What follows belongs to an exercise in optimizing a design on an open flow for small area and a short achievable clock period; a production flow would make more cautious choices.
Where RTL was checked, it was by simulation tests only, not by an equivalence proof against the original.
The series may have gaps, and a smaller design here may also do less where the tests do not look.
The RTL of runs 3 and 4 was laid out without a check of its function.
No driver is modelled on the clock port, so clocking that relies on it looks cheaper here than on a real chip.
No activity file was given, so power comes from the tool's default toggle rates.

Run 1, cells by drive strength:
(2 px per µm)
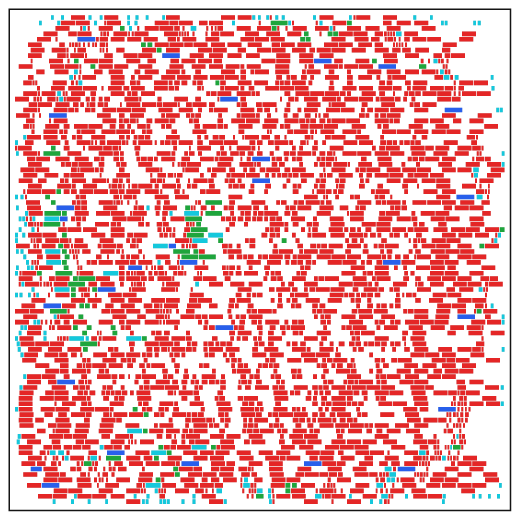
Run 1, a small window of the routed layout:
Region (115, 65) to (135, 85) µm. Cells in gray, sequential cells in the stronger gray; small squares are vias.
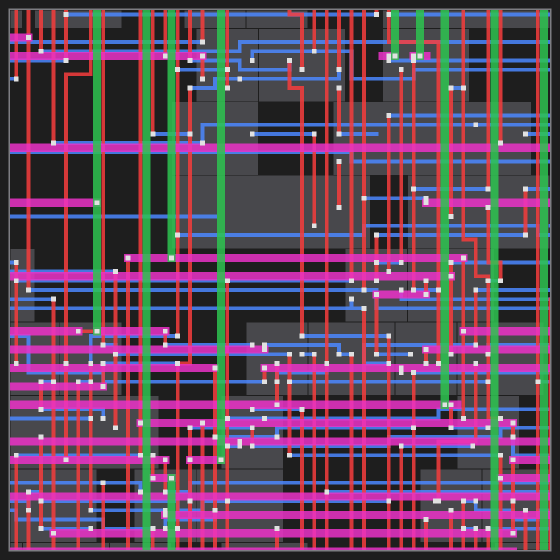
Run 1, track usage over the die:
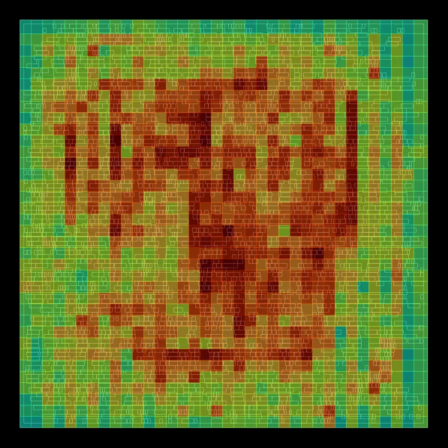
Run 1, clock network drawn from the DEF:
(2 px per µm)
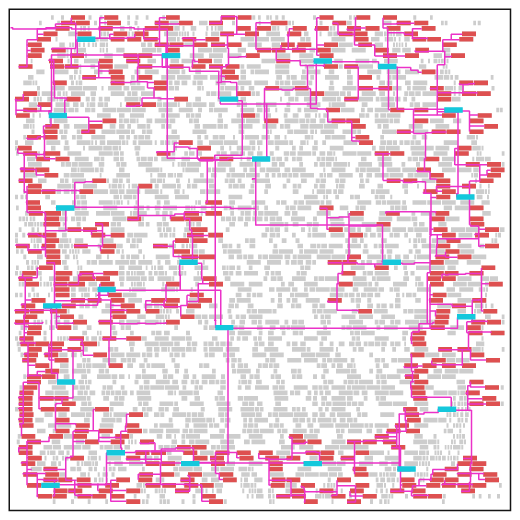
==> flow/design.v <==
module fa_m(input x, input y, input z, output s, output c);
    assign s = x ^ y ^ z;
    assign c = (x & y) | (x & z) | (y & z);
endmodule
module ha_m(input x, input y, output s, output c);
    assign s = x ^ y;
    assign c = x & y;
endmodule
module vedic_multiplier_32x32_pipelined(
    input clk,
    input [31:0] a, b,
    output reg [63:0] result_32x32
);
reg [31:0] a_r;
reg [220:0] r2;
reg one0, two0, neg0;
wire pp1;
wire pp2;
wire pp3;
wire pp4;
wire pp5;
wire pp6;
wire pp7;
wire pp8;
wire pp9;
wire pp10;
wire pp11;
wire pp12;
wire pp13;
wire pp14;
wire pp15;
wire pp16;
wire pp17;
wire pp18;
wire pp19;
wire pp20;
wire pp21;
wire pp22;
wire pp23;
wire pp24;
wire pp25;
wire pp26;
wire pp27;
wire pp28;
wire pp29;
wire pp30;
wire pp31;
wire pp32;
wire pp33;
wire ng34;
wire nn35;
reg one1, two1, neg1;
wire pp36;
wire pp37;
wire pp38;
wire pp39;
wire pp40;
wire pp41;
wire pp42;
wire pp43;
wire pp44;
wire pp45;
wire pp46;
wire pp47;
wire pp48;
wire pp49;
wire pp50;
wire pp51;
wire pp52;
wire pp53;
wire pp54;
wire pp55;
wire pp56;
wire pp57;
wire pp58;
wire pp59;
wire pp60;
wire pp61;
wire pp62;
wire pp63;
wire pp64;
wire pp65;
wire pp66;
wire pp67;
wire pp68;
wire ng69;
wire nn70;
reg one2, two2, neg2;
wire pp71;
wire pp72;
wire pp73;
wire pp74;
wire pp75;
wire pp76;
wire pp77;
wire pp78;
wire pp79;
wire pp80;
wire pp81;
wire pp82;
wire pp83;
wire pp84;
wire pp85;
wire pp86;
wire pp87;
wire pp88;
wire pp89;
wire pp90;
wire pp91;
wire pp92;
wire pp93;
wire pp94;
wire pp95;
wire pp96;
wire pp97;
wire pp98;
wire pp99;
wire pp100;
wire pp101;
wire pp102;
wire pp103;
wire ng104;
wire nn105;
reg one3, two3, neg3;
wire pp106;
wire pp107;
wire pp108;
wire pp109;
wire pp110;
wire pp111;
wire pp112;
wire pp113;
wire pp114;
wire pp115;
wire pp116;
wire pp117;
wire pp118;
wire pp119;
wire pp120;
wire pp121;
wire pp122;
wire pp123;
wire pp124;
wire pp125;
wire pp126;
wire pp127;
wire pp128;
wire pp129;
wire pp130;
wire pp131;
wire pp132;
wire pp133;
wire pp134;
wire pp135;
wire pp136;
wire pp137;
wire pp138;
wire ng139;
wire nn140;
reg one4, two4, neg4;
wire pp141;
wire pp142;
wire pp143;
wire pp144;
wire pp145;
wire pp146;
wire pp147;
wire pp148;
wire pp149;
wire pp150;
wire pp151;
wire pp152;
wire pp153;
wire pp154;
wire pp155;
wire pp156;
wire pp157;
wire pp158;
wire pp159;
wire pp160;
wire pp161;
wire pp162;
wire pp163;
wire pp164;
wire pp165;
wire pp166;
wire pp167;
wire pp168;
wire pp169;
wire pp170;
wire pp171;
wire pp172;
wire pp173;
wire ng174;
wire nn175;
reg one5, two5, neg5;
wire pp176;
wire pp177;
wire pp178;
wire pp179;
wire pp180;
wire pp181;
wire pp182;
wire pp183;
wire pp184;
wire pp185;
wire pp186;
wire pp187;
wire pp188;
wire pp189;
wire pp190;
wire pp191;
wire pp192;
wire pp193;
wire pp194;
wire pp195;
wire pp196;
wire pp197;
wire pp198;
wire pp199;
wire pp200;
wire pp201;
wire pp202;
wire pp203;
wire pp204;
wire pp205;
wire pp206;
wire pp207;
wire pp208;
wire ng209;
wire nn210;
reg one6, two6, neg6;
wire pp211;
wire pp212;
wire pp213;
wire pp214;
wire pp215;
wire pp216;
wire pp217;
wire pp218;
wire pp219;
wire pp220;
wire pp221;
wire pp222;
wire pp223;
wire pp224;
wire pp225;
wire pp226;
wire pp227;
wire pp228;
wire pp229;
wire pp230;
wire pp231;
wire pp232;
wire pp233;
wire pp234;
wire pp235;
wire pp236;
wire pp237;
wire pp238;
wire pp239;
wire pp240;
wire pp241;
wire pp242;
wire pp243;
wire ng244;
wire nn245;
reg one7, two7, neg7;
wire pp246;
wire pp247;
wire pp248;
wire pp249;
wire pp250;
wire pp251;
wire pp252;
wire pp253;
wire pp254;
wire pp255;
wire pp256;
wire pp257;
wire pp258;
wire pp259;
wire pp260;
wire pp261;
wire pp262;
wire pp263;
wire pp264;
wire pp265;
wire pp266;
wire pp267;
wire pp268;
wire pp269;
wire pp270;
wire pp271;
wire pp272;
wire pp273;
wire pp274;
wire pp275;
wire pp276;
wire pp277;
wire pp278;
wire ng279;
wire nn280;
reg one8, two8, neg8;
wire pp281;
wire pp282;
wire pp283;
wire pp284;
wire pp285;
wire pp286;
wire pp287;
wire pp288;
wire pp289;
wire pp290;
wire pp291;
wire pp292;
wire pp293;
wire pp294;
wire pp295;
wire pp296;
wire pp297;
wire pp298;
wire pp299;
wire pp300;
wire pp301;
wire pp302;
wire pp303;
wire pp304;
wire pp305;
wire pp306;
wire pp307;
wire pp308;
wire pp309;
wire pp310;
wire pp311;
wire pp312;
wire pp313;
wire ng314;
wire nn315;
reg one9, two9, neg9;
wire pp316;
wire pp317;
wire pp318;
wire pp319;
wire pp320;
wire pp321;
wire pp322;
wire pp323;
wire pp324;
wire pp325;
wire pp326;
wire pp327;
wire pp328;
wire pp329;
wire pp330;
wire pp331;
wire pp332;
wire pp333;
wire pp334;
wire pp335;
wire pp336;
wire pp337;
wire pp338;
wire pp339;
wire pp340;
wire pp341;
wire pp342;
wire pp343;
wire pp344;
wire pp345;
wire pp346;
wire pp347;
wire pp348;
wire ng349;
wire nn350;
reg one10, two10, neg10;
wire pp351;
wire pp352;
wire pp353;
wire pp354;
wire pp355;
wire pp356;
wire pp357;
wire pp358;
wire pp359;
wire pp360;
wire pp361;
wire pp362;
wire pp363;
wire pp364;
wire pp365;
wire pp366;
wire pp367;
wire pp368;
wire pp369;
wire pp370;
wire pp371;
wire pp372;
wire pp373;
wire pp374;
wire pp375;
wire pp376;
wire pp377;
wire pp378;
wire pp379;
wire pp380;
wire pp381;
wire pp382;
wire pp383;
wire ng384;
wire nn385;
reg one11, two11, neg11;
wire pp386;
wire pp387;
wire pp388;
wire pp389;
wire pp390;
wire pp391;
wire pp392;
wire pp393;
wire pp394;
wire pp395;
wire pp396;
wire pp397;
wire pp398;
wire pp399;
wire pp400;
wire pp401;
wire pp402;
wire pp403;
wire pp404;
wire pp405;
wire pp406;
wire pp407;
wire pp408;
wire pp409;
wire pp410;
wire pp411;
wire pp412;
wire pp413;
wire pp414;
wire pp415;
wire pp416;
wire pp417;
wire pp418;
wire ng419;
wire nn420;
reg one12, two12, neg12;
wire pp421;
wire pp422;
wire pp423;
wire pp424;
wire pp425;
wire pp426;
wire pp427;
wire pp428;
wire pp429;
wire pp430;
wire pp431;
wire pp432;
wire pp433;
wire pp434;
wire pp435;
wire pp436;
wire pp437;
wire pp438;
wire pp439;
wire pp440;
wire pp441;
wire pp442;
wire pp443;
wire pp444;
wire pp445;
wire pp446;
wire pp447;
wire pp448;
wire pp449;
wire pp450;
wire pp451;
wire pp452;
wire pp453;
wire ng454;
wire nn455;
reg one13, two13, neg13;
wire pp456;
wire pp457;
wire pp458;
wire pp459;
wire pp460;
wire pp461;
wire pp462;
wire pp463;
wire pp464;
wire pp465;
wire pp466;
wire pp467;
wire pp468;
wire pp469;
wire pp470;
wire pp471;
wire pp472;
wire pp473;
wire pp474;
wire pp475;
wire pp476;
wire pp477;
wire pp478;
wire pp479;
wire pp480;
wire pp481;
wire pp482;
wire pp483;
wire pp484;
wire pp485;
wire pp486;
wire pp487;
wire pp488;
wire ng489;
wire nn490;
reg one14, two14, neg14;
wire pp491;
wire pp492;
wire pp493;
wire pp494;
wire pp495;
wire pp496;
wire pp497;
wire pp498;
wire pp499;
wire pp500;
wire pp501;
wire pp502;
wire pp503;
wire pp504;
wire pp505;
wire pp506;
wire pp507;
wire pp508;
wire pp509;
wire pp510;
wire pp511;
wire pp512;
wire pp513;
wire pp514;
wire pp515;
wire pp516;
wire pp517;
wire pp518;
wire pp519;
wire pp520;
wire pp521;
wire pp522;
wire pp523;
wire ng524;
wire nn525;
reg one15, two15, neg15;
wire pp526;
wire pp527;
wire pp528;
wire pp529;
wire pp530;
wire pp531;
wire pp532;
wire pp533;
wire pp534;
wire pp535;
wire pp536;
wire pp537;
wire pp538;
wire pp539;
wire pp540;
wire pp541;
wire pp542;
wire pp543;
wire pp544;
wire pp545;
wire pp546;
wire pp547;
wire pp548;
wire pp549;
wire pp550;
wire pp551;
wire pp552;
wire pp553;
wire pp554;
wire pp555;
wire pp556;
wire pp557;
wire pp558;
wire ng559;
wire nn560;
reg one16, two16, neg16;
wire pp561;
wire pp562;
wire pp563;
wire pp564;
wire pp565;
wire pp566;
wire pp567;
wire pp568;
wire pp569;
wire pp570;
wire pp571;
wire pp572;
wire pp573;
wire pp574;
wire pp575;
wire pp576;
wire pp577;
wire pp578;
wire pp579;
wire pp580;
wire pp581;
wire pp582;
wire pp583;
wire pp584;
wire pp585;
wire pp586;
wire pp587;
wire pp588;
wire pp589;
wire pp590;
wire pp591;
wire pp592;
wire s593;
wire c594;
wire s595;
wire c596;
wire s597;
wire c598;
wire s599;
wire c600;
wire s601;
wire c602;
wire s603;
wire c604;
wire s605;
wire c606;
wire s607;
wire c608;
wire s609;
wire c610;
wire s611;
wire c612;
wire s613;
wire c614;
wire s615;
wire c616;
wire s617;
wire c618;
wire s619;
wire c620;
wire s621;
wire c622;
wire s623;
wire c624;
wire s625;
wire c626;
wire s627;
wire c628;
wire s629;
wire c630;
wire s631;
wire c632;
wire s633;
wire c634;
wire s635;
wire c636;
wire s637;
wire c638;
wire s639;
wire c640;
wire s641;
wire c642;
wire s643;
wire c644;
wire s645;
wire c646;
wire s647;
wire c648;
wire s649;
wire c650;
wire s651;
wire c652;
wire s653;
wire c654;
wire s655;
wire c656;
wire s657;
wire c658;
wire s659;
wire c660;
wire s661;
wire c662;
wire s663;
wire c664;
wire s665;
wire c666;
wire s667;
wire c668;
wire s669;
wire c670;
wire s671;
wire c672;
wire s673;
wire c674;
wire s675;
wire c676;
wire s677;
wire c678;
wire s679;
wire c680;
wire s681;
wire c682;
wire s683;
wire c684;
wire s685;
wire c686;
wire s687;
wire c688;
wire s689;
wire c690;
wire s691;
wire c692;
wire s693;
wire c694;
wire s695;
wire c696;
wire s697;
wire c698;
wire s699;
wire c700;
wire s701;
wire c702;
wire s703;
wire c704;
wire s705;
wire c706;
wire s707;
wire c708;
wire s709;
wire c710;
wire s711;
wire c712;
wire s713;
wire c714;
wire s715;
wire c716;
wire s717;
wire c718;
wire s719;
wire c720;
wire s721;
wire c722;
wire s723;
wire c724;
wire s725;
wire c726;
wire s727;
wire c728;
wire s729;
wire c730;
wire s731;
wire c732;
wire s733;
wire c734;
wire s735;
wire c736;
wire s737;
wire c738;
wire s739;
wire c740;
wire s741;
wire c742;
wire s743;
wire c744;
wire s745;
wire c746;
wire s747;
wire c748;
wire s749;
wire c750;
wire s751;
wire c752;
wire s753;
wire c754;
wire s755;
wire c756;
wire s757;
wire c758;
wire s759;
wire c760;
wire s761;
wire c762;
wire s763;
wire c764;
wire s765;
wire c766;
wire s767;
wire c768;
wire s769;
wire c770;
wire s771;
wire c772;
wire s773;
wire c774;
wire s775;
wire c776;
wire s777;
wire c778;
wire s779;
wire c780;
wire s781;
wire c782;
wire s783;
wire c784;
wire s785;
wire c786;
wire s787;
wire c788;
wire s789;
wire c790;
wire s791;
wire c792;
wire s793;
wire c794;
wire s795;
wire c796;
wire s797;
wire c798;
wire s799;
wire c800;
wire s801;
wire c802;
wire s803;
wire c804;
wire s805;
wire c806;
wire s807;
wire c808;
wire s809;
wire c810;
wire s811;
wire c812;
wire s813;
wire c814;
wire s815;
wire c816;
wire s817;
wire c818;
wire s819;
wire c820;
wire s821;
wire c822;
wire s823;
wire c824;
wire s825;
wire c826;
wire s827;
wire c828;
wire s829;
wire c830;
wire s831;
wire c832;
wire s833;
wire c834;
wire s835;
wire c836;
wire s837;
wire c838;
wire s839;
wire c840;
wire s841;
wire c842;
wire s843;
wire c844;
wire s845;
wire c846;
wire s847;
wire c848;
wire s849;
wire c850;
wire s851;
wire c852;
wire s853;
wire c854;
wire s855;
wire c856;
wire s857;
wire c858;
wire s859;
wire c860;
wire s861;
wire c862;
wire s863;
wire c864;
wire s865;
wire c866;
wire s867;
wire c868;
wire s869;
wire c870;
wire s871;
wire c872;
wire s873;
wire c874;
wire s875;
wire c876;
wire s877;
wire c878;
wire s879;
wire c880;
wire s881;
wire c882;
wire s883;
wire c884;
wire s885;
wire c886;
wire s887;
wire c888;
wire s889;
wire c890;
wire s891;
wire c892;
wire s893;
wire c894;
wire s895;
wire c896;
wire s897;
wire c898;
wire s899;
wire c900;
wire s901;
wire c902;
wire s903;
wire c904;
wire s905;
wire c906;
wire s907;
wire c908;
wire s909;
wire c910;
wire s911;
wire c912;
wire s913;
wire c914;
wire s915;
wire c916;
wire s917;
wire c918;
wire s919;
wire c920;
wire s921;
wire c922;
wire s923;
wire c924;
wire s925;
wire c926;
wire s927;
wire c928;
wire s929;
wire c930;
wire s931;
wire c932;
wire s933;
wire c934;
wire s935;
wire c936;
wire s937;
wire c938;
wire s939;
wire c940;
wire s941;
wire c942;
wire s943;
wire c944;
wire s945;
wire c946;
wire s947;
wire c948;
wire s949;
wire c950;
wire s951;
wire c952;
wire s953;
wire c954;
wire s955;
wire c956;
wire s957;
wire c958;
wire s959;
wire c960;
wire s961;
wire c962;
wire s963;
wire c964;
wire s965;
wire c966;
wire s967;
wire c968;
wire s969;
wire c970;
wire s971;
wire c972;
wire s973;
wire c974;
wire s975;
wire c976;
wire s977;
wire c978;
wire s979;
wire c980;
wire s981;
wire c982;
wire s983;
wire c984;
wire s985;
wire c986;
wire s987;
wire c988;
wire s989;
wire c990;
wire s991;
wire c992;
wire s993;
wire c994;
wire s995;
wire c996;
wire s997;
wire c998;
wire s999;
wire c1000;
wire s1001;
wire c1002;
wire s1003;
wire c1004;
wire s1005;
wire c1006;
wire s1007;
wire c1008;
wire s1009;
wire c1010;
wire s1011;
wire c1012;
wire s1013;
wire c1014;
wire s1015;
wire c1016;
wire s1017;
wire c1018;
wire s1019;
wire c1020;
wire s1021;
wire c1022;
wire s1023;
wire c1024;
wire s1025;
wire c1026;
wire s1027;
wire c1028;
wire s1029;
wire c1030;
wire s1031;
wire c1032;
wire s1033;
wire c1034;
wire s1035;
wire c1036;
wire s1037;
wire c1038;
wire s1039;
wire c1040;
wire s1041;
wire c1042;
wire s1043;
wire c1044;
wire s1045;
wire c1046;
wire s1047;
wire c1048;
wire s1049;
wire c1050;
wire s1051;
wire c1052;
wire s1053;
wire c1054;
wire s1055;
wire c1056;
wire s1057;
wire c1058;
wire s1059;
wire c1060;
wire s1061;
wire c1062;
wire s1063;
wire c1064;
wire s1065;
wire c1066;
wire s1067;
wire c1068;
wire s1069;
wire c1070;
wire s1071;
wire c1072;
wire s1073;
wire c1074;
wire s1075;
wire c1076;
wire s1077;
wire c1078;
wire s1079;
wire c1080;
wire s1081;
wire c1082;
wire s1083;
wire c1084;
wire s1085;
wire c1086;
wire s1087;
wire c1088;
wire s1089;
wire c1090;
wire s1091;
wire c1092;
wire s1093;
wire c1094;
wire s1095;
wire c1096;
wire s1097;
wire c1098;
wire s1099;
wire c1100;
wire s1101;
wire c1102;
wire s1103;
wire c1104;
wire s1105;
wire c1106;
wire s1107;
wire c1108;
wire s1109;
wire c1110;
wire s1111;
wire c1112;
wire s1113;
wire c1114;
wire s1115;
wire c1116;
wire s1117;
wire c1118;
wire s1119;
wire c1120;
wire s1121;
wire c1122;
wire s1123;
wire c1124;
wire s1125;
wire c1126;
wire s1127;
wire c1128;
wire s1129;
wire c1130;
wire s1131;
wire c1132;
wire s1133;
wire c1134;
wire s1135;
wire c1136;
wire s1137;
wire c1138;
wire s1139;
wire c1140;
wire s1141;
wire c1142;
wire s1143;
wire c1144;
wire s1145;
wire c1146;
wire s1147;
wire c1148;
wire s1149;
wire c1150;
wire s1151;
wire c1152;
wire s1153;
wire c1154;
wire s1155;
wire c1156;
wire s1157;
wire c1158;
wire s1159;
wire c1160;
wire s1161;
wire c1162;
wire s1163;
wire c1164;
wire s1165;
wire c1166;
wire s1167;
wire c1168;
wire s1169;
wire c1170;
wire s1171;
wire c1172;
wire s1173;
wire c1174;
wire s1175;
wire c1176;
wire s1177;
wire c1178;
wire s1179;
wire c1180;
wire s1181;
wire c1182;
wire s1183;
wire c1184;
wire s1185;
wire c1186;
wire s1187;
wire c1188;
wire s1189;
wire c1190;
wire s1191;
wire c1192;
wire s1193;
wire c1194;
wire s1195;
wire c1196;
wire s1197;
wire c1198;
wire s1199;
wire c1200;
wire s1201;
wire c1202;
wire s1203;
wire c1204;
wire s1205;
wire c1206;
wire s1207;
wire c1208;
wire s1209;
wire c1210;
wire s1211;
wire c1212;
wire s1213;
wire c1214;
wire s1215;
wire c1216;
wire s1217;
wire c1218;
wire s1219;
wire c1220;
wire s1221;
wire c1222;
wire s1223;
wire c1224;
wire s1225;
wire c1226;
wire s1227;
wire c1228;
wire s1229;
wire c1230;
wire s1231;
wire c1232;
wire s1233;
wire c1234;
wire s1235;
wire c1236;
wire s1237;
wire c1238;
wire s1239;
wire c1240;
wire s1241;
wire c1242;
wire s1243;
wire c1244;
wire s1245;
wire c1246;
wire s1247;
wire c1248;
wire s1249;
wire c1250;
wire s1251;
wire c1252;
wire s1253;
wire c1254;
wire s1255;
wire c1256;
wire s1257;
wire c1258;
wire s1259;
wire c1260;
wire s1261;
wire c1262;
wire s1263;
wire c1264;
wire s1265;
wire c1266;
wire s1267;
wire c1268;
wire s1269;
wire c1270;
wire s1271;
wire c1272;
wire s1273;
wire c1274;
wire s1275;
wire c1276;
wire s1277;
wire c1278;
wire s1279;
wire c1280;
wire s1281;
wire c1282;
wire s1283;
wire c1284;
wire s1285;
wire c1286;
wire s1287;
wire c1288;
wire s1289;
wire c1290;
wire s1291;
wire c1292;
wire s1293;
wire c1294;
wire s1295;
wire c1296;
wire s1297;
wire c1298;
wire s1299;
wire c1300;
wire s1301;
wire c1302;
wire s1303;
wire c1304;
wire s1305;
wire c1306;
wire s1307;
wire c1308;
wire s1309;
wire c1310;
wire s1311;
wire c1312;
wire s1313;
wire c1314;
wire s1315;
wire c1316;
wire s1317;
wire c1318;
wire s1319;
wire c1320;
wire s1321;
wire c1322;
wire s1323;
wire c1324;
wire s1325;
wire c1326;
wire s1327;
wire c1328;
wire s1329;
wire c1330;
wire s1331;
wire c1332;
wire s1333;
wire c1334;
wire s1335;
wire c1336;
wire s1337;
wire c1338;
wire s1339;
wire c1340;
wire s1341;
wire c1342;
wire s1343;
wire c1344;
wire s1345;
wire c1346;
wire s1347;
wire c1348;
wire s1349;
wire c1350;
wire s1351;
wire c1352;
wire s1353;
wire c1354;
wire s1355;
wire c1356;
wire s1357;
wire c1358;
wire s1359;
wire c1360;
wire s1361;
wire c1362;
wire s1363;
wire c1364;
wire s1365;
wire c1366;
wire s1367;
wire c1368;
wire s1369;
wire c1370;
wire s1371;
wire c1372;
wire s1373;
wire c1374;
wire s1375;
wire c1376;
wire s1377;
wire c1378;
wire s1379;
wire c1380;
wire s1381;
wire c1382;
wire s1383;
wire c1384;
wire s1385;
wire c1386;
wire s1387;
wire c1388;
wire s1389;
wire c1390;
wire s1391;
wire c1392;
wire s1393;
wire c1394;
wire s1395;
wire c1396;
wire s1397;
wire c1398;
wire s1399;
wire c1400;
wire s1401;
wire c1402;
wire s1403;
wire c1404;
wire s1405;
wire c1406;
wire s1407;
wire c1408;
wire s1409;
wire c1410;
wire s1411;
wire c1412;
wire s1413;
wire c1414;
wire s1415;
wire c1416;
wire s1417;
wire c1418;
wire s1419;
wire c1420;
wire s1421;
wire c1422;
wire s1423;
wire c1424;
wire s1425;
wire c1426;
wire s1427;
wire c1428;
wire s1429;
wire c1430;
wire s1431;
wire c1432;
wire s1433;
wire c1434;
wire s1435;
wire c1436;
wire s1437;
wire c1438;
wire s1439;
wire c1440;
wire s1441;
wire c1442;
wire s1443;
wire c1444;
wire s1445;
wire c1446;
wire s1447;
wire c1448;
wire s1449;
wire c1450;
wire s1451;
wire c1452;
wire s1453;
wire c1454;
wire s1455;
wire c1456;
wire s1457;
wire c1458;
wire s1459;
wire c1460;
wire s1461;
wire c1462;
wire s1463;
wire c1464;
wire s1465;
wire c1466;
wire s1467;
wire c1468;
wire s1469;
wire c1470;
wire s1471;
wire c1472;
wire s1473;
wire c1474;
wire s1475;
wire c1476;
wire s1477;
wire c1478;
wire s1479;
wire c1480;
wire s1481;
wire c1482;
wire s1483;
wire c1484;
wire s1485;
wire c1486;
wire s1487;
wire c1488;
wire s1489;
wire c1490;
wire s1491;
wire c1492;
wire s1493;
wire c1494;
wire s1495;
wire c1496;
wire s1497;
wire c1498;
wire s1499;
wire c1500;
wire s1501;
wire c1502;
wire s1503;
wire c1504;
wire s1505;
wire c1506;
wire s1507;
wire c1508;
wire s1509;
wire c1510;
wire s1511;
wire c1512;
wire s1513;
wire c1514;
wire s1515;
wire c1516;
wire s1517;
wire c1518;
wire s1519;
wire c1520;
wire s1521;
wire c1522;
wire s1523;
wire c1524;
wire s1525;
wire c1526;
wire s1527;
wire c1528;
wire s1529;
wire c1530;
wire s1531;
wire c1532;
wire s1533;
wire c1534;
wire s1535;
wire c1536;
wire s1537;
wire c1538;
wire s1539;
wire c1540;
wire s1541;
wire c1542;
wire s1543;
wire c1544;
wire s1545;
wire c1546;
wire s1547;
wire c1548;
wire s1549;
wire c1550;
wire s1551;
wire c1552;
wire s1553;
wire c1554;
wire s1555;
wire c1556;
wire s1557;
wire c1558;
wire s1559;
wire c1560;
wire s1561;
wire c1562;
wire s1563;
wire c1564;
wire s1565;
wire c1566;
wire s1567;
wire c1568;
wire s1569;
wire c1570;
wire s1571;
wire c1572;
wire s1573;
wire c1574;
wire s1575;
wire c1576;
wire s1577;
wire c1578;
wire s1579;
wire c1580;
wire s1581;
wire c1582;
wire s1583;
wire c1584;
wire s1585;
wire c1586;
wire s1587;
wire c1588;
wire s1589;
wire c1590;
wire s1591;
wire c1592;
wire s1593;
wire c1594;
wire s1595;
wire c1596;
wire s1597;
wire c1598;
wire s1599;
wire c1600;
wire s1601;
wire c1602;
wire s1603;
wire c1604;
wire s1605;
wire c1606;
wire s1607;
wire c1608;
wire s1609;
wire c1610;
wire s1611;
wire c1612;
wire s1613;
wire c1614;
wire s1615;
wire c1616;
wire s1617;
wire c1618;
wire s1619;
wire c1620;
wire s1621;
wire c1622;
wire s1623;
wire c1624;
wire s1625;
wire c1626;
wire s1627;
wire c1628;
wire s1629;
wire c1630;
wire s1631;
wire c1632;
wire s1633;
wire c1634;
wire s1635;
wire c1636;
wire s1637;
wire c1638;
wire s1639;
wire c1640;
wire s1641;
wire c1642;
wire s1643;
wire c1644;
wire s1645;
wire c1646;
wire s1647;
wire c1648;
wire s1649;
wire c1650;
wire s1651;
wire c1652;
wire s1653;
wire c1654;
wire s1655;
wire c1656;
wire g1657;
wire p1658;
wire g1659;
wire p1660;
wire g1661;
wire p1662;
wire g1663;
wire p1664;
wire g1665;
wire p1666;
wire g1667;
wire p1668;
wire g1669;
wire p1670;
wire g1671;
wire p1672;
wire g1673;
wire p1674;
wire g1675;
wire p1676;
wire g1677;
wire p1678;
wire g1679;
wire p1680;
wire g1681;
wire p1682;
wire g1683;
wire p1684;
wire g1685;
wire p1686;
wire g1687;
wire p1688;
wire g1689;
wire p1690;
wire g1691;
wire p1692;
wire g1693;
wire p1694;
wire g1695;
wire p1696;
wire g1697;
wire p1698;
wire g1699;
wire p1700;
wire g1701;
wire p1702;
wire g1703;
wire p1704;
wire g1705;
wire p1706;
wire k1707;
wire k1708;
wire k1709;
wire k1710;
wire k1711;
wire k1712;
wire k1713;
wire k1714;
wire k1715;
wire k1716;
wire k1717;
wire k1718;
wire k1719;
wire k1720;
wire k1721;
wire k1722;
wire k1723;
wire k1724;
wire k1725;
wire k1726;
wire k1727;
wire k1728;
wire k1729;
wire k1730;
wire k1731;
wire k1732;
wire k1733;
wire k1734;
wire k1735;
wire k1736;
wire k1737;
wire k1738;
wire k1739;
wire k1740;
wire k1741;
wire k1742;
wire k1743;
wire k1744;
wire k1745;
wire k1746;
wire k1747;
wire k1748;
wire k1749;
wire k1750;
wire k1751;
wire k1752;
wire k1753;
wire k1754;
wire k1755;
wire k1756;
wire k1757;
wire k1758;
wire k1759;
wire k1760;
wire k1761;
wire k1762;
wire k1763;
wire k1764;
wire k1765;
wire k1766;
wire k1767;
wire k1768;
wire k1769;
wire k1770;
wire k1771;
wire k1772;
wire k1773;
wire k1774;
wire k1775;
wire k1776;
wire k1777;
wire k1778;
wire k1779;
wire k1780;
wire k1781;
wire k1782;
wire k1783;
wire k1784;
wire k1785;
wire k1786;
wire k1787;
wire k1788;
wire k1789;
wire k1790;
wire k1791;
wire k1792;
wire k1793;
wire k1794;
wire k1795;
wire k1796;
wire k1797;
wire k1798;
wire k1799;
wire k1800;
wire k1801;
wire k1802;
wire k1803;
wire k1804;
wire k1805;
wire k1806;
wire k1807;
wire k1808;
wire k1809;
wire k1810;
wire k1811;
wire k1812;
wire k1813;
wire k1814;
wire k1815;
wire k1816;
wire k1817;
wire k1818;
wire k1819;
wire k1820;
wire k1821;
wire k1822;
wire k1823;
wire k1824;
wire k1825;
wire k1826;
wire k1827;
wire k1828;
wire k1829;
wire k1830;
wire k1831;
wire k1832;
wire k1833;
wire k1834;
wire k1835;
wire k1836;
wire k1837;
wire k1838;
wire k1839;
wire k1840;
wire k1841;
wire k1842;
wire k1843;
wire k1844;
wire k1845;
wire k1846;
wire k1847;
wire k1848;
wire k1849;
wire k1850;
wire k1851;
wire k1852;
wire k1853;
wire k1854;
wire k1855;
wire k1856;
wire k1857;
wire k1858;
wire k1859;
wire k1860;
wire k1861;
wire k1862;
wire k1863;
wire k1864;
wire k1865;
wire k1866;
wire k1867;
wire k1868;
wire k1869;
wire k1870;
wire k1871;
wire k1872;
wire k1873;
wire k1874;
wire k1875;
wire k1876;
wire k1877;
wire k1878;
wire k1879;
wire k1880;
wire k1881;
wire k1882;
wire k1883;
wire k1884;
wire k1885;
wire k1886;
wire k1887;
wire k1888;
wire k1889;
wire k1890;
wire k1891;
wire k1892;
wire k1893;
wire k1894;
wire k1895;
wire k1896;
wire k1897;
wire k1898;
wire k1899;
wire k1900;
wire k1901;
wire k1902;
wire k1903;
reg [98:0] r3;
wire g1904;
wire p1905;
wire g1906;
wire p1907;
wire g1908;
wire p1909;
wire g1910;
wire p1911;
wire g1912;
wire p1913;
wire g1914;
wire p1915;
wire g1916;
wire p1917;
wire g1918;
wire p1919;
wire g1920;
wire p1921;
wire g1922;
wire p1923;
wire g1924;
wire p1925;
wire g1926;
wire p1927;
wire g1928;
wire p1929;
wire g1930;
wire p1931;
wire g1932;
wire p1933;
wire g1934;
wire p1935;
wire g1936;
wire p1937;
wire g1938;
wire p1939;
wire g1940;
wire p1941;
wire g1942;
wire p1943;
wire g1944;
wire p1945;
wire g1946;
wire p1947;
wire g1948;
wire p1949;
wire g1950;
wire p1951;
wire g1952;
wire p1953;
wire g1954;
wire p1955;
wire g1956;
wire p1957;
wire g1958;
wire p1959;
wire g1960;
wire p1961;
wire g1962;
wire p1963;
wire g1964;
wire p1965;
wire g1966;
wire p1967;
wire g1968;
wire p1969;
wire g1970;
wire p1971;
wire k1972;
wire k1973;
wire k1974;
wire k1975;
wire k1976;
wire k1977;
wire k1978;
wire k1979;
wire k1980;
wire k1981;
wire k1982;
wire k1983;
wire k1984;
wire k1985;
wire k1986;
wire k1987;
wire k1988;
wire k1989;
wire k1990;
wire k1991;
wire k1992;
wire k1993;
wire k1994;
wire k1995;
wire k1996;
wire k1997;
wire k1998;
wire k1999;
wire k2000;
wire k2001;
wire k2002;
wire k2003;
wire k2004;
wire k2005;
wire k2006;
wire k2007;
wire k2008;
wire k2009;
wire k2010;
wire k2011;
wire k2012;
wire k2013;
wire k2014;
wire k2015;
wire k2016;
wire k2017;
wire k2018;
wire k2019;
wire k2020;
wire k2021;
wire k2022;
wire k2023;
wire k2024;
wire k2025;
wire k2026;
wire k2027;
wire k2028;
wire k2029;
wire k2030;
wire k2031;
wire k2032;
wire k2033;
wire k2034;
wire k2035;
wire k2036;
wire k2037;
wire k2038;
wire k2039;
wire k2040;
wire k2041;
wire k2042;
wire k2043;
wire k2044;
wire k2045;
wire k2046;
wire k2047;
wire k2048;
wire k2049;
wire k2050;
wire k2051;
wire k2052;
wire k2053;
wire k2054;
wire k2055;
wire k2056;
wire k2057;
wire k2058;
wire k2059;
wire k2060;
wire k2061;
wire k2062;
wire k2063;
wire k2064;
wire k2065;
wire k2066;
wire k2067;
wire k2068;
wire k2069;
wire k2070;
wire k2071;
wire k2072;
wire k2073;
wire k2074;
wire k2075;
wire k2076;
wire k2077;
wire k2078;
wire k2079;
wire k2080;
wire k2081;
wire k2082;
wire k2083;
wire k2084;
wire k2085;
wire k2086;
wire k2087;
wire k2088;
wire k2089;
wire k2090;
wire k2091;
wire k2092;
wire k2093;
wire k2094;
wire k2095;
wire k2096;
wire k2097;
wire k2098;
wire k2099;
wire k2100;
wire k2101;
wire k2102;
wire k2103;
wire k2104;
wire k2105;
wire k2106;
wire k2107;
wire k2108;
wire k2109;
wire k2110;
wire k2111;
wire k2112;
wire k2113;
wire k2114;
wire k2115;
wire k2116;
wire k2117;
wire k2118;
wire k2119;
wire k2120;
wire k2121;
wire k2122;
wire k2123;
wire k2124;
wire k2125;
wire k2126;
wire k2127;
wire k2128;
wire k2129;
wire k2130;
wire k2131;
wire k2132;
wire k2133;
wire k2134;
wire k2135;
wire k2136;
wire k2137;
wire k2138;
wire k2139;
wire k2140;
wire k2141;
wire k2142;
wire k2143;
wire k2144;
wire k2145;
wire k2146;
wire k2147;
wire k2148;
wire k2149;
wire k2150;
wire k2151;
wire k2152;
wire k2153;
wire k2154;
reg [63:0] p3;
wire [63:0] prod;
always @(posedge clk) begin
  a_r <= ~a;
end
  always @(posedge clk) one0 <= ~(b[0] ^ 1'b0);
  always @(posedge clk) two0 <= ~((b[1] & ~b[0] & ~1'b0) | (~b[1] & b[0] & 1'b0));
  always @(posedge clk) neg0 <= b[1];
assign pp1 = ~((one0 | a_r[0])) ^ neg0;
assign pp2 = ~((one0 | a_r[1]) & (two0 | a_r[0])) ^ neg0;
assign pp3 = ~((one0 | a_r[2]) & (two0 | a_r[1])) ^ neg0;
assign pp4 = ~((one0 | a_r[3]) & (two0 | a_r[2])) ^ neg0;
assign pp5 = ~((one0 | a_r[4]) & (two0 | a_r[3])) ^ neg0;
assign pp6 = ~((one0 | a_r[5]) & (two0 | a_r[4])) ^ neg0;
assign pp7 = ~((one0 | a_r[6]) & (two0 | a_r[5])) ^ neg0;
assign pp8 = ~((one0 | a_r[7]) & (two0 | a_r[6])) ^ neg0;
assign pp9 = ~((one0 | a_r[8]) & (two0 | a_r[7])) ^ neg0;
assign pp10 = ~((one0 | a_r[9]) & (two0 | a_r[8])) ^ neg0;
assign pp11 = ~((one0 | a_r[10]) & (two0 | a_r[9])) ^ neg0;
assign pp12 = ~((one0 | a_r[11]) & (two0 | a_r[10])) ^ neg0;
assign pp13 = ~((one0 | a_r[12]) & (two0 | a_r[11])) ^ neg0;
assign pp14 = ~((one0 | a_r[13]) & (two0 | a_r[12])) ^ neg0;
assign pp15 = ~((one0 | a_r[14]) & (two0 | a_r[13])) ^ neg0;
assign pp16 = ~((one0 | a_r[15]) & (two0 | a_r[14])) ^ neg0;
assign pp17 = ~((one0 | a_r[16]) & (two0 | a_r[15])) ^ neg0;
assign pp18 = ~((one0 | a_r[17]) & (two0 | a_r[16])) ^ neg0;
assign pp19 = ~((one0 | a_r[18]) & (two0 | a_r[17])) ^ neg0;
assign pp20 = ~((one0 | a_r[19]) & (two0 | a_r[18])) ^ neg0;
assign pp21 = ~((one0 | a_r[20]) & (two0 | a_r[19])) ^ neg0;
assign pp22 = ~((one0 | a_r[21]) & (two0 | a_r[20])) ^ neg0;
assign pp23 = ~((one0 | a_r[22]) & (two0 | a_r[21])) ^ neg0;
assign pp24 = ~((one0 | a_r[23]) & (two0 | a_r[22])) ^ neg0;
assign pp25 = ~((one0 | a_r[24]) & (two0 | a_r[23])) ^ neg0;
assign pp26 = ~((one0 | a_r[25]) & (two0 | a_r[24])) ^ neg0;
assign pp27 = ~((one0 | a_r[26]) & (two0 | a_r[25])) ^ neg0;
assign pp28 = ~((one0 | a_r[27]) & (two0 | a_r[26])) ^ neg0;
assign pp29 = ~((one0 | a_r[28]) & (two0 | a_r[27])) ^ neg0;
assign pp30 = ~((one0 | a_r[29]) & (two0 | a_r[28])) ^ neg0;
assign pp31 = ~((one0 | a_r[30]) & (two0 | a_r[29])) ^ neg0;
assign pp32 = ~((one0 | a_r[31]) & (two0 | a_r[30])) ^ neg0;
assign pp33 = ~((two0 | a_r[31])) ^ neg0;
assign ng34 = neg0;
assign nn35 = ~neg0;
  always @(posedge clk) one1 <= ~(b[2] ^ b[1]);
  always @(posedge clk) two1 <= ~((b[3] & ~b[2] & ~b[1]) | (~b[3] & b[2] & b[1]));
  always @(posedge clk) neg1 <= b[3];
assign pp36 = ~((one1 | a_r[0])) ^ neg1;
assign pp37 = ~((one1 | a_r[1]) & (two1 | a_r[0])) ^ neg1;
assign pp38 = ~((one1 | a_r[2]) & (two1 | a_r[1])) ^ neg1;
assign pp39 = ~((one1 | a_r[3]) & (two1 | a_r[2])) ^ neg1;
assign pp40 = ~((one1 | a_r[4]) & (two1 | a_r[3])) ^ neg1;
assign pp41 = ~((one1 | a_r[5]) & (two1 | a_r[4])) ^ neg1;
assign pp42 = ~((one1 | a_r[6]) & (two1 | a_r[5])) ^ neg1;
assign pp43 = ~((one1 | a_r[7]) & (two1 | a_r[6])) ^ neg1;
assign pp44 = ~((one1 | a_r[8]) & (two1 | a_r[7])) ^ neg1;
assign pp45 = ~((one1 | a_r[9]) & (two1 | a_r[8])) ^ neg1;
assign pp46 = ~((one1 | a_r[10]) & (two1 | a_r[9])) ^ neg1;
assign pp47 = ~((one1 | a_r[11]) & (two1 | a_r[10])) ^ neg1;
assign pp48 = ~((one1 | a_r[12]) & (two1 | a_r[11])) ^ neg1;
assign pp49 = ~((one1 | a_r[13]) & (two1 | a_r[12])) ^ neg1;
assign pp50 = ~((one1 | a_r[14]) & (two1 | a_r[13])) ^ neg1;
assign pp51 = ~((one1 | a_r[15]) & (two1 | a_r[14])) ^ neg1;
assign pp52 = ~((one1 | a_r[16]) & (two1 | a_r[15])) ^ neg1;
assign pp53 = ~((one1 | a_r[17]) & (two1 | a_r[16])) ^ neg1;
assign pp54 = ~((one1 | a_r[18]) & (two1 | a_r[17])) ^ neg1;
assign pp55 = ~((one1 | a_r[19]) & (two1 | a_r[18])) ^ neg1;
assign pp56 = ~((one1 | a_r[20]) & (two1 | a_r[19])) ^ neg1;
assign pp57 = ~((one1 | a_r[21]) & (two1 | a_r[20])) ^ neg1;
assign pp58 = ~((one1 | a_r[22]) & (two1 | a_r[21])) ^ neg1;
assign pp59 = ~((one1 | a_r[23]) & (two1 | a_r[22])) ^ neg1;
assign pp60 = ~((one1 | a_r[24]) & (two1 | a_r[23])) ^ neg1;
assign pp61 = ~((one1 | a_r[25]) & (two1 | a_r[24])) ^ neg1;
assign pp62 = ~((one1 | a_r[26]) & (two1 | a_r[25])) ^ neg1;
assign pp63 = ~((one1 | a_r[27]) & (two1 | a_r[26])) ^ neg1;
assign pp64 = ~((one1 | a_r[28]) & (two1 | a_r[27])) ^ neg1;
assign pp65 = ~((one1 | a_r[29]) & (two1 | a_r[28])) ^ neg1;
assign pp66 = ~((one1 | a_r[30]) & (two1 | a_r[29])) ^ neg1;
assign pp67 = ~((one1 | a_r[31]) & (two1 | a_r[30])) ^ neg1;
assign pp68 = ~((two1 | a_r[31])) ^ neg1;
assign ng69 = neg1;
assign nn70 = ~neg1;
  always @(posedge clk) one2 <= ~(b[4] ^ b[3]);
  always @(posedge clk) two2 <= ~((b[5] & ~b[4] & ~b[3]) | (~b[5] & b[4] & b[3]));
  always @(posedge clk) neg2 <= b[5];
assign pp71 = ~((one2 | a_r[0])) ^ neg2;
assign pp72 = ~((one2 | a_r[1]) & (two2 | a_r[0])) ^ neg2;
assign pp73 = ~((one2 | a_r[2]) & (two2 | a_r[1])) ^ neg2;
assign pp74 = ~((one2 | a_r[3]) & (two2 | a_r[2])) ^ neg2;
assign pp75 = ~((one2 | a_r[4]) & (two2 | a_r[3])) ^ neg2;
assign pp76 = ~((one2 | a_r[5]) & (two2 | a_r[4])) ^ neg2;
assign pp77 = ~((one2 | a_r[6]) & (two2 | a_r[5])) ^ neg2;
assign pp78 = ~((one2 | a_r[7]) & (two2 | a_r[6])) ^ neg2;
assign pp79 = ~((one2 | a_r[8]) & (two2 | a_r[7])) ^ neg2;
assign pp80 = ~((one2 | a_r[9]) & (two2 | a_r[8])) ^ neg2;
assign pp81 = ~((one2 | a_r[10]) & (two2 | a_r[9])) ^ neg2;
assign pp82 = ~((one2 | a_r[11]) & (two2 | a_r[10])) ^ neg2;
assign pp83 = ~((one2 | a_r[12]) & (two2 | a_r[11])) ^ neg2;
assign pp84 = ~((one2 | a_r[13]) & (two2 | a_r[12])) ^ neg2;
assign pp85 = ~((one2 | a_r[14]) & (two2 | a_r[13])) ^ neg2;
assign pp86 = ~((one2 | a_r[15]) & (two2 | a_r[14])) ^ neg2;
assign pp87 = ~((one2 | a_r[16]) & (two2 | a_r[15])) ^ neg2;
assign pp88 = ~((one2 | a_r[17]) & (two2 | a_r[16])) ^ neg2;
assign pp89 = ~((one2 | a_r[18]) & (two2 | a_r[17])) ^ neg2;
assign pp90 = ~((one2 | a_r[19]) & (two2 | a_r[18])) ^ neg2;
assign pp91 = ~((one2 | a_r[20]) & (two2 | a_r[19])) ^ neg2;
assign pp92 = ~((one2 | a_r[21]) & (two2 | a_r[20])) ^ neg2;
assign pp93 = ~((one2 | a_r[22]) & (two2 | a_r[21])) ^ neg2;
assign pp94 = ~((one2 | a_r[23]) & (two2 | a_r[22])) ^ neg2;
assign pp95 = ~((one2 | a_r[24]) & (two2 | a_r[23])) ^ neg2;
assign pp96 = ~((one2 | a_r[25]) & (two2 | a_r[24])) ^ neg2;
assign pp97 = ~((one2 | a_r[26]) & (two2 | a_r[25])) ^ neg2;
assign pp98 = ~((one2 | a_r[27]) & (two2 | a_r[26])) ^ neg2;
assign pp99 = ~((one2 | a_r[28]) & (two2 | a_r[27])) ^ neg2;
assign pp100 = ~((one2 | a_r[29]) & (two2 | a_r[28])) ^ neg2;
assign pp101 = ~((one2 | a_r[30]) & (two2 | a_r[29])) ^ neg2;
assign pp102 = ~((one2 | a_r[31]) & (two2 | a_r[30])) ^ neg2;
assign pp103 = ~((two2 | a_r[31])) ^ neg2;
assign ng104 = neg2;
assign nn105 = ~neg2;
  always @(posedge clk) one3 <= ~(b[6] ^ b[5]);
  always @(posedge clk) two3 <= ~((b[7] & ~b[6] & ~b[5]) | (~b[7] & b[6] & b[5]));
  always @(posedge clk) neg3 <= b[7];
assign pp106 = ~((one3 | a_r[0])) ^ neg3;
assign pp107 = ~((one3 | a_r[1]) & (two3 | a_r[0])) ^ neg3;
assign pp108 = ~((one3 | a_r[2]) & (two3 | a_r[1])) ^ neg3;
assign pp109 = ~((one3 | a_r[3]) & (two3 | a_r[2])) ^ neg3;
assign pp110 = ~((one3 | a_r[4]) & (two3 | a_r[3])) ^ neg3;
assign pp111 = ~((one3 | a_r[5]) & (two3 | a_r[4])) ^ neg3;
assign pp112 = ~((one3 | a_r[6]) & (two3 | a_r[5])) ^ neg3;
assign pp113 = ~((one3 | a_r[7]) & (two3 | a_r[6])) ^ neg3;
assign pp114 = ~((one3 | a_r[8]) & (two3 | a_r[7])) ^ neg3;
assign pp115 = ~((one3 | a_r[9]) & (two3 | a_r[8])) ^ neg3;
assign pp116 = ~((one3 | a_r[10]) & (two3 | a_r[9])) ^ neg3;
assign pp117 = ~((one3 | a_r[11]) & (two3 | a_r[10])) ^ neg3;
assign pp118 = ~((one3 | a_r[12]) & (two3 | a_r[11])) ^ neg3;
assign pp119 = ~((one3 | a_r[13]) & (two3 | a_r[12])) ^ neg3;
assign pp120 = ~((one3 | a_r[14]) & (two3 | a_r[13])) ^ neg3;
assign pp121 = ~((one3 | a_r[15]) & (two3 | a_r[14])) ^ neg3;
assign pp122 = ~((one3 | a_r[16]) & (two3 | a_r[15])) ^ neg3;
assign pp123 = ~((one3 | a_r[17]) & (two3 | a_r[16])) ^ neg3;
assign pp124 = ~((one3 | a_r[18]) & (two3 | a_r[17])) ^ neg3;
assign pp125 = ~((one3 | a_r[19]) & (two3 | a_r[18])) ^ neg3;
assign pp126 = ~((one3 | a_r[20]) & (two3 | a_r[19])) ^ neg3;
assign pp127 = ~((one3 | a_r[21]) & (two3 | a_r[20])) ^ neg3;
assign pp128 = ~((one3 | a_r[22]) & (two3 | a_r[21])) ^ neg3;
assign pp129 = ~((one3 | a_r[23]) & (two3 | a_r[22])) ^ neg3;
assign pp130 = ~((one3 | a_r[24]) & (two3 | a_r[23])) ^ neg3;
assign pp131 = ~((one3 | a_r[25]) & (two3 | a_r[24])) ^ neg3;
assign pp132 = ~((one3 | a_r[26]) & (two3 | a_r[25])) ^ neg3;
assign pp133 = ~((one3 | a_r[27]) & (two3 | a_r[26])) ^ neg3;
assign pp134 = ~((one3 | a_r[28]) & (two3 | a_r[27])) ^ neg3;
assign pp135 = ~((one3 | a_r[29]) & (two3 | a_r[28])) ^ neg3;
assign pp136 = ~((one3 | a_r[30]) & (two3 | a_r[29])) ^ neg3;
assign pp137 = ~((one3 | a_r[31]) & (two3 | a_r[30])) ^ neg3;
assign pp138 = ~((two3 | a_r[31])) ^ neg3;
assign ng139 = neg3;
assign nn140 = ~neg3;
  always @(posedge clk) one4 <= ~(b[8] ^ b[7]);
  always @(posedge clk) two4 <= ~((b[9] & ~b[8] & ~b[7]) | (~b[9] & b[8] & b[7]));
  always @(posedge clk) neg4 <= b[9];
assign pp141 = ~((one4 | a_r[0])) ^ neg4;
assign pp142 = ~((one4 | a_r[1]) & (two4 | a_r[0])) ^ neg4;
assign pp143 = ~((one4 | a_r[2]) & (two4 | a_r[1])) ^ neg4;
assign pp144 = ~((one4 | a_r[3]) & (two4 | a_r[2])) ^ neg4;
assign pp145 = ~((one4 | a_r[4]) & (two4 | a_r[3])) ^ neg4;
assign pp146 = ~((one4 | a_r[5]) & (two4 | a_r[4])) ^ neg4;
assign pp147 = ~((one4 | a_r[6]) & (two4 | a_r[5])) ^ neg4;
assign pp148 = ~((one4 | a_r[7]) & (two4 | a_r[6])) ^ neg4;
assign pp149 = ~((one4 | a_r[8]) & (two4 | a_r[7])) ^ neg4;
assign pp150 = ~((one4 | a_r[9]) & (two4 | a_r[8])) ^ neg4;
assign pp151 = ~((one4 | a_r[10]) & (two4 | a_r[9])) ^ neg4;
assign pp152 = ~((one4 | a_r[11]) & (two4 | a_r[10])) ^ neg4;
assign pp153 = ~((one4 | a_r[12]) & (two4 | a_r[11])) ^ neg4;
assign pp154 = ~((one4 | a_r[13]) & (two4 | a_r[12])) ^ neg4;
assign pp155 = ~((one4 | a_r[14]) & (two4 | a_r[13])) ^ neg4;
assign pp156 = ~((one4 | a_r[15]) & (two4 | a_r[14])) ^ neg4;
assign pp157 = ~((one4 | a_r[16]) & (two4 | a_r[15])) ^ neg4;
assign pp158 = ~((one4 | a_r[17]) & (two4 | a_r[16])) ^ neg4;
assign pp159 = ~((one4 | a_r[18]) & (two4 | a_r[17])) ^ neg4;
assign pp160 = ~((one4 | a_r[19]) & (two4 | a_r[18])) ^ neg4;
assign pp161 = ~((one4 | a_r[20]) & (two4 | a_r[19])) ^ neg4;
assign pp162 = ~((one4 | a_r[21]) & (two4 | a_r[20])) ^ neg4;
assign pp163 = ~((one4 | a_r[22]) & (two4 | a_r[21])) ^ neg4;
assign pp164 = ~((one4 | a_r[23]) & (two4 | a_r[22])) ^ neg4;
assign pp165 = ~((one4 | a_r[24]) & (two4 | a_r[23])) ^ neg4;
assign pp166 = ~((one4 | a_r[25]) & (two4 | a_r[24])) ^ neg4;
assign pp167 = ~((one4 | a_r[26]) & (two4 | a_r[25])) ^ neg4;
assign pp168 = ~((one4 | a_r[27]) & (two4 | a_r[26])) ^ neg4;
assign pp169 = ~((one4 | a_r[28]) & (two4 | a_r[27])) ^ neg4;
assign pp170 = ~((one4 | a_r[29]) & (two4 | a_r[28])) ^ neg4;
assign pp171 = ~((one4 | a_r[30]) & (two4 | a_r[29])) ^ neg4;
assign pp172 = ~((one4 | a_r[31]) & (two4 | a_r[30])) ^ neg4;
assign pp173 = ~((two4 | a_r[31])) ^ neg4;
assign ng174 = neg4;
assign nn175 = ~neg4;
  always @(posedge clk) one5 <= ~(b[10] ^ b[9]);
  always @(posedge clk) two5 <= ~((b[11] & ~b[10] & ~b[9]) | (~b[11] & b[10] & b[9]));
  always @(posedge clk) neg5 <= b[11];
assign pp176 = ~((one5 | a_r[0])) ^ neg5;
assign pp177 = ~((one5 | a_r[1]) & (two5 | a_r[0])) ^ neg5;
assign pp178 = ~((one5 | a_r[2]) & (two5 | a_r[1])) ^ neg5;
assign pp179 = ~((one5 | a_r[3]) & (two5 | a_r[2])) ^ neg5;
assign pp180 = ~((one5 | a_r[4]) & (two5 | a_r[3])) ^ neg5;
assign pp181 = ~((one5 | a_r[5]) & (two5 | a_r[4])) ^ neg5;
assign pp182 = ~((one5 | a_r[6]) & (two5 | a_r[5])) ^ neg5;
assign pp183 = ~((one5 | a_r[7]) & (two5 | a_r[6])) ^ neg5;
assign pp184 = ~((one5 | a_r[8]) & (two5 | a_r[7])) ^ neg5;
assign pp185 = ~((one5 | a_r[9]) & (two5 | a_r[8])) ^ neg5;
assign pp186 = ~((one5 | a_r[10]) & (two5 | a_r[9])) ^ neg5;
assign pp187 = ~((one5 | a_r[11]) & (two5 | a_r[10])) ^ neg5;
assign pp188 = ~((one5 | a_r[12]) & (two5 | a_r[11])) ^ neg5;
assign pp189 = ~((one5 | a_r[13]) & (two5 | a_r[12])) ^ neg5;
assign pp190 = ~((one5 | a_r[14]) & (two5 | a_r[13])) ^ neg5;
assign pp191 = ~((one5 | a_r[15]) & (two5 | a_r[14])) ^ neg5;
assign pp192 = ~((one5 | a_r[16]) & (two5 | a_r[15])) ^ neg5;
assign pp193 = ~((one5 | a_r[17]) & (two5 | a_r[16])) ^ neg5;
assign pp194 = ~((one5 | a_r[18]) & (two5 | a_r[17])) ^ neg5;
assign pp195 = ~((one5 | a_r[19]) & (two5 | a_r[18])) ^ neg5;
assign pp196 = ~((one5 | a_r[20]) & (two5 | a_r[19])) ^ neg5;
assign pp197 = ~((one5 | a_r[21]) & (two5 | a_r[20])) ^ neg5;
assign pp198 = ~((one5 | a_r[22]) & (two5 | a_r[21])) ^ neg5;
assign pp199 = ~((one5 | a_r[23]) & (two5 | a_r[22])) ^ neg5;
assign pp200 = ~((one5 | a_r[24]) & (two5 | a_r[23])) ^ neg5;
assign pp201 = ~((one5 | a_r[25]) & (two5 | a_r[24])) ^ neg5;
assign pp202 = ~((one5 | a_r[26]) & (two5 | a_r[25])) ^ neg5;
assign pp203 = ~((one5 | a_r[27]) & (two5 | a_r[26])) ^ neg5;
assign pp204 = ~((one5 | a_r[28]) & (two5 | a_r[27])) ^ neg5;
assign pp205 = ~((one5 | a_r[29]) & (two5 | a_r[28])) ^ neg5;
assign pp206 = ~((one5 | a_r[30]) & (two5 | a_r[29])) ^ neg5;
assign pp207 = ~((one5 | a_r[31]) & (two5 | a_r[30])) ^ neg5;
assign pp208 = ~((two5 | a_r[31])) ^ neg5;
assign ng209 = neg5;
assign nn210 = ~neg5;
  always @(posedge clk) one6 <= ~(b[12] ^ b[11]);
  always @(posedge clk) two6 <= ~((b[13] & ~b[12] & ~b[11]) | (~b[13] & b[12] & b[11]));
  always @(posedge clk) neg6 <= b[13];
assign pp211 = ~((one6 | a_r[0])) ^ neg6;
assign pp212 = ~((one6 | a_r[1]) & (two6 | a_r[0])) ^ neg6;
assign pp213 = ~((one6 | a_r[2]) & (two6 | a_r[1])) ^ neg6;
assign pp214 = ~((one6 | a_r[3]) & (two6 | a_r[2])) ^ neg6;
assign pp215 = ~((one6 | a_r[4]) & (two6 | a_r[3])) ^ neg6;
assign pp216 = ~((one6 | a_r[5]) & (two6 | a_r[4])) ^ neg6;
assign pp217 = ~((one6 | a_r[6]) & (two6 | a_r[5])) ^ neg6;
assign pp218 = ~((one6 | a_r[7]) & (two6 | a_r[6])) ^ neg6;
assign pp219 = ~((one6 | a_r[8]) & (two6 | a_r[7])) ^ neg6;
assign pp220 = ~((one6 | a_r[9]) & (two6 | a_r[8])) ^ neg6;
assign pp221 = ~((one6 | a_r[10]) & (two6 | a_r[9])) ^ neg6;
assign pp222 = ~((one6 | a_r[11]) & (two6 | a_r[10])) ^ neg6;
assign pp223 = ~((one6 | a_r[12]) & (two6 | a_r[11])) ^ neg6;
assign pp224 = ~((one6 | a_r[13]) & (two6 | a_r[12])) ^ neg6;
assign pp225 = ~((one6 | a_r[14]) & (two6 | a_r[13])) ^ neg6;
assign pp226 = ~((one6 | a_r[15]) & (two6 | a_r[14])) ^ neg6;
assign pp227 = ~((one6 | a_r[16]) & (two6 | a_r[15])) ^ neg6;
assign pp228 = ~((one6 | a_r[17]) & (two6 | a_r[16])) ^ neg6;
assign pp229 = ~((one6 | a_r[18]) & (two6 | a_r[17])) ^ neg6;
assign pp230 = ~((one6 | a_r[19]) & (two6 | a_r[18])) ^ neg6;
assign pp231 = ~((one6 | a_r[20]) & (two6 | a_r[19])) ^ neg6;
assign pp232 = ~((one6 | a_r[21]) & (two6 | a_r[20])) ^ neg6;
assign pp233 = ~((one6 | a_r[22]) & (two6 | a_r[21])) ^ neg6;
assign pp234 = ~((one6 | a_r[23]) & (two6 | a_r[22])) ^ neg6;
assign pp235 = ~((one6 | a_r[24]) & (two6 | a_r[23])) ^ neg6;
assign pp236 = ~((one6 | a_r[25]) & (two6 | a_r[24])) ^ neg6;
assign pp237 = ~((one6 | a_r[26]) & (two6 | a_r[25])) ^ neg6;
assign pp238 = ~((one6 | a_r[27]) & (two6 | a_r[26])) ^ neg6;
assign pp239 = ~((one6 | a_r[28]) & (two6 | a_r[27])) ^ neg6;
assign pp240 = ~((one6 | a_r[29]) & (two6 | a_r[28])) ^ neg6;
assign pp241 = ~((one6 | a_r[30]) & (two6 | a_r[29])) ^ neg6;
assign pp242 = ~((one6 | a_r[31]) & (two6 | a_r[30])) ^ neg6;
assign pp243 = ~((two6 | a_r[31])) ^ neg6;
assign ng244 = neg6;
assign nn245 = ~neg6;
  always @(posedge clk) one7 <= ~(b[14] ^ b[13]);
  always @(posedge clk) two7 <= ~((b[15] & ~b[14] & ~b[13]) | (~b[15] & b[14] & b[13]));
  always @(posedge clk) neg7 <= b[15];
assign pp246 = ~((one7 | a_r[0])) ^ neg7;
assign pp247 = ~((one7 | a_r[1]) & (two7 | a_r[0])) ^ neg7;
assign pp248 = ~((one7 | a_r[2]) & (two7 | a_r[1])) ^ neg7;
assign pp249 = ~((one7 | a_r[3]) & (two7 | a_r[2])) ^ neg7;
assign pp250 = ~((one7 | a_r[4]) & (two7 | a_r[3])) ^ neg7;
assign pp251 = ~((one7 | a_r[5]) & (two7 | a_r[4])) ^ neg7;
assign pp252 = ~((one7 | a_r[6]) & (two7 | a_r[5])) ^ neg7;
assign pp253 = ~((one7 | a_r[7]) & (two7 | a_r[6])) ^ neg7;
assign pp254 = ~((one7 | a_r[8]) & (two7 | a_r[7])) ^ neg7;
assign pp255 = ~((one7 | a_r[9]) & (two7 | a_r[8])) ^ neg7;
assign pp256 = ~((one7 | a_r[10]) & (two7 | a_r[9])) ^ neg7;
assign pp257 = ~((one7 | a_r[11]) & (two7 | a_r[10])) ^ neg7;
assign pp258 = ~((one7 | a_r[12]) & (two7 | a_r[11])) ^ neg7;
assign pp259 = ~((one7 | a_r[13]) & (two7 | a_r[12])) ^ neg7;
assign pp260 = ~((one7 | a_r[14]) & (two7 | a_r[13])) ^ neg7;
assign pp261 = ~((one7 | a_r[15]) & (two7 | a_r[14])) ^ neg7;
assign pp262 = ~((one7 | a_r[16]) & (two7 | a_r[15])) ^ neg7;
assign pp263 = ~((one7 | a_r[17]) & (two7 | a_r[16])) ^ neg7;
assign pp264 = ~((one7 | a_r[18]) & (two7 | a_r[17])) ^ neg7;
assign pp265 = ~((one7 | a_r[19]) & (two7 | a_r[18])) ^ neg7;
assign pp266 = ~((one7 | a_r[20]) & (two7 | a_r[19])) ^ neg7;
assign pp267 = ~((one7 | a_r[21]) & (two7 | a_r[20])) ^ neg7;
assign pp268 = ~((one7 | a_r[22]) & (two7 | a_r[21])) ^ neg7;
assign pp269 = ~((one7 | a_r[23]) & (two7 | a_r[22])) ^ neg7;
assign pp270 = ~((one7 | a_r[24]) & (two7 | a_r[23])) ^ neg7;
assign pp271 = ~((one7 | a_r[25]) & (two7 | a_r[24])) ^ neg7;
assign pp272 = ~((one7 | a_r[26]) & (two7 | a_r[25])) ^ neg7;
assign pp273 = ~((one7 | a_r[27]) & (two7 | a_r[26])) ^ neg7;
assign pp274 = ~((one7 | a_r[28]) & (two7 | a_r[27])) ^ neg7;
assign pp275 = ~((one7 | a_r[29]) & (two7 | a_r[28])) ^ neg7;
assign pp276 = ~((one7 | a_r[30]) & (two7 | a_r[29])) ^ neg7;
assign pp277 = ~((one7 | a_r[31]) & (two7 | a_r[30])) ^ neg7;
assign pp278 = ~((two7 | a_r[31])) ^ neg7;
assign ng279 = neg7;
assign nn280 = ~neg7;
  always @(posedge clk) one8 <= ~(b[16] ^ b[15]);
  always @(posedge clk) two8 <= ~((b[17] & ~b[16] & ~b[15]) | (~b[17] & b[16] & b[15]));
  always @(posedge clk) neg8 <= b[17];
assign pp281 = ~((one8 | a_r[0])) ^ neg8;
assign pp282 = ~((one8 | a_r[1]) & (two8 | a_r[0])) ^ neg8;
assign pp283 = ~((one8 | a_r[2]) & (two8 | a_r[1])) ^ neg8;
assign pp284 = ~((one8 | a_r[3]) & (two8 | a_r[2])) ^ neg8;
assign pp285 = ~((one8 | a_r[4]) & (two8 | a_r[3])) ^ neg8;
assign pp286 = ~((one8 | a_r[5]) & (two8 | a_r[4])) ^ neg8;
assign pp287 = ~((one8 | a_r[6]) & (two8 | a_r[5])) ^ neg8;
assign pp288 = ~((one8 | a_r[7]) & (two8 | a_r[6])) ^ neg8;
assign pp289 = ~((one8 | a_r[8]) & (two8 | a_r[7])) ^ neg8;
assign pp290 = ~((one8 | a_r[9]) & (two8 | a_r[8])) ^ neg8;
assign pp291 = ~((one8 | a_r[10]) & (two8 | a_r[9])) ^ neg8;
assign pp292 = ~((one8 | a_r[11]) & (two8 | a_r[10])) ^ neg8;
assign pp293 = ~((one8 | a_r[12]) & (two8 | a_r[11])) ^ neg8;
assign pp294 = ~((one8 | a_r[13]) & (two8 | a_r[12])) ^ neg8;
assign pp295 = ~((one8 | a_r[14]) & (two8 | a_r[13])) ^ neg8;
assign pp296 = ~((one8 | a_r[15]) & (two8 | a_r[14])) ^ neg8;
assign pp297 = ~((one8 | a_r[16]) & (two8 | a_r[15])) ^ neg8;
assign pp298 = ~((one8 | a_r[17]) & (two8 | a_r[16])) ^ neg8;
assign pp299 = ~((one8 | a_r[18]) & (two8 | a_r[17])) ^ neg8;
assign pp300 = ~((one8 | a_r[19]) & (two8 | a_r[18])) ^ neg8;
assign pp301 = ~((one8 | a_r[20]) & (two8 | a_r[19])) ^ neg8;
assign pp302 = ~((one8 | a_r[21]) & (two8 | a_r[20])) ^ neg8;
assign pp303 = ~((one8 | a_r[22]) & (two8 | a_r[21])) ^ neg8;
assign pp304 = ~((one8 | a_r[23]) & (two8 | a_r[22])) ^ neg8;
assign pp305 = ~((one8 | a_r[24]) & (two8 | a_r[23])) ^ neg8;
assign pp306 = ~((one8 | a_r[25]) & (two8 | a_r[24])) ^ neg8;
assign pp307 = ~((one8 | a_r[26]) & (two8 | a_r[25])) ^ neg8;
assign pp308 = ~((one8 | a_r[27]) & (two8 | a_r[26])) ^ neg8;
assign pp309 = ~((one8 | a_r[28]) & (two8 | a_r[27])) ^ neg8;
assign pp310 = ~((one8 | a_r[29]) & (two8 | a_r[28])) ^ neg8;
assign pp311 = ~((one8 | a_r[30]) & (two8 | a_r[29])) ^ neg8;
assign pp312 = ~((one8 | a_r[31]) & (two8 | a_r[30])) ^ neg8;
assign pp313 = ~((two8 | a_r[31])) ^ neg8;
assign ng314 = neg8;
assign nn315 = ~neg8;
  always @(posedge clk) one9 <= ~(b[18] ^ b[17]);
  always @(posedge clk) two9 <= ~((b[19] & ~b[18] & ~b[17]) | (~b[19] & b[18] & b[17]));
  always @(posedge clk) neg9 <= b[19];
assign pp316 = ~((one9 | a_r[0])) ^ neg9;
assign pp317 = ~((one9 | a_r[1]) & (two9 | a_r[0])) ^ neg9;
assign pp318 = ~((one9 | a_r[2]) & (two9 | a_r[1])) ^ neg9;
assign pp319 = ~((one9 | a_r[3]) & (two9 | a_r[2])) ^ neg9;
assign pp320 = ~((one9 | a_r[4]) & (two9 | a_r[3])) ^ neg9;
assign pp321 = ~((one9 | a_r[5]) & (two9 | a_r[4])) ^ neg9;
assign pp322 = ~((one9 | a_r[6]) & (two9 | a_r[5])) ^ neg9;
assign pp323 = ~((one9 | a_r[7]) & (two9 | a_r[6])) ^ neg9;
assign pp324 = ~((one9 | a_r[8]) & (two9 | a_r[7])) ^ neg9;
assign pp325 = ~((one9 | a_r[9]) & (two9 | a_r[8])) ^ neg9;
assign pp326 = ~((one9 | a_r[10]) & (two9 | a_r[9])) ^ neg9;
assign pp327 = ~((one9 | a_r[11]) & (two9 | a_r[10])) ^ neg9;
assign pp328 = ~((one9 | a_r[12]) & (two9 | a_r[11])) ^ neg9;
assign pp329 = ~((one9 | a_r[13]) & (two9 | a_r[12])) ^ neg9;
assign pp330 = ~((one9 | a_r[14]) & (two9 | a_r[13])) ^ neg9;
assign pp331 = ~((one9 | a_r[15]) & (two9 | a_r[14])) ^ neg9;
assign pp332 = ~((one9 | a_r[16]) & (two9 | a_r[15])) ^ neg9;
assign pp333 = ~((one9 | a_r[17]) & (two9 | a_r[16])) ^ neg9;
assign pp334 = ~((one9 | a_r[18]) & (two9 | a_r[17])) ^ neg9;
assign pp335 = ~((one9 | a_r[19]) & (two9 | a_r[18])) ^ neg9;
assign pp336 = ~((one9 | a_r[20]) & (two9 | a_r[19])) ^ neg9;
assign pp337 = ~((one9 | a_r[21]) & (two9 | a_r[20])) ^ neg9;
assign pp338 = ~((one9 | a_r[22]) & (two9 | a_r[21])) ^ neg9;
assign pp339 = ~((one9 | a_r[23]) & (two9 | a_r[22])) ^ neg9;
assign pp340 = ~((one9 | a_r[24]) & (two9 | a_r[23])) ^ neg9;
assign pp341 = ~((one9 | a_r[25]) & (two9 | a_r[24])) ^ neg9;
assign pp342 = ~((one9 | a_r[26]) & (two9 | a_r[25])) ^ neg9;
assign pp343 = ~((one9 | a_r[27]) & (two9 | a_r[26])) ^ neg9;
assign pp344 = ~((one9 | a_r[28]) & (two9 | a_r[27])) ^ neg9;
assign pp345 = ~((one9 | a_r[29]) & (two9 | a_r[28])) ^ neg9;
assign pp346 = ~((one9 | a_r[30]) & (two9 | a_r[29])) ^ neg9;
assign pp347 = ~((one9 | a_r[31]) & (two9 | a_r[30])) ^ neg9;
assign pp348 = ~((two9 | a_r[31])) ^ neg9;
assign ng349 = neg9;
assign nn350 = ~neg9;
  always @(posedge clk) one10 <= ~(b[20] ^ b[19]);
  always @(posedge clk) two10 <= ~((b[21] & ~b[20] & ~b[19]) | (~b[21] & b[20] & b[19]));
  always @(posedge clk) neg10 <= b[21];
assign pp351 = ~((one10 | a_r[0])) ^ neg10;
assign pp352 = ~((one10 | a_r[1]) & (two10 | a_r[0])) ^ neg10;
assign pp353 = ~((one10 | a_r[2]) & (two10 | a_r[1])) ^ neg10;
assign pp354 = ~((one10 | a_r[3]) & (two10 | a_r[2])) ^ neg10;
assign pp355 = ~((one10 | a_r[4]) & (two10 | a_r[3])) ^ neg10;
assign pp356 = ~((one10 | a_r[5]) & (two10 | a_r[4])) ^ neg10;
assign pp357 = ~((one10 | a_r[6]) & (two10 | a_r[5])) ^ neg10;
assign pp358 = ~((one10 | a_r[7]) & (two10 | a_r[6])) ^ neg10;
assign pp359 = ~((one10 | a_r[8]) & (two10 | a_r[7])) ^ neg10;
assign pp360 = ~((one10 | a_r[9]) & (two10 | a_r[8])) ^ neg10;
assign pp361 = ~((one10 | a_r[10]) & (two10 | a_r[9])) ^ neg10;
assign pp362 = ~((one10 | a_r[11]) & (two10 | a_r[10])) ^ neg10;
assign pp363 = ~((one10 | a_r[12]) & (two10 | a_r[11])) ^ neg10;
assign pp364 = ~((one10 | a_r[13]) & (two10 | a_r[12])) ^ neg10;
assign pp365 = ~((one10 | a_r[14]) & (two10 | a_r[13])) ^ neg10;
assign pp366 = ~((one10 | a_r[15]) & (two10 | a_r[14])) ^ neg10;
assign pp367 = ~((one10 | a_r[16]) & (two10 | a_r[15])) ^ neg10;
assign pp368 = ~((one10 | a_r[17]) & (two10 | a_r[16])) ^ neg10;
assign pp369 = ~((one10 | a_r[18]) & (two10 | a_r[17])) ^ neg10;
assign pp370 = ~((one10 | a_r[19]) & (two10 | a_r[18])) ^ neg10;
assign pp371 = ~((one10 | a_r[20]) & (two10 | a_r[19])) ^ neg10;
assign pp372 = ~((one10 | a_r[21]) & (two10 | a_r[20])) ^ neg10;
assign pp373 = ~((one10 | a_r[22]) & (two10 | a_r[21])) ^ neg10;
assign pp374 = ~((one10 | a_r[23]) & (two10 | a_r[22])) ^ neg10;
assign pp375 = ~((one10 | a_r[24]) & (two10 | a_r[23])) ^ neg10;
assign pp376 = ~((one10 | a_r[25]) & (two10 | a_r[24])) ^ neg10;
assign pp377 = ~((one10 | a_r[26]) & (two10 | a_r[25])) ^ neg10;
assign pp378 = ~((one10 | a_r[27]) & (two10 | a_r[26])) ^ neg10;
assign pp379 = ~((one10 | a_r[28]) & (two10 | a_r[27])) ^ neg10;
assign pp380 = ~((one10 | a_r[29]) & (two10 | a_r[28])) ^ neg10;
assign pp381 = ~((one10 | a_r[30]) & (two10 | a_r[29])) ^ neg10;
assign pp382 = ~((one10 | a_r[31]) & (two10 | a_r[30])) ^ neg10;
assign pp383 = ~((two10 | a_r[31])) ^ neg10;
assign ng384 = neg10;
assign nn385 = ~neg10;
  always @(posedge clk) one11 <= ~(b[22] ^ b[21]);
  always @(posedge clk) two11 <= ~((b[23] & ~b[22] & ~b[21]) | (~b[23] & b[22] & b[21]));
  always @(posedge clk) neg11 <= b[23];
assign pp386 = ~((one11 | a_r[0])) ^ neg11;
assign pp387 = ~((one11 | a_r[1]) & (two11 | a_r[0])) ^ neg11;
assign pp388 = ~((one11 | a_r[2]) & (two11 | a_r[1])) ^ neg11;
assign pp389 = ~((one11 | a_r[3]) & (two11 | a_r[2])) ^ neg11;
assign pp390 = ~((one11 | a_r[4]) & (two11 | a_r[3])) ^ neg11;
assign pp391 = ~((one11 | a_r[5]) & (two11 | a_r[4])) ^ neg11;
assign pp392 = ~((one11 | a_r[6]) & (two11 | a_r[5])) ^ neg11;
assign pp393 = ~((one11 | a_r[7]) & (two11 | a_r[6])) ^ neg11;
assign pp394 = ~((one11 | a_r[8]) & (two11 | a_r[7])) ^ neg11;
assign pp395 = ~((one11 | a_r[9]) & (two11 | a_r[8])) ^ neg11;
assign pp396 = ~((one11 | a_r[10]) & (two11 | a_r[9])) ^ neg11;
assign pp397 = ~((one11 | a_r[11]) & (two11 | a_r[10])) ^ neg11;
assign pp398 = ~((one11 | a_r[12]) & (two11 | a_r[11])) ^ neg11;
assign pp399 = ~((one11 | a_r[13]) & (two11 | a_r[12])) ^ neg11;
assign pp400 = ~((one11 | a_r[14]) & (two11 | a_r[13])) ^ neg11;
assign pp401 = ~((one11 | a_r[15]) & (two11 | a_r[14])) ^ neg11;
assign pp402 = ~((one11 | a_r[16]) & (two11 | a_r[15])) ^ neg11;
assign pp403 = ~((one11 | a_r[17]) & (two11 | a_r[16])) ^ neg11;
assign pp404 = ~((one11 | a_r[18]) & (two11 | a_r[17])) ^ neg11;
assign pp405 = ~((one11 | a_r[19]) & (two11 | a_r[18])) ^ neg11;
assign pp406 = ~((one11 | a_r[20]) & (two11 | a_r[19])) ^ neg11;
assign pp407 = ~((one11 | a_r[21]) & (two11 | a_r[20])) ^ neg11;
assign pp408 = ~((one11 | a_r[22]) & (two11 | a_r[21])) ^ neg11;
assign pp409 = ~((one11 | a_r[23]) & (two11 | a_r[22])) ^ neg11;
assign pp410 = ~((one11 | a_r[24]) & (two11 | a_r[23])) ^ neg11;
assign pp411 = ~((one11 | a_r[25]) & (two11 | a_r[24])) ^ neg11;
assign pp412 = ~((one11 | a_r[26]) & (two11 | a_r[25])) ^ neg11;
assign pp413 = ~((one11 | a_r[27]) & (two11 | a_r[26])) ^ neg11;
assign pp414 = ~((one11 | a_r[28]) & (two11 | a_r[27])) ^ neg11;
assign pp415 = ~((one11 | a_r[29]) & (two11 | a_r[28])) ^ neg11;
assign pp416 = ~((one11 | a_r[30]) & (two11 | a_r[29])) ^ neg11;
assign pp417 = ~((one11 | a_r[31]) & (two11 | a_r[30])) ^ neg11;
assign pp418 = ~((two11 | a_r[31])) ^ neg11;
assign ng419 = neg11;
assign nn420 = ~neg11;
  always @(posedge clk) one12 <= ~(b[24] ^ b[23]);
  always @(posedge clk) two12 <= ~((b[25] & ~b[24] & ~b[23]) | (~b[25] & b[24] & b[23]));
  always @(posedge clk) neg12 <= b[25];
assign pp421 = ~((one12 | a_r[0])) ^ neg12;
assign pp422 = ~((one12 | a_r[1]) & (two12 | a_r[0])) ^ neg12;
assign pp423 = ~((one12 | a_r[2]) & (two12 | a_r[1])) ^ neg12;
assign pp424 = ~((one12 | a_r[3]) & (two12 | a_r[2])) ^ neg12;
assign pp425 = ~((one12 | a_r[4]) & (two12 | a_r[3])) ^ neg12;
assign pp426 = ~((one12 | a_r[5]) & (two12 | a_r[4])) ^ neg12;
assign pp427 = ~((one12 | a_r[6]) & (two12 | a_r[5])) ^ neg12;
assign pp428 = ~((one12 | a_r[7]) & (two12 | a_r[6])) ^ neg12;
assign pp429 = ~((one12 | a_r[8]) & (two12 | a_r[7])) ^ neg12;
assign pp430 = ~((one12 | a_r[9]) & (two12 | a_r[8])) ^ neg12;
assign pp431 = ~((one12 | a_r[10]) & (two12 | a_r[9])) ^ neg12;
assign pp432 = ~((one12 | a_r[11]) & (two12 | a_r[10])) ^ neg12;
assign pp433 = ~((one12 | a_r[12]) & (two12 | a_r[11])) ^ neg12;
assign pp434 = ~((one12 | a_r[13]) & (two12 | a_r[12])) ^ neg12;
assign pp435 = ~((one12 | a_r[14]) & (two12 | a_r[13])) ^ neg12;
assign pp436 = ~((one12 | a_r[15]) & (two12 | a_r[14])) ^ neg12;
assign pp437 = ~((one12 | a_r[16]) & (two12 | a_r[15])) ^ neg12;
assign pp438 = ~((one12 | a_r[17]) & (two12 | a_r[16])) ^ neg12;
assign pp439 = ~((one12 | a_r[18]) & (two12 | a_r[17])) ^ neg12;
assign pp440 = ~((one12 | a_r[19]) & (two12 | a_r[18])) ^ neg12;
assign pp441 = ~((one12 | a_r[20]) & (two12 | a_r[19])) ^ neg12;
assign pp442 = ~((one12 | a_r[21]) & (two12 | a_r[20])) ^ neg12;
assign pp443 = ~((one12 | a_r[22]) & (two12 | a_r[21])) ^ neg12;
assign pp444 = ~((one12 | a_r[23]) & (two12 | a_r[22])) ^ neg12;
assign pp445 = ~((one12 | a_r[24]) & (two12 | a_r[23])) ^ neg12;
assign pp446 = ~((one12 | a_r[25]) & (two12 | a_r[24])) ^ neg12;
assign pp447 = ~((one12 | a_r[26]) & (two12 | a_r[25])) ^ neg12;
assign pp448 = ~((one12 | a_r[27]) & (two12 | a_r[26])) ^ neg12;
assign pp449 = ~((one12 | a_r[28]) & (two12 | a_r[27])) ^ neg12;
assign pp450 = ~((one12 | a_r[29]) & (two12 | a_r[28])) ^ neg12;
assign pp451 = ~((one12 | a_r[30]) & (two12 | a_r[29])) ^ neg12;
assign pp452 = ~((one12 | a_r[31]) & (two12 | a_r[30])) ^ neg12;
assign pp453 = ~((two12 | a_r[31])) ^ neg12;
assign ng454 = neg12;
assign nn455 = ~neg12;
  always @(posedge clk) one13 <= ~(b[26] ^ b[25]);
  always @(posedge clk) two13 <= ~((b[27] & ~b[26] & ~b[25]) | (~b[27] & b[26] & b[25]));
  always @(posedge clk) neg13 <= b[27];
assign pp456 = ~((one13 | a_r[0])) ^ neg13;
assign pp457 = ~((one13 | a_r[1]) & (two13 | a_r[0])) ^ neg13;
assign pp458 = ~((one13 | a_r[2]) & (two13 | a_r[1])) ^ neg13;
assign pp459 = ~((one13 | a_r[3]) & (two13 | a_r[2])) ^ neg13;
assign pp460 = ~((one13 | a_r[4]) & (two13 | a_r[3])) ^ neg13;
assign pp461 = ~((one13 | a_r[5]) & (two13 | a_r[4])) ^ neg13;
assign pp462 = ~((one13 | a_r[6]) & (two13 | a_r[5])) ^ neg13;
assign pp463 = ~((one13 | a_r[7]) & (two13 | a_r[6])) ^ neg13;
assign pp464 = ~((one13 | a_r[8]) & (two13 | a_r[7])) ^ neg13;
assign pp465 = ~((one13 | a_r[9]) & (two13 | a_r[8])) ^ neg13;
assign pp466 = ~((one13 | a_r[10]) & (two13 | a_r[9])) ^ neg13;
assign pp467 = ~((one13 | a_r[11]) & (two13 | a_r[10])) ^ neg13;
assign pp468 = ~((one13 | a_r[12]) & (two13 | a_r[11])) ^ neg13;
assign pp469 = ~((one13 | a_r[13]) & (two13 | a_r[12])) ^ neg13;
assign pp470 = ~((one13 | a_r[14]) & (two13 | a_r[13])) ^ neg13;
assign pp471 = ~((one13 | a_r[15]) & (two13 | a_r[14])) ^ neg13;
assign pp472 = ~((one13 | a_r[16]) & (two13 | a_r[15])) ^ neg13;
assign pp473 = ~((one13 | a_r[17]) & (two13 | a_r[16])) ^ neg13;
assign pp474 = ~((one13 | a_r[18]) & (two13 | a_r[17])) ^ neg13;
assign pp475 = ~((one13 | a_r[19]) & (two13 | a_r[18])) ^ neg13;
assign pp476 = ~((one13 | a_r[20]) & (two13 | a_r[19])) ^ neg13;
assign pp477 = ~((one13 | a_r[21]) & (two13 | a_r[20])) ^ neg13;
assign pp478 = ~((one13 | a_r[22]) & (two13 | a_r[21])) ^ neg13;
assign pp479 = ~((one13 | a_r[23]) & (two13 | a_r[22])) ^ neg13;
assign pp480 = ~((one13 | a_r[24]) & (two13 | a_r[23])) ^ neg13;
assign pp481 = ~((one13 | a_r[25]) & (two13 | a_r[24])) ^ neg13;
assign pp482 = ~((one13 | a_r[26]) & (two13 | a_r[25])) ^ neg13;
assign pp483 = ~((one13 | a_r[27]) & (two13 | a_r[26])) ^ neg13;
assign pp484 = ~((one13 | a_r[28]) & (two13 | a_r[27])) ^ neg13;
assign pp485 = ~((one13 | a_r[29]) & (two13 | a_r[28])) ^ neg13;
assign pp486 = ~((one13 | a_r[30]) & (two13 | a_r[29])) ^ neg13;
assign pp487 = ~((one13 | a_r[31]) & (two13 | a_r[30])) ^ neg13;
assign pp488 = ~((two13 | a_r[31])) ^ neg13;
assign ng489 = neg13;
assign nn490 = ~neg13;
  always @(posedge clk) one14 <= ~(b[28] ^ b[27]);
  always @(posedge clk) two14 <= ~((b[29] & ~b[28] & ~b[27]) | (~b[29] & b[28] & b[27]));
  always @(posedge clk) neg14 <= b[29];
assign pp491 = ~((one14 | a_r[0])) ^ neg14;
assign pp492 = ~((one14 | a_r[1]) & (two14 | a_r[0])) ^ neg14;
assign pp493 = ~((one14 | a_r[2]) & (two14 | a_r[1])) ^ neg14;
assign pp494 = ~((one14 | a_r[3]) & (two14 | a_r[2])) ^ neg14;
assign pp495 = ~((one14 | a_r[4]) & (two14 | a_r[3])) ^ neg14;
assign pp496 = ~((one14 | a_r[5]) & (two14 | a_r[4])) ^ neg14;
assign pp497 = ~((one14 | a_r[6]) & (two14 | a_r[5])) ^ neg14;
assign pp498 = ~((one14 | a_r[7]) & (two14 | a_r[6])) ^ neg14;
assign pp499 = ~((one14 | a_r[8]) & (two14 | a_r[7])) ^ neg14;
assign pp500 = ~((one14 | a_r[9]) & (two14 | a_r[8])) ^ neg14;
assign pp501 = ~((one14 | a_r[10]) & (two14 | a_r[9])) ^ neg14;
assign pp502 = ~((one14 | a_r[11]) & (two14 | a_r[10])) ^ neg14;
assign pp503 = ~((one14 | a_r[12]) & (two14 | a_r[11])) ^ neg14;
assign pp504 = ~((one14 | a_r[13]) & (two14 | a_r[12])) ^ neg14;
assign pp505 = ~((one14 | a_r[14]) & (two14 | a_r[13])) ^ neg14;
assign pp506 = ~((one14 | a_r[15]) & (two14 | a_r[14])) ^ neg14;
assign pp507 = ~((one14 | a_r[16]) & (two14 | a_r[15])) ^ neg14;
assign pp508 = ~((one14 | a_r[17]) & (two14 | a_r[16])) ^ neg14;
assign pp509 = ~((one14 | a_r[18]) & (two14 | a_r[17])) ^ neg14;
assign pp510 = ~((one14 | a_r[19]) & (two14 | a_r[18])) ^ neg14;
assign pp511 = ~((one14 | a_r[20]) & (two14 | a_r[19])) ^ neg14;
assign pp512 = ~((one14 | a_r[21]) & (two14 | a_r[20])) ^ neg14;
assign pp513 = ~((one14 | a_r[22]) & (two14 | a_r[21])) ^ neg14;
assign pp514 = ~((one14 | a_r[23]) & (two14 | a_r[22])) ^ neg14;
assign pp515 = ~((one14 | a_r[24]) & (two14 | a_r[23])) ^ neg14;
assign pp516 = ~((one14 | a_r[25]) & (two14 | a_r[24])) ^ neg14;
assign pp517 = ~((one14 | a_r[26]) & (two14 | a_r[25])) ^ neg14;
assign pp518 = ~((one14 | a_r[27]) & (two14 | a_r[26])) ^ neg14;
assign pp519 = ~((one14 | a_r[28]) & (two14 | a_r[27])) ^ neg14;
assign pp520 = ~((one14 | a_r[29]) & (two14 | a_r[28])) ^ neg14;
assign pp521 = ~((one14 | a_r[30]) & (two14 | a_r[29])) ^ neg14;
assign pp522 = ~((one14 | a_r[31]) & (two14 | a_r[30])) ^ neg14;
assign pp523 = ~((two14 | a_r[31])) ^ neg14;
assign ng524 = neg14;
assign nn525 = ~neg14;
  always @(posedge clk) one15 <= ~(b[30] ^ b[29]);
  always @(posedge clk) two15 <= ~((b[31] & ~b[30] & ~b[29]) | (~b[31] & b[30] & b[29]));
  always @(posedge clk) neg15 <= b[31];
assign pp526 = ~((one15 | a_r[0])) ^ neg15;
assign pp527 = ~((one15 | a_r[1]) & (two15 | a_r[0])) ^ neg15;
assign pp528 = ~((one15 | a_r[2]) & (two15 | a_r[1])) ^ neg15;
assign pp529 = ~((one15 | a_r[3]) & (two15 | a_r[2])) ^ neg15;
assign pp530 = ~((one15 | a_r[4]) & (two15 | a_r[3])) ^ neg15;
assign pp531 = ~((one15 | a_r[5]) & (two15 | a_r[4])) ^ neg15;
assign pp532 = ~((one15 | a_r[6]) & (two15 | a_r[5])) ^ neg15;
assign pp533 = ~((one15 | a_r[7]) & (two15 | a_r[6])) ^ neg15;
assign pp534 = ~((one15 | a_r[8]) & (two15 | a_r[7])) ^ neg15;
assign pp535 = ~((one15 | a_r[9]) & (two15 | a_r[8])) ^ neg15;
assign pp536 = ~((one15 | a_r[10]) & (two15 | a_r[9])) ^ neg15;
assign pp537 = ~((one15 | a_r[11]) & (two15 | a_r[10])) ^ neg15;
assign pp538 = ~((one15 | a_r[12]) & (two15 | a_r[11])) ^ neg15;
assign pp539 = ~((one15 | a_r[13]) & (two15 | a_r[12])) ^ neg15;
assign pp540 = ~((one15 | a_r[14]) & (two15 | a_r[13])) ^ neg15;
assign pp541 = ~((one15 | a_r[15]) & (two15 | a_r[14])) ^ neg15;
assign pp542 = ~((one15 | a_r[16]) & (two15 | a_r[15])) ^ neg15;
assign pp543 = ~((one15 | a_r[17]) & (two15 | a_r[16])) ^ neg15;
assign pp544 = ~((one15 | a_r[18]) & (two15 | a_r[17])) ^ neg15;
assign pp545 = ~((one15 | a_r[19]) & (two15 | a_r[18])) ^ neg15;
assign pp546 = ~((one15 | a_r[20]) & (two15 | a_r[19])) ^ neg15;
assign pp547 = ~((one15 | a_r[21]) & (two15 | a_r[20])) ^ neg15;
assign pp548 = ~((one15 | a_r[22]) & (two15 | a_r[21])) ^ neg15;
assign pp549 = ~((one15 | a_r[23]) & (two15 | a_r[22])) ^ neg15;
assign pp550 = ~((one15 | a_r[24]) & (two15 | a_r[23])) ^ neg15;
assign pp551 = ~((one15 | a_r[25]) & (two15 | a_r[24])) ^ neg15;
assign pp552 = ~((one15 | a_r[26]) & (two15 | a_r[25])) ^ neg15;
assign pp553 = ~((one15 | a_r[27]) & (two15 | a_r[26])) ^ neg15;
assign pp554 = ~((one15 | a_r[28]) & (two15 | a_r[27])) ^ neg15;
assign pp555 = ~((one15 | a_r[29]) & (two15 | a_r[28])) ^ neg15;
assign pp556 = ~((one15 | a_r[30]) & (two15 | a_r[29])) ^ neg15;
assign pp557 = ~((one15 | a_r[31]) & (two15 | a_r[30])) ^ neg15;
assign pp558 = ~((two15 | a_r[31])) ^ neg15;
assign ng559 = neg15;
assign nn560 = ~neg15;
  always @(posedge clk) one16 <= ~(1'b0 ^ b[31]);
  always @(posedge clk) two16 <= ~((1'b0 & ~1'b0 & ~b[31]) | (~1'b0 & 1'b0 & b[31]));
  always @(posedge clk) neg16 <= 1'b0;
assign pp561 = ~((one16 | a_r[0]));
assign pp562 = ~((one16 | a_r[1]) & (two16 | a_r[0]));
assign pp563 = ~((one16 | a_r[2]) & (two16 | a_r[1]));
assign pp564 = ~((one16 | a_r[3]) & (two16 | a_r[2]));
assign pp565 = ~((one16 | a_r[4]) & (two16 | a_r[3]));
assign pp566 = ~((one16 | a_r[5]) & (two16 | a_r[4]));
assign pp567 = ~((one16 | a_r[6]) & (two16 | a_r[5]));
assign pp568 = ~((one16 | a_r[7]) & (two16 | a_r[6]));
assign pp569 = ~((one16 | a_r[8]) & (two16 | a_r[7]));
assign pp570 = ~((one16 | a_r[9]) & (two16 | a_r[8]));
assign pp571 = ~((one16 | a_r[10]) & (two16 | a_r[9]));
assign pp572 = ~((one16 | a_r[11]) & (two16 | a_r[10]));
assign pp573 = ~((one16 | a_r[12]) & (two16 | a_r[11]));
assign pp574 = ~((one16 | a_r[13]) & (two16 | a_r[12]));
assign pp575 = ~((one16 | a_r[14]) & (two16 | a_r[13]));
assign pp576 = ~((one16 | a_r[15]) & (two16 | a_r[14]));
assign pp577 = ~((one16 | a_r[16]) & (two16 | a_r[15]));
assign pp578 = ~((one16 | a_r[17]) & (two16 | a_r[16]));
assign pp579 = ~((one16 | a_r[18]) & (two16 | a_r[17]));
assign pp580 = ~((one16 | a_r[19]) & (two16 | a_r[18]));
assign pp581 = ~((one16 | a_r[20]) & (two16 | a_r[19]));
assign pp582 = ~((one16 | a_r[21]) & (two16 | a_r[20]));
assign pp583 = ~((one16 | a_r[22]) & (two16 | a_r[21]));
assign pp584 = ~((one16 | a_r[23]) & (two16 | a_r[22]));
assign pp585 = ~((one16 | a_r[24]) & (two16 | a_r[23]));
assign pp586 = ~((one16 | a_r[25]) & (two16 | a_r[24]));
assign pp587 = ~((one16 | a_r[26]) & (two16 | a_r[25]));
assign pp588 = ~((one16 | a_r[27]) & (two16 | a_r[26]));
assign pp589 = ~((one16 | a_r[28]) & (two16 | a_r[27]));
assign pp590 = ~((one16 | a_r[29]) & (two16 | a_r[28]));
assign pp591 = ~((one16 | a_r[30]) & (two16 | a_r[29]));
assign pp592 = ~((one16 | a_r[31]) & (two16 | a_r[30]));
fa_m us593 (.x(ng69), .y(pp3), .z(pp36), .s(s593), .c(c594));
fa_m us595 (.x(pp4), .y(pp37), .z(c594), .s(s595), .c(c596));
fa_m us597 (.x(ng104), .y(pp5), .z(pp38), .s(s597), .c(c598));
fa_m us599 (.x(pp71), .y(s597), .z(c596), .s(s599), .c(c600));
fa_m us601 (.x(pp6), .y(pp39), .z(pp72), .s(s601), .c(c602));
fa_m us603 (.x(ng139), .y(pp7), .z(pp40), .s(s603), .c(c604));
fa_m us605 (.x(pp73), .y(pp106), .z(c602), .s(s605), .c(c606));
fa_m us607 (.x(pp8), .y(pp41), .z(pp74), .s(s607), .c(c608));
fa_m us609 (.x(pp107), .y(c604), .z(s607), .s(s609), .c(c610));
fa_m us611 (.x(ng174), .y(pp9), .z(pp42), .s(s611), .c(c612));
fa_m us613 (.x(pp75), .y(pp108), .z(pp141), .s(s613), .c(c614));
fa_m us615 (.x(c608), .y(s611), .z(s613), .s(s615), .c(c616));
fa_m us617 (.x(pp10), .y(pp43), .z(pp76), .s(s617), .c(c618));
fa_m us619 (.x(pp109), .y(pp142), .z(c612), .s(s619), .c(c620));
fa_m us621 (.x(c614), .y(s617), .z(s619), .s(s621), .c(c622));
fa_m us623 (.x(ng209), .y(pp11), .z(pp44), .s(s623), .c(c624));
fa_m us625 (.x(pp77), .y(pp110), .z(pp143), .s(s625), .c(c626));
fa_m us627 (.x(pp176), .y(c618), .z(s623), .s(s627), .c(c628));
fa_m us629 (.x(s625), .y(c620), .z(s627), .s(s629), .c(c630));
fa_m us631 (.x(pp12), .y(pp45), .z(pp78), .s(s631), .c(c632));
fa_m us633 (.x(pp111), .y(pp144), .z(pp177), .s(s633), .c(c634));
fa_m us635 (.x(c624), .y(c626), .z(s631), .s(s635), .c(c636));
fa_m us637 (.x(s633), .y(c628), .z(s635), .s(s637), .c(c638));
fa_m us639 (.x(ng244), .y(pp13), .z(pp46), .s(s639), .c(c640));
fa_m us641 (.x(pp79), .y(pp112), .z(pp145), .s(s641), .c(c642));
fa_m us643 (.x(pp178), .y(pp211), .z(c632), .s(s643), .c(c644));
fa_m us645 (.x(c634), .y(s639), .z(s641), .s(s645), .c(c646));
fa_m us647 (.x(s643), .y(c636), .z(s645), .s(s647), .c(c648));
fa_m us649 (.x(pp14), .y(pp47), .z(pp80), .s(s649), .c(c650));
fa_m us651 (.x(pp113), .y(pp146), .z(pp179), .s(s651), .c(c652));
fa_m us653 (.x(pp212), .y(c640), .z(c642), .s(s653), .c(c654));
fa_m us655 (.x(s649), .y(s651), .z(c644), .s(s655), .c(c656));
fa_m us657 (.x(ng279), .y(pp15), .z(pp48), .s(s657), .c(c658));
fa_m us659 (.x(pp81), .y(pp114), .z(pp147), .s(s659), .c(c660));
fa_m us661 (.x(pp180), .y(pp213), .z(pp246), .s(s661), .c(c662));
fa_m us663 (.x(c650), .y(c652), .z(s657), .s(s663), .c(c664));
fa_m us665 (.x(s659), .y(s661), .z(c654), .s(s665), .c(c666));
fa_m us667 (.x(pp16), .y(pp49), .z(pp82), .s(s667), .c(c668));
fa_m us669 (.x(pp115), .y(pp148), .z(pp181), .s(s669), .c(c670));
fa_m us671 (.x(pp214), .y(pp247), .z(c658), .s(s671), .c(c672));
fa_m us673 (.x(c660), .y(c662), .z(s667), .s(s673), .c(c674));
fa_m us675 (.x(s669), .y(s671), .z(c664), .s(s675), .c(c676));
fa_m us677 (.x(ng314), .y(pp17), .z(pp50), .s(s677), .c(c678));
fa_m us679 (.x(pp83), .y(pp116), .z(pp149), .s(s679), .c(c680));
fa_m us681 (.x(pp182), .y(pp215), .z(pp248), .s(s681), .c(c682));
fa_m us683 (.x(pp281), .y(c668), .z(c670), .s(s683), .c(c684));
fa_m us685 (.x(s677), .y(s679), .z(s681), .s(s685), .c(c686));
fa_m us687 (.x(c672), .y(s683), .z(c674), .s(s687), .c(c688));
fa_m us689 (.x(pp18), .y(pp51), .z(pp84), .s(s689), .c(c690));
fa_m us691 (.x(pp117), .y(pp150), .z(pp183), .s(s691), .c(c692));
fa_m us693 (.x(pp216), .y(pp249), .z(pp282), .s(s693), .c(c694));
fa_m us695 (.x(c678), .y(c680), .z(c682), .s(s695), .c(c696));
fa_m us697 (.x(s689), .y(s691), .z(s693), .s(s697), .c(c698));
fa_m us699 (.x(c684), .y(s695), .z(c686), .s(s699), .c(c700));
fa_m us701 (.x(ng349), .y(pp19), .z(pp52), .s(s701), .c(c702));
fa_m us703 (.x(pp85), .y(pp118), .z(pp151), .s(s703), .c(c704));
fa_m us705 (.x(pp184), .y(pp217), .z(pp250), .s(s705), .c(c706));
fa_m us707 (.x(pp283), .y(pp316), .z(c690), .s(s707), .c(c708));
fa_m us709 (.x(c692), .y(c694), .z(s701), .s(s709), .c(c710));
fa_m us711 (.x(s703), .y(s705), .z(c696), .s(s711), .c(c712));
fa_m us713 (.x(s707), .y(c698), .z(s709), .s(s713), .c(c714));
fa_m us715 (.x(pp20), .y(pp53), .z(pp86), .s(s715), .c(c716));
fa_m us717 (.x(pp119), .y(pp152), .z(pp185), .s(s717), .c(c718));
fa_m us719 (.x(pp218), .y(pp251), .z(pp284), .s(s719), .c(c720));
fa_m us721 (.x(pp317), .y(c702), .z(c704), .s(s721), .c(c722));
fa_m us723 (.x(c706), .y(s715), .z(s717), .s(s723), .c(c724));
fa_m us725 (.x(s719), .y(c708), .z(s721), .s(s725), .c(c726));
fa_m us727 (.x(ng384), .y(pp21), .z(pp54), .s(s727), .c(c728));
fa_m us729 (.x(pp87), .y(pp120), .z(pp153), .s(s729), .c(c730));
fa_m us731 (.x(pp186), .y(pp219), .z(pp252), .s(s731), .c(c732));
fa_m us733 (.x(pp285), .y(pp318), .z(pp351), .s(s733), .c(c734));
fa_m us735 (.x(c716), .y(c718), .z(c720), .s(s735), .c(c736));
fa_m us737 (.x(s727), .y(s729), .z(s731), .s(s737), .c(c738));
fa_m us739 (.x(s733), .y(c722), .z(s735), .s(s739), .c(c740));
fa_m us741 (.x(pp22), .y(pp55), .z(pp88), .s(s741), .c(c742));
fa_m us743 (.x(pp121), .y(pp154), .z(pp187), .s(s743), .c(c744));
fa_m us745 (.x(pp220), .y(pp253), .z(pp286), .s(s745), .c(c746));
fa_m us747 (.x(pp319), .y(pp352), .z(c728), .s(s747), .c(c748));
fa_m us749 (.x(c730), .y(c732), .z(c734), .s(s749), .c(c750));
fa_m us751 (.x(s741), .y(s743), .z(s745), .s(s751), .c(c752));
fa_m us753 (.x(c736), .y(s747), .z(s749), .s(s753), .c(c754));
fa_m us755 (.x(ng419), .y(pp23), .z(pp56), .s(s755), .c(c756));
fa_m us757 (.x(pp89), .y(pp122), .z(pp155), .s(s757), .c(c758));
fa_m us759 (.x(pp188), .y(pp221), .z(pp254), .s(s759), .c(c760));
fa_m us761 (.x(pp287), .y(pp320), .z(pp353), .s(s761), .c(c762));
fa_m us763 (.x(pp386), .y(c742), .z(c744), .s(s763), .c(c764));
fa_m us765 (.x(c746), .y(s755), .z(s757), .s(s765), .c(c766));
fa_m us767 (.x(s759), .y(s761), .z(c748), .s(s767), .c(c768));
fa_m us769 (.x(c750), .y(s763), .z(c752), .s(s769), .c(c770));
fa_m us771 (.x(pp24), .y(pp57), .z(pp90), .s(s771), .c(c772));
fa_m us773 (.x(pp123), .y(pp156), .z(pp189), .s(s773), .c(c774));
fa_m us775 (.x(pp222), .y(pp255), .z(pp288), .s(s775), .c(c776));
fa_m us777 (.x(pp321), .y(pp354), .z(pp387), .s(s777), .c(c778));
fa_m us779 (.x(c756), .y(c758), .z(c760), .s(s779), .c(c780));
fa_m us781 (.x(c762), .y(s771), .z(s773), .s(s781), .c(c782));
fa_m us783 (.x(s775), .y(s777), .z(c764), .s(s783), .c(c784));
fa_m us785 (.x(s779), .y(c766), .z(s781), .s(s785), .c(c786));
fa_m us787 (.x(ng454), .y(pp25), .z(pp58), .s(s787), .c(c788));
fa_m us789 (.x(pp91), .y(pp124), .z(pp157), .s(s789), .c(c790));
fa_m us791 (.x(pp190), .y(pp223), .z(pp256), .s(s791), .c(c792));
fa_m us793 (.x(pp289), .y(pp322), .z(pp355), .s(s793), .c(c794));
fa_m us795 (.x(pp388), .y(pp421), .z(c772), .s(s795), .c(c796));
fa_m us797 (.x(c774), .y(c776), .z(c778), .s(s797), .c(c798));
fa_m us799 (.x(s787), .y(s789), .z(s791), .s(s799), .c(c800));
fa_m us801 (.x(s793), .y(c780), .z(s795), .s(s801), .c(c802));
fa_m us803 (.x(s797), .y(c782), .z(s799), .s(s803), .c(c804));
fa_m us805 (.x(pp26), .y(pp59), .z(pp92), .s(s805), .c(c806));
fa_m us807 (.x(pp125), .y(pp158), .z(pp191), .s(s807), .c(c808));
fa_m us809 (.x(pp224), .y(pp257), .z(pp290), .s(s809), .c(c810));
fa_m us811 (.x(pp323), .y(pp356), .z(pp389), .s(s811), .c(c812));
fa_m us813 (.x(pp422), .y(c788), .z(c790), .s(s813), .c(c814));
fa_m us815 (.x(c792), .y(c794), .z(s805), .s(s815), .c(c816));
fa_m us817 (.x(s807), .y(s809), .z(s811), .s(s817), .c(c818));
fa_m us819 (.x(c796), .y(c798), .z(s813), .s(s819), .c(c820));
fa_m us821 (.x(c800), .y(s815), .z(s817), .s(s821), .c(c822));
fa_m us823 (.x(ng489), .y(pp27), .z(pp60), .s(s823), .c(c824));
fa_m us825 (.x(pp93), .y(pp126), .z(pp159), .s(s825), .c(c826));
fa_m us827 (.x(pp192), .y(pp225), .z(pp258), .s(s827), .c(c828));
fa_m us829 (.x(pp291), .y(pp324), .z(pp357), .s(s829), .c(c830));
fa_m us831 (.x(pp390), .y(pp423), .z(pp456), .s(s831), .c(c832));
fa_m us833 (.x(c806), .y(c808), .z(c810), .s(s833), .c(c834));
fa_m us835 (.x(c812), .y(s823), .z(s825), .s(s835), .c(c836));
fa_m us837 (.x(s827), .y(s829), .z(s831), .s(s837), .c(c838));
fa_m us839 (.x(c814), .y(s833), .z(c816), .s(s839), .c(c840));
fa_m us841 (.x(c818), .y(s835), .z(s837), .s(s841), .c(c842));
fa_m us843 (.x(pp28), .y(pp61), .z(pp94), .s(s843), .c(c844));
fa_m us845 (.x(pp127), .y(pp160), .z(pp193), .s(s845), .c(c846));
fa_m us847 (.x(pp226), .y(pp259), .z(pp292), .s(s847), .c(c848));
fa_m us849 (.x(pp325), .y(pp358), .z(pp391), .s(s849), .c(c850));
fa_m us851 (.x(pp424), .y(pp457), .z(c824), .s(s851), .c(c852));
fa_m us853 (.x(c826), .y(c828), .z(c830), .s(s853), .c(c854));
fa_m us855 (.x(c832), .y(s843), .z(s845), .s(s855), .c(c856));
fa_m us857 (.x(s847), .y(s849), .z(c834), .s(s857), .c(c858));
fa_m us859 (.x(s851), .y(s853), .z(c836), .s(s859), .c(c860));
fa_m us861 (.x(ng524), .y(pp29), .z(pp62), .s(s861), .c(c862));
fa_m us863 (.x(pp95), .y(pp128), .z(pp161), .s(s863), .c(c864));
fa_m us865 (.x(pp194), .y(pp227), .z(pp260), .s(s865), .c(c866));
fa_m us867 (.x(pp293), .y(pp326), .z(pp359), .s(s867), .c(c868));
fa_m us869 (.x(pp392), .y(pp425), .z(pp458), .s(s869), .c(c870));
fa_m us871 (.x(pp491), .y(c844), .z(c846), .s(s871), .c(c872));
fa_m us873 (.x(c848), .y(c850), .z(s861), .s(s873), .c(c874));
fa_m us875 (.x(s863), .y(s865), .z(s867), .s(s875), .c(c876));
fa_m us877 (.x(s869), .y(c852), .z(c854), .s(s877), .c(c878));
fa_m us879 (.x(s871), .y(c856), .z(s873), .s(s879), .c(c880));
fa_m us881 (.x(pp30), .y(pp63), .z(pp96), .s(s881), .c(c882));
fa_m us883 (.x(pp129), .y(pp162), .z(pp195), .s(s883), .c(c884));
fa_m us885 (.x(pp228), .y(pp261), .z(pp294), .s(s885), .c(c886));
fa_m us887 (.x(pp327), .y(pp360), .z(pp393), .s(s887), .c(c888));
fa_m us889 (.x(pp426), .y(pp459), .z(pp492), .s(s889), .c(c890));
fa_m us891 (.x(c862), .y(c864), .z(c866), .s(s891), .c(c892));
fa_m us893 (.x(c868), .y(c870), .z(s881), .s(s893), .c(c894));
fa_m us895 (.x(s883), .y(s885), .z(s887), .s(s895), .c(c896));
fa_m us897 (.x(s889), .y(c872), .z(s891), .s(s897), .c(c898));
fa_m us899 (.x(c874), .y(c876), .z(s893), .s(s899), .c(c900));
fa_m us901 (.x(ng559), .y(pp31), .z(pp64), .s(s901), .c(c902));
fa_m us903 (.x(pp97), .y(pp130), .z(pp163), .s(s903), .c(c904));
fa_m us905 (.x(pp196), .y(pp229), .z(pp262), .s(s905), .c(c906));
fa_m us907 (.x(pp295), .y(pp328), .z(pp361), .s(s907), .c(c908));
fa_m us909 (.x(pp394), .y(pp427), .z(pp460), .s(s909), .c(c910));
fa_m us911 (.x(pp493), .y(pp526), .z(c882), .s(s911), .c(c912));
fa_m us913 (.x(c884), .y(c886), .z(c888), .s(s913), .c(c914));
fa_m us915 (.x(c890), .y(s901), .z(s903), .s(s915), .c(c916));
fa_m us917 (.x(s905), .y(s907), .z(s909), .s(s917), .c(c918));
fa_m us919 (.x(c892), .y(s911), .z(s913), .s(s919), .c(c920));
fa_m us921 (.x(c894), .y(c896), .z(s915), .s(s921), .c(c922));
fa_m us923 (.x(pp32), .y(pp65), .z(pp98), .s(s923), .c(c924));
fa_m us925 (.x(pp131), .y(pp164), .z(pp197), .s(s925), .c(c926));
fa_m us927 (.x(pp230), .y(pp263), .z(pp296), .s(s927), .c(c928));
fa_m us929 (.x(pp329), .y(pp362), .z(pp395), .s(s929), .c(c930));
fa_m us931 (.x(pp428), .y(pp461), .z(pp494), .s(s931), .c(c932));
fa_m us933 (.x(pp527), .y(c902), .z(c904), .s(s933), .c(c934));
fa_m us935 (.x(c906), .y(c908), .z(c910), .s(s935), .c(c936));
fa_m us937 (.x(s923), .y(s925), .z(s927), .s(s937), .c(c938));
fa_m us939 (.x(s929), .y(s931), .z(c912), .s(s939), .c(c940));
fa_m us941 (.x(c914), .y(s933), .z(s935), .s(s941), .c(c942));
fa_m us943 (.x(c916), .y(c918), .z(s937), .s(s943), .c(c944));
fa_m us945 (.x(pp33), .y(pp66), .z(pp99), .s(s945), .c(c946));
fa_m us947 (.x(pp132), .y(pp165), .z(pp198), .s(s947), .c(c948));
fa_m us949 (.x(pp231), .y(pp264), .z(pp297), .s(s949), .c(c950));
fa_m us951 (.x(pp330), .y(pp363), .z(pp396), .s(s951), .c(c952));
fa_m us953 (.x(pp429), .y(pp462), .z(pp495), .s(s953), .c(c954));
fa_m us955 (.x(pp528), .y(pp561), .z(c924), .s(s955), .c(c956));
fa_m us957 (.x(c926), .y(c928), .z(c930), .s(s957), .c(c958));
fa_m us959 (.x(c932), .y(s945), .z(s947), .s(s959), .c(c960));
fa_m us961 (.x(s949), .y(s951), .z(s953), .s(s961), .c(c962));
fa_m us963 (.x(c934), .y(c936), .z(s955), .s(s963), .c(c964));
fa_m us965 (.x(s957), .y(c938), .z(s959), .s(s965), .c(c966));
assign s967 = ~(nn35 ^ pp67);
assign c968 = nn35 | pp67;
fa_m us969 (.x(pp100), .y(pp133), .z(pp166), .s(s969), .c(c970));
fa_m us971 (.x(pp199), .y(pp232), .z(pp265), .s(s971), .c(c972));
fa_m us973 (.x(pp298), .y(pp331), .z(pp364), .s(s973), .c(c974));
fa_m us975 (.x(pp397), .y(pp430), .z(pp463), .s(s975), .c(c976));
fa_m us977 (.x(pp496), .y(pp529), .z(pp562), .s(s977), .c(c978));
fa_m us979 (.x(s967), .y(c946), .z(c948), .s(s979), .c(c980));
fa_m us981 (.x(c950), .y(c952), .z(c954), .s(s981), .c(c982));
fa_m us983 (.x(s969), .y(s971), .z(s973), .s(s983), .c(c984));
fa_m us985 (.x(s975), .y(s977), .z(c956), .s(s985), .c(c986));
fa_m us987 (.x(c958), .y(s979), .z(s981), .s(s987), .c(c988));
fa_m us989 (.x(c960), .y(c962), .z(s983), .s(s989), .c(c990));
assign s991 = ~(pp68 ^ pp101);
assign c992 = pp68 | pp101;
fa_m us993 (.x(pp134), .y(pp167), .z(pp200), .s(s993), .c(c994));
fa_m us995 (.x(pp233), .y(pp266), .z(pp299), .s(s995), .c(c996));
fa_m us997 (.x(pp332), .y(pp365), .z(pp398), .s(s997), .c(c998));
fa_m us999 (.x(pp431), .y(pp464), .z(pp497), .s(s999), .c(c1000));
fa_m us1001 (.x(pp530), .y(pp563), .z(c968), .s(s1001), .c(c1002));
fa_m us1003 (.x(s991), .y(c970), .z(c972), .s(s1003), .c(c1004));
fa_m us1005 (.x(c974), .y(c976), .z(c978), .s(s1005), .c(c1006));
fa_m us1007 (.x(s993), .y(s995), .z(s997), .s(s1007), .c(c1008));
fa_m us1009 (.x(s999), .y(s1001), .z(c980), .s(s1009), .c(c1010));
fa_m us1011 (.x(c982), .y(s1003), .z(s1005), .s(s1011), .c(c1012));
fa_m us1013 (.x(nn70), .y(pp102), .z(pp135), .s(s1013), .c(c1014));
fa_m us1015 (.x(pp168), .y(pp201), .z(pp234), .s(s1015), .c(c1016));
fa_m us1017 (.x(pp267), .y(pp300), .z(pp333), .s(s1017), .c(c1018));
fa_m us1019 (.x(pp366), .y(pp399), .z(pp432), .s(s1019), .c(c1020));
fa_m us1021 (.x(pp465), .y(pp498), .z(pp531), .s(s1021), .c(c1022));
fa_m us1023 (.x(pp564), .y(c992), .z(c994), .s(s1023), .c(c1024));
fa_m us1025 (.x(c996), .y(c998), .z(c1000), .s(s1025), .c(c1026));
fa_m us1027 (.x(s1013), .y(s1015), .z(s1017), .s(s1027), .c(c1028));
fa_m us1029 (.x(s1019), .y(s1021), .z(c1002), .s(s1029), .c(c1030));
fa_m us1031 (.x(c1004), .y(c1006), .z(s1023), .s(s1031), .c(c1032));
fa_m us1033 (.x(s1025), .y(c1008), .z(s1027), .s(s1033), .c(c1034));
assign s1035 = ~(pp103 ^ pp136);
assign c1036 = pp103 | pp136;
fa_m us1037 (.x(pp169), .y(pp202), .z(pp235), .s(s1037), .c(c1038));
fa_m us1039 (.x(pp268), .y(pp301), .z(pp334), .s(s1039), .c(c1040));
fa_m us1041 (.x(pp367), .y(pp400), .z(pp433), .s(s1041), .c(c1042));
fa_m us1043 (.x(pp466), .y(pp499), .z(pp532), .s(s1043), .c(c1044));
fa_m us1045 (.x(pp565), .y(s1035), .z(c1014), .s(s1045), .c(c1046));
fa_m us1047 (.x(c1016), .y(c1018), .z(c1020), .s(s1047), .c(c1048));
fa_m us1049 (.x(c1022), .y(s1037), .z(s1039), .s(s1049), .c(c1050));
fa_m us1051 (.x(s1041), .y(s1043), .z(c1024), .s(s1051), .c(c1052));
fa_m us1053 (.x(c1026), .y(s1045), .z(s1047), .s(s1053), .c(c1054));
fa_m us1055 (.x(c1028), .y(c1030), .z(s1049), .s(s1055), .c(c1056));
fa_m us1057 (.x(nn105), .y(pp137), .z(pp170), .s(s1057), .c(c1058));
fa_m us1059 (.x(pp203), .y(pp236), .z(pp269), .s(s1059), .c(c1060));
fa_m us1061 (.x(pp302), .y(pp335), .z(pp368), .s(s1061), .c(c1062));
fa_m us1063 (.x(pp401), .y(pp434), .z(pp467), .s(s1063), .c(c1064));
fa_m us1065 (.x(pp500), .y(pp533), .z(pp566), .s(s1065), .c(c1066));
fa_m us1067 (.x(c1036), .y(c1038), .z(c1040), .s(s1067), .c(c1068));
fa_m us1069 (.x(c1042), .y(c1044), .z(s1057), .s(s1069), .c(c1070));
fa_m us1071 (.x(s1059), .y(s1061), .z(s1063), .s(s1071), .c(c1072));
fa_m us1073 (.x(s1065), .y(c1046), .z(c1048), .s(s1073), .c(c1074));
fa_m us1075 (.x(s1067), .y(c1050), .z(s1069), .s(s1075), .c(c1076));
assign s1077 = ~(pp138 ^ pp171);
assign c1078 = pp138 | pp171;
fa_m us1079 (.x(pp204), .y(pp237), .z(pp270), .s(s1079), .c(c1080));
fa_m us1081 (.x(pp303), .y(pp336), .z(pp369), .s(s1081), .c(c1082));
fa_m us1083 (.x(pp402), .y(pp435), .z(pp468), .s(s1083), .c(c1084));
fa_m us1085 (.x(pp501), .y(pp534), .z(pp567), .s(s1085), .c(c1086));
fa_m us1087 (.x(s1077), .y(c1058), .z(c1060), .s(s1087), .c(c1088));
fa_m us1089 (.x(c1062), .y(c1064), .z(c1066), .s(s1089), .c(c1090));
fa_m us1091 (.x(s1079), .y(s1081), .z(s1083), .s(s1091), .c(c1092));
fa_m us1093 (.x(s1085), .y(c1068), .z(s1087), .s(s1093), .c(c1094));
fa_m us1095 (.x(s1089), .y(c1070), .z(c1072), .s(s1095), .c(c1096));
fa_m us1097 (.x(nn140), .y(pp172), .z(pp205), .s(s1097), .c(c1098));
fa_m us1099 (.x(pp238), .y(pp271), .z(pp304), .s(s1099), .c(c1100));
fa_m us1101 (.x(pp337), .y(pp370), .z(pp403), .s(s1101), .c(c1102));
fa_m us1103 (.x(pp436), .y(pp469), .z(pp502), .s(s1103), .c(c1104));
fa_m us1105 (.x(pp535), .y(pp568), .z(c1078), .s(s1105), .c(c1106));
fa_m us1107 (.x(c1080), .y(c1082), .z(c1084), .s(s1107), .c(c1108));
fa_m us1109 (.x(c1086), .y(s1097), .z(s1099), .s(s1109), .c(c1110));
fa_m us1111 (.x(s1101), .y(s1103), .z(s1105), .s(s1111), .c(c1112));
fa_m us1113 (.x(c1088), .y(c1090), .z(s1107), .s(s1113), .c(c1114));
fa_m us1115 (.x(c1092), .y(s1109), .z(s1111), .s(s1115), .c(c1116));
assign s1117 = ~(pp173 ^ pp206);
assign c1118 = pp173 | pp206;
fa_m us1119 (.x(pp239), .y(pp272), .z(pp305), .s(s1119), .c(c1120));
fa_m us1121 (.x(pp338), .y(pp371), .z(pp404), .s(s1121), .c(c1122));
fa_m us1123 (.x(pp437), .y(pp470), .z(pp503), .s(s1123), .c(c1124));
fa_m us1125 (.x(pp536), .y(pp569), .z(s1117), .s(s1125), .c(c1126));
fa_m us1127 (.x(c1098), .y(c1100), .z(c1102), .s(s1127), .c(c1128));
fa_m us1129 (.x(c1104), .y(s1119), .z(s1121), .s(s1129), .c(c1130));
fa_m us1131 (.x(s1123), .y(c1106), .z(s1125), .s(s1131), .c(c1132));
fa_m us1133 (.x(c1108), .y(s1127), .z(c1110), .s(s1133), .c(c1134));
fa_m us1135 (.x(nn175), .y(pp207), .z(pp240), .s(s1135), .c(c1136));
fa_m us1137 (.x(pp273), .y(pp306), .z(pp339), .s(s1137), .c(c1138));
fa_m us1139 (.x(pp372), .y(pp405), .z(pp438), .s(s1139), .c(c1140));
fa_m us1141 (.x(pp471), .y(pp504), .z(pp537), .s(s1141), .c(c1142));
fa_m us1143 (.x(pp570), .y(c1118), .z(c1120), .s(s1143), .c(c1144));
fa_m us1145 (.x(c1122), .y(c1124), .z(s1135), .s(s1145), .c(c1146));
fa_m us1147 (.x(s1137), .y(s1139), .z(s1141), .s(s1147), .c(c1148));
fa_m us1149 (.x(c1126), .y(c1128), .z(s1143), .s(s1149), .c(c1150));
fa_m us1151 (.x(c1130), .y(s1145), .z(s1147), .s(s1151), .c(c1152));
assign s1153 = ~(pp208 ^ pp241);
assign c1154 = pp208 | pp241;
fa_m us1155 (.x(pp274), .y(pp307), .z(pp340), .s(s1155), .c(c1156));
fa_m us1157 (.x(pp373), .y(pp406), .z(pp439), .s(s1157), .c(c1158));
fa_m us1159 (.x(pp472), .y(pp505), .z(pp538), .s(s1159), .c(c1160));
fa_m us1161 (.x(pp571), .y(s1153), .z(c1136), .s(s1161), .c(c1162));
fa_m us1163 (.x(c1138), .y(c1140), .z(c1142), .s(s1163), .c(c1164));
fa_m us1165 (.x(s1155), .y(s1157), .z(s1159), .s(s1165), .c(c1166));
fa_m us1167 (.x(c1144), .y(s1161), .z(s1163), .s(s1167), .c(c1168));
fa_m us1169 (.x(c1146), .y(c1148), .z(s1165), .s(s1169), .c(c1170));
fa_m us1171 (.x(nn210), .y(pp242), .z(pp275), .s(s1171), .c(c1172));
fa_m us1173 (.x(pp308), .y(pp341), .z(pp374), .s(s1173), .c(c1174));
fa_m us1175 (.x(pp407), .y(pp440), .z(pp473), .s(s1175), .c(c1176));
fa_m us1177 (.x(pp506), .y(pp539), .z(pp572), .s(s1177), .c(c1178));
fa_m us1179 (.x(c1154), .y(c1156), .z(c1158), .s(s1179), .c(c1180));
fa_m us1181 (.x(c1160), .y(s1171), .z(s1173), .s(s1181), .c(c1182));
fa_m us1183 (.x(s1175), .y(s1177), .z(c1162), .s(s1183), .c(c1184));
fa_m us1185 (.x(c1164), .y(s1179), .z(c1166), .s(s1185), .c(c1186));
assign s1187 = ~(pp243 ^ pp276);
assign c1188 = pp243 | pp276;
fa_m us1189 (.x(pp309), .y(pp342), .z(pp375), .s(s1189), .c(c1190));
fa_m us1191 (.x(pp408), .y(pp441), .z(pp474), .s(s1191), .c(c1192));
fa_m us1193 (.x(pp507), .y(pp540), .z(pp573), .s(s1193), .c(c1194));
fa_m us1195 (.x(s1187), .y(c1172), .z(c1174), .s(s1195), .c(c1196));
fa_m us1197 (.x(c1176), .y(c1178), .z(s1189), .s(s1197), .c(c1198));
fa_m us1199 (.x(s1191), .y(s1193), .z(c1180), .s(s1199), .c(c1200));
fa_m us1201 (.x(s1195), .y(c1182), .z(s1197), .s(s1201), .c(c1202));
fa_m us1203 (.x(nn245), .y(pp277), .z(pp310), .s(s1203), .c(c1204));
fa_m us1205 (.x(pp343), .y(pp376), .z(pp409), .s(s1205), .c(c1206));
fa_m us1207 (.x(pp442), .y(pp475), .z(pp508), .s(s1207), .c(c1208));
fa_m us1209 (.x(pp541), .y(pp574), .z(c1188), .s(s1209), .c(c1210));
fa_m us1211 (.x(c1190), .y(c1192), .z(c1194), .s(s1211), .c(c1212));
fa_m us1213 (.x(s1203), .y(s1205), .z(s1207), .s(s1213), .c(c1214));
fa_m us1215 (.x(s1209), .y(c1196), .z(s1211), .s(s1215), .c(c1216));
assign s1217 = ~(pp278 ^ pp311);
assign c1218 = pp278 | pp311;
fa_m us1219 (.x(pp344), .y(pp377), .z(pp410), .s(s1219), .c(c1220));
fa_m us1221 (.x(pp443), .y(pp476), .z(pp509), .s(s1221), .c(c1222));
fa_m us1223 (.x(pp542), .y(pp575), .z(s1217), .s(s1223), .c(c1224));
fa_m us1225 (.x(c1204), .y(c1206), .z(c1208), .s(s1225), .c(c1226));
fa_m us1227 (.x(s1219), .y(s1221), .z(c1210), .s(s1227), .c(c1228));
fa_m us1229 (.x(s1223), .y(c1212), .z(s1225), .s(s1229), .c(c1230));
fa_m us1231 (.x(nn280), .y(pp312), .z(pp345), .s(s1231), .c(c1232));
fa_m us1233 (.x(pp378), .y(pp411), .z(pp444), .s(s1233), .c(c1234));
fa_m us1235 (.x(pp477), .y(pp510), .z(pp543), .s(s1235), .c(c1236));
fa_m us1237 (.x(pp576), .y(c1218), .z(c1220), .s(s1237), .c(c1238));
fa_m us1239 (.x(c1222), .y(s1231), .z(s1233), .s(s1239), .c(c1240));
fa_m us1241 (.x(s1235), .y(c1224), .z(c1226), .s(s1241), .c(c1242));
fa_m us1243 (.x(s1237), .y(c1228), .z(s1239), .s(s1243), .c(c1244));
assign s1245 = ~(pp313 ^ pp346);
assign c1246 = pp313 | pp346;
fa_m us1247 (.x(pp379), .y(pp412), .z(pp445), .s(s1247), .c(c1248));
fa_m us1249 (.x(pp478), .y(pp511), .z(pp544), .s(s1249), .c(c1250));
fa_m us1251 (.x(pp577), .y(s1245), .z(c1232), .s(s1251), .c(c1252));
fa_m us1253 (.x(c1234), .y(c1236), .z(s1247), .s(s1253), .c(c1254));
fa_m us1255 (.x(s1249), .y(c1238), .z(s1251), .s(s1255), .c(c1256));
fa_m us1257 (.x(nn315), .y(pp347), .z(pp380), .s(s1257), .c(c1258));
fa_m us1259 (.x(pp413), .y(pp446), .z(pp479), .s(s1259), .c(c1260));
fa_m us1261 (.x(pp512), .y(pp545), .z(pp578), .s(s1261), .c(c1262));
fa_m us1263 (.x(c1246), .y(c1248), .z(c1250), .s(s1263), .c(c1264));
fa_m us1265 (.x(s1257), .y(s1259), .z(s1261), .s(s1265), .c(c1266));
fa_m us1267 (.x(c1252), .y(s1263), .z(c1254), .s(s1267), .c(c1268));
assign s1269 = ~(pp348 ^ pp381);
assign c1270 = pp348 | pp381;
fa_m us1271 (.x(pp414), .y(pp447), .z(pp480), .s(s1271), .c(c1272));
fa_m us1273 (.x(pp513), .y(pp546), .z(pp579), .s(s1273), .c(c1274));
fa_m us1275 (.x(s1269), .y(c1258), .z(c1260), .s(s1275), .c(c1276));
fa_m us1277 (.x(c1262), .y(s1271), .z(s1273), .s(s1277), .c(c1278));
fa_m us1279 (.x(c1264), .y(s1275), .z(c1266), .s(s1279), .c(c1280));
fa_m us1281 (.x(nn350), .y(pp382), .z(pp415), .s(s1281), .c(c1282));
fa_m us1283 (.x(pp448), .y(pp481), .z(pp514), .s(s1283), .c(c1284));
fa_m us1285 (.x(pp547), .y(pp580), .z(c1270), .s(s1285), .c(c1286));
fa_m us1287 (.x(c1272), .y(c1274), .z(s1281), .s(s1287), .c(c1288));
fa_m us1289 (.x(s1283), .y(s1285), .z(c1276), .s(s1289), .c(c1290));
assign s1291 = ~(pp383 ^ pp416);
assign c1292 = pp383 | pp416;
fa_m us1293 (.x(pp449), .y(pp482), .z(pp515), .s(s1293), .c(c1294));
fa_m us1295 (.x(pp548), .y(pp581), .z(s1291), .s(s1295), .c(c1296));
fa_m us1297 (.x(c1282), .y(c1284), .z(s1293), .s(s1297), .c(c1298));
fa_m us1299 (.x(c1286), .y(s1295), .z(c1288), .s(s1299), .c(c1300));
fa_m us1301 (.x(nn385), .y(pp417), .z(pp450), .s(s1301), .c(c1302));
fa_m us1303 (.x(pp483), .y(pp516), .z(pp549), .s(s1303), .c(c1304));
fa_m us1305 (.x(pp582), .y(c1292), .z(c1294), .s(s1305), .c(c1306));
fa_m us1307 (.x(s1301), .y(s1303), .z(c1296), .s(s1307), .c(c1308));
fa_m us1309 (.x(s1305), .y(c1298), .z(s1307), .s(s1309), .c(c1310));
assign s1311 = ~(pp418 ^ pp451);
assign c1312 = pp418 | pp451;
fa_m us1313 (.x(pp484), .y(pp517), .z(pp550), .s(s1313), .c(c1314));
fa_m us1315 (.x(pp583), .y(s1311), .z(c1302), .s(s1315), .c(c1316));
fa_m us1317 (.x(c1304), .y(s1313), .z(c1306), .s(s1317), .c(c1318));
fa_m us1319 (.x(nn420), .y(pp452), .z(pp485), .s(s1319), .c(c1320));
fa_m us1321 (.x(pp518), .y(pp551), .z(pp584), .s(s1321), .c(c1322));
fa_m us1323 (.x(c1312), .y(c1314), .z(s1319), .s(s1323), .c(c1324));
fa_m us1325 (.x(s1321), .y(c1316), .z(s1323), .s(s1325), .c(c1326));
assign s1327 = ~(pp453 ^ pp486);
assign c1328 = pp453 | pp486;
fa_m us1329 (.x(pp519), .y(pp552), .z(pp585), .s(s1329), .c(c1330));
fa_m us1331 (.x(s1327), .y(c1320), .z(c1322), .s(s1331), .c(c1332));
fa_m us1333 (.x(s1329), .y(s1331), .z(c1324), .s(s1333), .c(c1334));
fa_m us1335 (.x(nn455), .y(pp487), .z(pp520), .s(s1335), .c(c1336));
fa_m us1337 (.x(pp553), .y(pp586), .z(c1328), .s(s1337), .c(c1338));
fa_m us1339 (.x(c1330), .y(s1335), .z(s1337), .s(s1339), .c(c1340));
assign s1341 = ~(pp488 ^ pp521);
assign c1342 = pp488 | pp521;
fa_m us1343 (.x(pp554), .y(pp587), .z(s1341), .s(s1343), .c(c1344));
fa_m us1345 (.x(c1336), .y(c1338), .z(s1343), .s(s1345), .c(c1346));
fa_m us1347 (.x(nn490), .y(pp522), .z(pp555), .s(s1347), .c(c1348));
fa_m us1349 (.x(pp588), .y(c1342), .z(s1347), .s(s1349), .c(c1350));
fa_m us1351 (.x(c1344), .y(s1349), .z(c1346), .s(s1351), .c(c1352));
assign s1353 = ~(pp523 ^ pp556);
assign c1354 = pp523 | pp556;
fa_m us1355 (.x(pp589), .y(s1353), .z(c1348), .s(s1355), .c(c1356));
fa_m us1357 (.x(nn525), .y(pp557), .z(pp590), .s(s1357), .c(c1358));
fa_m us1359 (.x(c1354), .y(s1357), .z(c1356), .s(s1359), .c(c1360));
assign s1361 = ~(pp558 ^ pp591);
assign c1362 = pp558 | pp591;
fa_m us1363 (.x(nn560), .y(pp592), .z(c1362), .s(s1363), .c(c1364));
ha_m us1365 (.x(ng34), .y(pp1), .s(s1365), .c(c1366));
ha_m us1367 (.x(pp2), .y(c1366), .s(s1367), .c(c1368));
ha_m us1369 (.x(c1368), .y(s593), .s(s1369), .c(c1370));
ha_m us1371 (.x(c1370), .y(s595), .s(s1371), .c(c1372));
ha_m us1373 (.x(c1372), .y(s599), .s(s1373), .c(c1374));
always @(posedge clk) begin
  r2[0] <= s1365;
  r2[1] <= s1367;
  r2[2] <= s1369;
  r2[3] <= s1371;
  r2[4] <= s1373;
  r2[5] <= c598;
  r2[6] <= s601;
  r2[7] <= c600;
  r2[8] <= c1374;
  r2[9] <= s603;
  r2[10] <= s605;
  r2[11] <= c606;
  r2[12] <= s609;
  r2[13] <= c610;
  r2[14] <= s615;
  r2[15] <= c616;
  r2[16] <= s621;
  r2[17] <= c622;
  r2[18] <= s629;
  r2[19] <= c630;
  r2[20] <= s637;
  r2[21] <= c638;
  r2[22] <= s647;
  r2[23] <= s653;
  r2[24] <= c646;
  r2[25] <= s655;
  r2[26] <= c648;
  r2[27] <= s663;
  r2[28] <= c656;
  r2[29] <= s665;
  r2[30] <= s673;
  r2[31] <= c666;
  r2[32] <= s675;
  r2[33] <= s685;
  r2[34] <= c676;
  r2[35] <= s687;
  r2[36] <= s697;
  r2[37] <= c688;
  r2[38] <= s699;
  r2[39] <= s711;
  r2[40] <= c700;
  r2[41] <= s713;
  r2[42] <= c710;
  r2[43] <= s723;
  r2[44] <= c712;
  r2[45] <= s725;
  r2[46] <= c714;
  r2[47] <= c724;
  r2[48] <= s737;
  r2[49] <= c726;
  r2[50] <= s739;
  r2[51] <= c738;
  r2[52] <= s751;
  r2[53] <= c740;
  r2[54] <= s753;
  r2[55] <= s765;
  r2[56] <= c754;
  r2[57] <= s767;
  r2[58] <= s769;
  r2[59] <= c768;
  r2[60] <= s783;
  r2[61] <= c770;
  r2[62] <= s785;
  r2[63] <= c784;
  r2[64] <= s801;
  r2[65] <= c786;
  r2[66] <= s803;
  r2[67] <= c802;
  r2[68] <= s819;
  r2[69] <= c804;
  r2[70] <= s821;
  r2[71] <= c820;
  r2[72] <= c822;
  r2[73] <= s839;
  r2[74] <= s841;
  r2[75] <= c838;
  r2[76] <= s855;
  r2[77] <= s857;
  r2[78] <= c840;
  r2[79] <= c842;
  r2[80] <= s859;
  r2[81] <= s875;
  r2[82] <= c858;
  r2[83] <= s877;
  r2[84] <= c860;
  r2[85] <= s879;
  r2[86] <= s895;
  r2[87] <= c878;
  r2[88] <= s897;
  r2[89] <= c880;
  r2[90] <= s899;
  r2[91] <= s917;
  r2[92] <= c898;
  r2[93] <= s919;
  r2[94] <= c900;
  r2[95] <= s921;
  r2[96] <= c920;
  r2[97] <= s939;
  r2[98] <= s941;
  r2[99] <= c922;
  r2[100] <= s943;
  r2[101] <= s961;
  r2[102] <= c940;
  r2[103] <= c942;
  r2[104] <= s963;
  r2[105] <= c944;
  r2[106] <= s965;
  r2[107] <= c964;
  r2[108] <= s985;
  r2[109] <= s987;
  r2[110] <= c966;
  r2[111] <= s989;
  r2[112] <= c984;
  r2[113] <= s1007;
  r2[114] <= c986;
  r2[115] <= c988;
  r2[116] <= s1009;
  r2[117] <= s1011;
  r2[118] <= c990;
  r2[119] <= s1029;
  r2[120] <= c1010;
  r2[121] <= c1012;
  r2[122] <= s1031;
  r2[123] <= s1033;
  r2[124] <= c1032;
  r2[125] <= s1051;
  r2[126] <= s1053;
  r2[127] <= c1034;
  r2[128] <= s1055;
  r2[129] <= s1071;
  r2[130] <= c1052;
  r2[131] <= c1054;
  r2[132] <= s1073;
  r2[133] <= c1056;
  r2[134] <= s1075;
  r2[135] <= s1091;
  r2[136] <= c1074;
  r2[137] <= s1093;
  r2[138] <= c1076;
  r2[139] <= s1095;
  r2[140] <= c1094;
  r2[141] <= c1096;
  r2[142] <= s1113;
  r2[143] <= s1115;
  r2[144] <= s1129;
  r2[145] <= c1112;
  r2[146] <= s1131;
  r2[147] <= c1114;
  r2[148] <= s1133;
  r2[149] <= c1116;
  r2[150] <= c1132;
  r2[151] <= c1134;
  r2[152] <= s1149;
  r2[153] <= s1151;
  r2[154] <= c1150;
  r2[155] <= s1167;
  r2[156] <= c1152;
  r2[157] <= s1169;
  r2[158] <= s1181;
  r2[159] <= c1168;
  r2[160] <= s1183;
  r2[161] <= c1170;
  r2[162] <= s1185;
  r2[163] <= c1184;
  r2[164] <= s1199;
  r2[165] <= c1186;
  r2[166] <= s1201;
  r2[167] <= c1198;
  r2[168] <= s1213;
  r2[169] <= c1200;
  r2[170] <= s1215;
  r2[171] <= c1202;
  r2[172] <= c1214;
  r2[173] <= s1227;
  r2[174] <= c1216;
  r2[175] <= s1229;
  r2[176] <= c1230;
  r2[177] <= s1241;
  r2[178] <= s1243;
  r2[179] <= c1240;
  r2[180] <= s1253;
  r2[181] <= c1242;
  r2[182] <= s1255;
  r2[183] <= c1244;
  r2[184] <= s1265;
  r2[185] <= c1256;
  r2[186] <= s1267;
  r2[187] <= s1277;
  r2[188] <= c1268;
  r2[189] <= s1279;
  r2[190] <= c1278;
  r2[191] <= s1287;
  r2[192] <= s1289;
  r2[193] <= c1280;
  r2[194] <= s1297;
  r2[195] <= c1290;
  r2[196] <= s1299;
  r2[197] <= c1300;
  r2[198] <= s1309;
  r2[199] <= s1315;
  r2[200] <= c1308;
  r2[201] <= s1317;
  r2[202] <= c1310;
  r2[203] <= c1318;
  r2[204] <= s1325;
  r2[205] <= c1326;
  r2[206] <= s1333;
  r2[207] <= c1332;
  r2[208] <= s1339;
  r2[209] <= c1334;
  r2[210] <= c1340;
  r2[211] <= s1345;
  r2[212] <= s1351;
  r2[213] <= s1355;
  r2[214] <= c1350;
  r2[215] <= c1352;
  r2[216] <= s1359;
  r2[217] <= s1361;
  r2[218] <= c1358;
  r2[219] <= c1360;
  r2[220] <= s1363;
end
ha_m us1375 (.x(r2[112]), .y(r2[113]), .s(s1375), .c(c1376));
ha_m us1377 (.x(r2[42]), .y(r2[43]), .s(s1377), .c(c1378));
ha_m us1379 (.x(r2[47]), .y(r2[48]), .s(s1379), .c(c1380));
ha_m us1381 (.x(r2[51]), .y(r2[52]), .s(s1381), .c(c1382));
ha_m us1383 (.x(r2[55]), .y(r2[56]), .s(s1383), .c(c1384));
ha_m us1385 (.x(r2[59]), .y(r2[60]), .s(s1385), .c(c1386));
ha_m us1387 (.x(r2[63]), .y(r2[64]), .s(s1387), .c(c1388));
ha_m us1389 (.x(r2[67]), .y(r2[68]), .s(s1389), .c(c1390));
ha_m us1391 (.x(r2[71]), .y(r2[72]), .s(s1391), .c(c1392));
fa_m us1393 (.x(r2[75]), .y(r2[76]), .z(r2[77]), .s(s1393), .c(c1394));
ha_m us1395 (.x(r2[78]), .y(r2[79]), .s(s1395), .c(c1396));
fa_m us1397 (.x(r2[81]), .y(r2[82]), .z(r2[83]), .s(s1397), .c(c1398));
ha_m us1399 (.x(r2[84]), .y(r2[85]), .s(s1399), .c(c1400));
fa_m us1401 (.x(r2[86]), .y(r2[87]), .z(r2[88]), .s(s1401), .c(c1402));
ha_m us1403 (.x(r2[89]), .y(r2[90]), .s(s1403), .c(c1404));
fa_m us1405 (.x(r2[91]), .y(r2[92]), .z(r2[93]), .s(s1405), .c(c1406));
ha_m us1407 (.x(r2[94]), .y(r2[95]), .s(s1407), .c(c1408));
fa_m us1409 (.x(r2[96]), .y(r2[97]), .z(r2[98]), .s(s1409), .c(c1410));
ha_m us1411 (.x(r2[99]), .y(r2[100]), .s(s1411), .c(c1412));
fa_m us1413 (.x(r2[101]), .y(r2[102]), .z(r2[103]), .s(s1413), .c(c1414));
fa_m us1415 (.x(r2[104]), .y(r2[105]), .z(r2[106]), .s(s1415), .c(c1416));
fa_m us1417 (.x(r2[107]), .y(r2[108]), .z(r2[109]), .s(s1417), .c(c1418));
ha_m us1419 (.x(r2[110]), .y(r2[111]), .s(s1419), .c(c1420));
fa_m us1421 (.x(r2[114]), .y(r2[115]), .z(r2[116]), .s(s1421), .c(c1422));
fa_m us1423 (.x(r2[117]), .y(r2[118]), .z(s1375), .s(s1423), .c(c1424));
fa_m us1425 (.x(r2[119]), .y(r2[120]), .z(r2[121]), .s(s1425), .c(c1426));
fa_m us1427 (.x(r2[122]), .y(r2[123]), .z(c1376), .s(s1427), .c(c1428));
fa_m us1429 (.x(r2[124]), .y(r2[125]), .z(r2[126]), .s(s1429), .c(c1430));
ha_m us1431 (.x(r2[127]), .y(r2[128]), .s(s1431), .c(c1432));
fa_m us1433 (.x(r2[129]), .y(r2[130]), .z(r2[131]), .s(s1433), .c(c1434));
fa_m us1435 (.x(r2[132]), .y(r2[133]), .z(r2[134]), .s(s1435), .c(c1436));
fa_m us1437 (.x(r2[135]), .y(r2[136]), .z(r2[137]), .s(s1437), .c(c1438));
ha_m us1439 (.x(r2[138]), .y(r2[139]), .s(s1439), .c(c1440));
fa_m us1441 (.x(r2[140]), .y(r2[141]), .z(r2[142]), .s(s1441), .c(c1442));
fa_m us1443 (.x(r2[144]), .y(r2[145]), .z(r2[146]), .s(s1443), .c(c1444));
ha_m us1445 (.x(r2[147]), .y(r2[148]), .s(s1445), .c(c1446));
fa_m us1447 (.x(r2[150]), .y(r2[151]), .z(r2[152]), .s(s1447), .c(c1448));
ha_m us1449 (.x(r2[154]), .y(r2[155]), .s(s1449), .c(c1450));
fa_m us1451 (.x(r2[158]), .y(r2[159]), .z(r2[160]), .s(s1451), .c(c1452));
ha_m us1453 (.x(r2[163]), .y(r2[164]), .s(s1453), .c(c1454));
fa_m us1455 (.x(r2[167]), .y(r2[168]), .z(r2[169]), .s(s1455), .c(c1456));
ha_m us1457 (.x(r2[172]), .y(r2[173]), .s(s1457), .c(c1458));
ha_m us1459 (.x(r2[179]), .y(r2[180]), .s(s1459), .c(c1460));
ha_m us1461 (.x(r2[5]), .y(r2[6]), .s(s1461), .c(c1462));
ha_m us1463 (.x(r2[23]), .y(r2[24]), .s(s1463), .c(c1464));
ha_m us1465 (.x(r2[27]), .y(r2[28]), .s(s1465), .c(c1466));
ha_m us1467 (.x(r2[30]), .y(r2[31]), .s(s1467), .c(c1468));
ha_m us1469 (.x(r2[33]), .y(r2[34]), .s(s1469), .c(c1470));
ha_m us1471 (.x(r2[36]), .y(r2[37]), .s(s1471), .c(c1472));
ha_m us1473 (.x(r2[39]), .y(r2[40]), .s(s1473), .c(c1474));
fa_m us1475 (.x(r2[44]), .y(r2[45]), .z(r2[46]), .s(s1475), .c(c1476));
fa_m us1477 (.x(r2[49]), .y(r2[50]), .z(c1378), .s(s1477), .c(c1478));
fa_m us1479 (.x(r2[53]), .y(r2[54]), .z(c1380), .s(s1479), .c(c1480));
fa_m us1481 (.x(r2[57]), .y(r2[58]), .z(c1382), .s(s1481), .c(c1482));
fa_m us1483 (.x(r2[61]), .y(r2[62]), .z(c1384), .s(s1483), .c(c1484));
fa_m us1485 (.x(r2[65]), .y(r2[66]), .z(c1386), .s(s1485), .c(c1486));
fa_m us1487 (.x(r2[69]), .y(r2[70]), .z(c1388), .s(s1487), .c(c1488));
fa_m us1489 (.x(r2[73]), .y(r2[74]), .z(c1390), .s(s1489), .c(c1490));
fa_m us1491 (.x(r2[80]), .y(c1392), .z(s1395), .s(s1491), .c(c1492));
fa_m us1493 (.x(c1396), .y(s1399), .z(c1394), .s(s1493), .c(c1494));
fa_m us1495 (.x(c1400), .y(s1403), .z(c1398), .s(s1495), .c(c1496));
fa_m us1497 (.x(c1404), .y(s1407), .z(c1402), .s(s1497), .c(c1498));
fa_m us1499 (.x(c1408), .y(s1411), .z(c1406), .s(s1499), .c(c1500));
fa_m us1501 (.x(c1412), .y(c1410), .z(s1413), .s(s1501), .c(c1502));
fa_m us1503 (.x(s1419), .y(c1414), .z(c1416), .s(s1503), .c(c1504));
fa_m us1505 (.x(c1420), .y(c1418), .z(s1421), .s(s1505), .c(c1506));
fa_m us1507 (.x(c1422), .y(s1425), .z(c1424), .s(s1507), .c(c1508));
fa_m us1509 (.x(s1431), .y(c1426), .z(s1429), .s(s1509), .c(c1510));
fa_m us1511 (.x(c1432), .y(c1430), .z(s1433), .s(s1511), .c(c1512));
fa_m us1513 (.x(s1439), .y(c1434), .z(c1436), .s(s1513), .c(c1514));
fa_m us1515 (.x(r2[143]), .y(c1440), .z(c1438), .s(s1515), .c(c1516));
fa_m us1517 (.x(r2[149]), .y(s1445), .z(c1442), .s(s1517), .c(c1518));
fa_m us1519 (.x(r2[153]), .y(c1446), .z(c1444), .s(s1519), .c(c1520));
fa_m us1521 (.x(r2[156]), .y(r2[157]), .z(s1449), .s(s1521), .c(c1522));
fa_m us1523 (.x(r2[161]), .y(r2[162]), .z(c1450), .s(s1523), .c(c1524));
fa_m us1525 (.x(r2[165]), .y(r2[166]), .z(s1453), .s(s1525), .c(c1526));
fa_m us1527 (.x(r2[170]), .y(r2[171]), .z(c1454), .s(s1527), .c(c1528));
fa_m us1529 (.x(r2[174]), .y(r2[175]), .z(s1457), .s(s1529), .c(c1530));
fa_m us1531 (.x(r2[176]), .y(r2[177]), .z(r2[178]), .s(s1531), .c(c1532));
fa_m us1533 (.x(r2[181]), .y(r2[182]), .z(r2[183]), .s(s1533), .c(c1534));
fa_m us1535 (.x(r2[184]), .y(r2[185]), .z(r2[186]), .s(s1535), .c(c1536));
ha_m us1537 (.x(r2[187]), .y(r2[188]), .s(s1537), .c(c1538));
fa_m us1539 (.x(r2[190]), .y(r2[191]), .z(r2[192]), .s(s1539), .c(c1540));
ha_m us1541 (.x(r2[194]), .y(r2[195]), .s(s1541), .c(c1542));
ha_m us1543 (.x(r2[199]), .y(r2[200]), .s(s1543), .c(c1544));
ha_m us1545 (.x(r2[7]), .y(r2[8]), .s(s1545), .c(c1546));
fa_m us1547 (.x(r2[9]), .y(r2[10]), .z(c1462), .s(s1547), .c(c1548));
ha_m us1549 (.x(r2[11]), .y(r2[12]), .s(s1549), .c(c1550));
ha_m us1551 (.x(r2[13]), .y(r2[14]), .s(s1551), .c(c1552));
ha_m us1553 (.x(r2[15]), .y(r2[16]), .s(s1553), .c(c1554));
ha_m us1555 (.x(r2[17]), .y(r2[18]), .s(s1555), .c(c1556));
ha_m us1557 (.x(r2[19]), .y(r2[20]), .s(s1557), .c(c1558));
ha_m us1559 (.x(r2[21]), .y(r2[22]), .s(s1559), .c(c1560));
fa_m us1561 (.x(r2[25]), .y(r2[26]), .z(s1463), .s(s1561), .c(c1562));
fa_m us1563 (.x(r2[29]), .y(c1464), .z(s1465), .s(s1563), .c(c1564));
fa_m us1565 (.x(r2[32]), .y(c1466), .z(s1467), .s(s1565), .c(c1566));
fa_m us1567 (.x(r2[35]), .y(c1468), .z(s1469), .s(s1567), .c(c1568));
fa_m us1569 (.x(r2[38]), .y(c1470), .z(s1471), .s(s1569), .c(c1570));
fa_m us1571 (.x(r2[41]), .y(c1472), .z(s1473), .s(s1571), .c(c1572));
fa_m us1573 (.x(c1474), .y(s1377), .z(s1475), .s(s1573), .c(c1574));
fa_m us1575 (.x(s1379), .y(c1476), .z(s1477), .s(s1575), .c(c1576));
fa_m us1577 (.x(s1381), .y(c1478), .z(s1479), .s(s1577), .c(c1578));
fa_m us1579 (.x(s1383), .y(c1480), .z(s1481), .s(s1579), .c(c1580));
fa_m us1581 (.x(s1385), .y(c1482), .z(s1483), .s(s1581), .c(c1582));
fa_m us1583 (.x(s1387), .y(c1484), .z(s1485), .s(s1583), .c(c1584));
fa_m us1585 (.x(s1389), .y(c1486), .z(s1487), .s(s1585), .c(c1586));
fa_m us1587 (.x(s1391), .y(c1488), .z(s1489), .s(s1587), .c(c1588));
fa_m us1589 (.x(s1393), .y(c1490), .z(s1491), .s(s1589), .c(c1590));
fa_m us1591 (.x(s1397), .y(c1492), .z(s1493), .s(s1591), .c(c1592));
fa_m us1593 (.x(s1401), .y(c1494), .z(s1495), .s(s1593), .c(c1594));
fa_m us1595 (.x(s1405), .y(c1496), .z(s1497), .s(s1595), .c(c1596));
fa_m us1597 (.x(s1409), .y(c1498), .z(s1499), .s(s1597), .c(c1598));
fa_m us1599 (.x(s1415), .y(c1500), .z(s1501), .s(s1599), .c(c1600));
fa_m us1601 (.x(s1417), .y(c1502), .z(s1503), .s(s1601), .c(c1602));
fa_m us1603 (.x(s1423), .y(c1504), .z(s1505), .s(s1603), .c(c1604));
fa_m us1605 (.x(s1427), .y(c1506), .z(s1507), .s(s1605), .c(c1606));
fa_m us1607 (.x(c1428), .y(s1509), .z(c1508), .s(s1607), .c(c1608));
fa_m us1609 (.x(s1435), .y(c1510), .z(s1511), .s(s1609), .c(c1610));
fa_m us1611 (.x(s1437), .y(c1512), .z(s1513), .s(s1611), .c(c1612));
fa_m us1613 (.x(s1441), .y(c1514), .z(s1515), .s(s1613), .c(c1614));
fa_m us1615 (.x(s1443), .y(c1516), .z(s1517), .s(s1615), .c(c1616));
fa_m us1617 (.x(s1447), .y(c1518), .z(s1519), .s(s1617), .c(c1618));
fa_m us1619 (.x(c1448), .y(s1521), .z(c1520), .s(s1619), .c(c1620));
fa_m us1621 (.x(s1451), .y(c1522), .z(s1523), .s(s1621), .c(c1622));
fa_m us1623 (.x(c1452), .y(c1524), .z(s1525), .s(s1623), .c(c1624));
fa_m us1625 (.x(s1455), .y(c1526), .z(s1527), .s(s1625), .c(c1626));
fa_m us1627 (.x(c1456), .y(c1528), .z(s1529), .s(s1627), .c(c1628));
fa_m us1629 (.x(c1458), .y(s1531), .z(c1530), .s(s1629), .c(c1630));
fa_m us1631 (.x(s1459), .y(c1532), .z(s1533), .s(s1631), .c(c1632));
fa_m us1633 (.x(c1460), .y(c1534), .z(s1535), .s(s1633), .c(c1634));
fa_m us1635 (.x(r2[189]), .y(s1537), .z(c1536), .s(s1635), .c(c1636));
fa_m us1637 (.x(r2[193]), .y(c1538), .z(s1539), .s(s1637), .c(c1638));
fa_m us1639 (.x(r2[196]), .y(s1541), .z(c1540), .s(s1639), .c(c1640));
fa_m us1641 (.x(r2[197]), .y(r2[198]), .z(c1542), .s(s1641), .c(c1642));
fa_m us1643 (.x(r2[201]), .y(r2[202]), .z(s1543), .s(s1643), .c(c1644));
fa_m us1645 (.x(r2[203]), .y(r2[204]), .z(c1544), .s(s1645), .c(c1646));
ha_m us1647 (.x(r2[205]), .y(r2[206]), .s(s1647), .c(c1648));
fa_m us1649 (.x(r2[207]), .y(r2[208]), .z(r2[209]), .s(s1649), .c(c1650));
ha_m us1651 (.x(r2[210]), .y(r2[211]), .s(s1651), .c(c1652));
ha_m us1653 (.x(r2[213]), .y(r2[214]), .s(s1653), .c(c1654));
ha_m us1655 (.x(r2[217]), .y(r2[218]), .s(s1655), .c(c1656));
ha_m ug1657 (.x(s1545), .y(s1461), .s(p1658), .c(g1657));
ha_m ug1659 (.x(c1546), .y(s1547), .s(p1660), .c(g1659));
ha_m ug1661 (.x(c1548), .y(s1549), .s(p1662), .c(g1661));
ha_m ug1663 (.x(c1550), .y(s1551), .s(p1664), .c(g1663));
ha_m ug1665 (.x(c1552), .y(s1553), .s(p1666), .c(g1665));
ha_m ug1667 (.x(c1554), .y(s1555), .s(p1668), .c(g1667));
ha_m ug1669 (.x(c1556), .y(s1557), .s(p1670), .c(g1669));
ha_m ug1671 (.x(c1558), .y(s1559), .s(p1672), .c(g1671));
ha_m ug1673 (.x(c1560), .y(s1561), .s(p1674), .c(g1673));
ha_m ug1675 (.x(c1562), .y(s1563), .s(p1676), .c(g1675));
ha_m ug1677 (.x(c1564), .y(s1565), .s(p1678), .c(g1677));
ha_m ug1679 (.x(c1566), .y(s1567), .s(p1680), .c(g1679));
ha_m ug1681 (.x(c1568), .y(s1569), .s(p1682), .c(g1681));
ha_m ug1683 (.x(c1570), .y(s1571), .s(p1684), .c(g1683));
ha_m ug1685 (.x(c1572), .y(s1573), .s(p1686), .c(g1685));
ha_m ug1687 (.x(c1574), .y(s1575), .s(p1688), .c(g1687));
ha_m ug1689 (.x(c1576), .y(s1577), .s(p1690), .c(g1689));
ha_m ug1691 (.x(c1578), .y(s1579), .s(p1692), .c(g1691));
ha_m ug1693 (.x(c1580), .y(s1581), .s(p1694), .c(g1693));
ha_m ug1695 (.x(c1582), .y(s1583), .s(p1696), .c(g1695));
ha_m ug1697 (.x(c1584), .y(s1585), .s(p1698), .c(g1697));
ha_m ug1699 (.x(c1586), .y(s1587), .s(p1700), .c(g1699));
ha_m ug1701 (.x(c1588), .y(s1589), .s(p1702), .c(g1701));
ha_m ug1703 (.x(c1590), .y(s1591), .s(p1704), .c(g1703));
ha_m ug1705 (.x(c1592), .y(s1593), .s(p1706), .c(g1705));
assign k1707 = r2[2] & r2[1];
assign k1708 = r2[4] & r2[3];
assign k1709 = p1660 & g1657;
assign k1710 = g1659 | (p1660 & g1657);
assign k1711 = p1660 & p1658;
assign k1712 = p1664 & g1661;
assign k1713 = g1663 | (p1664 & g1661);
assign k1714 = p1664 & p1662;
assign k1715 = p1668 & g1665;
assign k1716 = g1667 | (p1668 & g1665);
assign k1717 = p1668 & p1666;
assign k1718 = p1672 & g1669;
assign k1719 = g1671 | (p1672 & g1669);
assign k1720 = p1672 & p1670;
assign k1721 = p1676 & g1673;
assign k1722 = g1675 | (p1676 & g1673);
assign k1723 = p1676 & p1674;
assign k1724 = p1680 & g1677;
assign k1725 = g1679 | (p1680 & g1677);
assign k1726 = p1680 & p1678;
assign k1727 = p1684 & g1681;
assign k1728 = g1683 | (p1684 & g1681);
assign k1729 = p1684 & p1682;
assign k1730 = p1688 & g1685;
assign k1731 = g1687 | (p1688 & g1685);
assign k1732 = p1688 & p1686;
assign k1733 = p1692 & g1689;
assign k1734 = g1691 | (p1692 & g1689);
assign k1735 = p1692 & p1690;
assign k1736 = p1696 & g1693;
assign k1737 = g1695 | (p1696 & g1693);
assign k1738 = p1696 & p1694;
assign k1739 = p1700 & g1697;
assign k1740 = g1699 | (p1700 & g1697);
assign k1741 = p1700 & p1698;
assign k1742 = p1704 & g1701;
assign k1743 = g1703 | (p1704 & g1701);
assign k1744 = p1704 & p1702;
assign k1745 = p1658 & k1708;
assign k1746 = k1711 & k1708;
assign k1747 = p1666 & k1713;
assign k1748 = g1665 | (p1666 & k1713);
assign k1749 = p1666 & k1714;
assign k1750 = k1717 & k1713;
assign k1751 = k1716 | (k1717 & k1713);
assign k1752 = k1717 & k1714;
assign k1753 = p1674 & k1719;
assign k1754 = g1673 | (p1674 & k1719);
assign k1755 = p1674 & k1720;
assign k1756 = k1723 & k1719;
assign k1757 = k1722 | (k1723 & k1719);
assign k1758 = k1723 & k1720;
assign k1759 = p1682 & k1725;
assign k1760 = g1681 | (p1682 & k1725);
assign k1761 = p1682 & k1726;
assign k1762 = k1729 & k1725;
assign k1763 = k1728 | (k1729 & k1725);
assign k1764 = k1729 & k1726;
assign k1765 = p1690 & k1731;
assign k1766 = g1689 | (p1690 & k1731);
assign k1767 = p1690 & k1732;
assign k1768 = k1735 & k1731;
assign k1769 = k1734 | (k1735 & k1731);
assign k1770 = k1735 & k1732;
assign k1771 = p1698 & k1737;
assign k1772 = g1697 | (p1698 & k1737);
assign k1773 = p1698 & k1738;
assign k1774 = k1741 & k1737;
assign k1775 = k1740 | (k1741 & k1737);
assign k1776 = k1741 & k1738;
assign k1777 = p1706 & k1743;
assign k1778 = g1705 | (p1706 & k1743);
assign k1779 = p1706 & k1744;
assign k1780 = p1670 & k1751;
assign k1781 = g1669 | (p1670 & k1751);
assign k1782 = p1670 & k1752;
assign k1783 = k1720 & k1751;
assign k1784 = k1719 | (k1720 & k1751);
assign k1785 = k1720 & k1752;
assign k1786 = k1755 & k1751;
assign k1787 = k1754 | (k1755 & k1751);
assign k1788 = k1755 & k1752;
assign k1789 = k1758 & k1751;
assign k1790 = k1757 | (k1758 & k1751);
assign k1791 = k1758 & k1752;
assign k1792 = p1686 & k1763;
assign k1793 = g1685 | (p1686 & k1763);
assign k1794 = p1686 & k1764;
assign k1795 = k1732 & k1763;
assign k1796 = k1731 | (k1732 & k1763);
assign k1797 = k1732 & k1764;
assign k1798 = k1767 & k1763;
assign k1799 = k1766 | (k1767 & k1763);
assign k1800 = k1767 & k1764;
assign k1801 = k1770 & k1763;
assign k1802 = k1769 | (k1770 & k1763);
assign k1803 = k1770 & k1764;
assign k1804 = p1702 & k1775;
assign k1805 = g1701 | (p1702 & k1775);
assign k1806 = p1702 & k1776;
assign k1807 = k1744 & k1775;
assign k1808 = k1743 | (k1744 & k1775);
assign k1809 = k1744 & k1776;
assign k1810 = k1779 & k1775;
assign k1811 = k1778 | (k1779 & k1775);
assign k1812 = k1779 & k1776;
assign k1813 = p1662 & k1710;
assign k1814 = g1661 | (p1662 & k1710);
assign k1815 = k1714 & k1710;
assign k1816 = k1713 | (k1714 & k1710);
assign k1817 = k1749 & k1710;
assign k1818 = k1748 | (k1749 & k1710);
assign k1819 = k1752 & k1710;
assign k1820 = k1751 | (k1752 & k1710);
assign k1821 = k1782 & k1710;
assign k1822 = k1781 | (k1782 & k1710);
assign k1823 = k1785 & k1710;
assign k1824 = k1784 | (k1785 & k1710);
assign k1825 = k1788 & k1710;
assign k1826 = k1787 | (k1788 & k1710);
assign k1827 = k1791 & k1710;
assign k1828 = k1790 | (k1791 & k1710);
assign k1829 = p1694 & k1802;
assign k1830 = g1693 | (p1694 & k1802);
assign k1831 = p1694 & k1803;
assign k1832 = k1738 & k1802;
assign k1833 = k1737 | (k1738 & k1802);
assign k1834 = k1738 & k1803;
assign k1835 = k1773 & k1802;
assign k1836 = k1772 | (k1773 & k1802);
assign k1837 = k1773 & k1803;
assign k1838 = k1776 & k1802;
assign k1839 = k1775 | (k1776 & k1802);
assign k1840 = k1776 & k1803;
assign k1841 = k1806 & k1802;
assign k1842 = k1805 | (k1806 & k1802);
assign k1843 = k1806 & k1803;
assign k1844 = k1809 & k1802;
assign k1845 = k1808 | (k1809 & k1802);
assign k1846 = k1809 & k1803;
assign k1847 = k1812 & k1802;
assign k1848 = k1811 | (k1812 & k1802);
assign k1849 = k1812 & k1803;
assign k1850 = p1678 & k1828;
assign k1851 = g1677 | (p1678 & k1828);
assign k1852 = k1726 & k1828;
assign k1853 = k1725 | (k1726 & k1828);
assign k1854 = k1761 & k1828;
assign k1855 = k1760 | (k1761 & k1828);
assign k1856 = k1764 & k1828;
assign k1857 = k1763 | (k1764 & k1828);
assign k1858 = k1794 & k1828;
assign k1859 = k1793 | (k1794 & k1828);
assign k1860 = k1797 & k1828;
assign k1861 = k1796 | (k1797 & k1828);
assign k1862 = k1800 & k1828;
assign k1863 = k1799 | (k1800 & k1828);
assign k1864 = k1803 & k1828;
assign k1865 = k1802 | (k1803 & k1828);
assign k1866 = k1831 & k1828;
assign k1867 = k1830 | (k1831 & k1828);
assign k1868 = k1834 & k1828;
assign k1869 = k1833 | (k1834 & k1828);
assign k1870 = k1837 & k1828;
assign k1871 = k1836 | (k1837 & k1828);
assign k1872 = k1840 & k1828;
assign k1873 = k1839 | (k1840 & k1828);
assign k1874 = k1843 & k1828;
assign k1875 = k1842 | (k1843 & k1828);
assign k1876 = k1846 & k1828;
assign k1877 = k1845 | (k1846 & k1828);
assign k1878 = k1849 & k1828;
assign k1879 = k1848 | (k1849 & k1828);
assign k1880 = p1660 ^ g1657;
assign k1881 = p1662 ^ k1710;
assign k1882 = p1664 ^ k1814;
assign k1883 = p1666 ^ k1816;
assign k1884 = p1668 ^ k1818;
assign k1885 = p1670 ^ k1820;
assign k1886 = p1672 ^ k1822;
assign k1887 = p1674 ^ k1824;
assign k1888 = p1676 ^ k1826;
assign k1889 = p1678 ^ k1828;
assign k1890 = p1680 ^ k1851;
assign k1891 = p1682 ^ k1853;
assign k1892 = p1684 ^ k1855;
assign k1893 = p1686 ^ k1857;
assign k1894 = p1688 ^ k1859;
assign k1895 = p1690 ^ k1861;
assign k1896 = p1692 ^ k1863;
assign k1897 = p1694 ^ k1865;
assign k1898 = p1696 ^ k1867;
assign k1899 = p1698 ^ k1869;
assign k1900 = p1700 ^ k1871;
assign k1901 = p1702 ^ k1873;
assign k1902 = p1704 ^ k1875;
assign k1903 = p1706 ^ k1877;
always @(posedge clk) begin
  r3[0] <= r2[0];
  r3[1] <= r2[1];
  r3[2] <= r2[2];
  r3[3] <= r2[3];
  r3[4] <= r2[4];
  r3[5] <= p1658;
  r3[6] <= k1880;
  r3[7] <= k1881;
  r3[8] <= k1882;
  r3[9] <= k1883;
  r3[10] <= k1884;
  r3[11] <= k1885;
  r3[12] <= k1886;
  r3[13] <= k1887;
  r3[14] <= k1888;
  r3[15] <= k1889;
  r3[16] <= k1890;
  r3[17] <= k1891;
  r3[18] <= k1892;
  r3[19] <= k1893;
  r3[20] <= k1894;
  r3[21] <= k1895;
  r3[22] <= k1896;
  r3[23] <= k1897;
  r3[24] <= k1898;
  r3[25] <= k1899;
  r3[26] <= k1900;
  r3[27] <= k1901;
  r3[28] <= k1902;
  r3[29] <= k1903;
  r3[30] <= k1879;
  r3[31] <= c1594;
  r3[32] <= c1596;
  r3[33] <= c1598;
  r3[34] <= c1600;
  r3[35] <= c1602;
  r3[36] <= c1604;
  r3[37] <= c1606;
  r3[38] <= c1608;
  r3[39] <= c1610;
  r3[40] <= c1612;
  r3[41] <= c1614;
  r3[42] <= c1616;
  r3[43] <= c1618;
  r3[44] <= c1620;
  r3[45] <= c1622;
  r3[46] <= c1624;
  r3[47] <= c1626;
  r3[48] <= c1628;
  r3[49] <= c1630;
  r3[50] <= c1632;
  r3[51] <= c1634;
  r3[52] <= c1636;
  r3[53] <= c1638;
  r3[54] <= c1640;
  r3[55] <= c1642;
  r3[56] <= c1644;
  r3[57] <= c1646;
  r3[58] <= c1648;
  r3[59] <= c1650;
  r3[60] <= c1652;
  r3[61] <= s1653;
  r3[62] <= c1654;
  r3[63] <= s1655;
  r3[64] <= c1656;
  r3[65] <= s1595;
  r3[66] <= s1597;
  r3[67] <= s1599;
  r3[68] <= s1601;
  r3[69] <= s1603;
  r3[70] <= s1605;
  r3[71] <= s1607;
  r3[72] <= s1609;
  r3[73] <= s1611;
  r3[74] <= s1613;
  r3[75] <= s1615;
  r3[76] <= s1617;
  r3[77] <= s1619;
  r3[78] <= s1621;
  r3[79] <= s1623;
  r3[80] <= s1625;
  r3[81] <= s1627;
  r3[82] <= s1629;
  r3[83] <= s1631;
  r3[84] <= s1633;
  r3[85] <= s1635;
  r3[86] <= s1637;
  r3[87] <= s1639;
  r3[88] <= s1641;
  r3[89] <= s1643;
  r3[90] <= s1645;
  r3[91] <= s1647;
  r3[92] <= s1649;
  r3[93] <= s1651;
  r3[94] <= r2[212];
  r3[95] <= r2[215];
  r3[96] <= r2[216];
  r3[97] <= r2[219];
  r3[98] <= r2[220];
end
ha_m ug1904 (.x(r3[31]), .y(r3[65]), .s(p1905), .c(g1904));
ha_m ug1906 (.x(r3[32]), .y(r3[66]), .s(p1907), .c(g1906));
ha_m ug1908 (.x(r3[33]), .y(r3[67]), .s(p1909), .c(g1908));
ha_m ug1910 (.x(r3[34]), .y(r3[68]), .s(p1911), .c(g1910));
ha_m ug1912 (.x(r3[35]), .y(r3[69]), .s(p1913), .c(g1912));
ha_m ug1914 (.x(r3[36]), .y(r3[70]), .s(p1915), .c(g1914));
ha_m ug1916 (.x(r3[37]), .y(r3[71]), .s(p1917), .c(g1916));
ha_m ug1918 (.x(r3[38]), .y(r3[72]), .s(p1919), .c(g1918));
ha_m ug1920 (.x(r3[39]), .y(r3[73]), .s(p1921), .c(g1920));
ha_m ug1922 (.x(r3[40]), .y(r3[74]), .s(p1923), .c(g1922));
ha_m ug1924 (.x(r3[41]), .y(r3[75]), .s(p1925), .c(g1924));
ha_m ug1926 (.x(r3[42]), .y(r3[76]), .s(p1927), .c(g1926));
ha_m ug1928 (.x(r3[43]), .y(r3[77]), .s(p1929), .c(g1928));
ha_m ug1930 (.x(r3[44]), .y(r3[78]), .s(p1931), .c(g1930));
ha_m ug1932 (.x(r3[45]), .y(r3[79]), .s(p1933), .c(g1932));
ha_m ug1934 (.x(r3[46]), .y(r3[80]), .s(p1935), .c(g1934));
ha_m ug1936 (.x(r3[47]), .y(r3[81]), .s(p1937), .c(g1936));
ha_m ug1938 (.x(r3[48]), .y(r3[82]), .s(p1939), .c(g1938));
ha_m ug1940 (.x(r3[49]), .y(r3[83]), .s(p1941), .c(g1940));
ha_m ug1942 (.x(r3[50]), .y(r3[84]), .s(p1943), .c(g1942));
ha_m ug1944 (.x(r3[51]), .y(r3[85]), .s(p1945), .c(g1944));
ha_m ug1946 (.x(r3[52]), .y(r3[86]), .s(p1947), .c(g1946));
ha_m ug1948 (.x(r3[53]), .y(r3[87]), .s(p1949), .c(g1948));
ha_m ug1950 (.x(r3[54]), .y(r3[88]), .s(p1951), .c(g1950));
ha_m ug1952 (.x(r3[55]), .y(r3[89]), .s(p1953), .c(g1952));
ha_m ug1954 (.x(r3[56]), .y(r3[90]), .s(p1955), .c(g1954));
ha_m ug1956 (.x(r3[57]), .y(r3[91]), .s(p1957), .c(g1956));
ha_m ug1958 (.x(r3[58]), .y(r3[92]), .s(p1959), .c(g1958));
ha_m ug1960 (.x(r3[59]), .y(r3[93]), .s(p1961), .c(g1960));
ha_m ug1962 (.x(r3[60]), .y(r3[94]), .s(p1963), .c(g1962));
ha_m ug1964 (.x(r3[61]), .y(r3[95]), .s(p1965), .c(g1964));
ha_m ug1966 (.x(r3[62]), .y(r3[96]), .s(p1967), .c(g1966));
ha_m ug1968 (.x(r3[63]), .y(r3[97]), .s(p1969), .c(g1968));
ha_m ug1970 (.x(r3[64]), .y(r3[98]), .s(p1971), .c(g1970));
assign k1972 = p1905 & r3[30];
assign k1973 = g1904 | (p1905 & r3[30]);
assign k1974 = p1909 & g1906;
assign k1975 = g1908 | (p1909 & g1906);
assign k1976 = p1909 & p1907;
assign k1977 = p1913 & g1910;
assign k1978 = g1912 | (p1913 & g1910);
assign k1979 = p1913 & p1911;
assign k1980 = p1917 & g1914;
assign k1981 = g1916 | (p1917 & g1914);
assign k1982 = p1917 & p1915;
assign k1983 = p1921 & g1918;
assign k1984 = g1920 | (p1921 & g1918);
assign k1985 = p1921 & p1919;
assign k1986 = p1925 & g1922;
assign k1987 = g1924 | (p1925 & g1922);
assign k1988 = p1925 & p1923;
assign k1989 = p1929 & g1926;
assign k1990 = g1928 | (p1929 & g1926);
assign k1991 = p1929 & p1927;
assign k1992 = p1933 & g1930;
assign k1993 = g1932 | (p1933 & g1930);
assign k1994 = p1933 & p1931;
assign k1995 = p1937 & g1934;
assign k1996 = g1936 | (p1937 & g1934);
assign k1997 = p1937 & p1935;
assign k1998 = p1941 & g1938;
assign k1999 = g1940 | (p1941 & g1938);
assign k2000 = p1941 & p1939;
assign k2001 = p1945 & g1942;
assign k2002 = g1944 | (p1945 & g1942);
assign k2003 = p1945 & p1943;
assign k2004 = p1949 & g1946;
assign k2005 = g1948 | (p1949 & g1946);
assign k2006 = p1949 & p1947;
assign k2007 = p1953 & g1950;
assign k2008 = g1952 | (p1953 & g1950);
assign k2009 = p1953 & p1951;
assign k2010 = p1957 & g1954;
assign k2011 = g1956 | (p1957 & g1954);
assign k2012 = p1957 & p1955;
assign k2013 = p1961 & g1958;
assign k2014 = g1960 | (p1961 & g1958);
assign k2015 = p1961 & p1959;
assign k2016 = p1965 & g1962;
assign k2017 = g1964 | (p1965 & g1962);
assign k2018 = p1965 & p1963;
assign k2019 = p1969 & g1966;
assign k2020 = g1968 | (p1969 & g1966);
assign k2021 = p1969 & p1967;
assign k2022 = k1976 & k1973;
assign k2023 = k1975 | (k1976 & k1973);
assign k2024 = k1982 & k1978;
assign k2025 = k1981 | (k1982 & k1978);
assign k2026 = k1982 & k1979;
assign k2027 = k1988 & k1984;
assign k2028 = k1987 | (k1988 & k1984);
assign k2029 = k1988 & k1985;
assign k2030 = k1994 & k1990;
assign k2031 = k1993 | (k1994 & k1990);
assign k2032 = k1994 & k1991;
assign k2033 = k2000 & k1996;
assign k2034 = k1999 | (k2000 & k1996);
assign k2035 = k2000 & k1997;
assign k2036 = k2006 & k2002;
assign k2037 = k2005 | (k2006 & k2002);
assign k2038 = k2006 & k2003;
assign k2039 = k2012 & k2008;
assign k2040 = k2011 | (k2012 & k2008);
assign k2041 = k2012 & k2009;
assign k2042 = k2018 & k2014;
assign k2043 = k2017 | (k2018 & k2014);
assign k2044 = k2018 & k2015;
assign k2045 = k2026 & k2023;
assign k2046 = k2025 | (k2026 & k2023);
assign k2047 = k2032 & k2028;
assign k2048 = k2031 | (k2032 & k2028);
assign k2049 = k2032 & k2029;
assign k2050 = k2038 & k2034;
assign k2051 = k2037 | (k2038 & k2034);
assign k2052 = k2038 & k2035;
assign k2053 = k2044 & k2040;
assign k2054 = k2043 | (k2044 & k2040);
assign k2055 = k2044 & k2041;
assign k2056 = k2049 & k2046;
assign k2057 = k2048 | (k2049 & k2046);
assign k2058 = k2055 & k2051;
assign k2059 = k2054 | (k2055 & k2051);
assign k2060 = k2055 & k2052;
assign k2061 = k2060 & k2057;
assign k2062 = k2059 | (k2060 & k2057);
assign k2063 = k2052 & k2057;
assign k2064 = k2051 | (k2052 & k2057);
assign k2065 = k2029 & k2046;
assign k2066 = k2028 | (k2029 & k2046);
assign k2067 = k2035 & k2057;
assign k2068 = k2034 | (k2035 & k2057);
assign k2069 = k2041 & k2064;
assign k2070 = k2040 | (k2041 & k2064);
assign k2071 = k1979 & k2023;
assign k2072 = k1978 | (k1979 & k2023);
assign k2073 = k1985 & k2046;
assign k2074 = k1984 | (k1985 & k2046);
assign k2075 = k1991 & k2066;
assign k2076 = k1990 | (k1991 & k2066);
assign k2077 = k1997 & k2057;
assign k2078 = k1996 | (k1997 & k2057);
assign k2079 = k2003 & k2068;
assign k2080 = k2002 | (k2003 & k2068);
assign k2081 = k2009 & k2064;
assign k2082 = k2008 | (k2009 & k2064);
assign k2083 = k2015 & k2070;
assign k2084 = k2014 | (k2015 & k2070);
assign k2085 = k2021 & k2062;
assign k2086 = k2020 | (k2021 & k2062);
assign k2087 = p1907 & k1973;
assign k2088 = g1906 | (p1907 & k1973);
assign k2089 = p1911 & k2023;
assign k2090 = g1910 | (p1911 & k2023);
assign k2091 = p1915 & k2072;
assign k2092 = g1914 | (p1915 & k2072);
assign k2093 = p1919 & k2046;
assign k2094 = g1918 | (p1919 & k2046);
assign k2095 = p1923 & k2074;
assign k2096 = g1922 | (p1923 & k2074);
assign k2097 = p1927 & k2066;
assign k2098 = g1926 | (p1927 & k2066);
assign k2099 = p1931 & k2076;
assign k2100 = g1930 | (p1931 & k2076);
assign k2101 = p1935 & k2057;
assign k2102 = g1934 | (p1935 & k2057);
assign k2103 = p1939 & k2078;
assign k2104 = g1938 | (p1939 & k2078);
assign k2105 = p1943 & k2068;
assign k2106 = g1942 | (p1943 & k2068);
assign k2107 = p1947 & k2080;
assign k2108 = g1946 | (p1947 & k2080);
assign k2109 = p1951 & k2064;
assign k2110 = g1950 | (p1951 & k2064);
assign k2111 = p1955 & k2082;
assign k2112 = g1954 | (p1955 & k2082);
assign k2113 = p1959 & k2070;
assign k2114 = g1958 | (p1959 & k2070);
assign k2115 = p1963 & k2084;
assign k2116 = g1962 | (p1963 & k2084);
assign k2117 = p1967 & k2062;
assign k2118 = g1966 | (p1967 & k2062);
assign k2119 = p1971 & k2086;
assign k2120 = g1970 | (p1971 & k2086);
assign k2121 = p1905 ^ r3[30];
assign k2122 = p1907 ^ k1973;
assign k2123 = p1909 ^ k2088;
assign k2124 = p1911 ^ k2023;
assign k2125 = p1913 ^ k2090;
assign k2126 = p1915 ^ k2072;
assign k2127 = p1917 ^ k2092;
assign k2128 = p1919 ^ k2046;
assign k2129 = p1921 ^ k2094;
assign k2130 = p1923 ^ k2074;
assign k2131 = p1925 ^ k2096;
assign k2132 = p1927 ^ k2066;
assign k2133 = p1929 ^ k2098;
assign k2134 = p1931 ^ k2076;
assign k2135 = p1933 ^ k2100;
assign k2136 = p1935 ^ k2057;
assign k2137 = p1937 ^ k2102;
assign k2138 = p1939 ^ k2078;
assign k2139 = p1941 ^ k2104;
assign k2140 = p1943 ^ k2068;
assign k2141 = p1945 ^ k2106;
assign k2142 = p1947 ^ k2080;
assign k2143 = p1949 ^ k2108;
assign k2144 = p1951 ^ k2064;
assign k2145 = p1953 ^ k2110;
assign k2146 = p1955 ^ k2082;
assign k2147 = p1957 ^ k2112;
assign k2148 = p1959 ^ k2070;
assign k2149 = p1961 ^ k2114;
assign k2150 = p1963 ^ k2084;
assign k2151 = p1965 ^ k2116;
assign k2152 = p1967 ^ k2062;
assign k2153 = p1969 ^ k2118;
assign k2154 = p1971 ^ k2086;
always @(posedge clk) begin
  p3[0] <= r3[0];
  p3[1] <= r3[1];
  p3[2] <= r3[2];
  p3[3] <= r3[3];
  p3[4] <= r3[4];
  p3[5] <= r3[5];
  p3[6] <= r3[6];
  p3[7] <= r3[7];
  p3[8] <= r3[8];
  p3[9] <= r3[9];
  p3[10] <= r3[10];
  p3[11] <= r3[11];
  p3[12] <= r3[12];
  p3[13] <= r3[13];
  p3[14] <= r3[14];
  p3[15] <= r3[15];
  p3[16] <= r3[16];
  p3[17] <= r3[17];
  p3[18] <= r3[18];
  p3[19] <= r3[19];
  p3[20] <= r3[20];
  p3[21] <= r3[21];
  p3[22] <= r3[22];
  p3[23] <= r3[23];
  p3[24] <= r3[24];
  p3[25] <= r3[25];
  p3[26] <= r3[26];
  p3[27] <= r3[27];
  p3[28] <= r3[28];
  p3[29] <= r3[29];
  p3[30] <= k2121;
  p3[31] <= k2122;
  p3[32] <= k2123;
  p3[33] <= k2124;
  p3[34] <= k2125;
  p3[35] <= k2126;
  p3[36] <= k2127;
  p3[37] <= k2128;
  p3[38] <= k2129;
  p3[39] <= k2130;
  p3[40] <= k2131;
  p3[41] <= k2132;
  p3[42] <= k2133;
  p3[43] <= k2134;
  p3[44] <= k2135;
  p3[45] <= k2136;
  p3[46] <= k2137;
  p3[47] <= k2138;
  p3[48] <= k2139;
  p3[49] <= k2140;
  p3[50] <= k2141;
  p3[51] <= k2142;
  p3[52] <= k2143;
  p3[53] <= k2144;
  p3[54] <= k2145;
  p3[55] <= k2146;
  p3[56] <= k2147;
  p3[57] <= k2148;
  p3[58] <= k2149;
  p3[59] <= k2150;
  p3[60] <= k2151;
  p3[61] <= k2152;
  p3[62] <= k2153;
  p3[63] <= k2154;
end
assign prod = {p3[63], p3[62], p3[61], p3[60], p3[59], p3[58], p3[57], p3[56], p3[55], p3[54], p3[53], p3[52], p3[51], p3[50], p3[49], p3[48], p3[47], p3[46], p3[45], p3[44], p3[43], p3[42], p3[41], p3[40], p3[39], p3[38], p3[37], p3[36], p3[35], p3[34], p3[33], p3[32], p3[31], p3[30], p3[29], p3[28], p3[27], p3[26], p3[25], p3[24], p3[23], p3[22], p3[21], p3[20], p3[19], p3[18], p3[17], p3[16], p3[15], p3[14], p3[13], p3[12], p3[11], p3[10], p3[9], p3[8], p3[7], p3[6], p3[5], p3[4], p3[3], p3[2], p3[1], p3[0]};
always @(posedge clk) begin
  result_32x32 <= prod;
end
endmodule
==> flow/flow/run.sh <==
#!/bin/bash
# Own layout flow: the standard ORFS flow (standard.sh, unchanged synthesis)
# with two changes:
#  - the I/O port buffers are sky130_fd_sc_hd__buf_2 cells instead of the
#    delay-cell buffer that buffer_ports picks by default;
#  - after CTS, post_cts.tcl drops the clock tree's root buffer when it only
#    feeds the few first-level clock buffers (one stage less for every register).
# make's full output goes to standard_flow.log here; ORFS keeps each step's log
# under orfs/logs/.
set -euo pipefail
here=$(pwd)
bash standard.sh "BUFFER_PORTS_ARGS=-buffer_cell sky130_fd_sc_hd__buf_2" \
  "POST_CTS_TCL=$here/flow/post_cts.tcl" finish > standard_flow.log 2>&1
==> flow/flow/post_cts.tcl <==
set block [ord::get_db_block]
set clknet [[$block findBTerm clk] getNet]
set loads {}
foreach it [$clknet getITerms] { lappend loads $it }
if {[llength $loads] == 1} {
  set root [[lindex $loads 0] getInst]
  set master [[$root getMaster] getName]
  set out [$root findITerm X]
  if {[string match "sky130_fd_sc_hd__clkbuf_*" $master] && $out ne "NULL"} {
    set onet [$out getNet]
    set sinks {}
    foreach it [$onet getITerms] {
      if {[$it getInst] ne $root} { lappend sinks $it }
    }
    set ok [expr {[llength $sinks] <= 4 && [llength [$onet getBTerms]] == 0}]
    foreach it $sinks {
      if {![string match "sky130_fd_sc_hd__clkbuf_*" [[[$it getInst] getMaster] getName]]} { set ok 0 }
    }
    if {$ok} {
      puts "post_cts: removing root clock buffer [$root getName] ($master), port clk now feeds [llength $sinks] buffers"
      foreach it $sinks { $it disconnect; $it connect $clknet }
      [lindex $loads 0] disconnect
      odb::dbInst_destroy $root
      odb::dbNet_destroy $onet
    } else {
      puts "post_cts: root clock buffer kept"
    }
  }
}
==> flow/standard.sh <==
#!/bin/bash
# synth_recipe.tcl (not shown) runs the flow's synth.tcl, then flattens the netlist and writes it again
# the make line also repeats each setting of config.mk as NAME=value (left out here)
make -C /OpenROAD-flow-scripts/flow DESIGN_CONFIG=/design/flow/config.mk WORK_HOME=/design/flow/orfs CLKGATE_MAP_FILE= SYNTH_SCRIPT=/design/flow/synth_recipe.tcl "${@:-finish}"
==> flow/config.mk <==
export PLATFORM = sky130hd
export DESIGN_NAME = vedic_multiplier_32x32_pipelined
export DESIGN_NICKNAME = vedic_multiplier_32x32_pipelined
export VERILOG_FILES = /design/flow/design.v
export SDC_FILE = /design/flow/constraint.sdc
export NUM_CORES = 4
export LEC_CHECK = 0
export ABC_AREA = 1
export CAP_MARGIN = 30
export CORE_MARGIN = 2
export CORE_UTILIZATION = 55
export CTS_CLUSTER_DIAMETER = 120
export CTS_CLUSTER_SIZE = 26
export SLEW_MARGIN = 50
export SYNTH_HIERARCHICAL = 1
export SYNTH_MINIMUM_KEEP_SIZE = 0
==> flow/constraint.sdc <==
create_clock -name core_clock -period 11.5 [get_ports {clk}]
set_input_delay 2.3000 -clock core_clock [delete_from_list [all_inputs] [get_ports {clk}]]
set_output_delay 2.3000 -clock core_clock [all_outputs]
set_load 0.01 [all_outputs]
==> results.json, run 1 <==
{
  "status": "timing/DRC/antenna clean",
  "synth_edf_count": 0,
  "synth.distinct_cells": 35,
  "crit_path_start": "result_32x32[48]$_DFF_P_",
  "min_period_ns": 3.22,
  "die_area_um2": 62500,
  "gp_congestion": 0.902,
  "final_common_cell": "xor2_1",
  "max_stage_delay_ns": 0.33,
  "min-delay-start": "p3[6]$_DFF_P_",
  "crit_family": "flip-flops",
  "final_max_slew_viol_count": 0,
  "placed_area_um2": 34300,
  "fillCellCount": 4976,
  "power_leader": "combinational cells",
  "synth_fp_nets": 3692,
  "grt_max_degree": 36,
  "num_vias": 23200,
  "worstPathRequired_ns": 9.20,
  "synth_area_um2": 33300,
  "path_max_fanout": 1,
  "internal-power_mw": 6.04,
  "r2r_start": "neg13$_DFF_P_",
  "dp_slack_ns": 8.32,
  "antenna_found_initial": 6
}
## Picture notes: 'cells by drive strength'
[blue] drive 6 and up | cells: 28
[green] drive 3 to 4 | cells: 84
[cyan] drive 2 | cells: 179
[red] drive 1 or less | cells: 2658
setup ws final: 8.28 ns
area grow syn2layout: 5.06%
nonclk buf count: 192
Post-Layout Inst Area: 34900 µm²

## Picture notes: 'a small window of the routed layout'
[green] met4
[red] met2
[magenta] met3
[blue] met1
sequential cells in the window: 0
cells with their middle in the window: 23
most frequent: xor2_1 (10), o22ai_1 (9), fa_1 (4)

## Picture notes: 'track usage over the die'
grt peak-use layer: met2
routing usage on met1: 41.1%

## Picture notes: 'clock network drawn from the DEF'
[cyan] cells driving clock nets | count: 23
[magenta] clock wires | length: 5860 µm
[red] flip-flops | count: 529
routed clock nets: 24
Clk. pwr: 0.963 mW
clk_skew: 0.0265 ns
clock power share: 8.8%
Worst-Skew Late Latency: 0.48 ns

run 1: synth_stat cells (4+ instances only):
library cell | count | area, µm²
nor2_1 | 127 | 477
nand3_1 | 25 | 125
nand3_2 | 7 | 70.1
buf_2 | 48 | 240
dfxtp_1 | 529 | 10600
clkbuf_1 | 240 | 901
xnor2_1 | 34 | 298
inv_1 | 137 | 514
a21oi_1 | 39 | 195
a31o_2 | 4 | 35.0
fa_1 | 468 | 9370
nand2_2 | 13 | 81.3
xor2_1 | 534 | 4680
ha_1 | 143 | 1790
nand4_1 | 5 | 31.3
o22ai_1 | 496 | 3100
nand2_1 | 133 | 499
o21ai_0 | 4 | 20.0
run 1: cell families after synthesis:
kind of cell	synth area share [%]
compound gates	10.4
xor+xnor	15.0
fa+ha+maj	33.5
buf+inv	5.09
flops	31.8
simple gates	4.19
run 1: worst paths after layout:
check,to,slack (ns),depth (start not counted)
max,result_32x32[48],8.28,1
min,result_32x32[6]$_DFF_P_,0.33,0
max reg2reg,r2[212]$_DFF_P_,8.29,8
min reg2reg,result_32x32[6]$_DFF_P_,0.33,0
run 1: stage by stage:
stage | hold WS, ns | std cells | total power [mW]
global route | 0.337 | 3731 | 12.1
detailed placement | 0.312 | 3697 | 10.0
floorplan | 0.310 | 3016 | 8.03
finish | 0.332 | 3733 | 10.9
global placement | 0.310 | 3697 | 9.82
run 1: registers in the layout, indices dropped and copies added, names as in the netlist, 32 cells and up:
name and cells:
a_r 32, p3 64, r2 221, r3 99, result_32x32 64
run 1: routing by layer:
metal / vias up / track usage (%) / part of all wire, %
met1: 11600 / 41.1 / 40
met3: 309 / 9.81 / 12
met5: - / 0 / 0.013
met2: 1495 / 46.9 / 44
met4: 2 / 12.4 / 4.3
li1: 9785 / - / -
run 1: cell type report:
type | instances | area, µm² | area share, %
antenna | 2 | 5.00 | 0.0143
timing repair buffer | 192 | 1140 | 3.27
sequential | 529 | 10700 | 30.5
clock inverter | 2 | 22.5 | 0.0644
multi-input combinational | 2056 | 21000 | 60.0
tap | 782 | 978 | 2.80
clock buffer | 31 | 627 | 1.79
inverter | 139 | 522 | 1.49
run 1: per-module statistics from Yosys, one instance, submodules excluded:
module | cell area [µm²] | flops+latches
ha_m | 12.5 | 0
vedic_multiplier_32x32_pipelined | 22600 | 529
fa_m | 20.0 | 0
Run 1, cell classes on the final placement:
(3 px per µm)
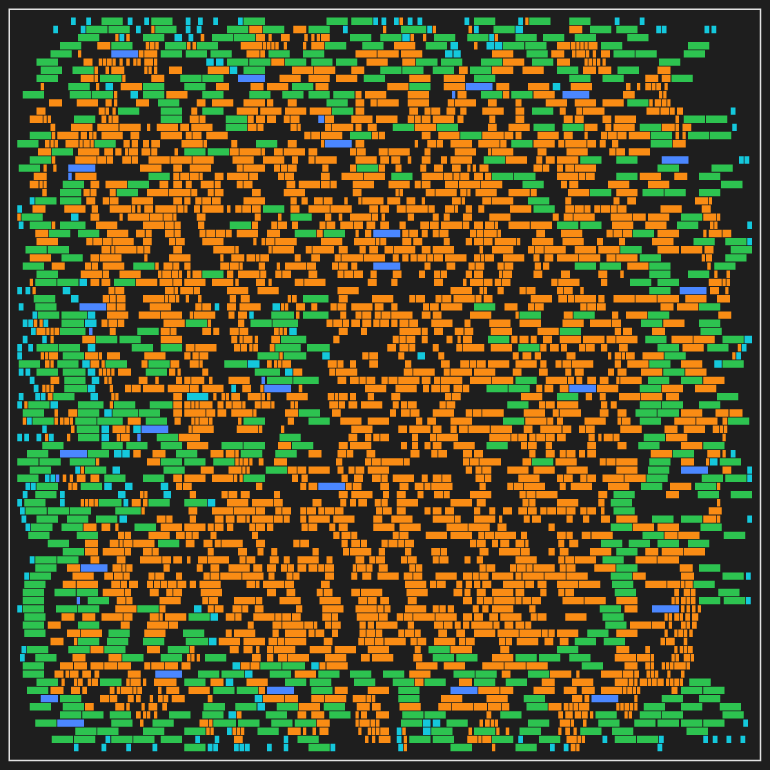

==> inputs of run 2 (changes only) <==
--- a/flow/config.mk
+++ b/flow/config.mk
@@ -8,3 +8,3 @@
 export ABC_AREA = 1
-export CAP_MARGIN = 30
+export CAP_MARGIN = 50
 export CORE_MARGIN = 2
@@ -13,3 +13,3 @@
 export CTS_CLUSTER_SIZE = 26
-export SLEW_MARGIN = 50
+export SLEW_MARGIN = 70
 export SYNTH_HIERARCHICAL = 1
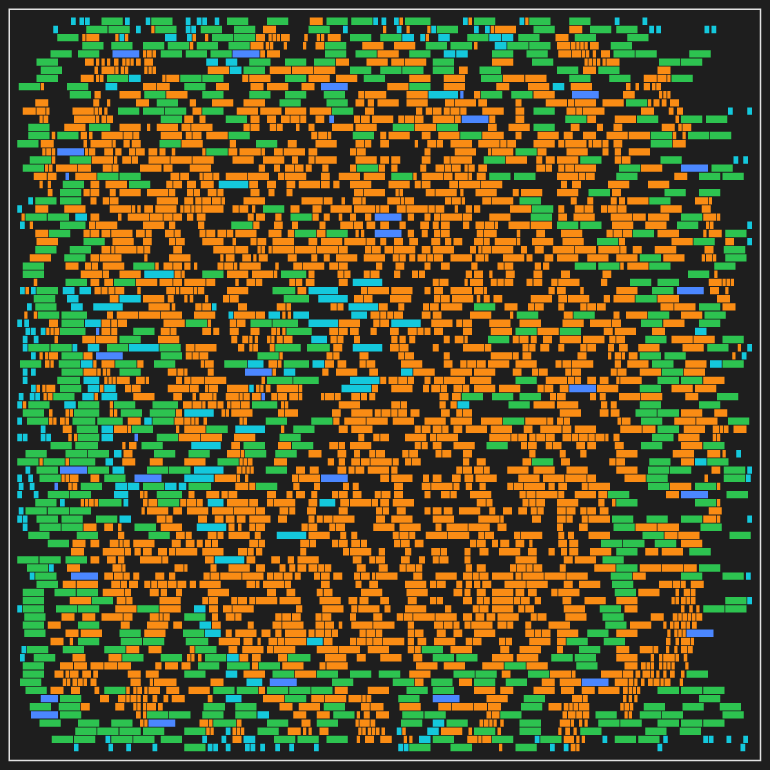
Run 2: cell classes on the final placement
(3 px per µm)
[blue] clock drivers and dummy loads | cells: 32 | share of their area: 1.8%
[orange] all other logic | cells: 2195 | share of their area: 62%
[cyan] other buffers and delay cells | cells: 218 | share of their area: 5.9%
[green] flip-flops | cells: 529 | share of their area: 31%

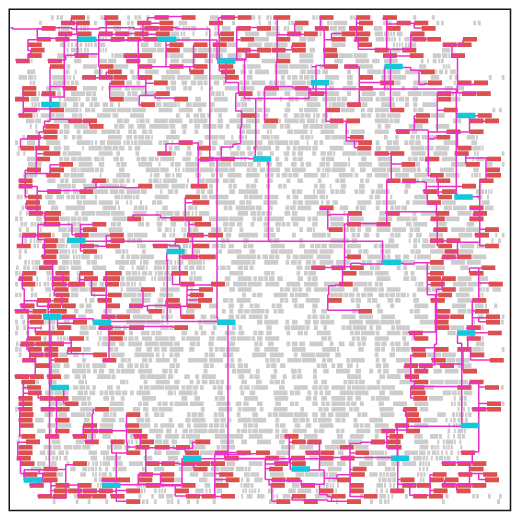
Run 2: clock network drawn from the DEF
(2 px per µm)
[magenta] clock wires | length: 5780 µm
[cyan] cells driving clock nets | count: 23
[red] flip-flops | count: 529
routed clock nets: 24
flops lie: all over the die
clock power share: 8.7%
Clk. pwr: 0.961 mW

==> run 2 against run 1 <==
Clock skew up 0.016 ns. Via count up 1.0%. Sequential cell count unchanged. First-iteration DRC count up 3.5%. Non-clock buffer count up 26. Cell count up 0.62%. Critical endpoint is now result_32x32[47].
==> results.json, run 2 <==
{
  "status": "timing/DRC/antenna clean",
  "fin_cells": 3756,
  "synth_area_um2": 33300,
  "synthXorXnorAreaFrac_pct": 15.0,
  "regMostFlops": "r2",
  "hold_slack_ns": 0.323,
  "max_stage_delay_ns": 0.33,
  "ys_seq_area_share_pct": 31.8,
  "synth_compound_area_share_pct": 10.4,
  "multi_input_area_um2": 21000,
  "grt_first_pass_wirelength_mm": 149,
  "muxShareOfSynthArea_pct": 0,
  "synthSimpleGateAreaFrac_pct": 4.19,
  "worstPathRequired_ns": 9.20,
  "crit_chain": "buf_2",
  "syn2layout_area_growth_pct": 7.80,
  "synth_fp_nets": 3692,
  "antenna_found_initial": 5,
  "synthArstFlopShare_pct": 0,
  "synth.distinct_cells": 35,
  "synth_top_area_share_pct": 31.8,
  "gp_congestion": 0.902,
  "grt_pass1_vias": 24900,
  "worst_clock_skew_ns": 0.0430,
  "dp_slack_ns": 8.59,
  "dp.cells": 3722,
  "synth_top_family_by_area": "adder cells",
  "grt_max_degree": 34,
  "final_common_cell": "xor2_1",
  "clkSinkCount": 529,
  "reg_top3": "r2 x221, r3 x99",
  "crit_family": "flip-flops",
  "ys_top_cells_by_count": "534 x xor2_1, 529 x dfxtp_1, 496 x o22ai_1",
  "syn_inst": 3016,
  "fillCellCount": 4876,
  "grt_overflow_total": 0,
  "final_max_slew_viol_count": 0,
  "yosys.area.top_type": "dfxtp_1",
  "worstMarginPinSlew_ns": 0.478,
  "setup_slack_ns": 8.27,
  "die_area_um2": 62500,
  "synth_edf_count": 0,
  "seqCellArea_um2": 10700,
  "synth_area_leaders": "dfxtp_1 32%, fa_1 28%, xor2_1 14%",
  "yosys.cell_count.top_type": "xor2_1",
  "synth_seq_cells": 529,
  "totalWireLength_mm": 97.3,
  "num_vias": 23400,
  "power_mw": 11.0,
  "min_period_ns": 3.23,
  "largest_register_ff_count": 221,
  "clk_latency_ns": 0.48,
  "portBuffers": 128,
  "synth_adder_area_share_pct": 33.5,
  "num_antenna_cells": 0,
  "path_max_fanout": 1
}
==> run 2: cell counts after synthesis <==
No cell type changed its count.
==> run 2: cell families (layout without fill, tap and decap cells) <==
| logic type | Yosys count | in the layout |
|---|---|---|
| adder cells (fa/ha/maj) | 611 | 611 |
| AND/OR/NAND/NOR | 322 | 322 |
| AO/OA/AOI/OAI | 555 | 555 |
| flip-flops | 529 | 529 |
| buffers and inverters | 431 | 389 |
| XOR/XNOR | 568 | 568 |
==> run 2: metal layers <==
layer	global-route usage, %	routed length, µm	up-vias
met4	11.2	3480	6
met3	8.87	11500	284
met1	42.0	38600	11800
met2	47.9	43700	1528
li1	-	-	9844
met5	0	43	-
==> run 2: final cells by class <==
| cell class | instances | area share, % |
|---|---|---|
| Multi-Input combinational cell | 2056 | 58.5 |
| Sequential cell | 529 | 29.8 |
| Timing Repair Buffer | 218 | 5.74 |
| Tap cell | 782 | 2.73 |
| Clock buffer | 30 | 1.74 |
| Inverter | 139 | 1.46 |
| Clock inverter | 2 | 0.0593 |
==> run 2: worst paths after layout <==
check                                        end  slack (ns)                      from  depth (start not counted)
worst max register to register    r2[66]$_DFF_P_        8.57           a_r[18]$_DFF_P_                          6
worst max-delay path            result_32x32[47]        8.27  result_32x32[47]$_DFF_P_                          1
worst min register to register     p3[9]$_DFF_P_        0.32             r3[9]$_DFF_P_                          0
worst min-delay path               p3[9]$_DFF_P_        0.32             r3[9]$_DFF_P_                          0
==> run 2: through the flow <==
step / util [%] / area, µm²
after global routing: 59.7 / 35900
after global placement: 57.0 / 34200
after floorplan: - / 33300
final: 59.7 / 35900
after detailed placement: 58.6 / 35200
==> run 2: power by group <==
part | switching [mW] | internal, mW | leakage [nW]
combinational | 3.98 | 2.86 | 10.6
sequential | 0.363 | 2.84 | 4.47
clock | 0.576 | 0.386 | 0.314
total | 4.92 | 6.09 | 15.4
==> run 2: modules after synthesis, one instance, submodules excluded <==
| module | flops+latches | copies in the design |
|---|---|---|
| ha_m | 0 | 107 |
| fa_m | 0 | 468 |
| vedic_multiplier_32x32_pipelined | 529 | 1 |
Run 2, a small window of the routed layout:
Region (115, 65) to (135, 85) µm. Cells in gray, sequential cells in the stronger gray; small squares are vias.
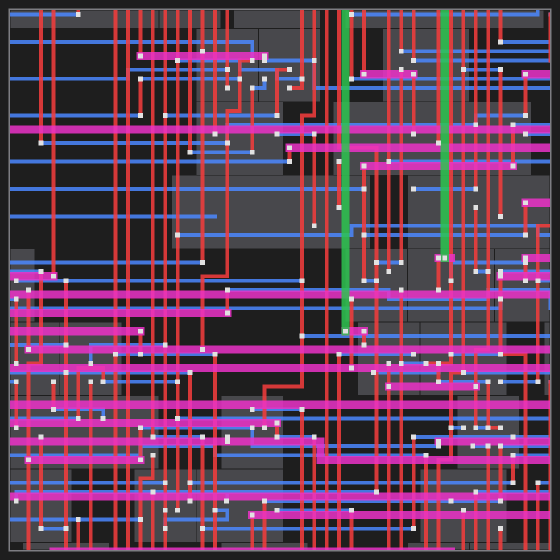

==> run 3: too many edits to list; what changed since run 2 <==
flow/design.v: 4217 -> 4374 lines; modules unchanged: 2
  vedic_multiplier_32x32_pipelined: edited, 4209 -> 4366 lines
==> flow/flow/run.sh (replaced) <==
#!/bin/bash
# Own layout flow: the standard ORFS flow (standard.sh, unchanged synthesis),
# with the I/O port buffers made of sky130_fd_sc_hd__buf_2 cells instead of the
# delay-cell buffer that buffer_ports picks by default.
# make's full output goes to standard_flow.log here; ORFS keeps each step's log
# under orfs/logs/.
set -euo pipefail
bash standard.sh "BUFFER_PORTS_ARGS=-buffer_cell sky130_fd_sc_hd__buf_2" finish > standard_flow.log 2>&1
--- a/flow/config.mk
+++ b/flow/config.mk
@@ -10,6 +10,4 @@
 export CORE_MARGIN = 2
 export CORE_UTILIZATION = 55
-export CTS_CLUSTER_DIAMETER = 120
-export CTS_CLUSTER_SIZE = 26
 export SLEW_MARGIN = 70
 export SYNTH_HIERARCHICAL = 1
removed: flow/flow/post_cts.tcl
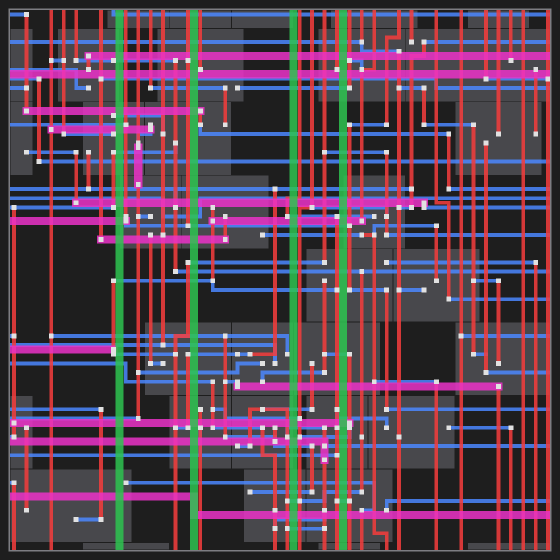
Run 3: a small window of the routed layout
Region (116, 65) to (136, 85) µm. Cells in gray, sequential cells in the stronger gray; small squares are vias.
[blue] met1
[red] met2
[green] met4
[magenta] met3
cells with their middle in the window: 22
sequential cells in the window: 0
most frequent: xor2_1 (11), o22ai_1 (9), fa_1 (2)

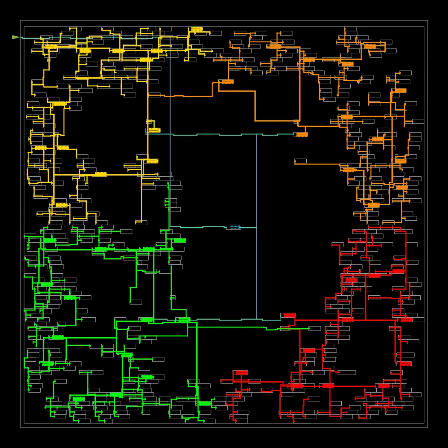
Run 3: CTS result over the die
CTS root buffer: clkbuf_16
CTS HTree Levels: 2
total CTS buffers: 54
sequential cell count: 530

==> run 3 against run 2 <==
Cell area grew 5.4%. Largest power group unchanged. Critical endpoint is now r3[32]$_DFF_P_. Critical path type is now flip-flop to flip-flop. Cell count increased by 5.7%. Highest routed layer unchanged. Via count is 3.2% higher. Setup slack lost 0.15 ns. Total power grew 12%. Critical path depth rose by 12. First-iteration DRC count fell by 5.4%. Still clean. Global-route usage fell by 1.6 points. Worst hold slack worse by 0.0014 ns.
==> results.json, run 3 <==
{
  "setup_slack_ns": 8.13,
  "gp_congestion": 0.860,
  "seqCellArea_um2": 10700,
  "utilization_pct": 62.5,
  "crit_family": "adder cells",
  "synthArstFlopShare_pct": 0,
  "regMostFlops": "r2",
  "fin_area_um2": 37800,
  "ys_top_cells_by_count": "540 x xor2_1, 530 x dfxtp_1, 496 x o22ai_1",
  "grt_pass1_vias": 25400,
  "largest_register_ff_count": 224,
  "final_max_slew_viol_count": 0,
  "placed_area_um2": 35700,
  "holdPathStages": 0,
  "power_mw": 12.3,
  "ios": 129,
  "grt_max_degree": 34,
  "synth_area_leaders": "dfxtp_1 32%, fa_1 28%, xor2_1 14%",
  "worstMarginPinSlew_ns": 0.459,
  "status": "timing/DRC/antenna clean",
  "cp-start-kind": "flip-flop",
  "yosys.cell_count.top_type": "xor2_1",
  "dp.cells": 3861,
  "grt_overflow_total": 0,
  "num_vias": 24200,
  "path_max_fanout": 4,
  "clkSinkCount": 530,
  "antenna_found_initial": 7,
  "path_depth": 13,
  "synth_seq_cells": 530,
  "dp_slack_ns": 8.13,
  "worst_clock_skew_ns": 0.0499,
  "synth_edf_count": 0,
  "relSlewSlack_pct": 69.4,
  "syn_inst": 3152,
  "fin_cells": 3970,
  "hold_slack_ns": 0.322,
  "cts_hold_buffers": 0,
  "grt_first_pass_wirelength_mm": 144,
  "reg_top3": "r2 x224, r3 x97",
  "synth_top_area_share_pct": 31.5,
  "yosys.area.top_type": "dfxtp_1",
  "worstPathRequired_ns": 11.98,
  "syn2layout_area_growth_pct": 12.3,
  "portBuffers": 128,
  "max_stage_delay_ns": 0.56,
  "hp-class": "flip-flop to flip-flop",
  "fillCellCount": 4794,
  "crit_top_cell": "nor2_1",
  "min_period_ns": 3.37,
  "p_leak_nw": 16.5,
  "multi_input_area_um2": 21300,
  "die_area_um2": 63200,
  "crit_chain": "fa_1 > fa_1 > fa_1 > ha_1 > a21oi_1 > nor2_1 > nor2_1 > and2_1 > nor2_1 > nor2_1 > nand2_1 > ha_1 > or2_2",
  "ys_seq_area_share_pct": 31.5,
  "final_common_cell": "xor2_1",
  "clk_latency_ns": 0.64,
  "synth_area_um2": 33700,
  "reg2reg_depth": 13,
  "totalWireLength_mm": 92.0
}
-- run 3: cell types whose count changed after synthesis, moves of 9 or more --
cell,change
ha_1,-11
nor2_1,+12
nand2_1,+77
xnor2_1,-9
inv_1,+25
a21oi_1,+19
nand3_1,+12
-- run 3: power by group --
group	total (mW)	leakage [nW]	internal, mW	switching [mW]
Clock	1.89	0.958	1.14	0.749
Combinational	7.27	11.1	3.03	4.24
Sequential	3.17	4.48	2.85	0.325
Total	12.3	16.5	7.02	5.31
-- run 3: layout make-up --
| class | instances | share of cell area [%] |
|---|---|---|
| tap | 782 | 2.59 |
| clock inverter | 27 | 0.940 |
| multi-input combinational | 2159 | 56.2 |
| timing repair buffer | 225 | 5.98 |
| clock buffer | 75 | 4.24 |
| inverter | 170 | 1.69 |
| sequential | 530 | 28.3 |
| antenna | 2 | 0.0132 |
-- run 3: cells by family (layout without fill, tap and decap cells) --
kind of cell | after synthesis | in the layout | share of synthesized area, %
other | 0 | 2 | 0
DFF | 530 | 530 | 31.5
and+or+nand+nor | 430 | 430 | 5.36
AOI/OAI and AO/OA | 564 | 564 | 10.3
buffers and inverters | 463 | 497 | 5.41
adders and majority gates | 600 | 600 | 32.7
xor gates and xnor gates | 565 | 565 | 14.7
-- run 3: final timing paths --
kind,startpoint,end,slack [ns]
hold reg to reg,p3[13]$_DFF_P_,result_32x32[13]$_DFF_P_,0.32
setup reg to reg,r2[76]$_DFF_P_,r3[32]$_DFF_P_,8.13
setup / recovery,r2[76]$_DFF_P_,r3[32]$_DFF_P_,8.13
hold / removal,p3[13]$_DFF_P_,result_32x32[13]$_DFF_P_,0.32
-- run 3: modules after synthesis, one instance, submodules excluded --
module	cells	area [µm²]
ha_m	1	12.5
vedic_multiplier_32x32_pipelined	2577	23000
fa_m	1	20.0
-- run 3: layer usage --
| metal | routed length (µm) | vias to the layer above | GRT usage, % |
|---|---|---|---|
| met4 | 3100 | 10 | 11.2 |
| met2 | 41200 | 1405 | 45.1 |
| li1 | - | 10400 | - |
| met3 | 10000 | 278 | 8.82 |
| met5 | 64 | - | 0 |
| met1 | 37600 | 12100 | 39.7 |
Run 3, track usage over the die:
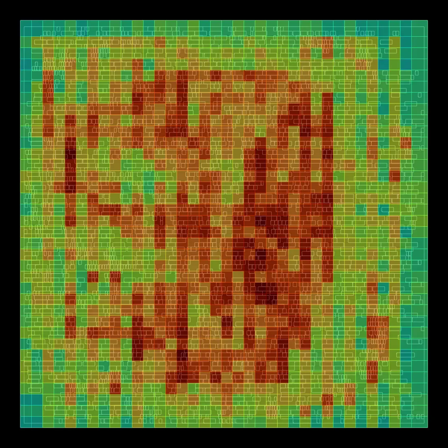

==> run 4: too many edits to list; what changed since run 3 <==
flow/design.v: 4374 -> 4172 lines; modules unchanged: 2
  vedic_multiplier_32x32_pipelined: edited, 4366 -> 4164 lines
==> flow/flow/run.sh (replaced) <==
#!/bin/bash
# Own layout flow: the standard ORFS flow (standard.sh, unchanged synthesis)
# with two changes:
#  - the I/O port buffers are sky130_fd_sc_hd__buf_2 cells instead of the
#    delay-cell buffer that buffer_ports picks by default;
#  - after CTS, post_cts.tcl drops the clock tree's root buffer when it only
#    feeds the few first-level clock buffers (one stage less for every register).
# make's full output goes to standard_flow.log here; ORFS keeps each step's log
# under orfs/logs/.
set -euo pipefail
here=$(pwd)
bash standard.sh "BUFFER_PORTS_ARGS=-buffer_cell sky130_fd_sc_hd__buf_2" \
  "POST_CTS_TCL=$here/flow/post_cts.tcl" finish > standard_flow.log 2>&1
==> flow/flow/post_cts.tcl (new file) <==
set block [ord::get_db_block]
set clknet [[$block findBTerm clk] getNet]
set loads {}
foreach it [$clknet getITerms] { lappend loads $it }
if {[llength $loads] == 1} {
  set root [[lindex $loads 0] getInst]
  set master [[$root getMaster] getName]
  set out [$root findITerm X]
  if {[string match "sky130_fd_sc_hd__clkbuf_*" $master] && $out ne "NULL"} {
    set onet [$out getNet]
    set sinks {}
    foreach it [$onet getITerms] {
      if {[$it getInst] ne $root} { lappend sinks $it }
    }
    set ok [expr {[llength $sinks] <= 4 && [llength [$onet getBTerms]] == 0}]
    foreach it $sinks {
      if {![string match "sky130_fd_sc_hd__clkbuf_*" [[[$it getInst] getMaster] getName]]} { set ok 0 }
    }
    if {$ok} {
      puts "post_cts: removing root clock buffer [$root getName] ($master), port clk now feeds [llength $sinks] buffers"
      foreach it $sinks { $it disconnect; $it connect $clknet }
      [lindex $loads 0] disconnect
      odb::dbInst_destroy $root
      odb::dbNet_destroy $onet
    } else {
      puts "post_cts: root clock buffer kept"
    }
  }
}
--- a/flow/config.mk
+++ b/flow/config.mk
@@ -10,4 +10,6 @@
 export CORE_MARGIN = 2
 export CORE_UTILIZATION = 55
+export CTS_CLUSTER_DIAMETER = 120
+export CTS_CLUSTER_SIZE = 26
 export SLEW_MARGIN = 70
 export SYNTH_HIERARCHICAL = 1
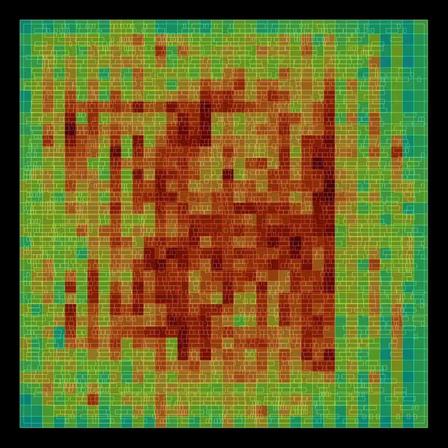
Run 4: track usage over the die
final core occ: 61.3%
routing usage on met1: 40.8%
Tot GR Track Use: 30.4%

==> run 4 against run 3 <==
Register-to-register slack better by 0.45 ns. Sequential power is 2% higher. Still clean. First-iteration DRC count is 8.1% higher. Clock skew is 0.012 ns lower. Maximum frequency is 4.9% higher. Routed wire length is 2.3% higher.
==> results.json, run 4 <==
{
  "status": "timing/DRC/antenna clean",
  "syn2layout_area_growth_pct": 10.8,
  "setup.reg_to_reg.worst_slack_ns": 8.58,
  "cp-start-kind": "flip-flop",
  "grt_max_degree": 36,
  "dp.cells": 3705,
  "min_period_ns": 3.22,
  "grt_pass1_vias": 24900,
  "synth_top_area_share_pct": 32.4,
  "portBuffers": 128,
  "synth_area_um2": 33300,
  "grt_overflow_total": 0,
  "antenna_found_initial": 5,
  "max_stage_delay_ns": 0.33,
  "syn_inst": 2984,
  "synth_area_leaders": "dfxtp_1 32%, fa_1 28%, xor2_1 14%",
  "gp_congestion": 0.876,
  "synthArstFlopShare_pct": 0,
  "final_max_slew_viol_count": 0,
  "fillCellCount": 4891,
  "final_common_cell": "xor2_1",
  "ys_seq_area_share_pct": 32.4,
  "grt_first_pass_wirelength_mm": 147,
  "num_vias": 23300,
  "seqCellArea_um2": 11000,
  "clkSinkCount": 538,
  "ios": 129,
  "reg_top3": "r2 x224, r3 x105",
  "worstMarginPinSlew_ns": 0.462,
  "worst_clock_skew_ns": 0.0375,
  "hold_slack_ns": 0.326,
  "regMostFlops": "r2",
  "totalWireLength_mm": 94.1,
  "relSlewSlack_pct": 69.2,
  "p_leak_nw": 15.8,
  "die_area_um2": 62500
}
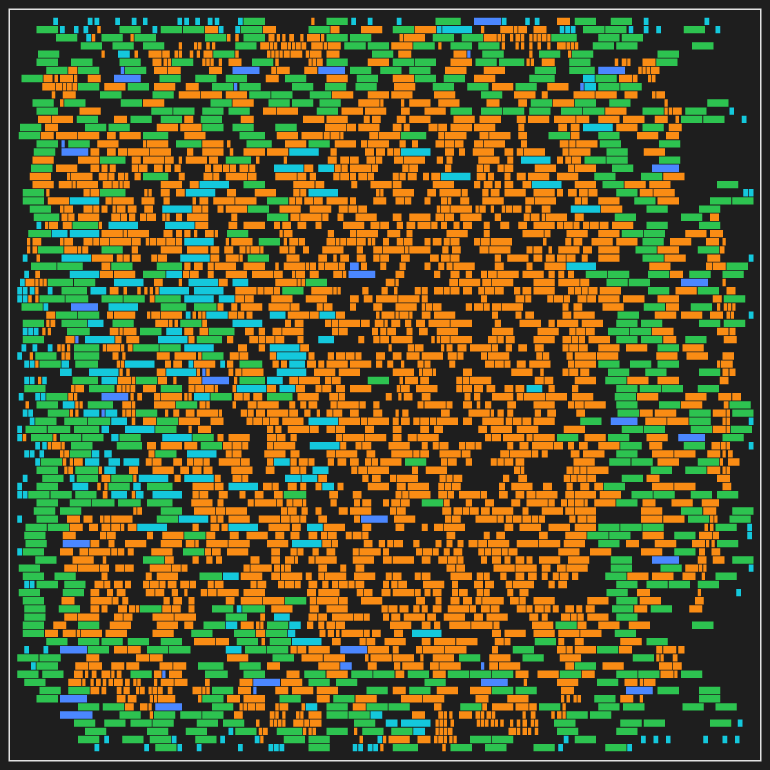
Run 4: cell classes on the final placement
(3 px per µm)
[orange] all other logic | cells: 2155 | share of their area: 60%
[cyan] other buffers and delay cells | cells: 238 | share of their area: 8.0%
[green] flip-flops | cells: 538 | share of their area: 31%
[blue] clock drivers and dummy loads | cells: 38 | share of their area: 1.9%
core area: 60100 µm²
Seq/total area: 29.7%

-- run 4: changes by cell type after synthesis, moves of 12 or more --
cell / change
ha_1: +14
nand2_1: -96
a21oi_1: -24
inv_1: -35
xnor2_1: +12
nand3_1: -19
-- run 4: stage by stage --
stage / util, % / cell area [µm²] / setup slack (ns)
after floorplan: - / 33300 / 8.72
after global placement: 56.7 / 34100 / 8.39
after detailed placement: 59.7 / 35900 / 8.61
after global routing: 61.3 / 36900 / 8.22
final: 61.3 / 36900 / 8.28
-- run 4: cell type report --
class	instances	area share, %
clock inverter	3	0.136
sequential	538	29.7
timing repair buffer	238	7.78
clock buffer	35	1.74
tap	782	2.65
multi-input combinational	2026	56.7
inverter	129	1.31
antenna	1	0.00679
-- run 4: cell families after synthesis --
| group | after synthesis | share of synthesized area [%] |
|---|---|---|
| fa+ha+maj | 614 | 33.6 |
| xor+xnor | 569 | 15.0 |
| compound gates | 554 | 10.4 |
| flops | 538 | 32.4 |
| buf+inv | 420 | 4.92 |
| simple gates | 289 | 3.66 |
-- run 4: where the power goes --
| part | total, mW | switching (mW) | internal [mW] |
|---|---|---|---|
| logic | 5.89 | 3.31 | 2.57 |
| clock network | 0.990 | 0.591 | 0.399 |
| registers | 3.24 | 0.359 | 2.88 |
| total | 10.1 | 4.26 | 5.85 |
-- run 4: worst paths after layout --
| kind | start | end | cells after the start |
|---|---|---|---|
| worst max-delay path | result_32x32[49]$_DFF_P_ | result_32x32[49] | 1 |
| worst min-delay path | p3[8]$_DFF_P_ | result_32x32[8]$_DFF_P_ | 0 |
| worst max register to register | neg1$_DFF_P_ | r2[128]$_DFF_P_ | 8 |
| worst min register to register | p3[8]$_DFF_P_ | result_32x32[8]$_DFF_P_ | 0 |
-- run 4: per-layer routing --
metal  vias up  global-route usage [%]  routed length [µm]
met4         8                    11.9                3950
met3       338                    7.88               10500
li1       9789                       -                   -
met5         -                       0                  75
met2      1596                    47.2               42300
met1     11600                    40.8               37300
-- run 4: Yosys stat by module, one instance, submodules excluded --
module                            times used  cells  flops+latches
vedic_multiplier_32x32_pipelined           1   2409            538
fa_m                                     468      1              0
ha_m                                     107      1              0

separate check: timing with driven ports:
The results above use ideal ports. As a check the final layouts listed here were re-extracted and re-timed, cells and wires unchanged.
Step 1 (the two cells are an assumption about what drives the block):
set clk [get_ports {clk}]
set_driving_cell -lib_cell sky130_fd_sc_hd__clkbuf_16 $clk
set_driving_cell -lib_cell sky130_fd_sc_hd__buf_2 [delete_from_list [all_inputs] $clk]
Step 2, shift: input delay + t, output delay - t, t = (earliest + latest rising clock arrival at the registers) / 2. This alone moves slack from input paths to output paths.
Three values: ideal ports, drivers, drivers and shift; two values: the first two.
run	t, ns	setup slack, ns	latest minus earliest clock arrival (ns)	slew at the worst register clock pin (ns)
run 1	0.538	8.277 / 8.199 / 8.285	0.039 / 0.039	0.11 / 0.11
run 2	0.534	8.271 / 8.192 / 8.572	0.050 / 0.050	0.12 / 0.12
run 3	0.682	8.125 / 8.063 / 8.125	0.050 / 0.051	0.08 / 0.08
run 4	0.533	8.283 / 8.199 / 8.583	0.054 / 0.054	0.12 / 0.12
After both steps setup and hold are still met in every run listed.
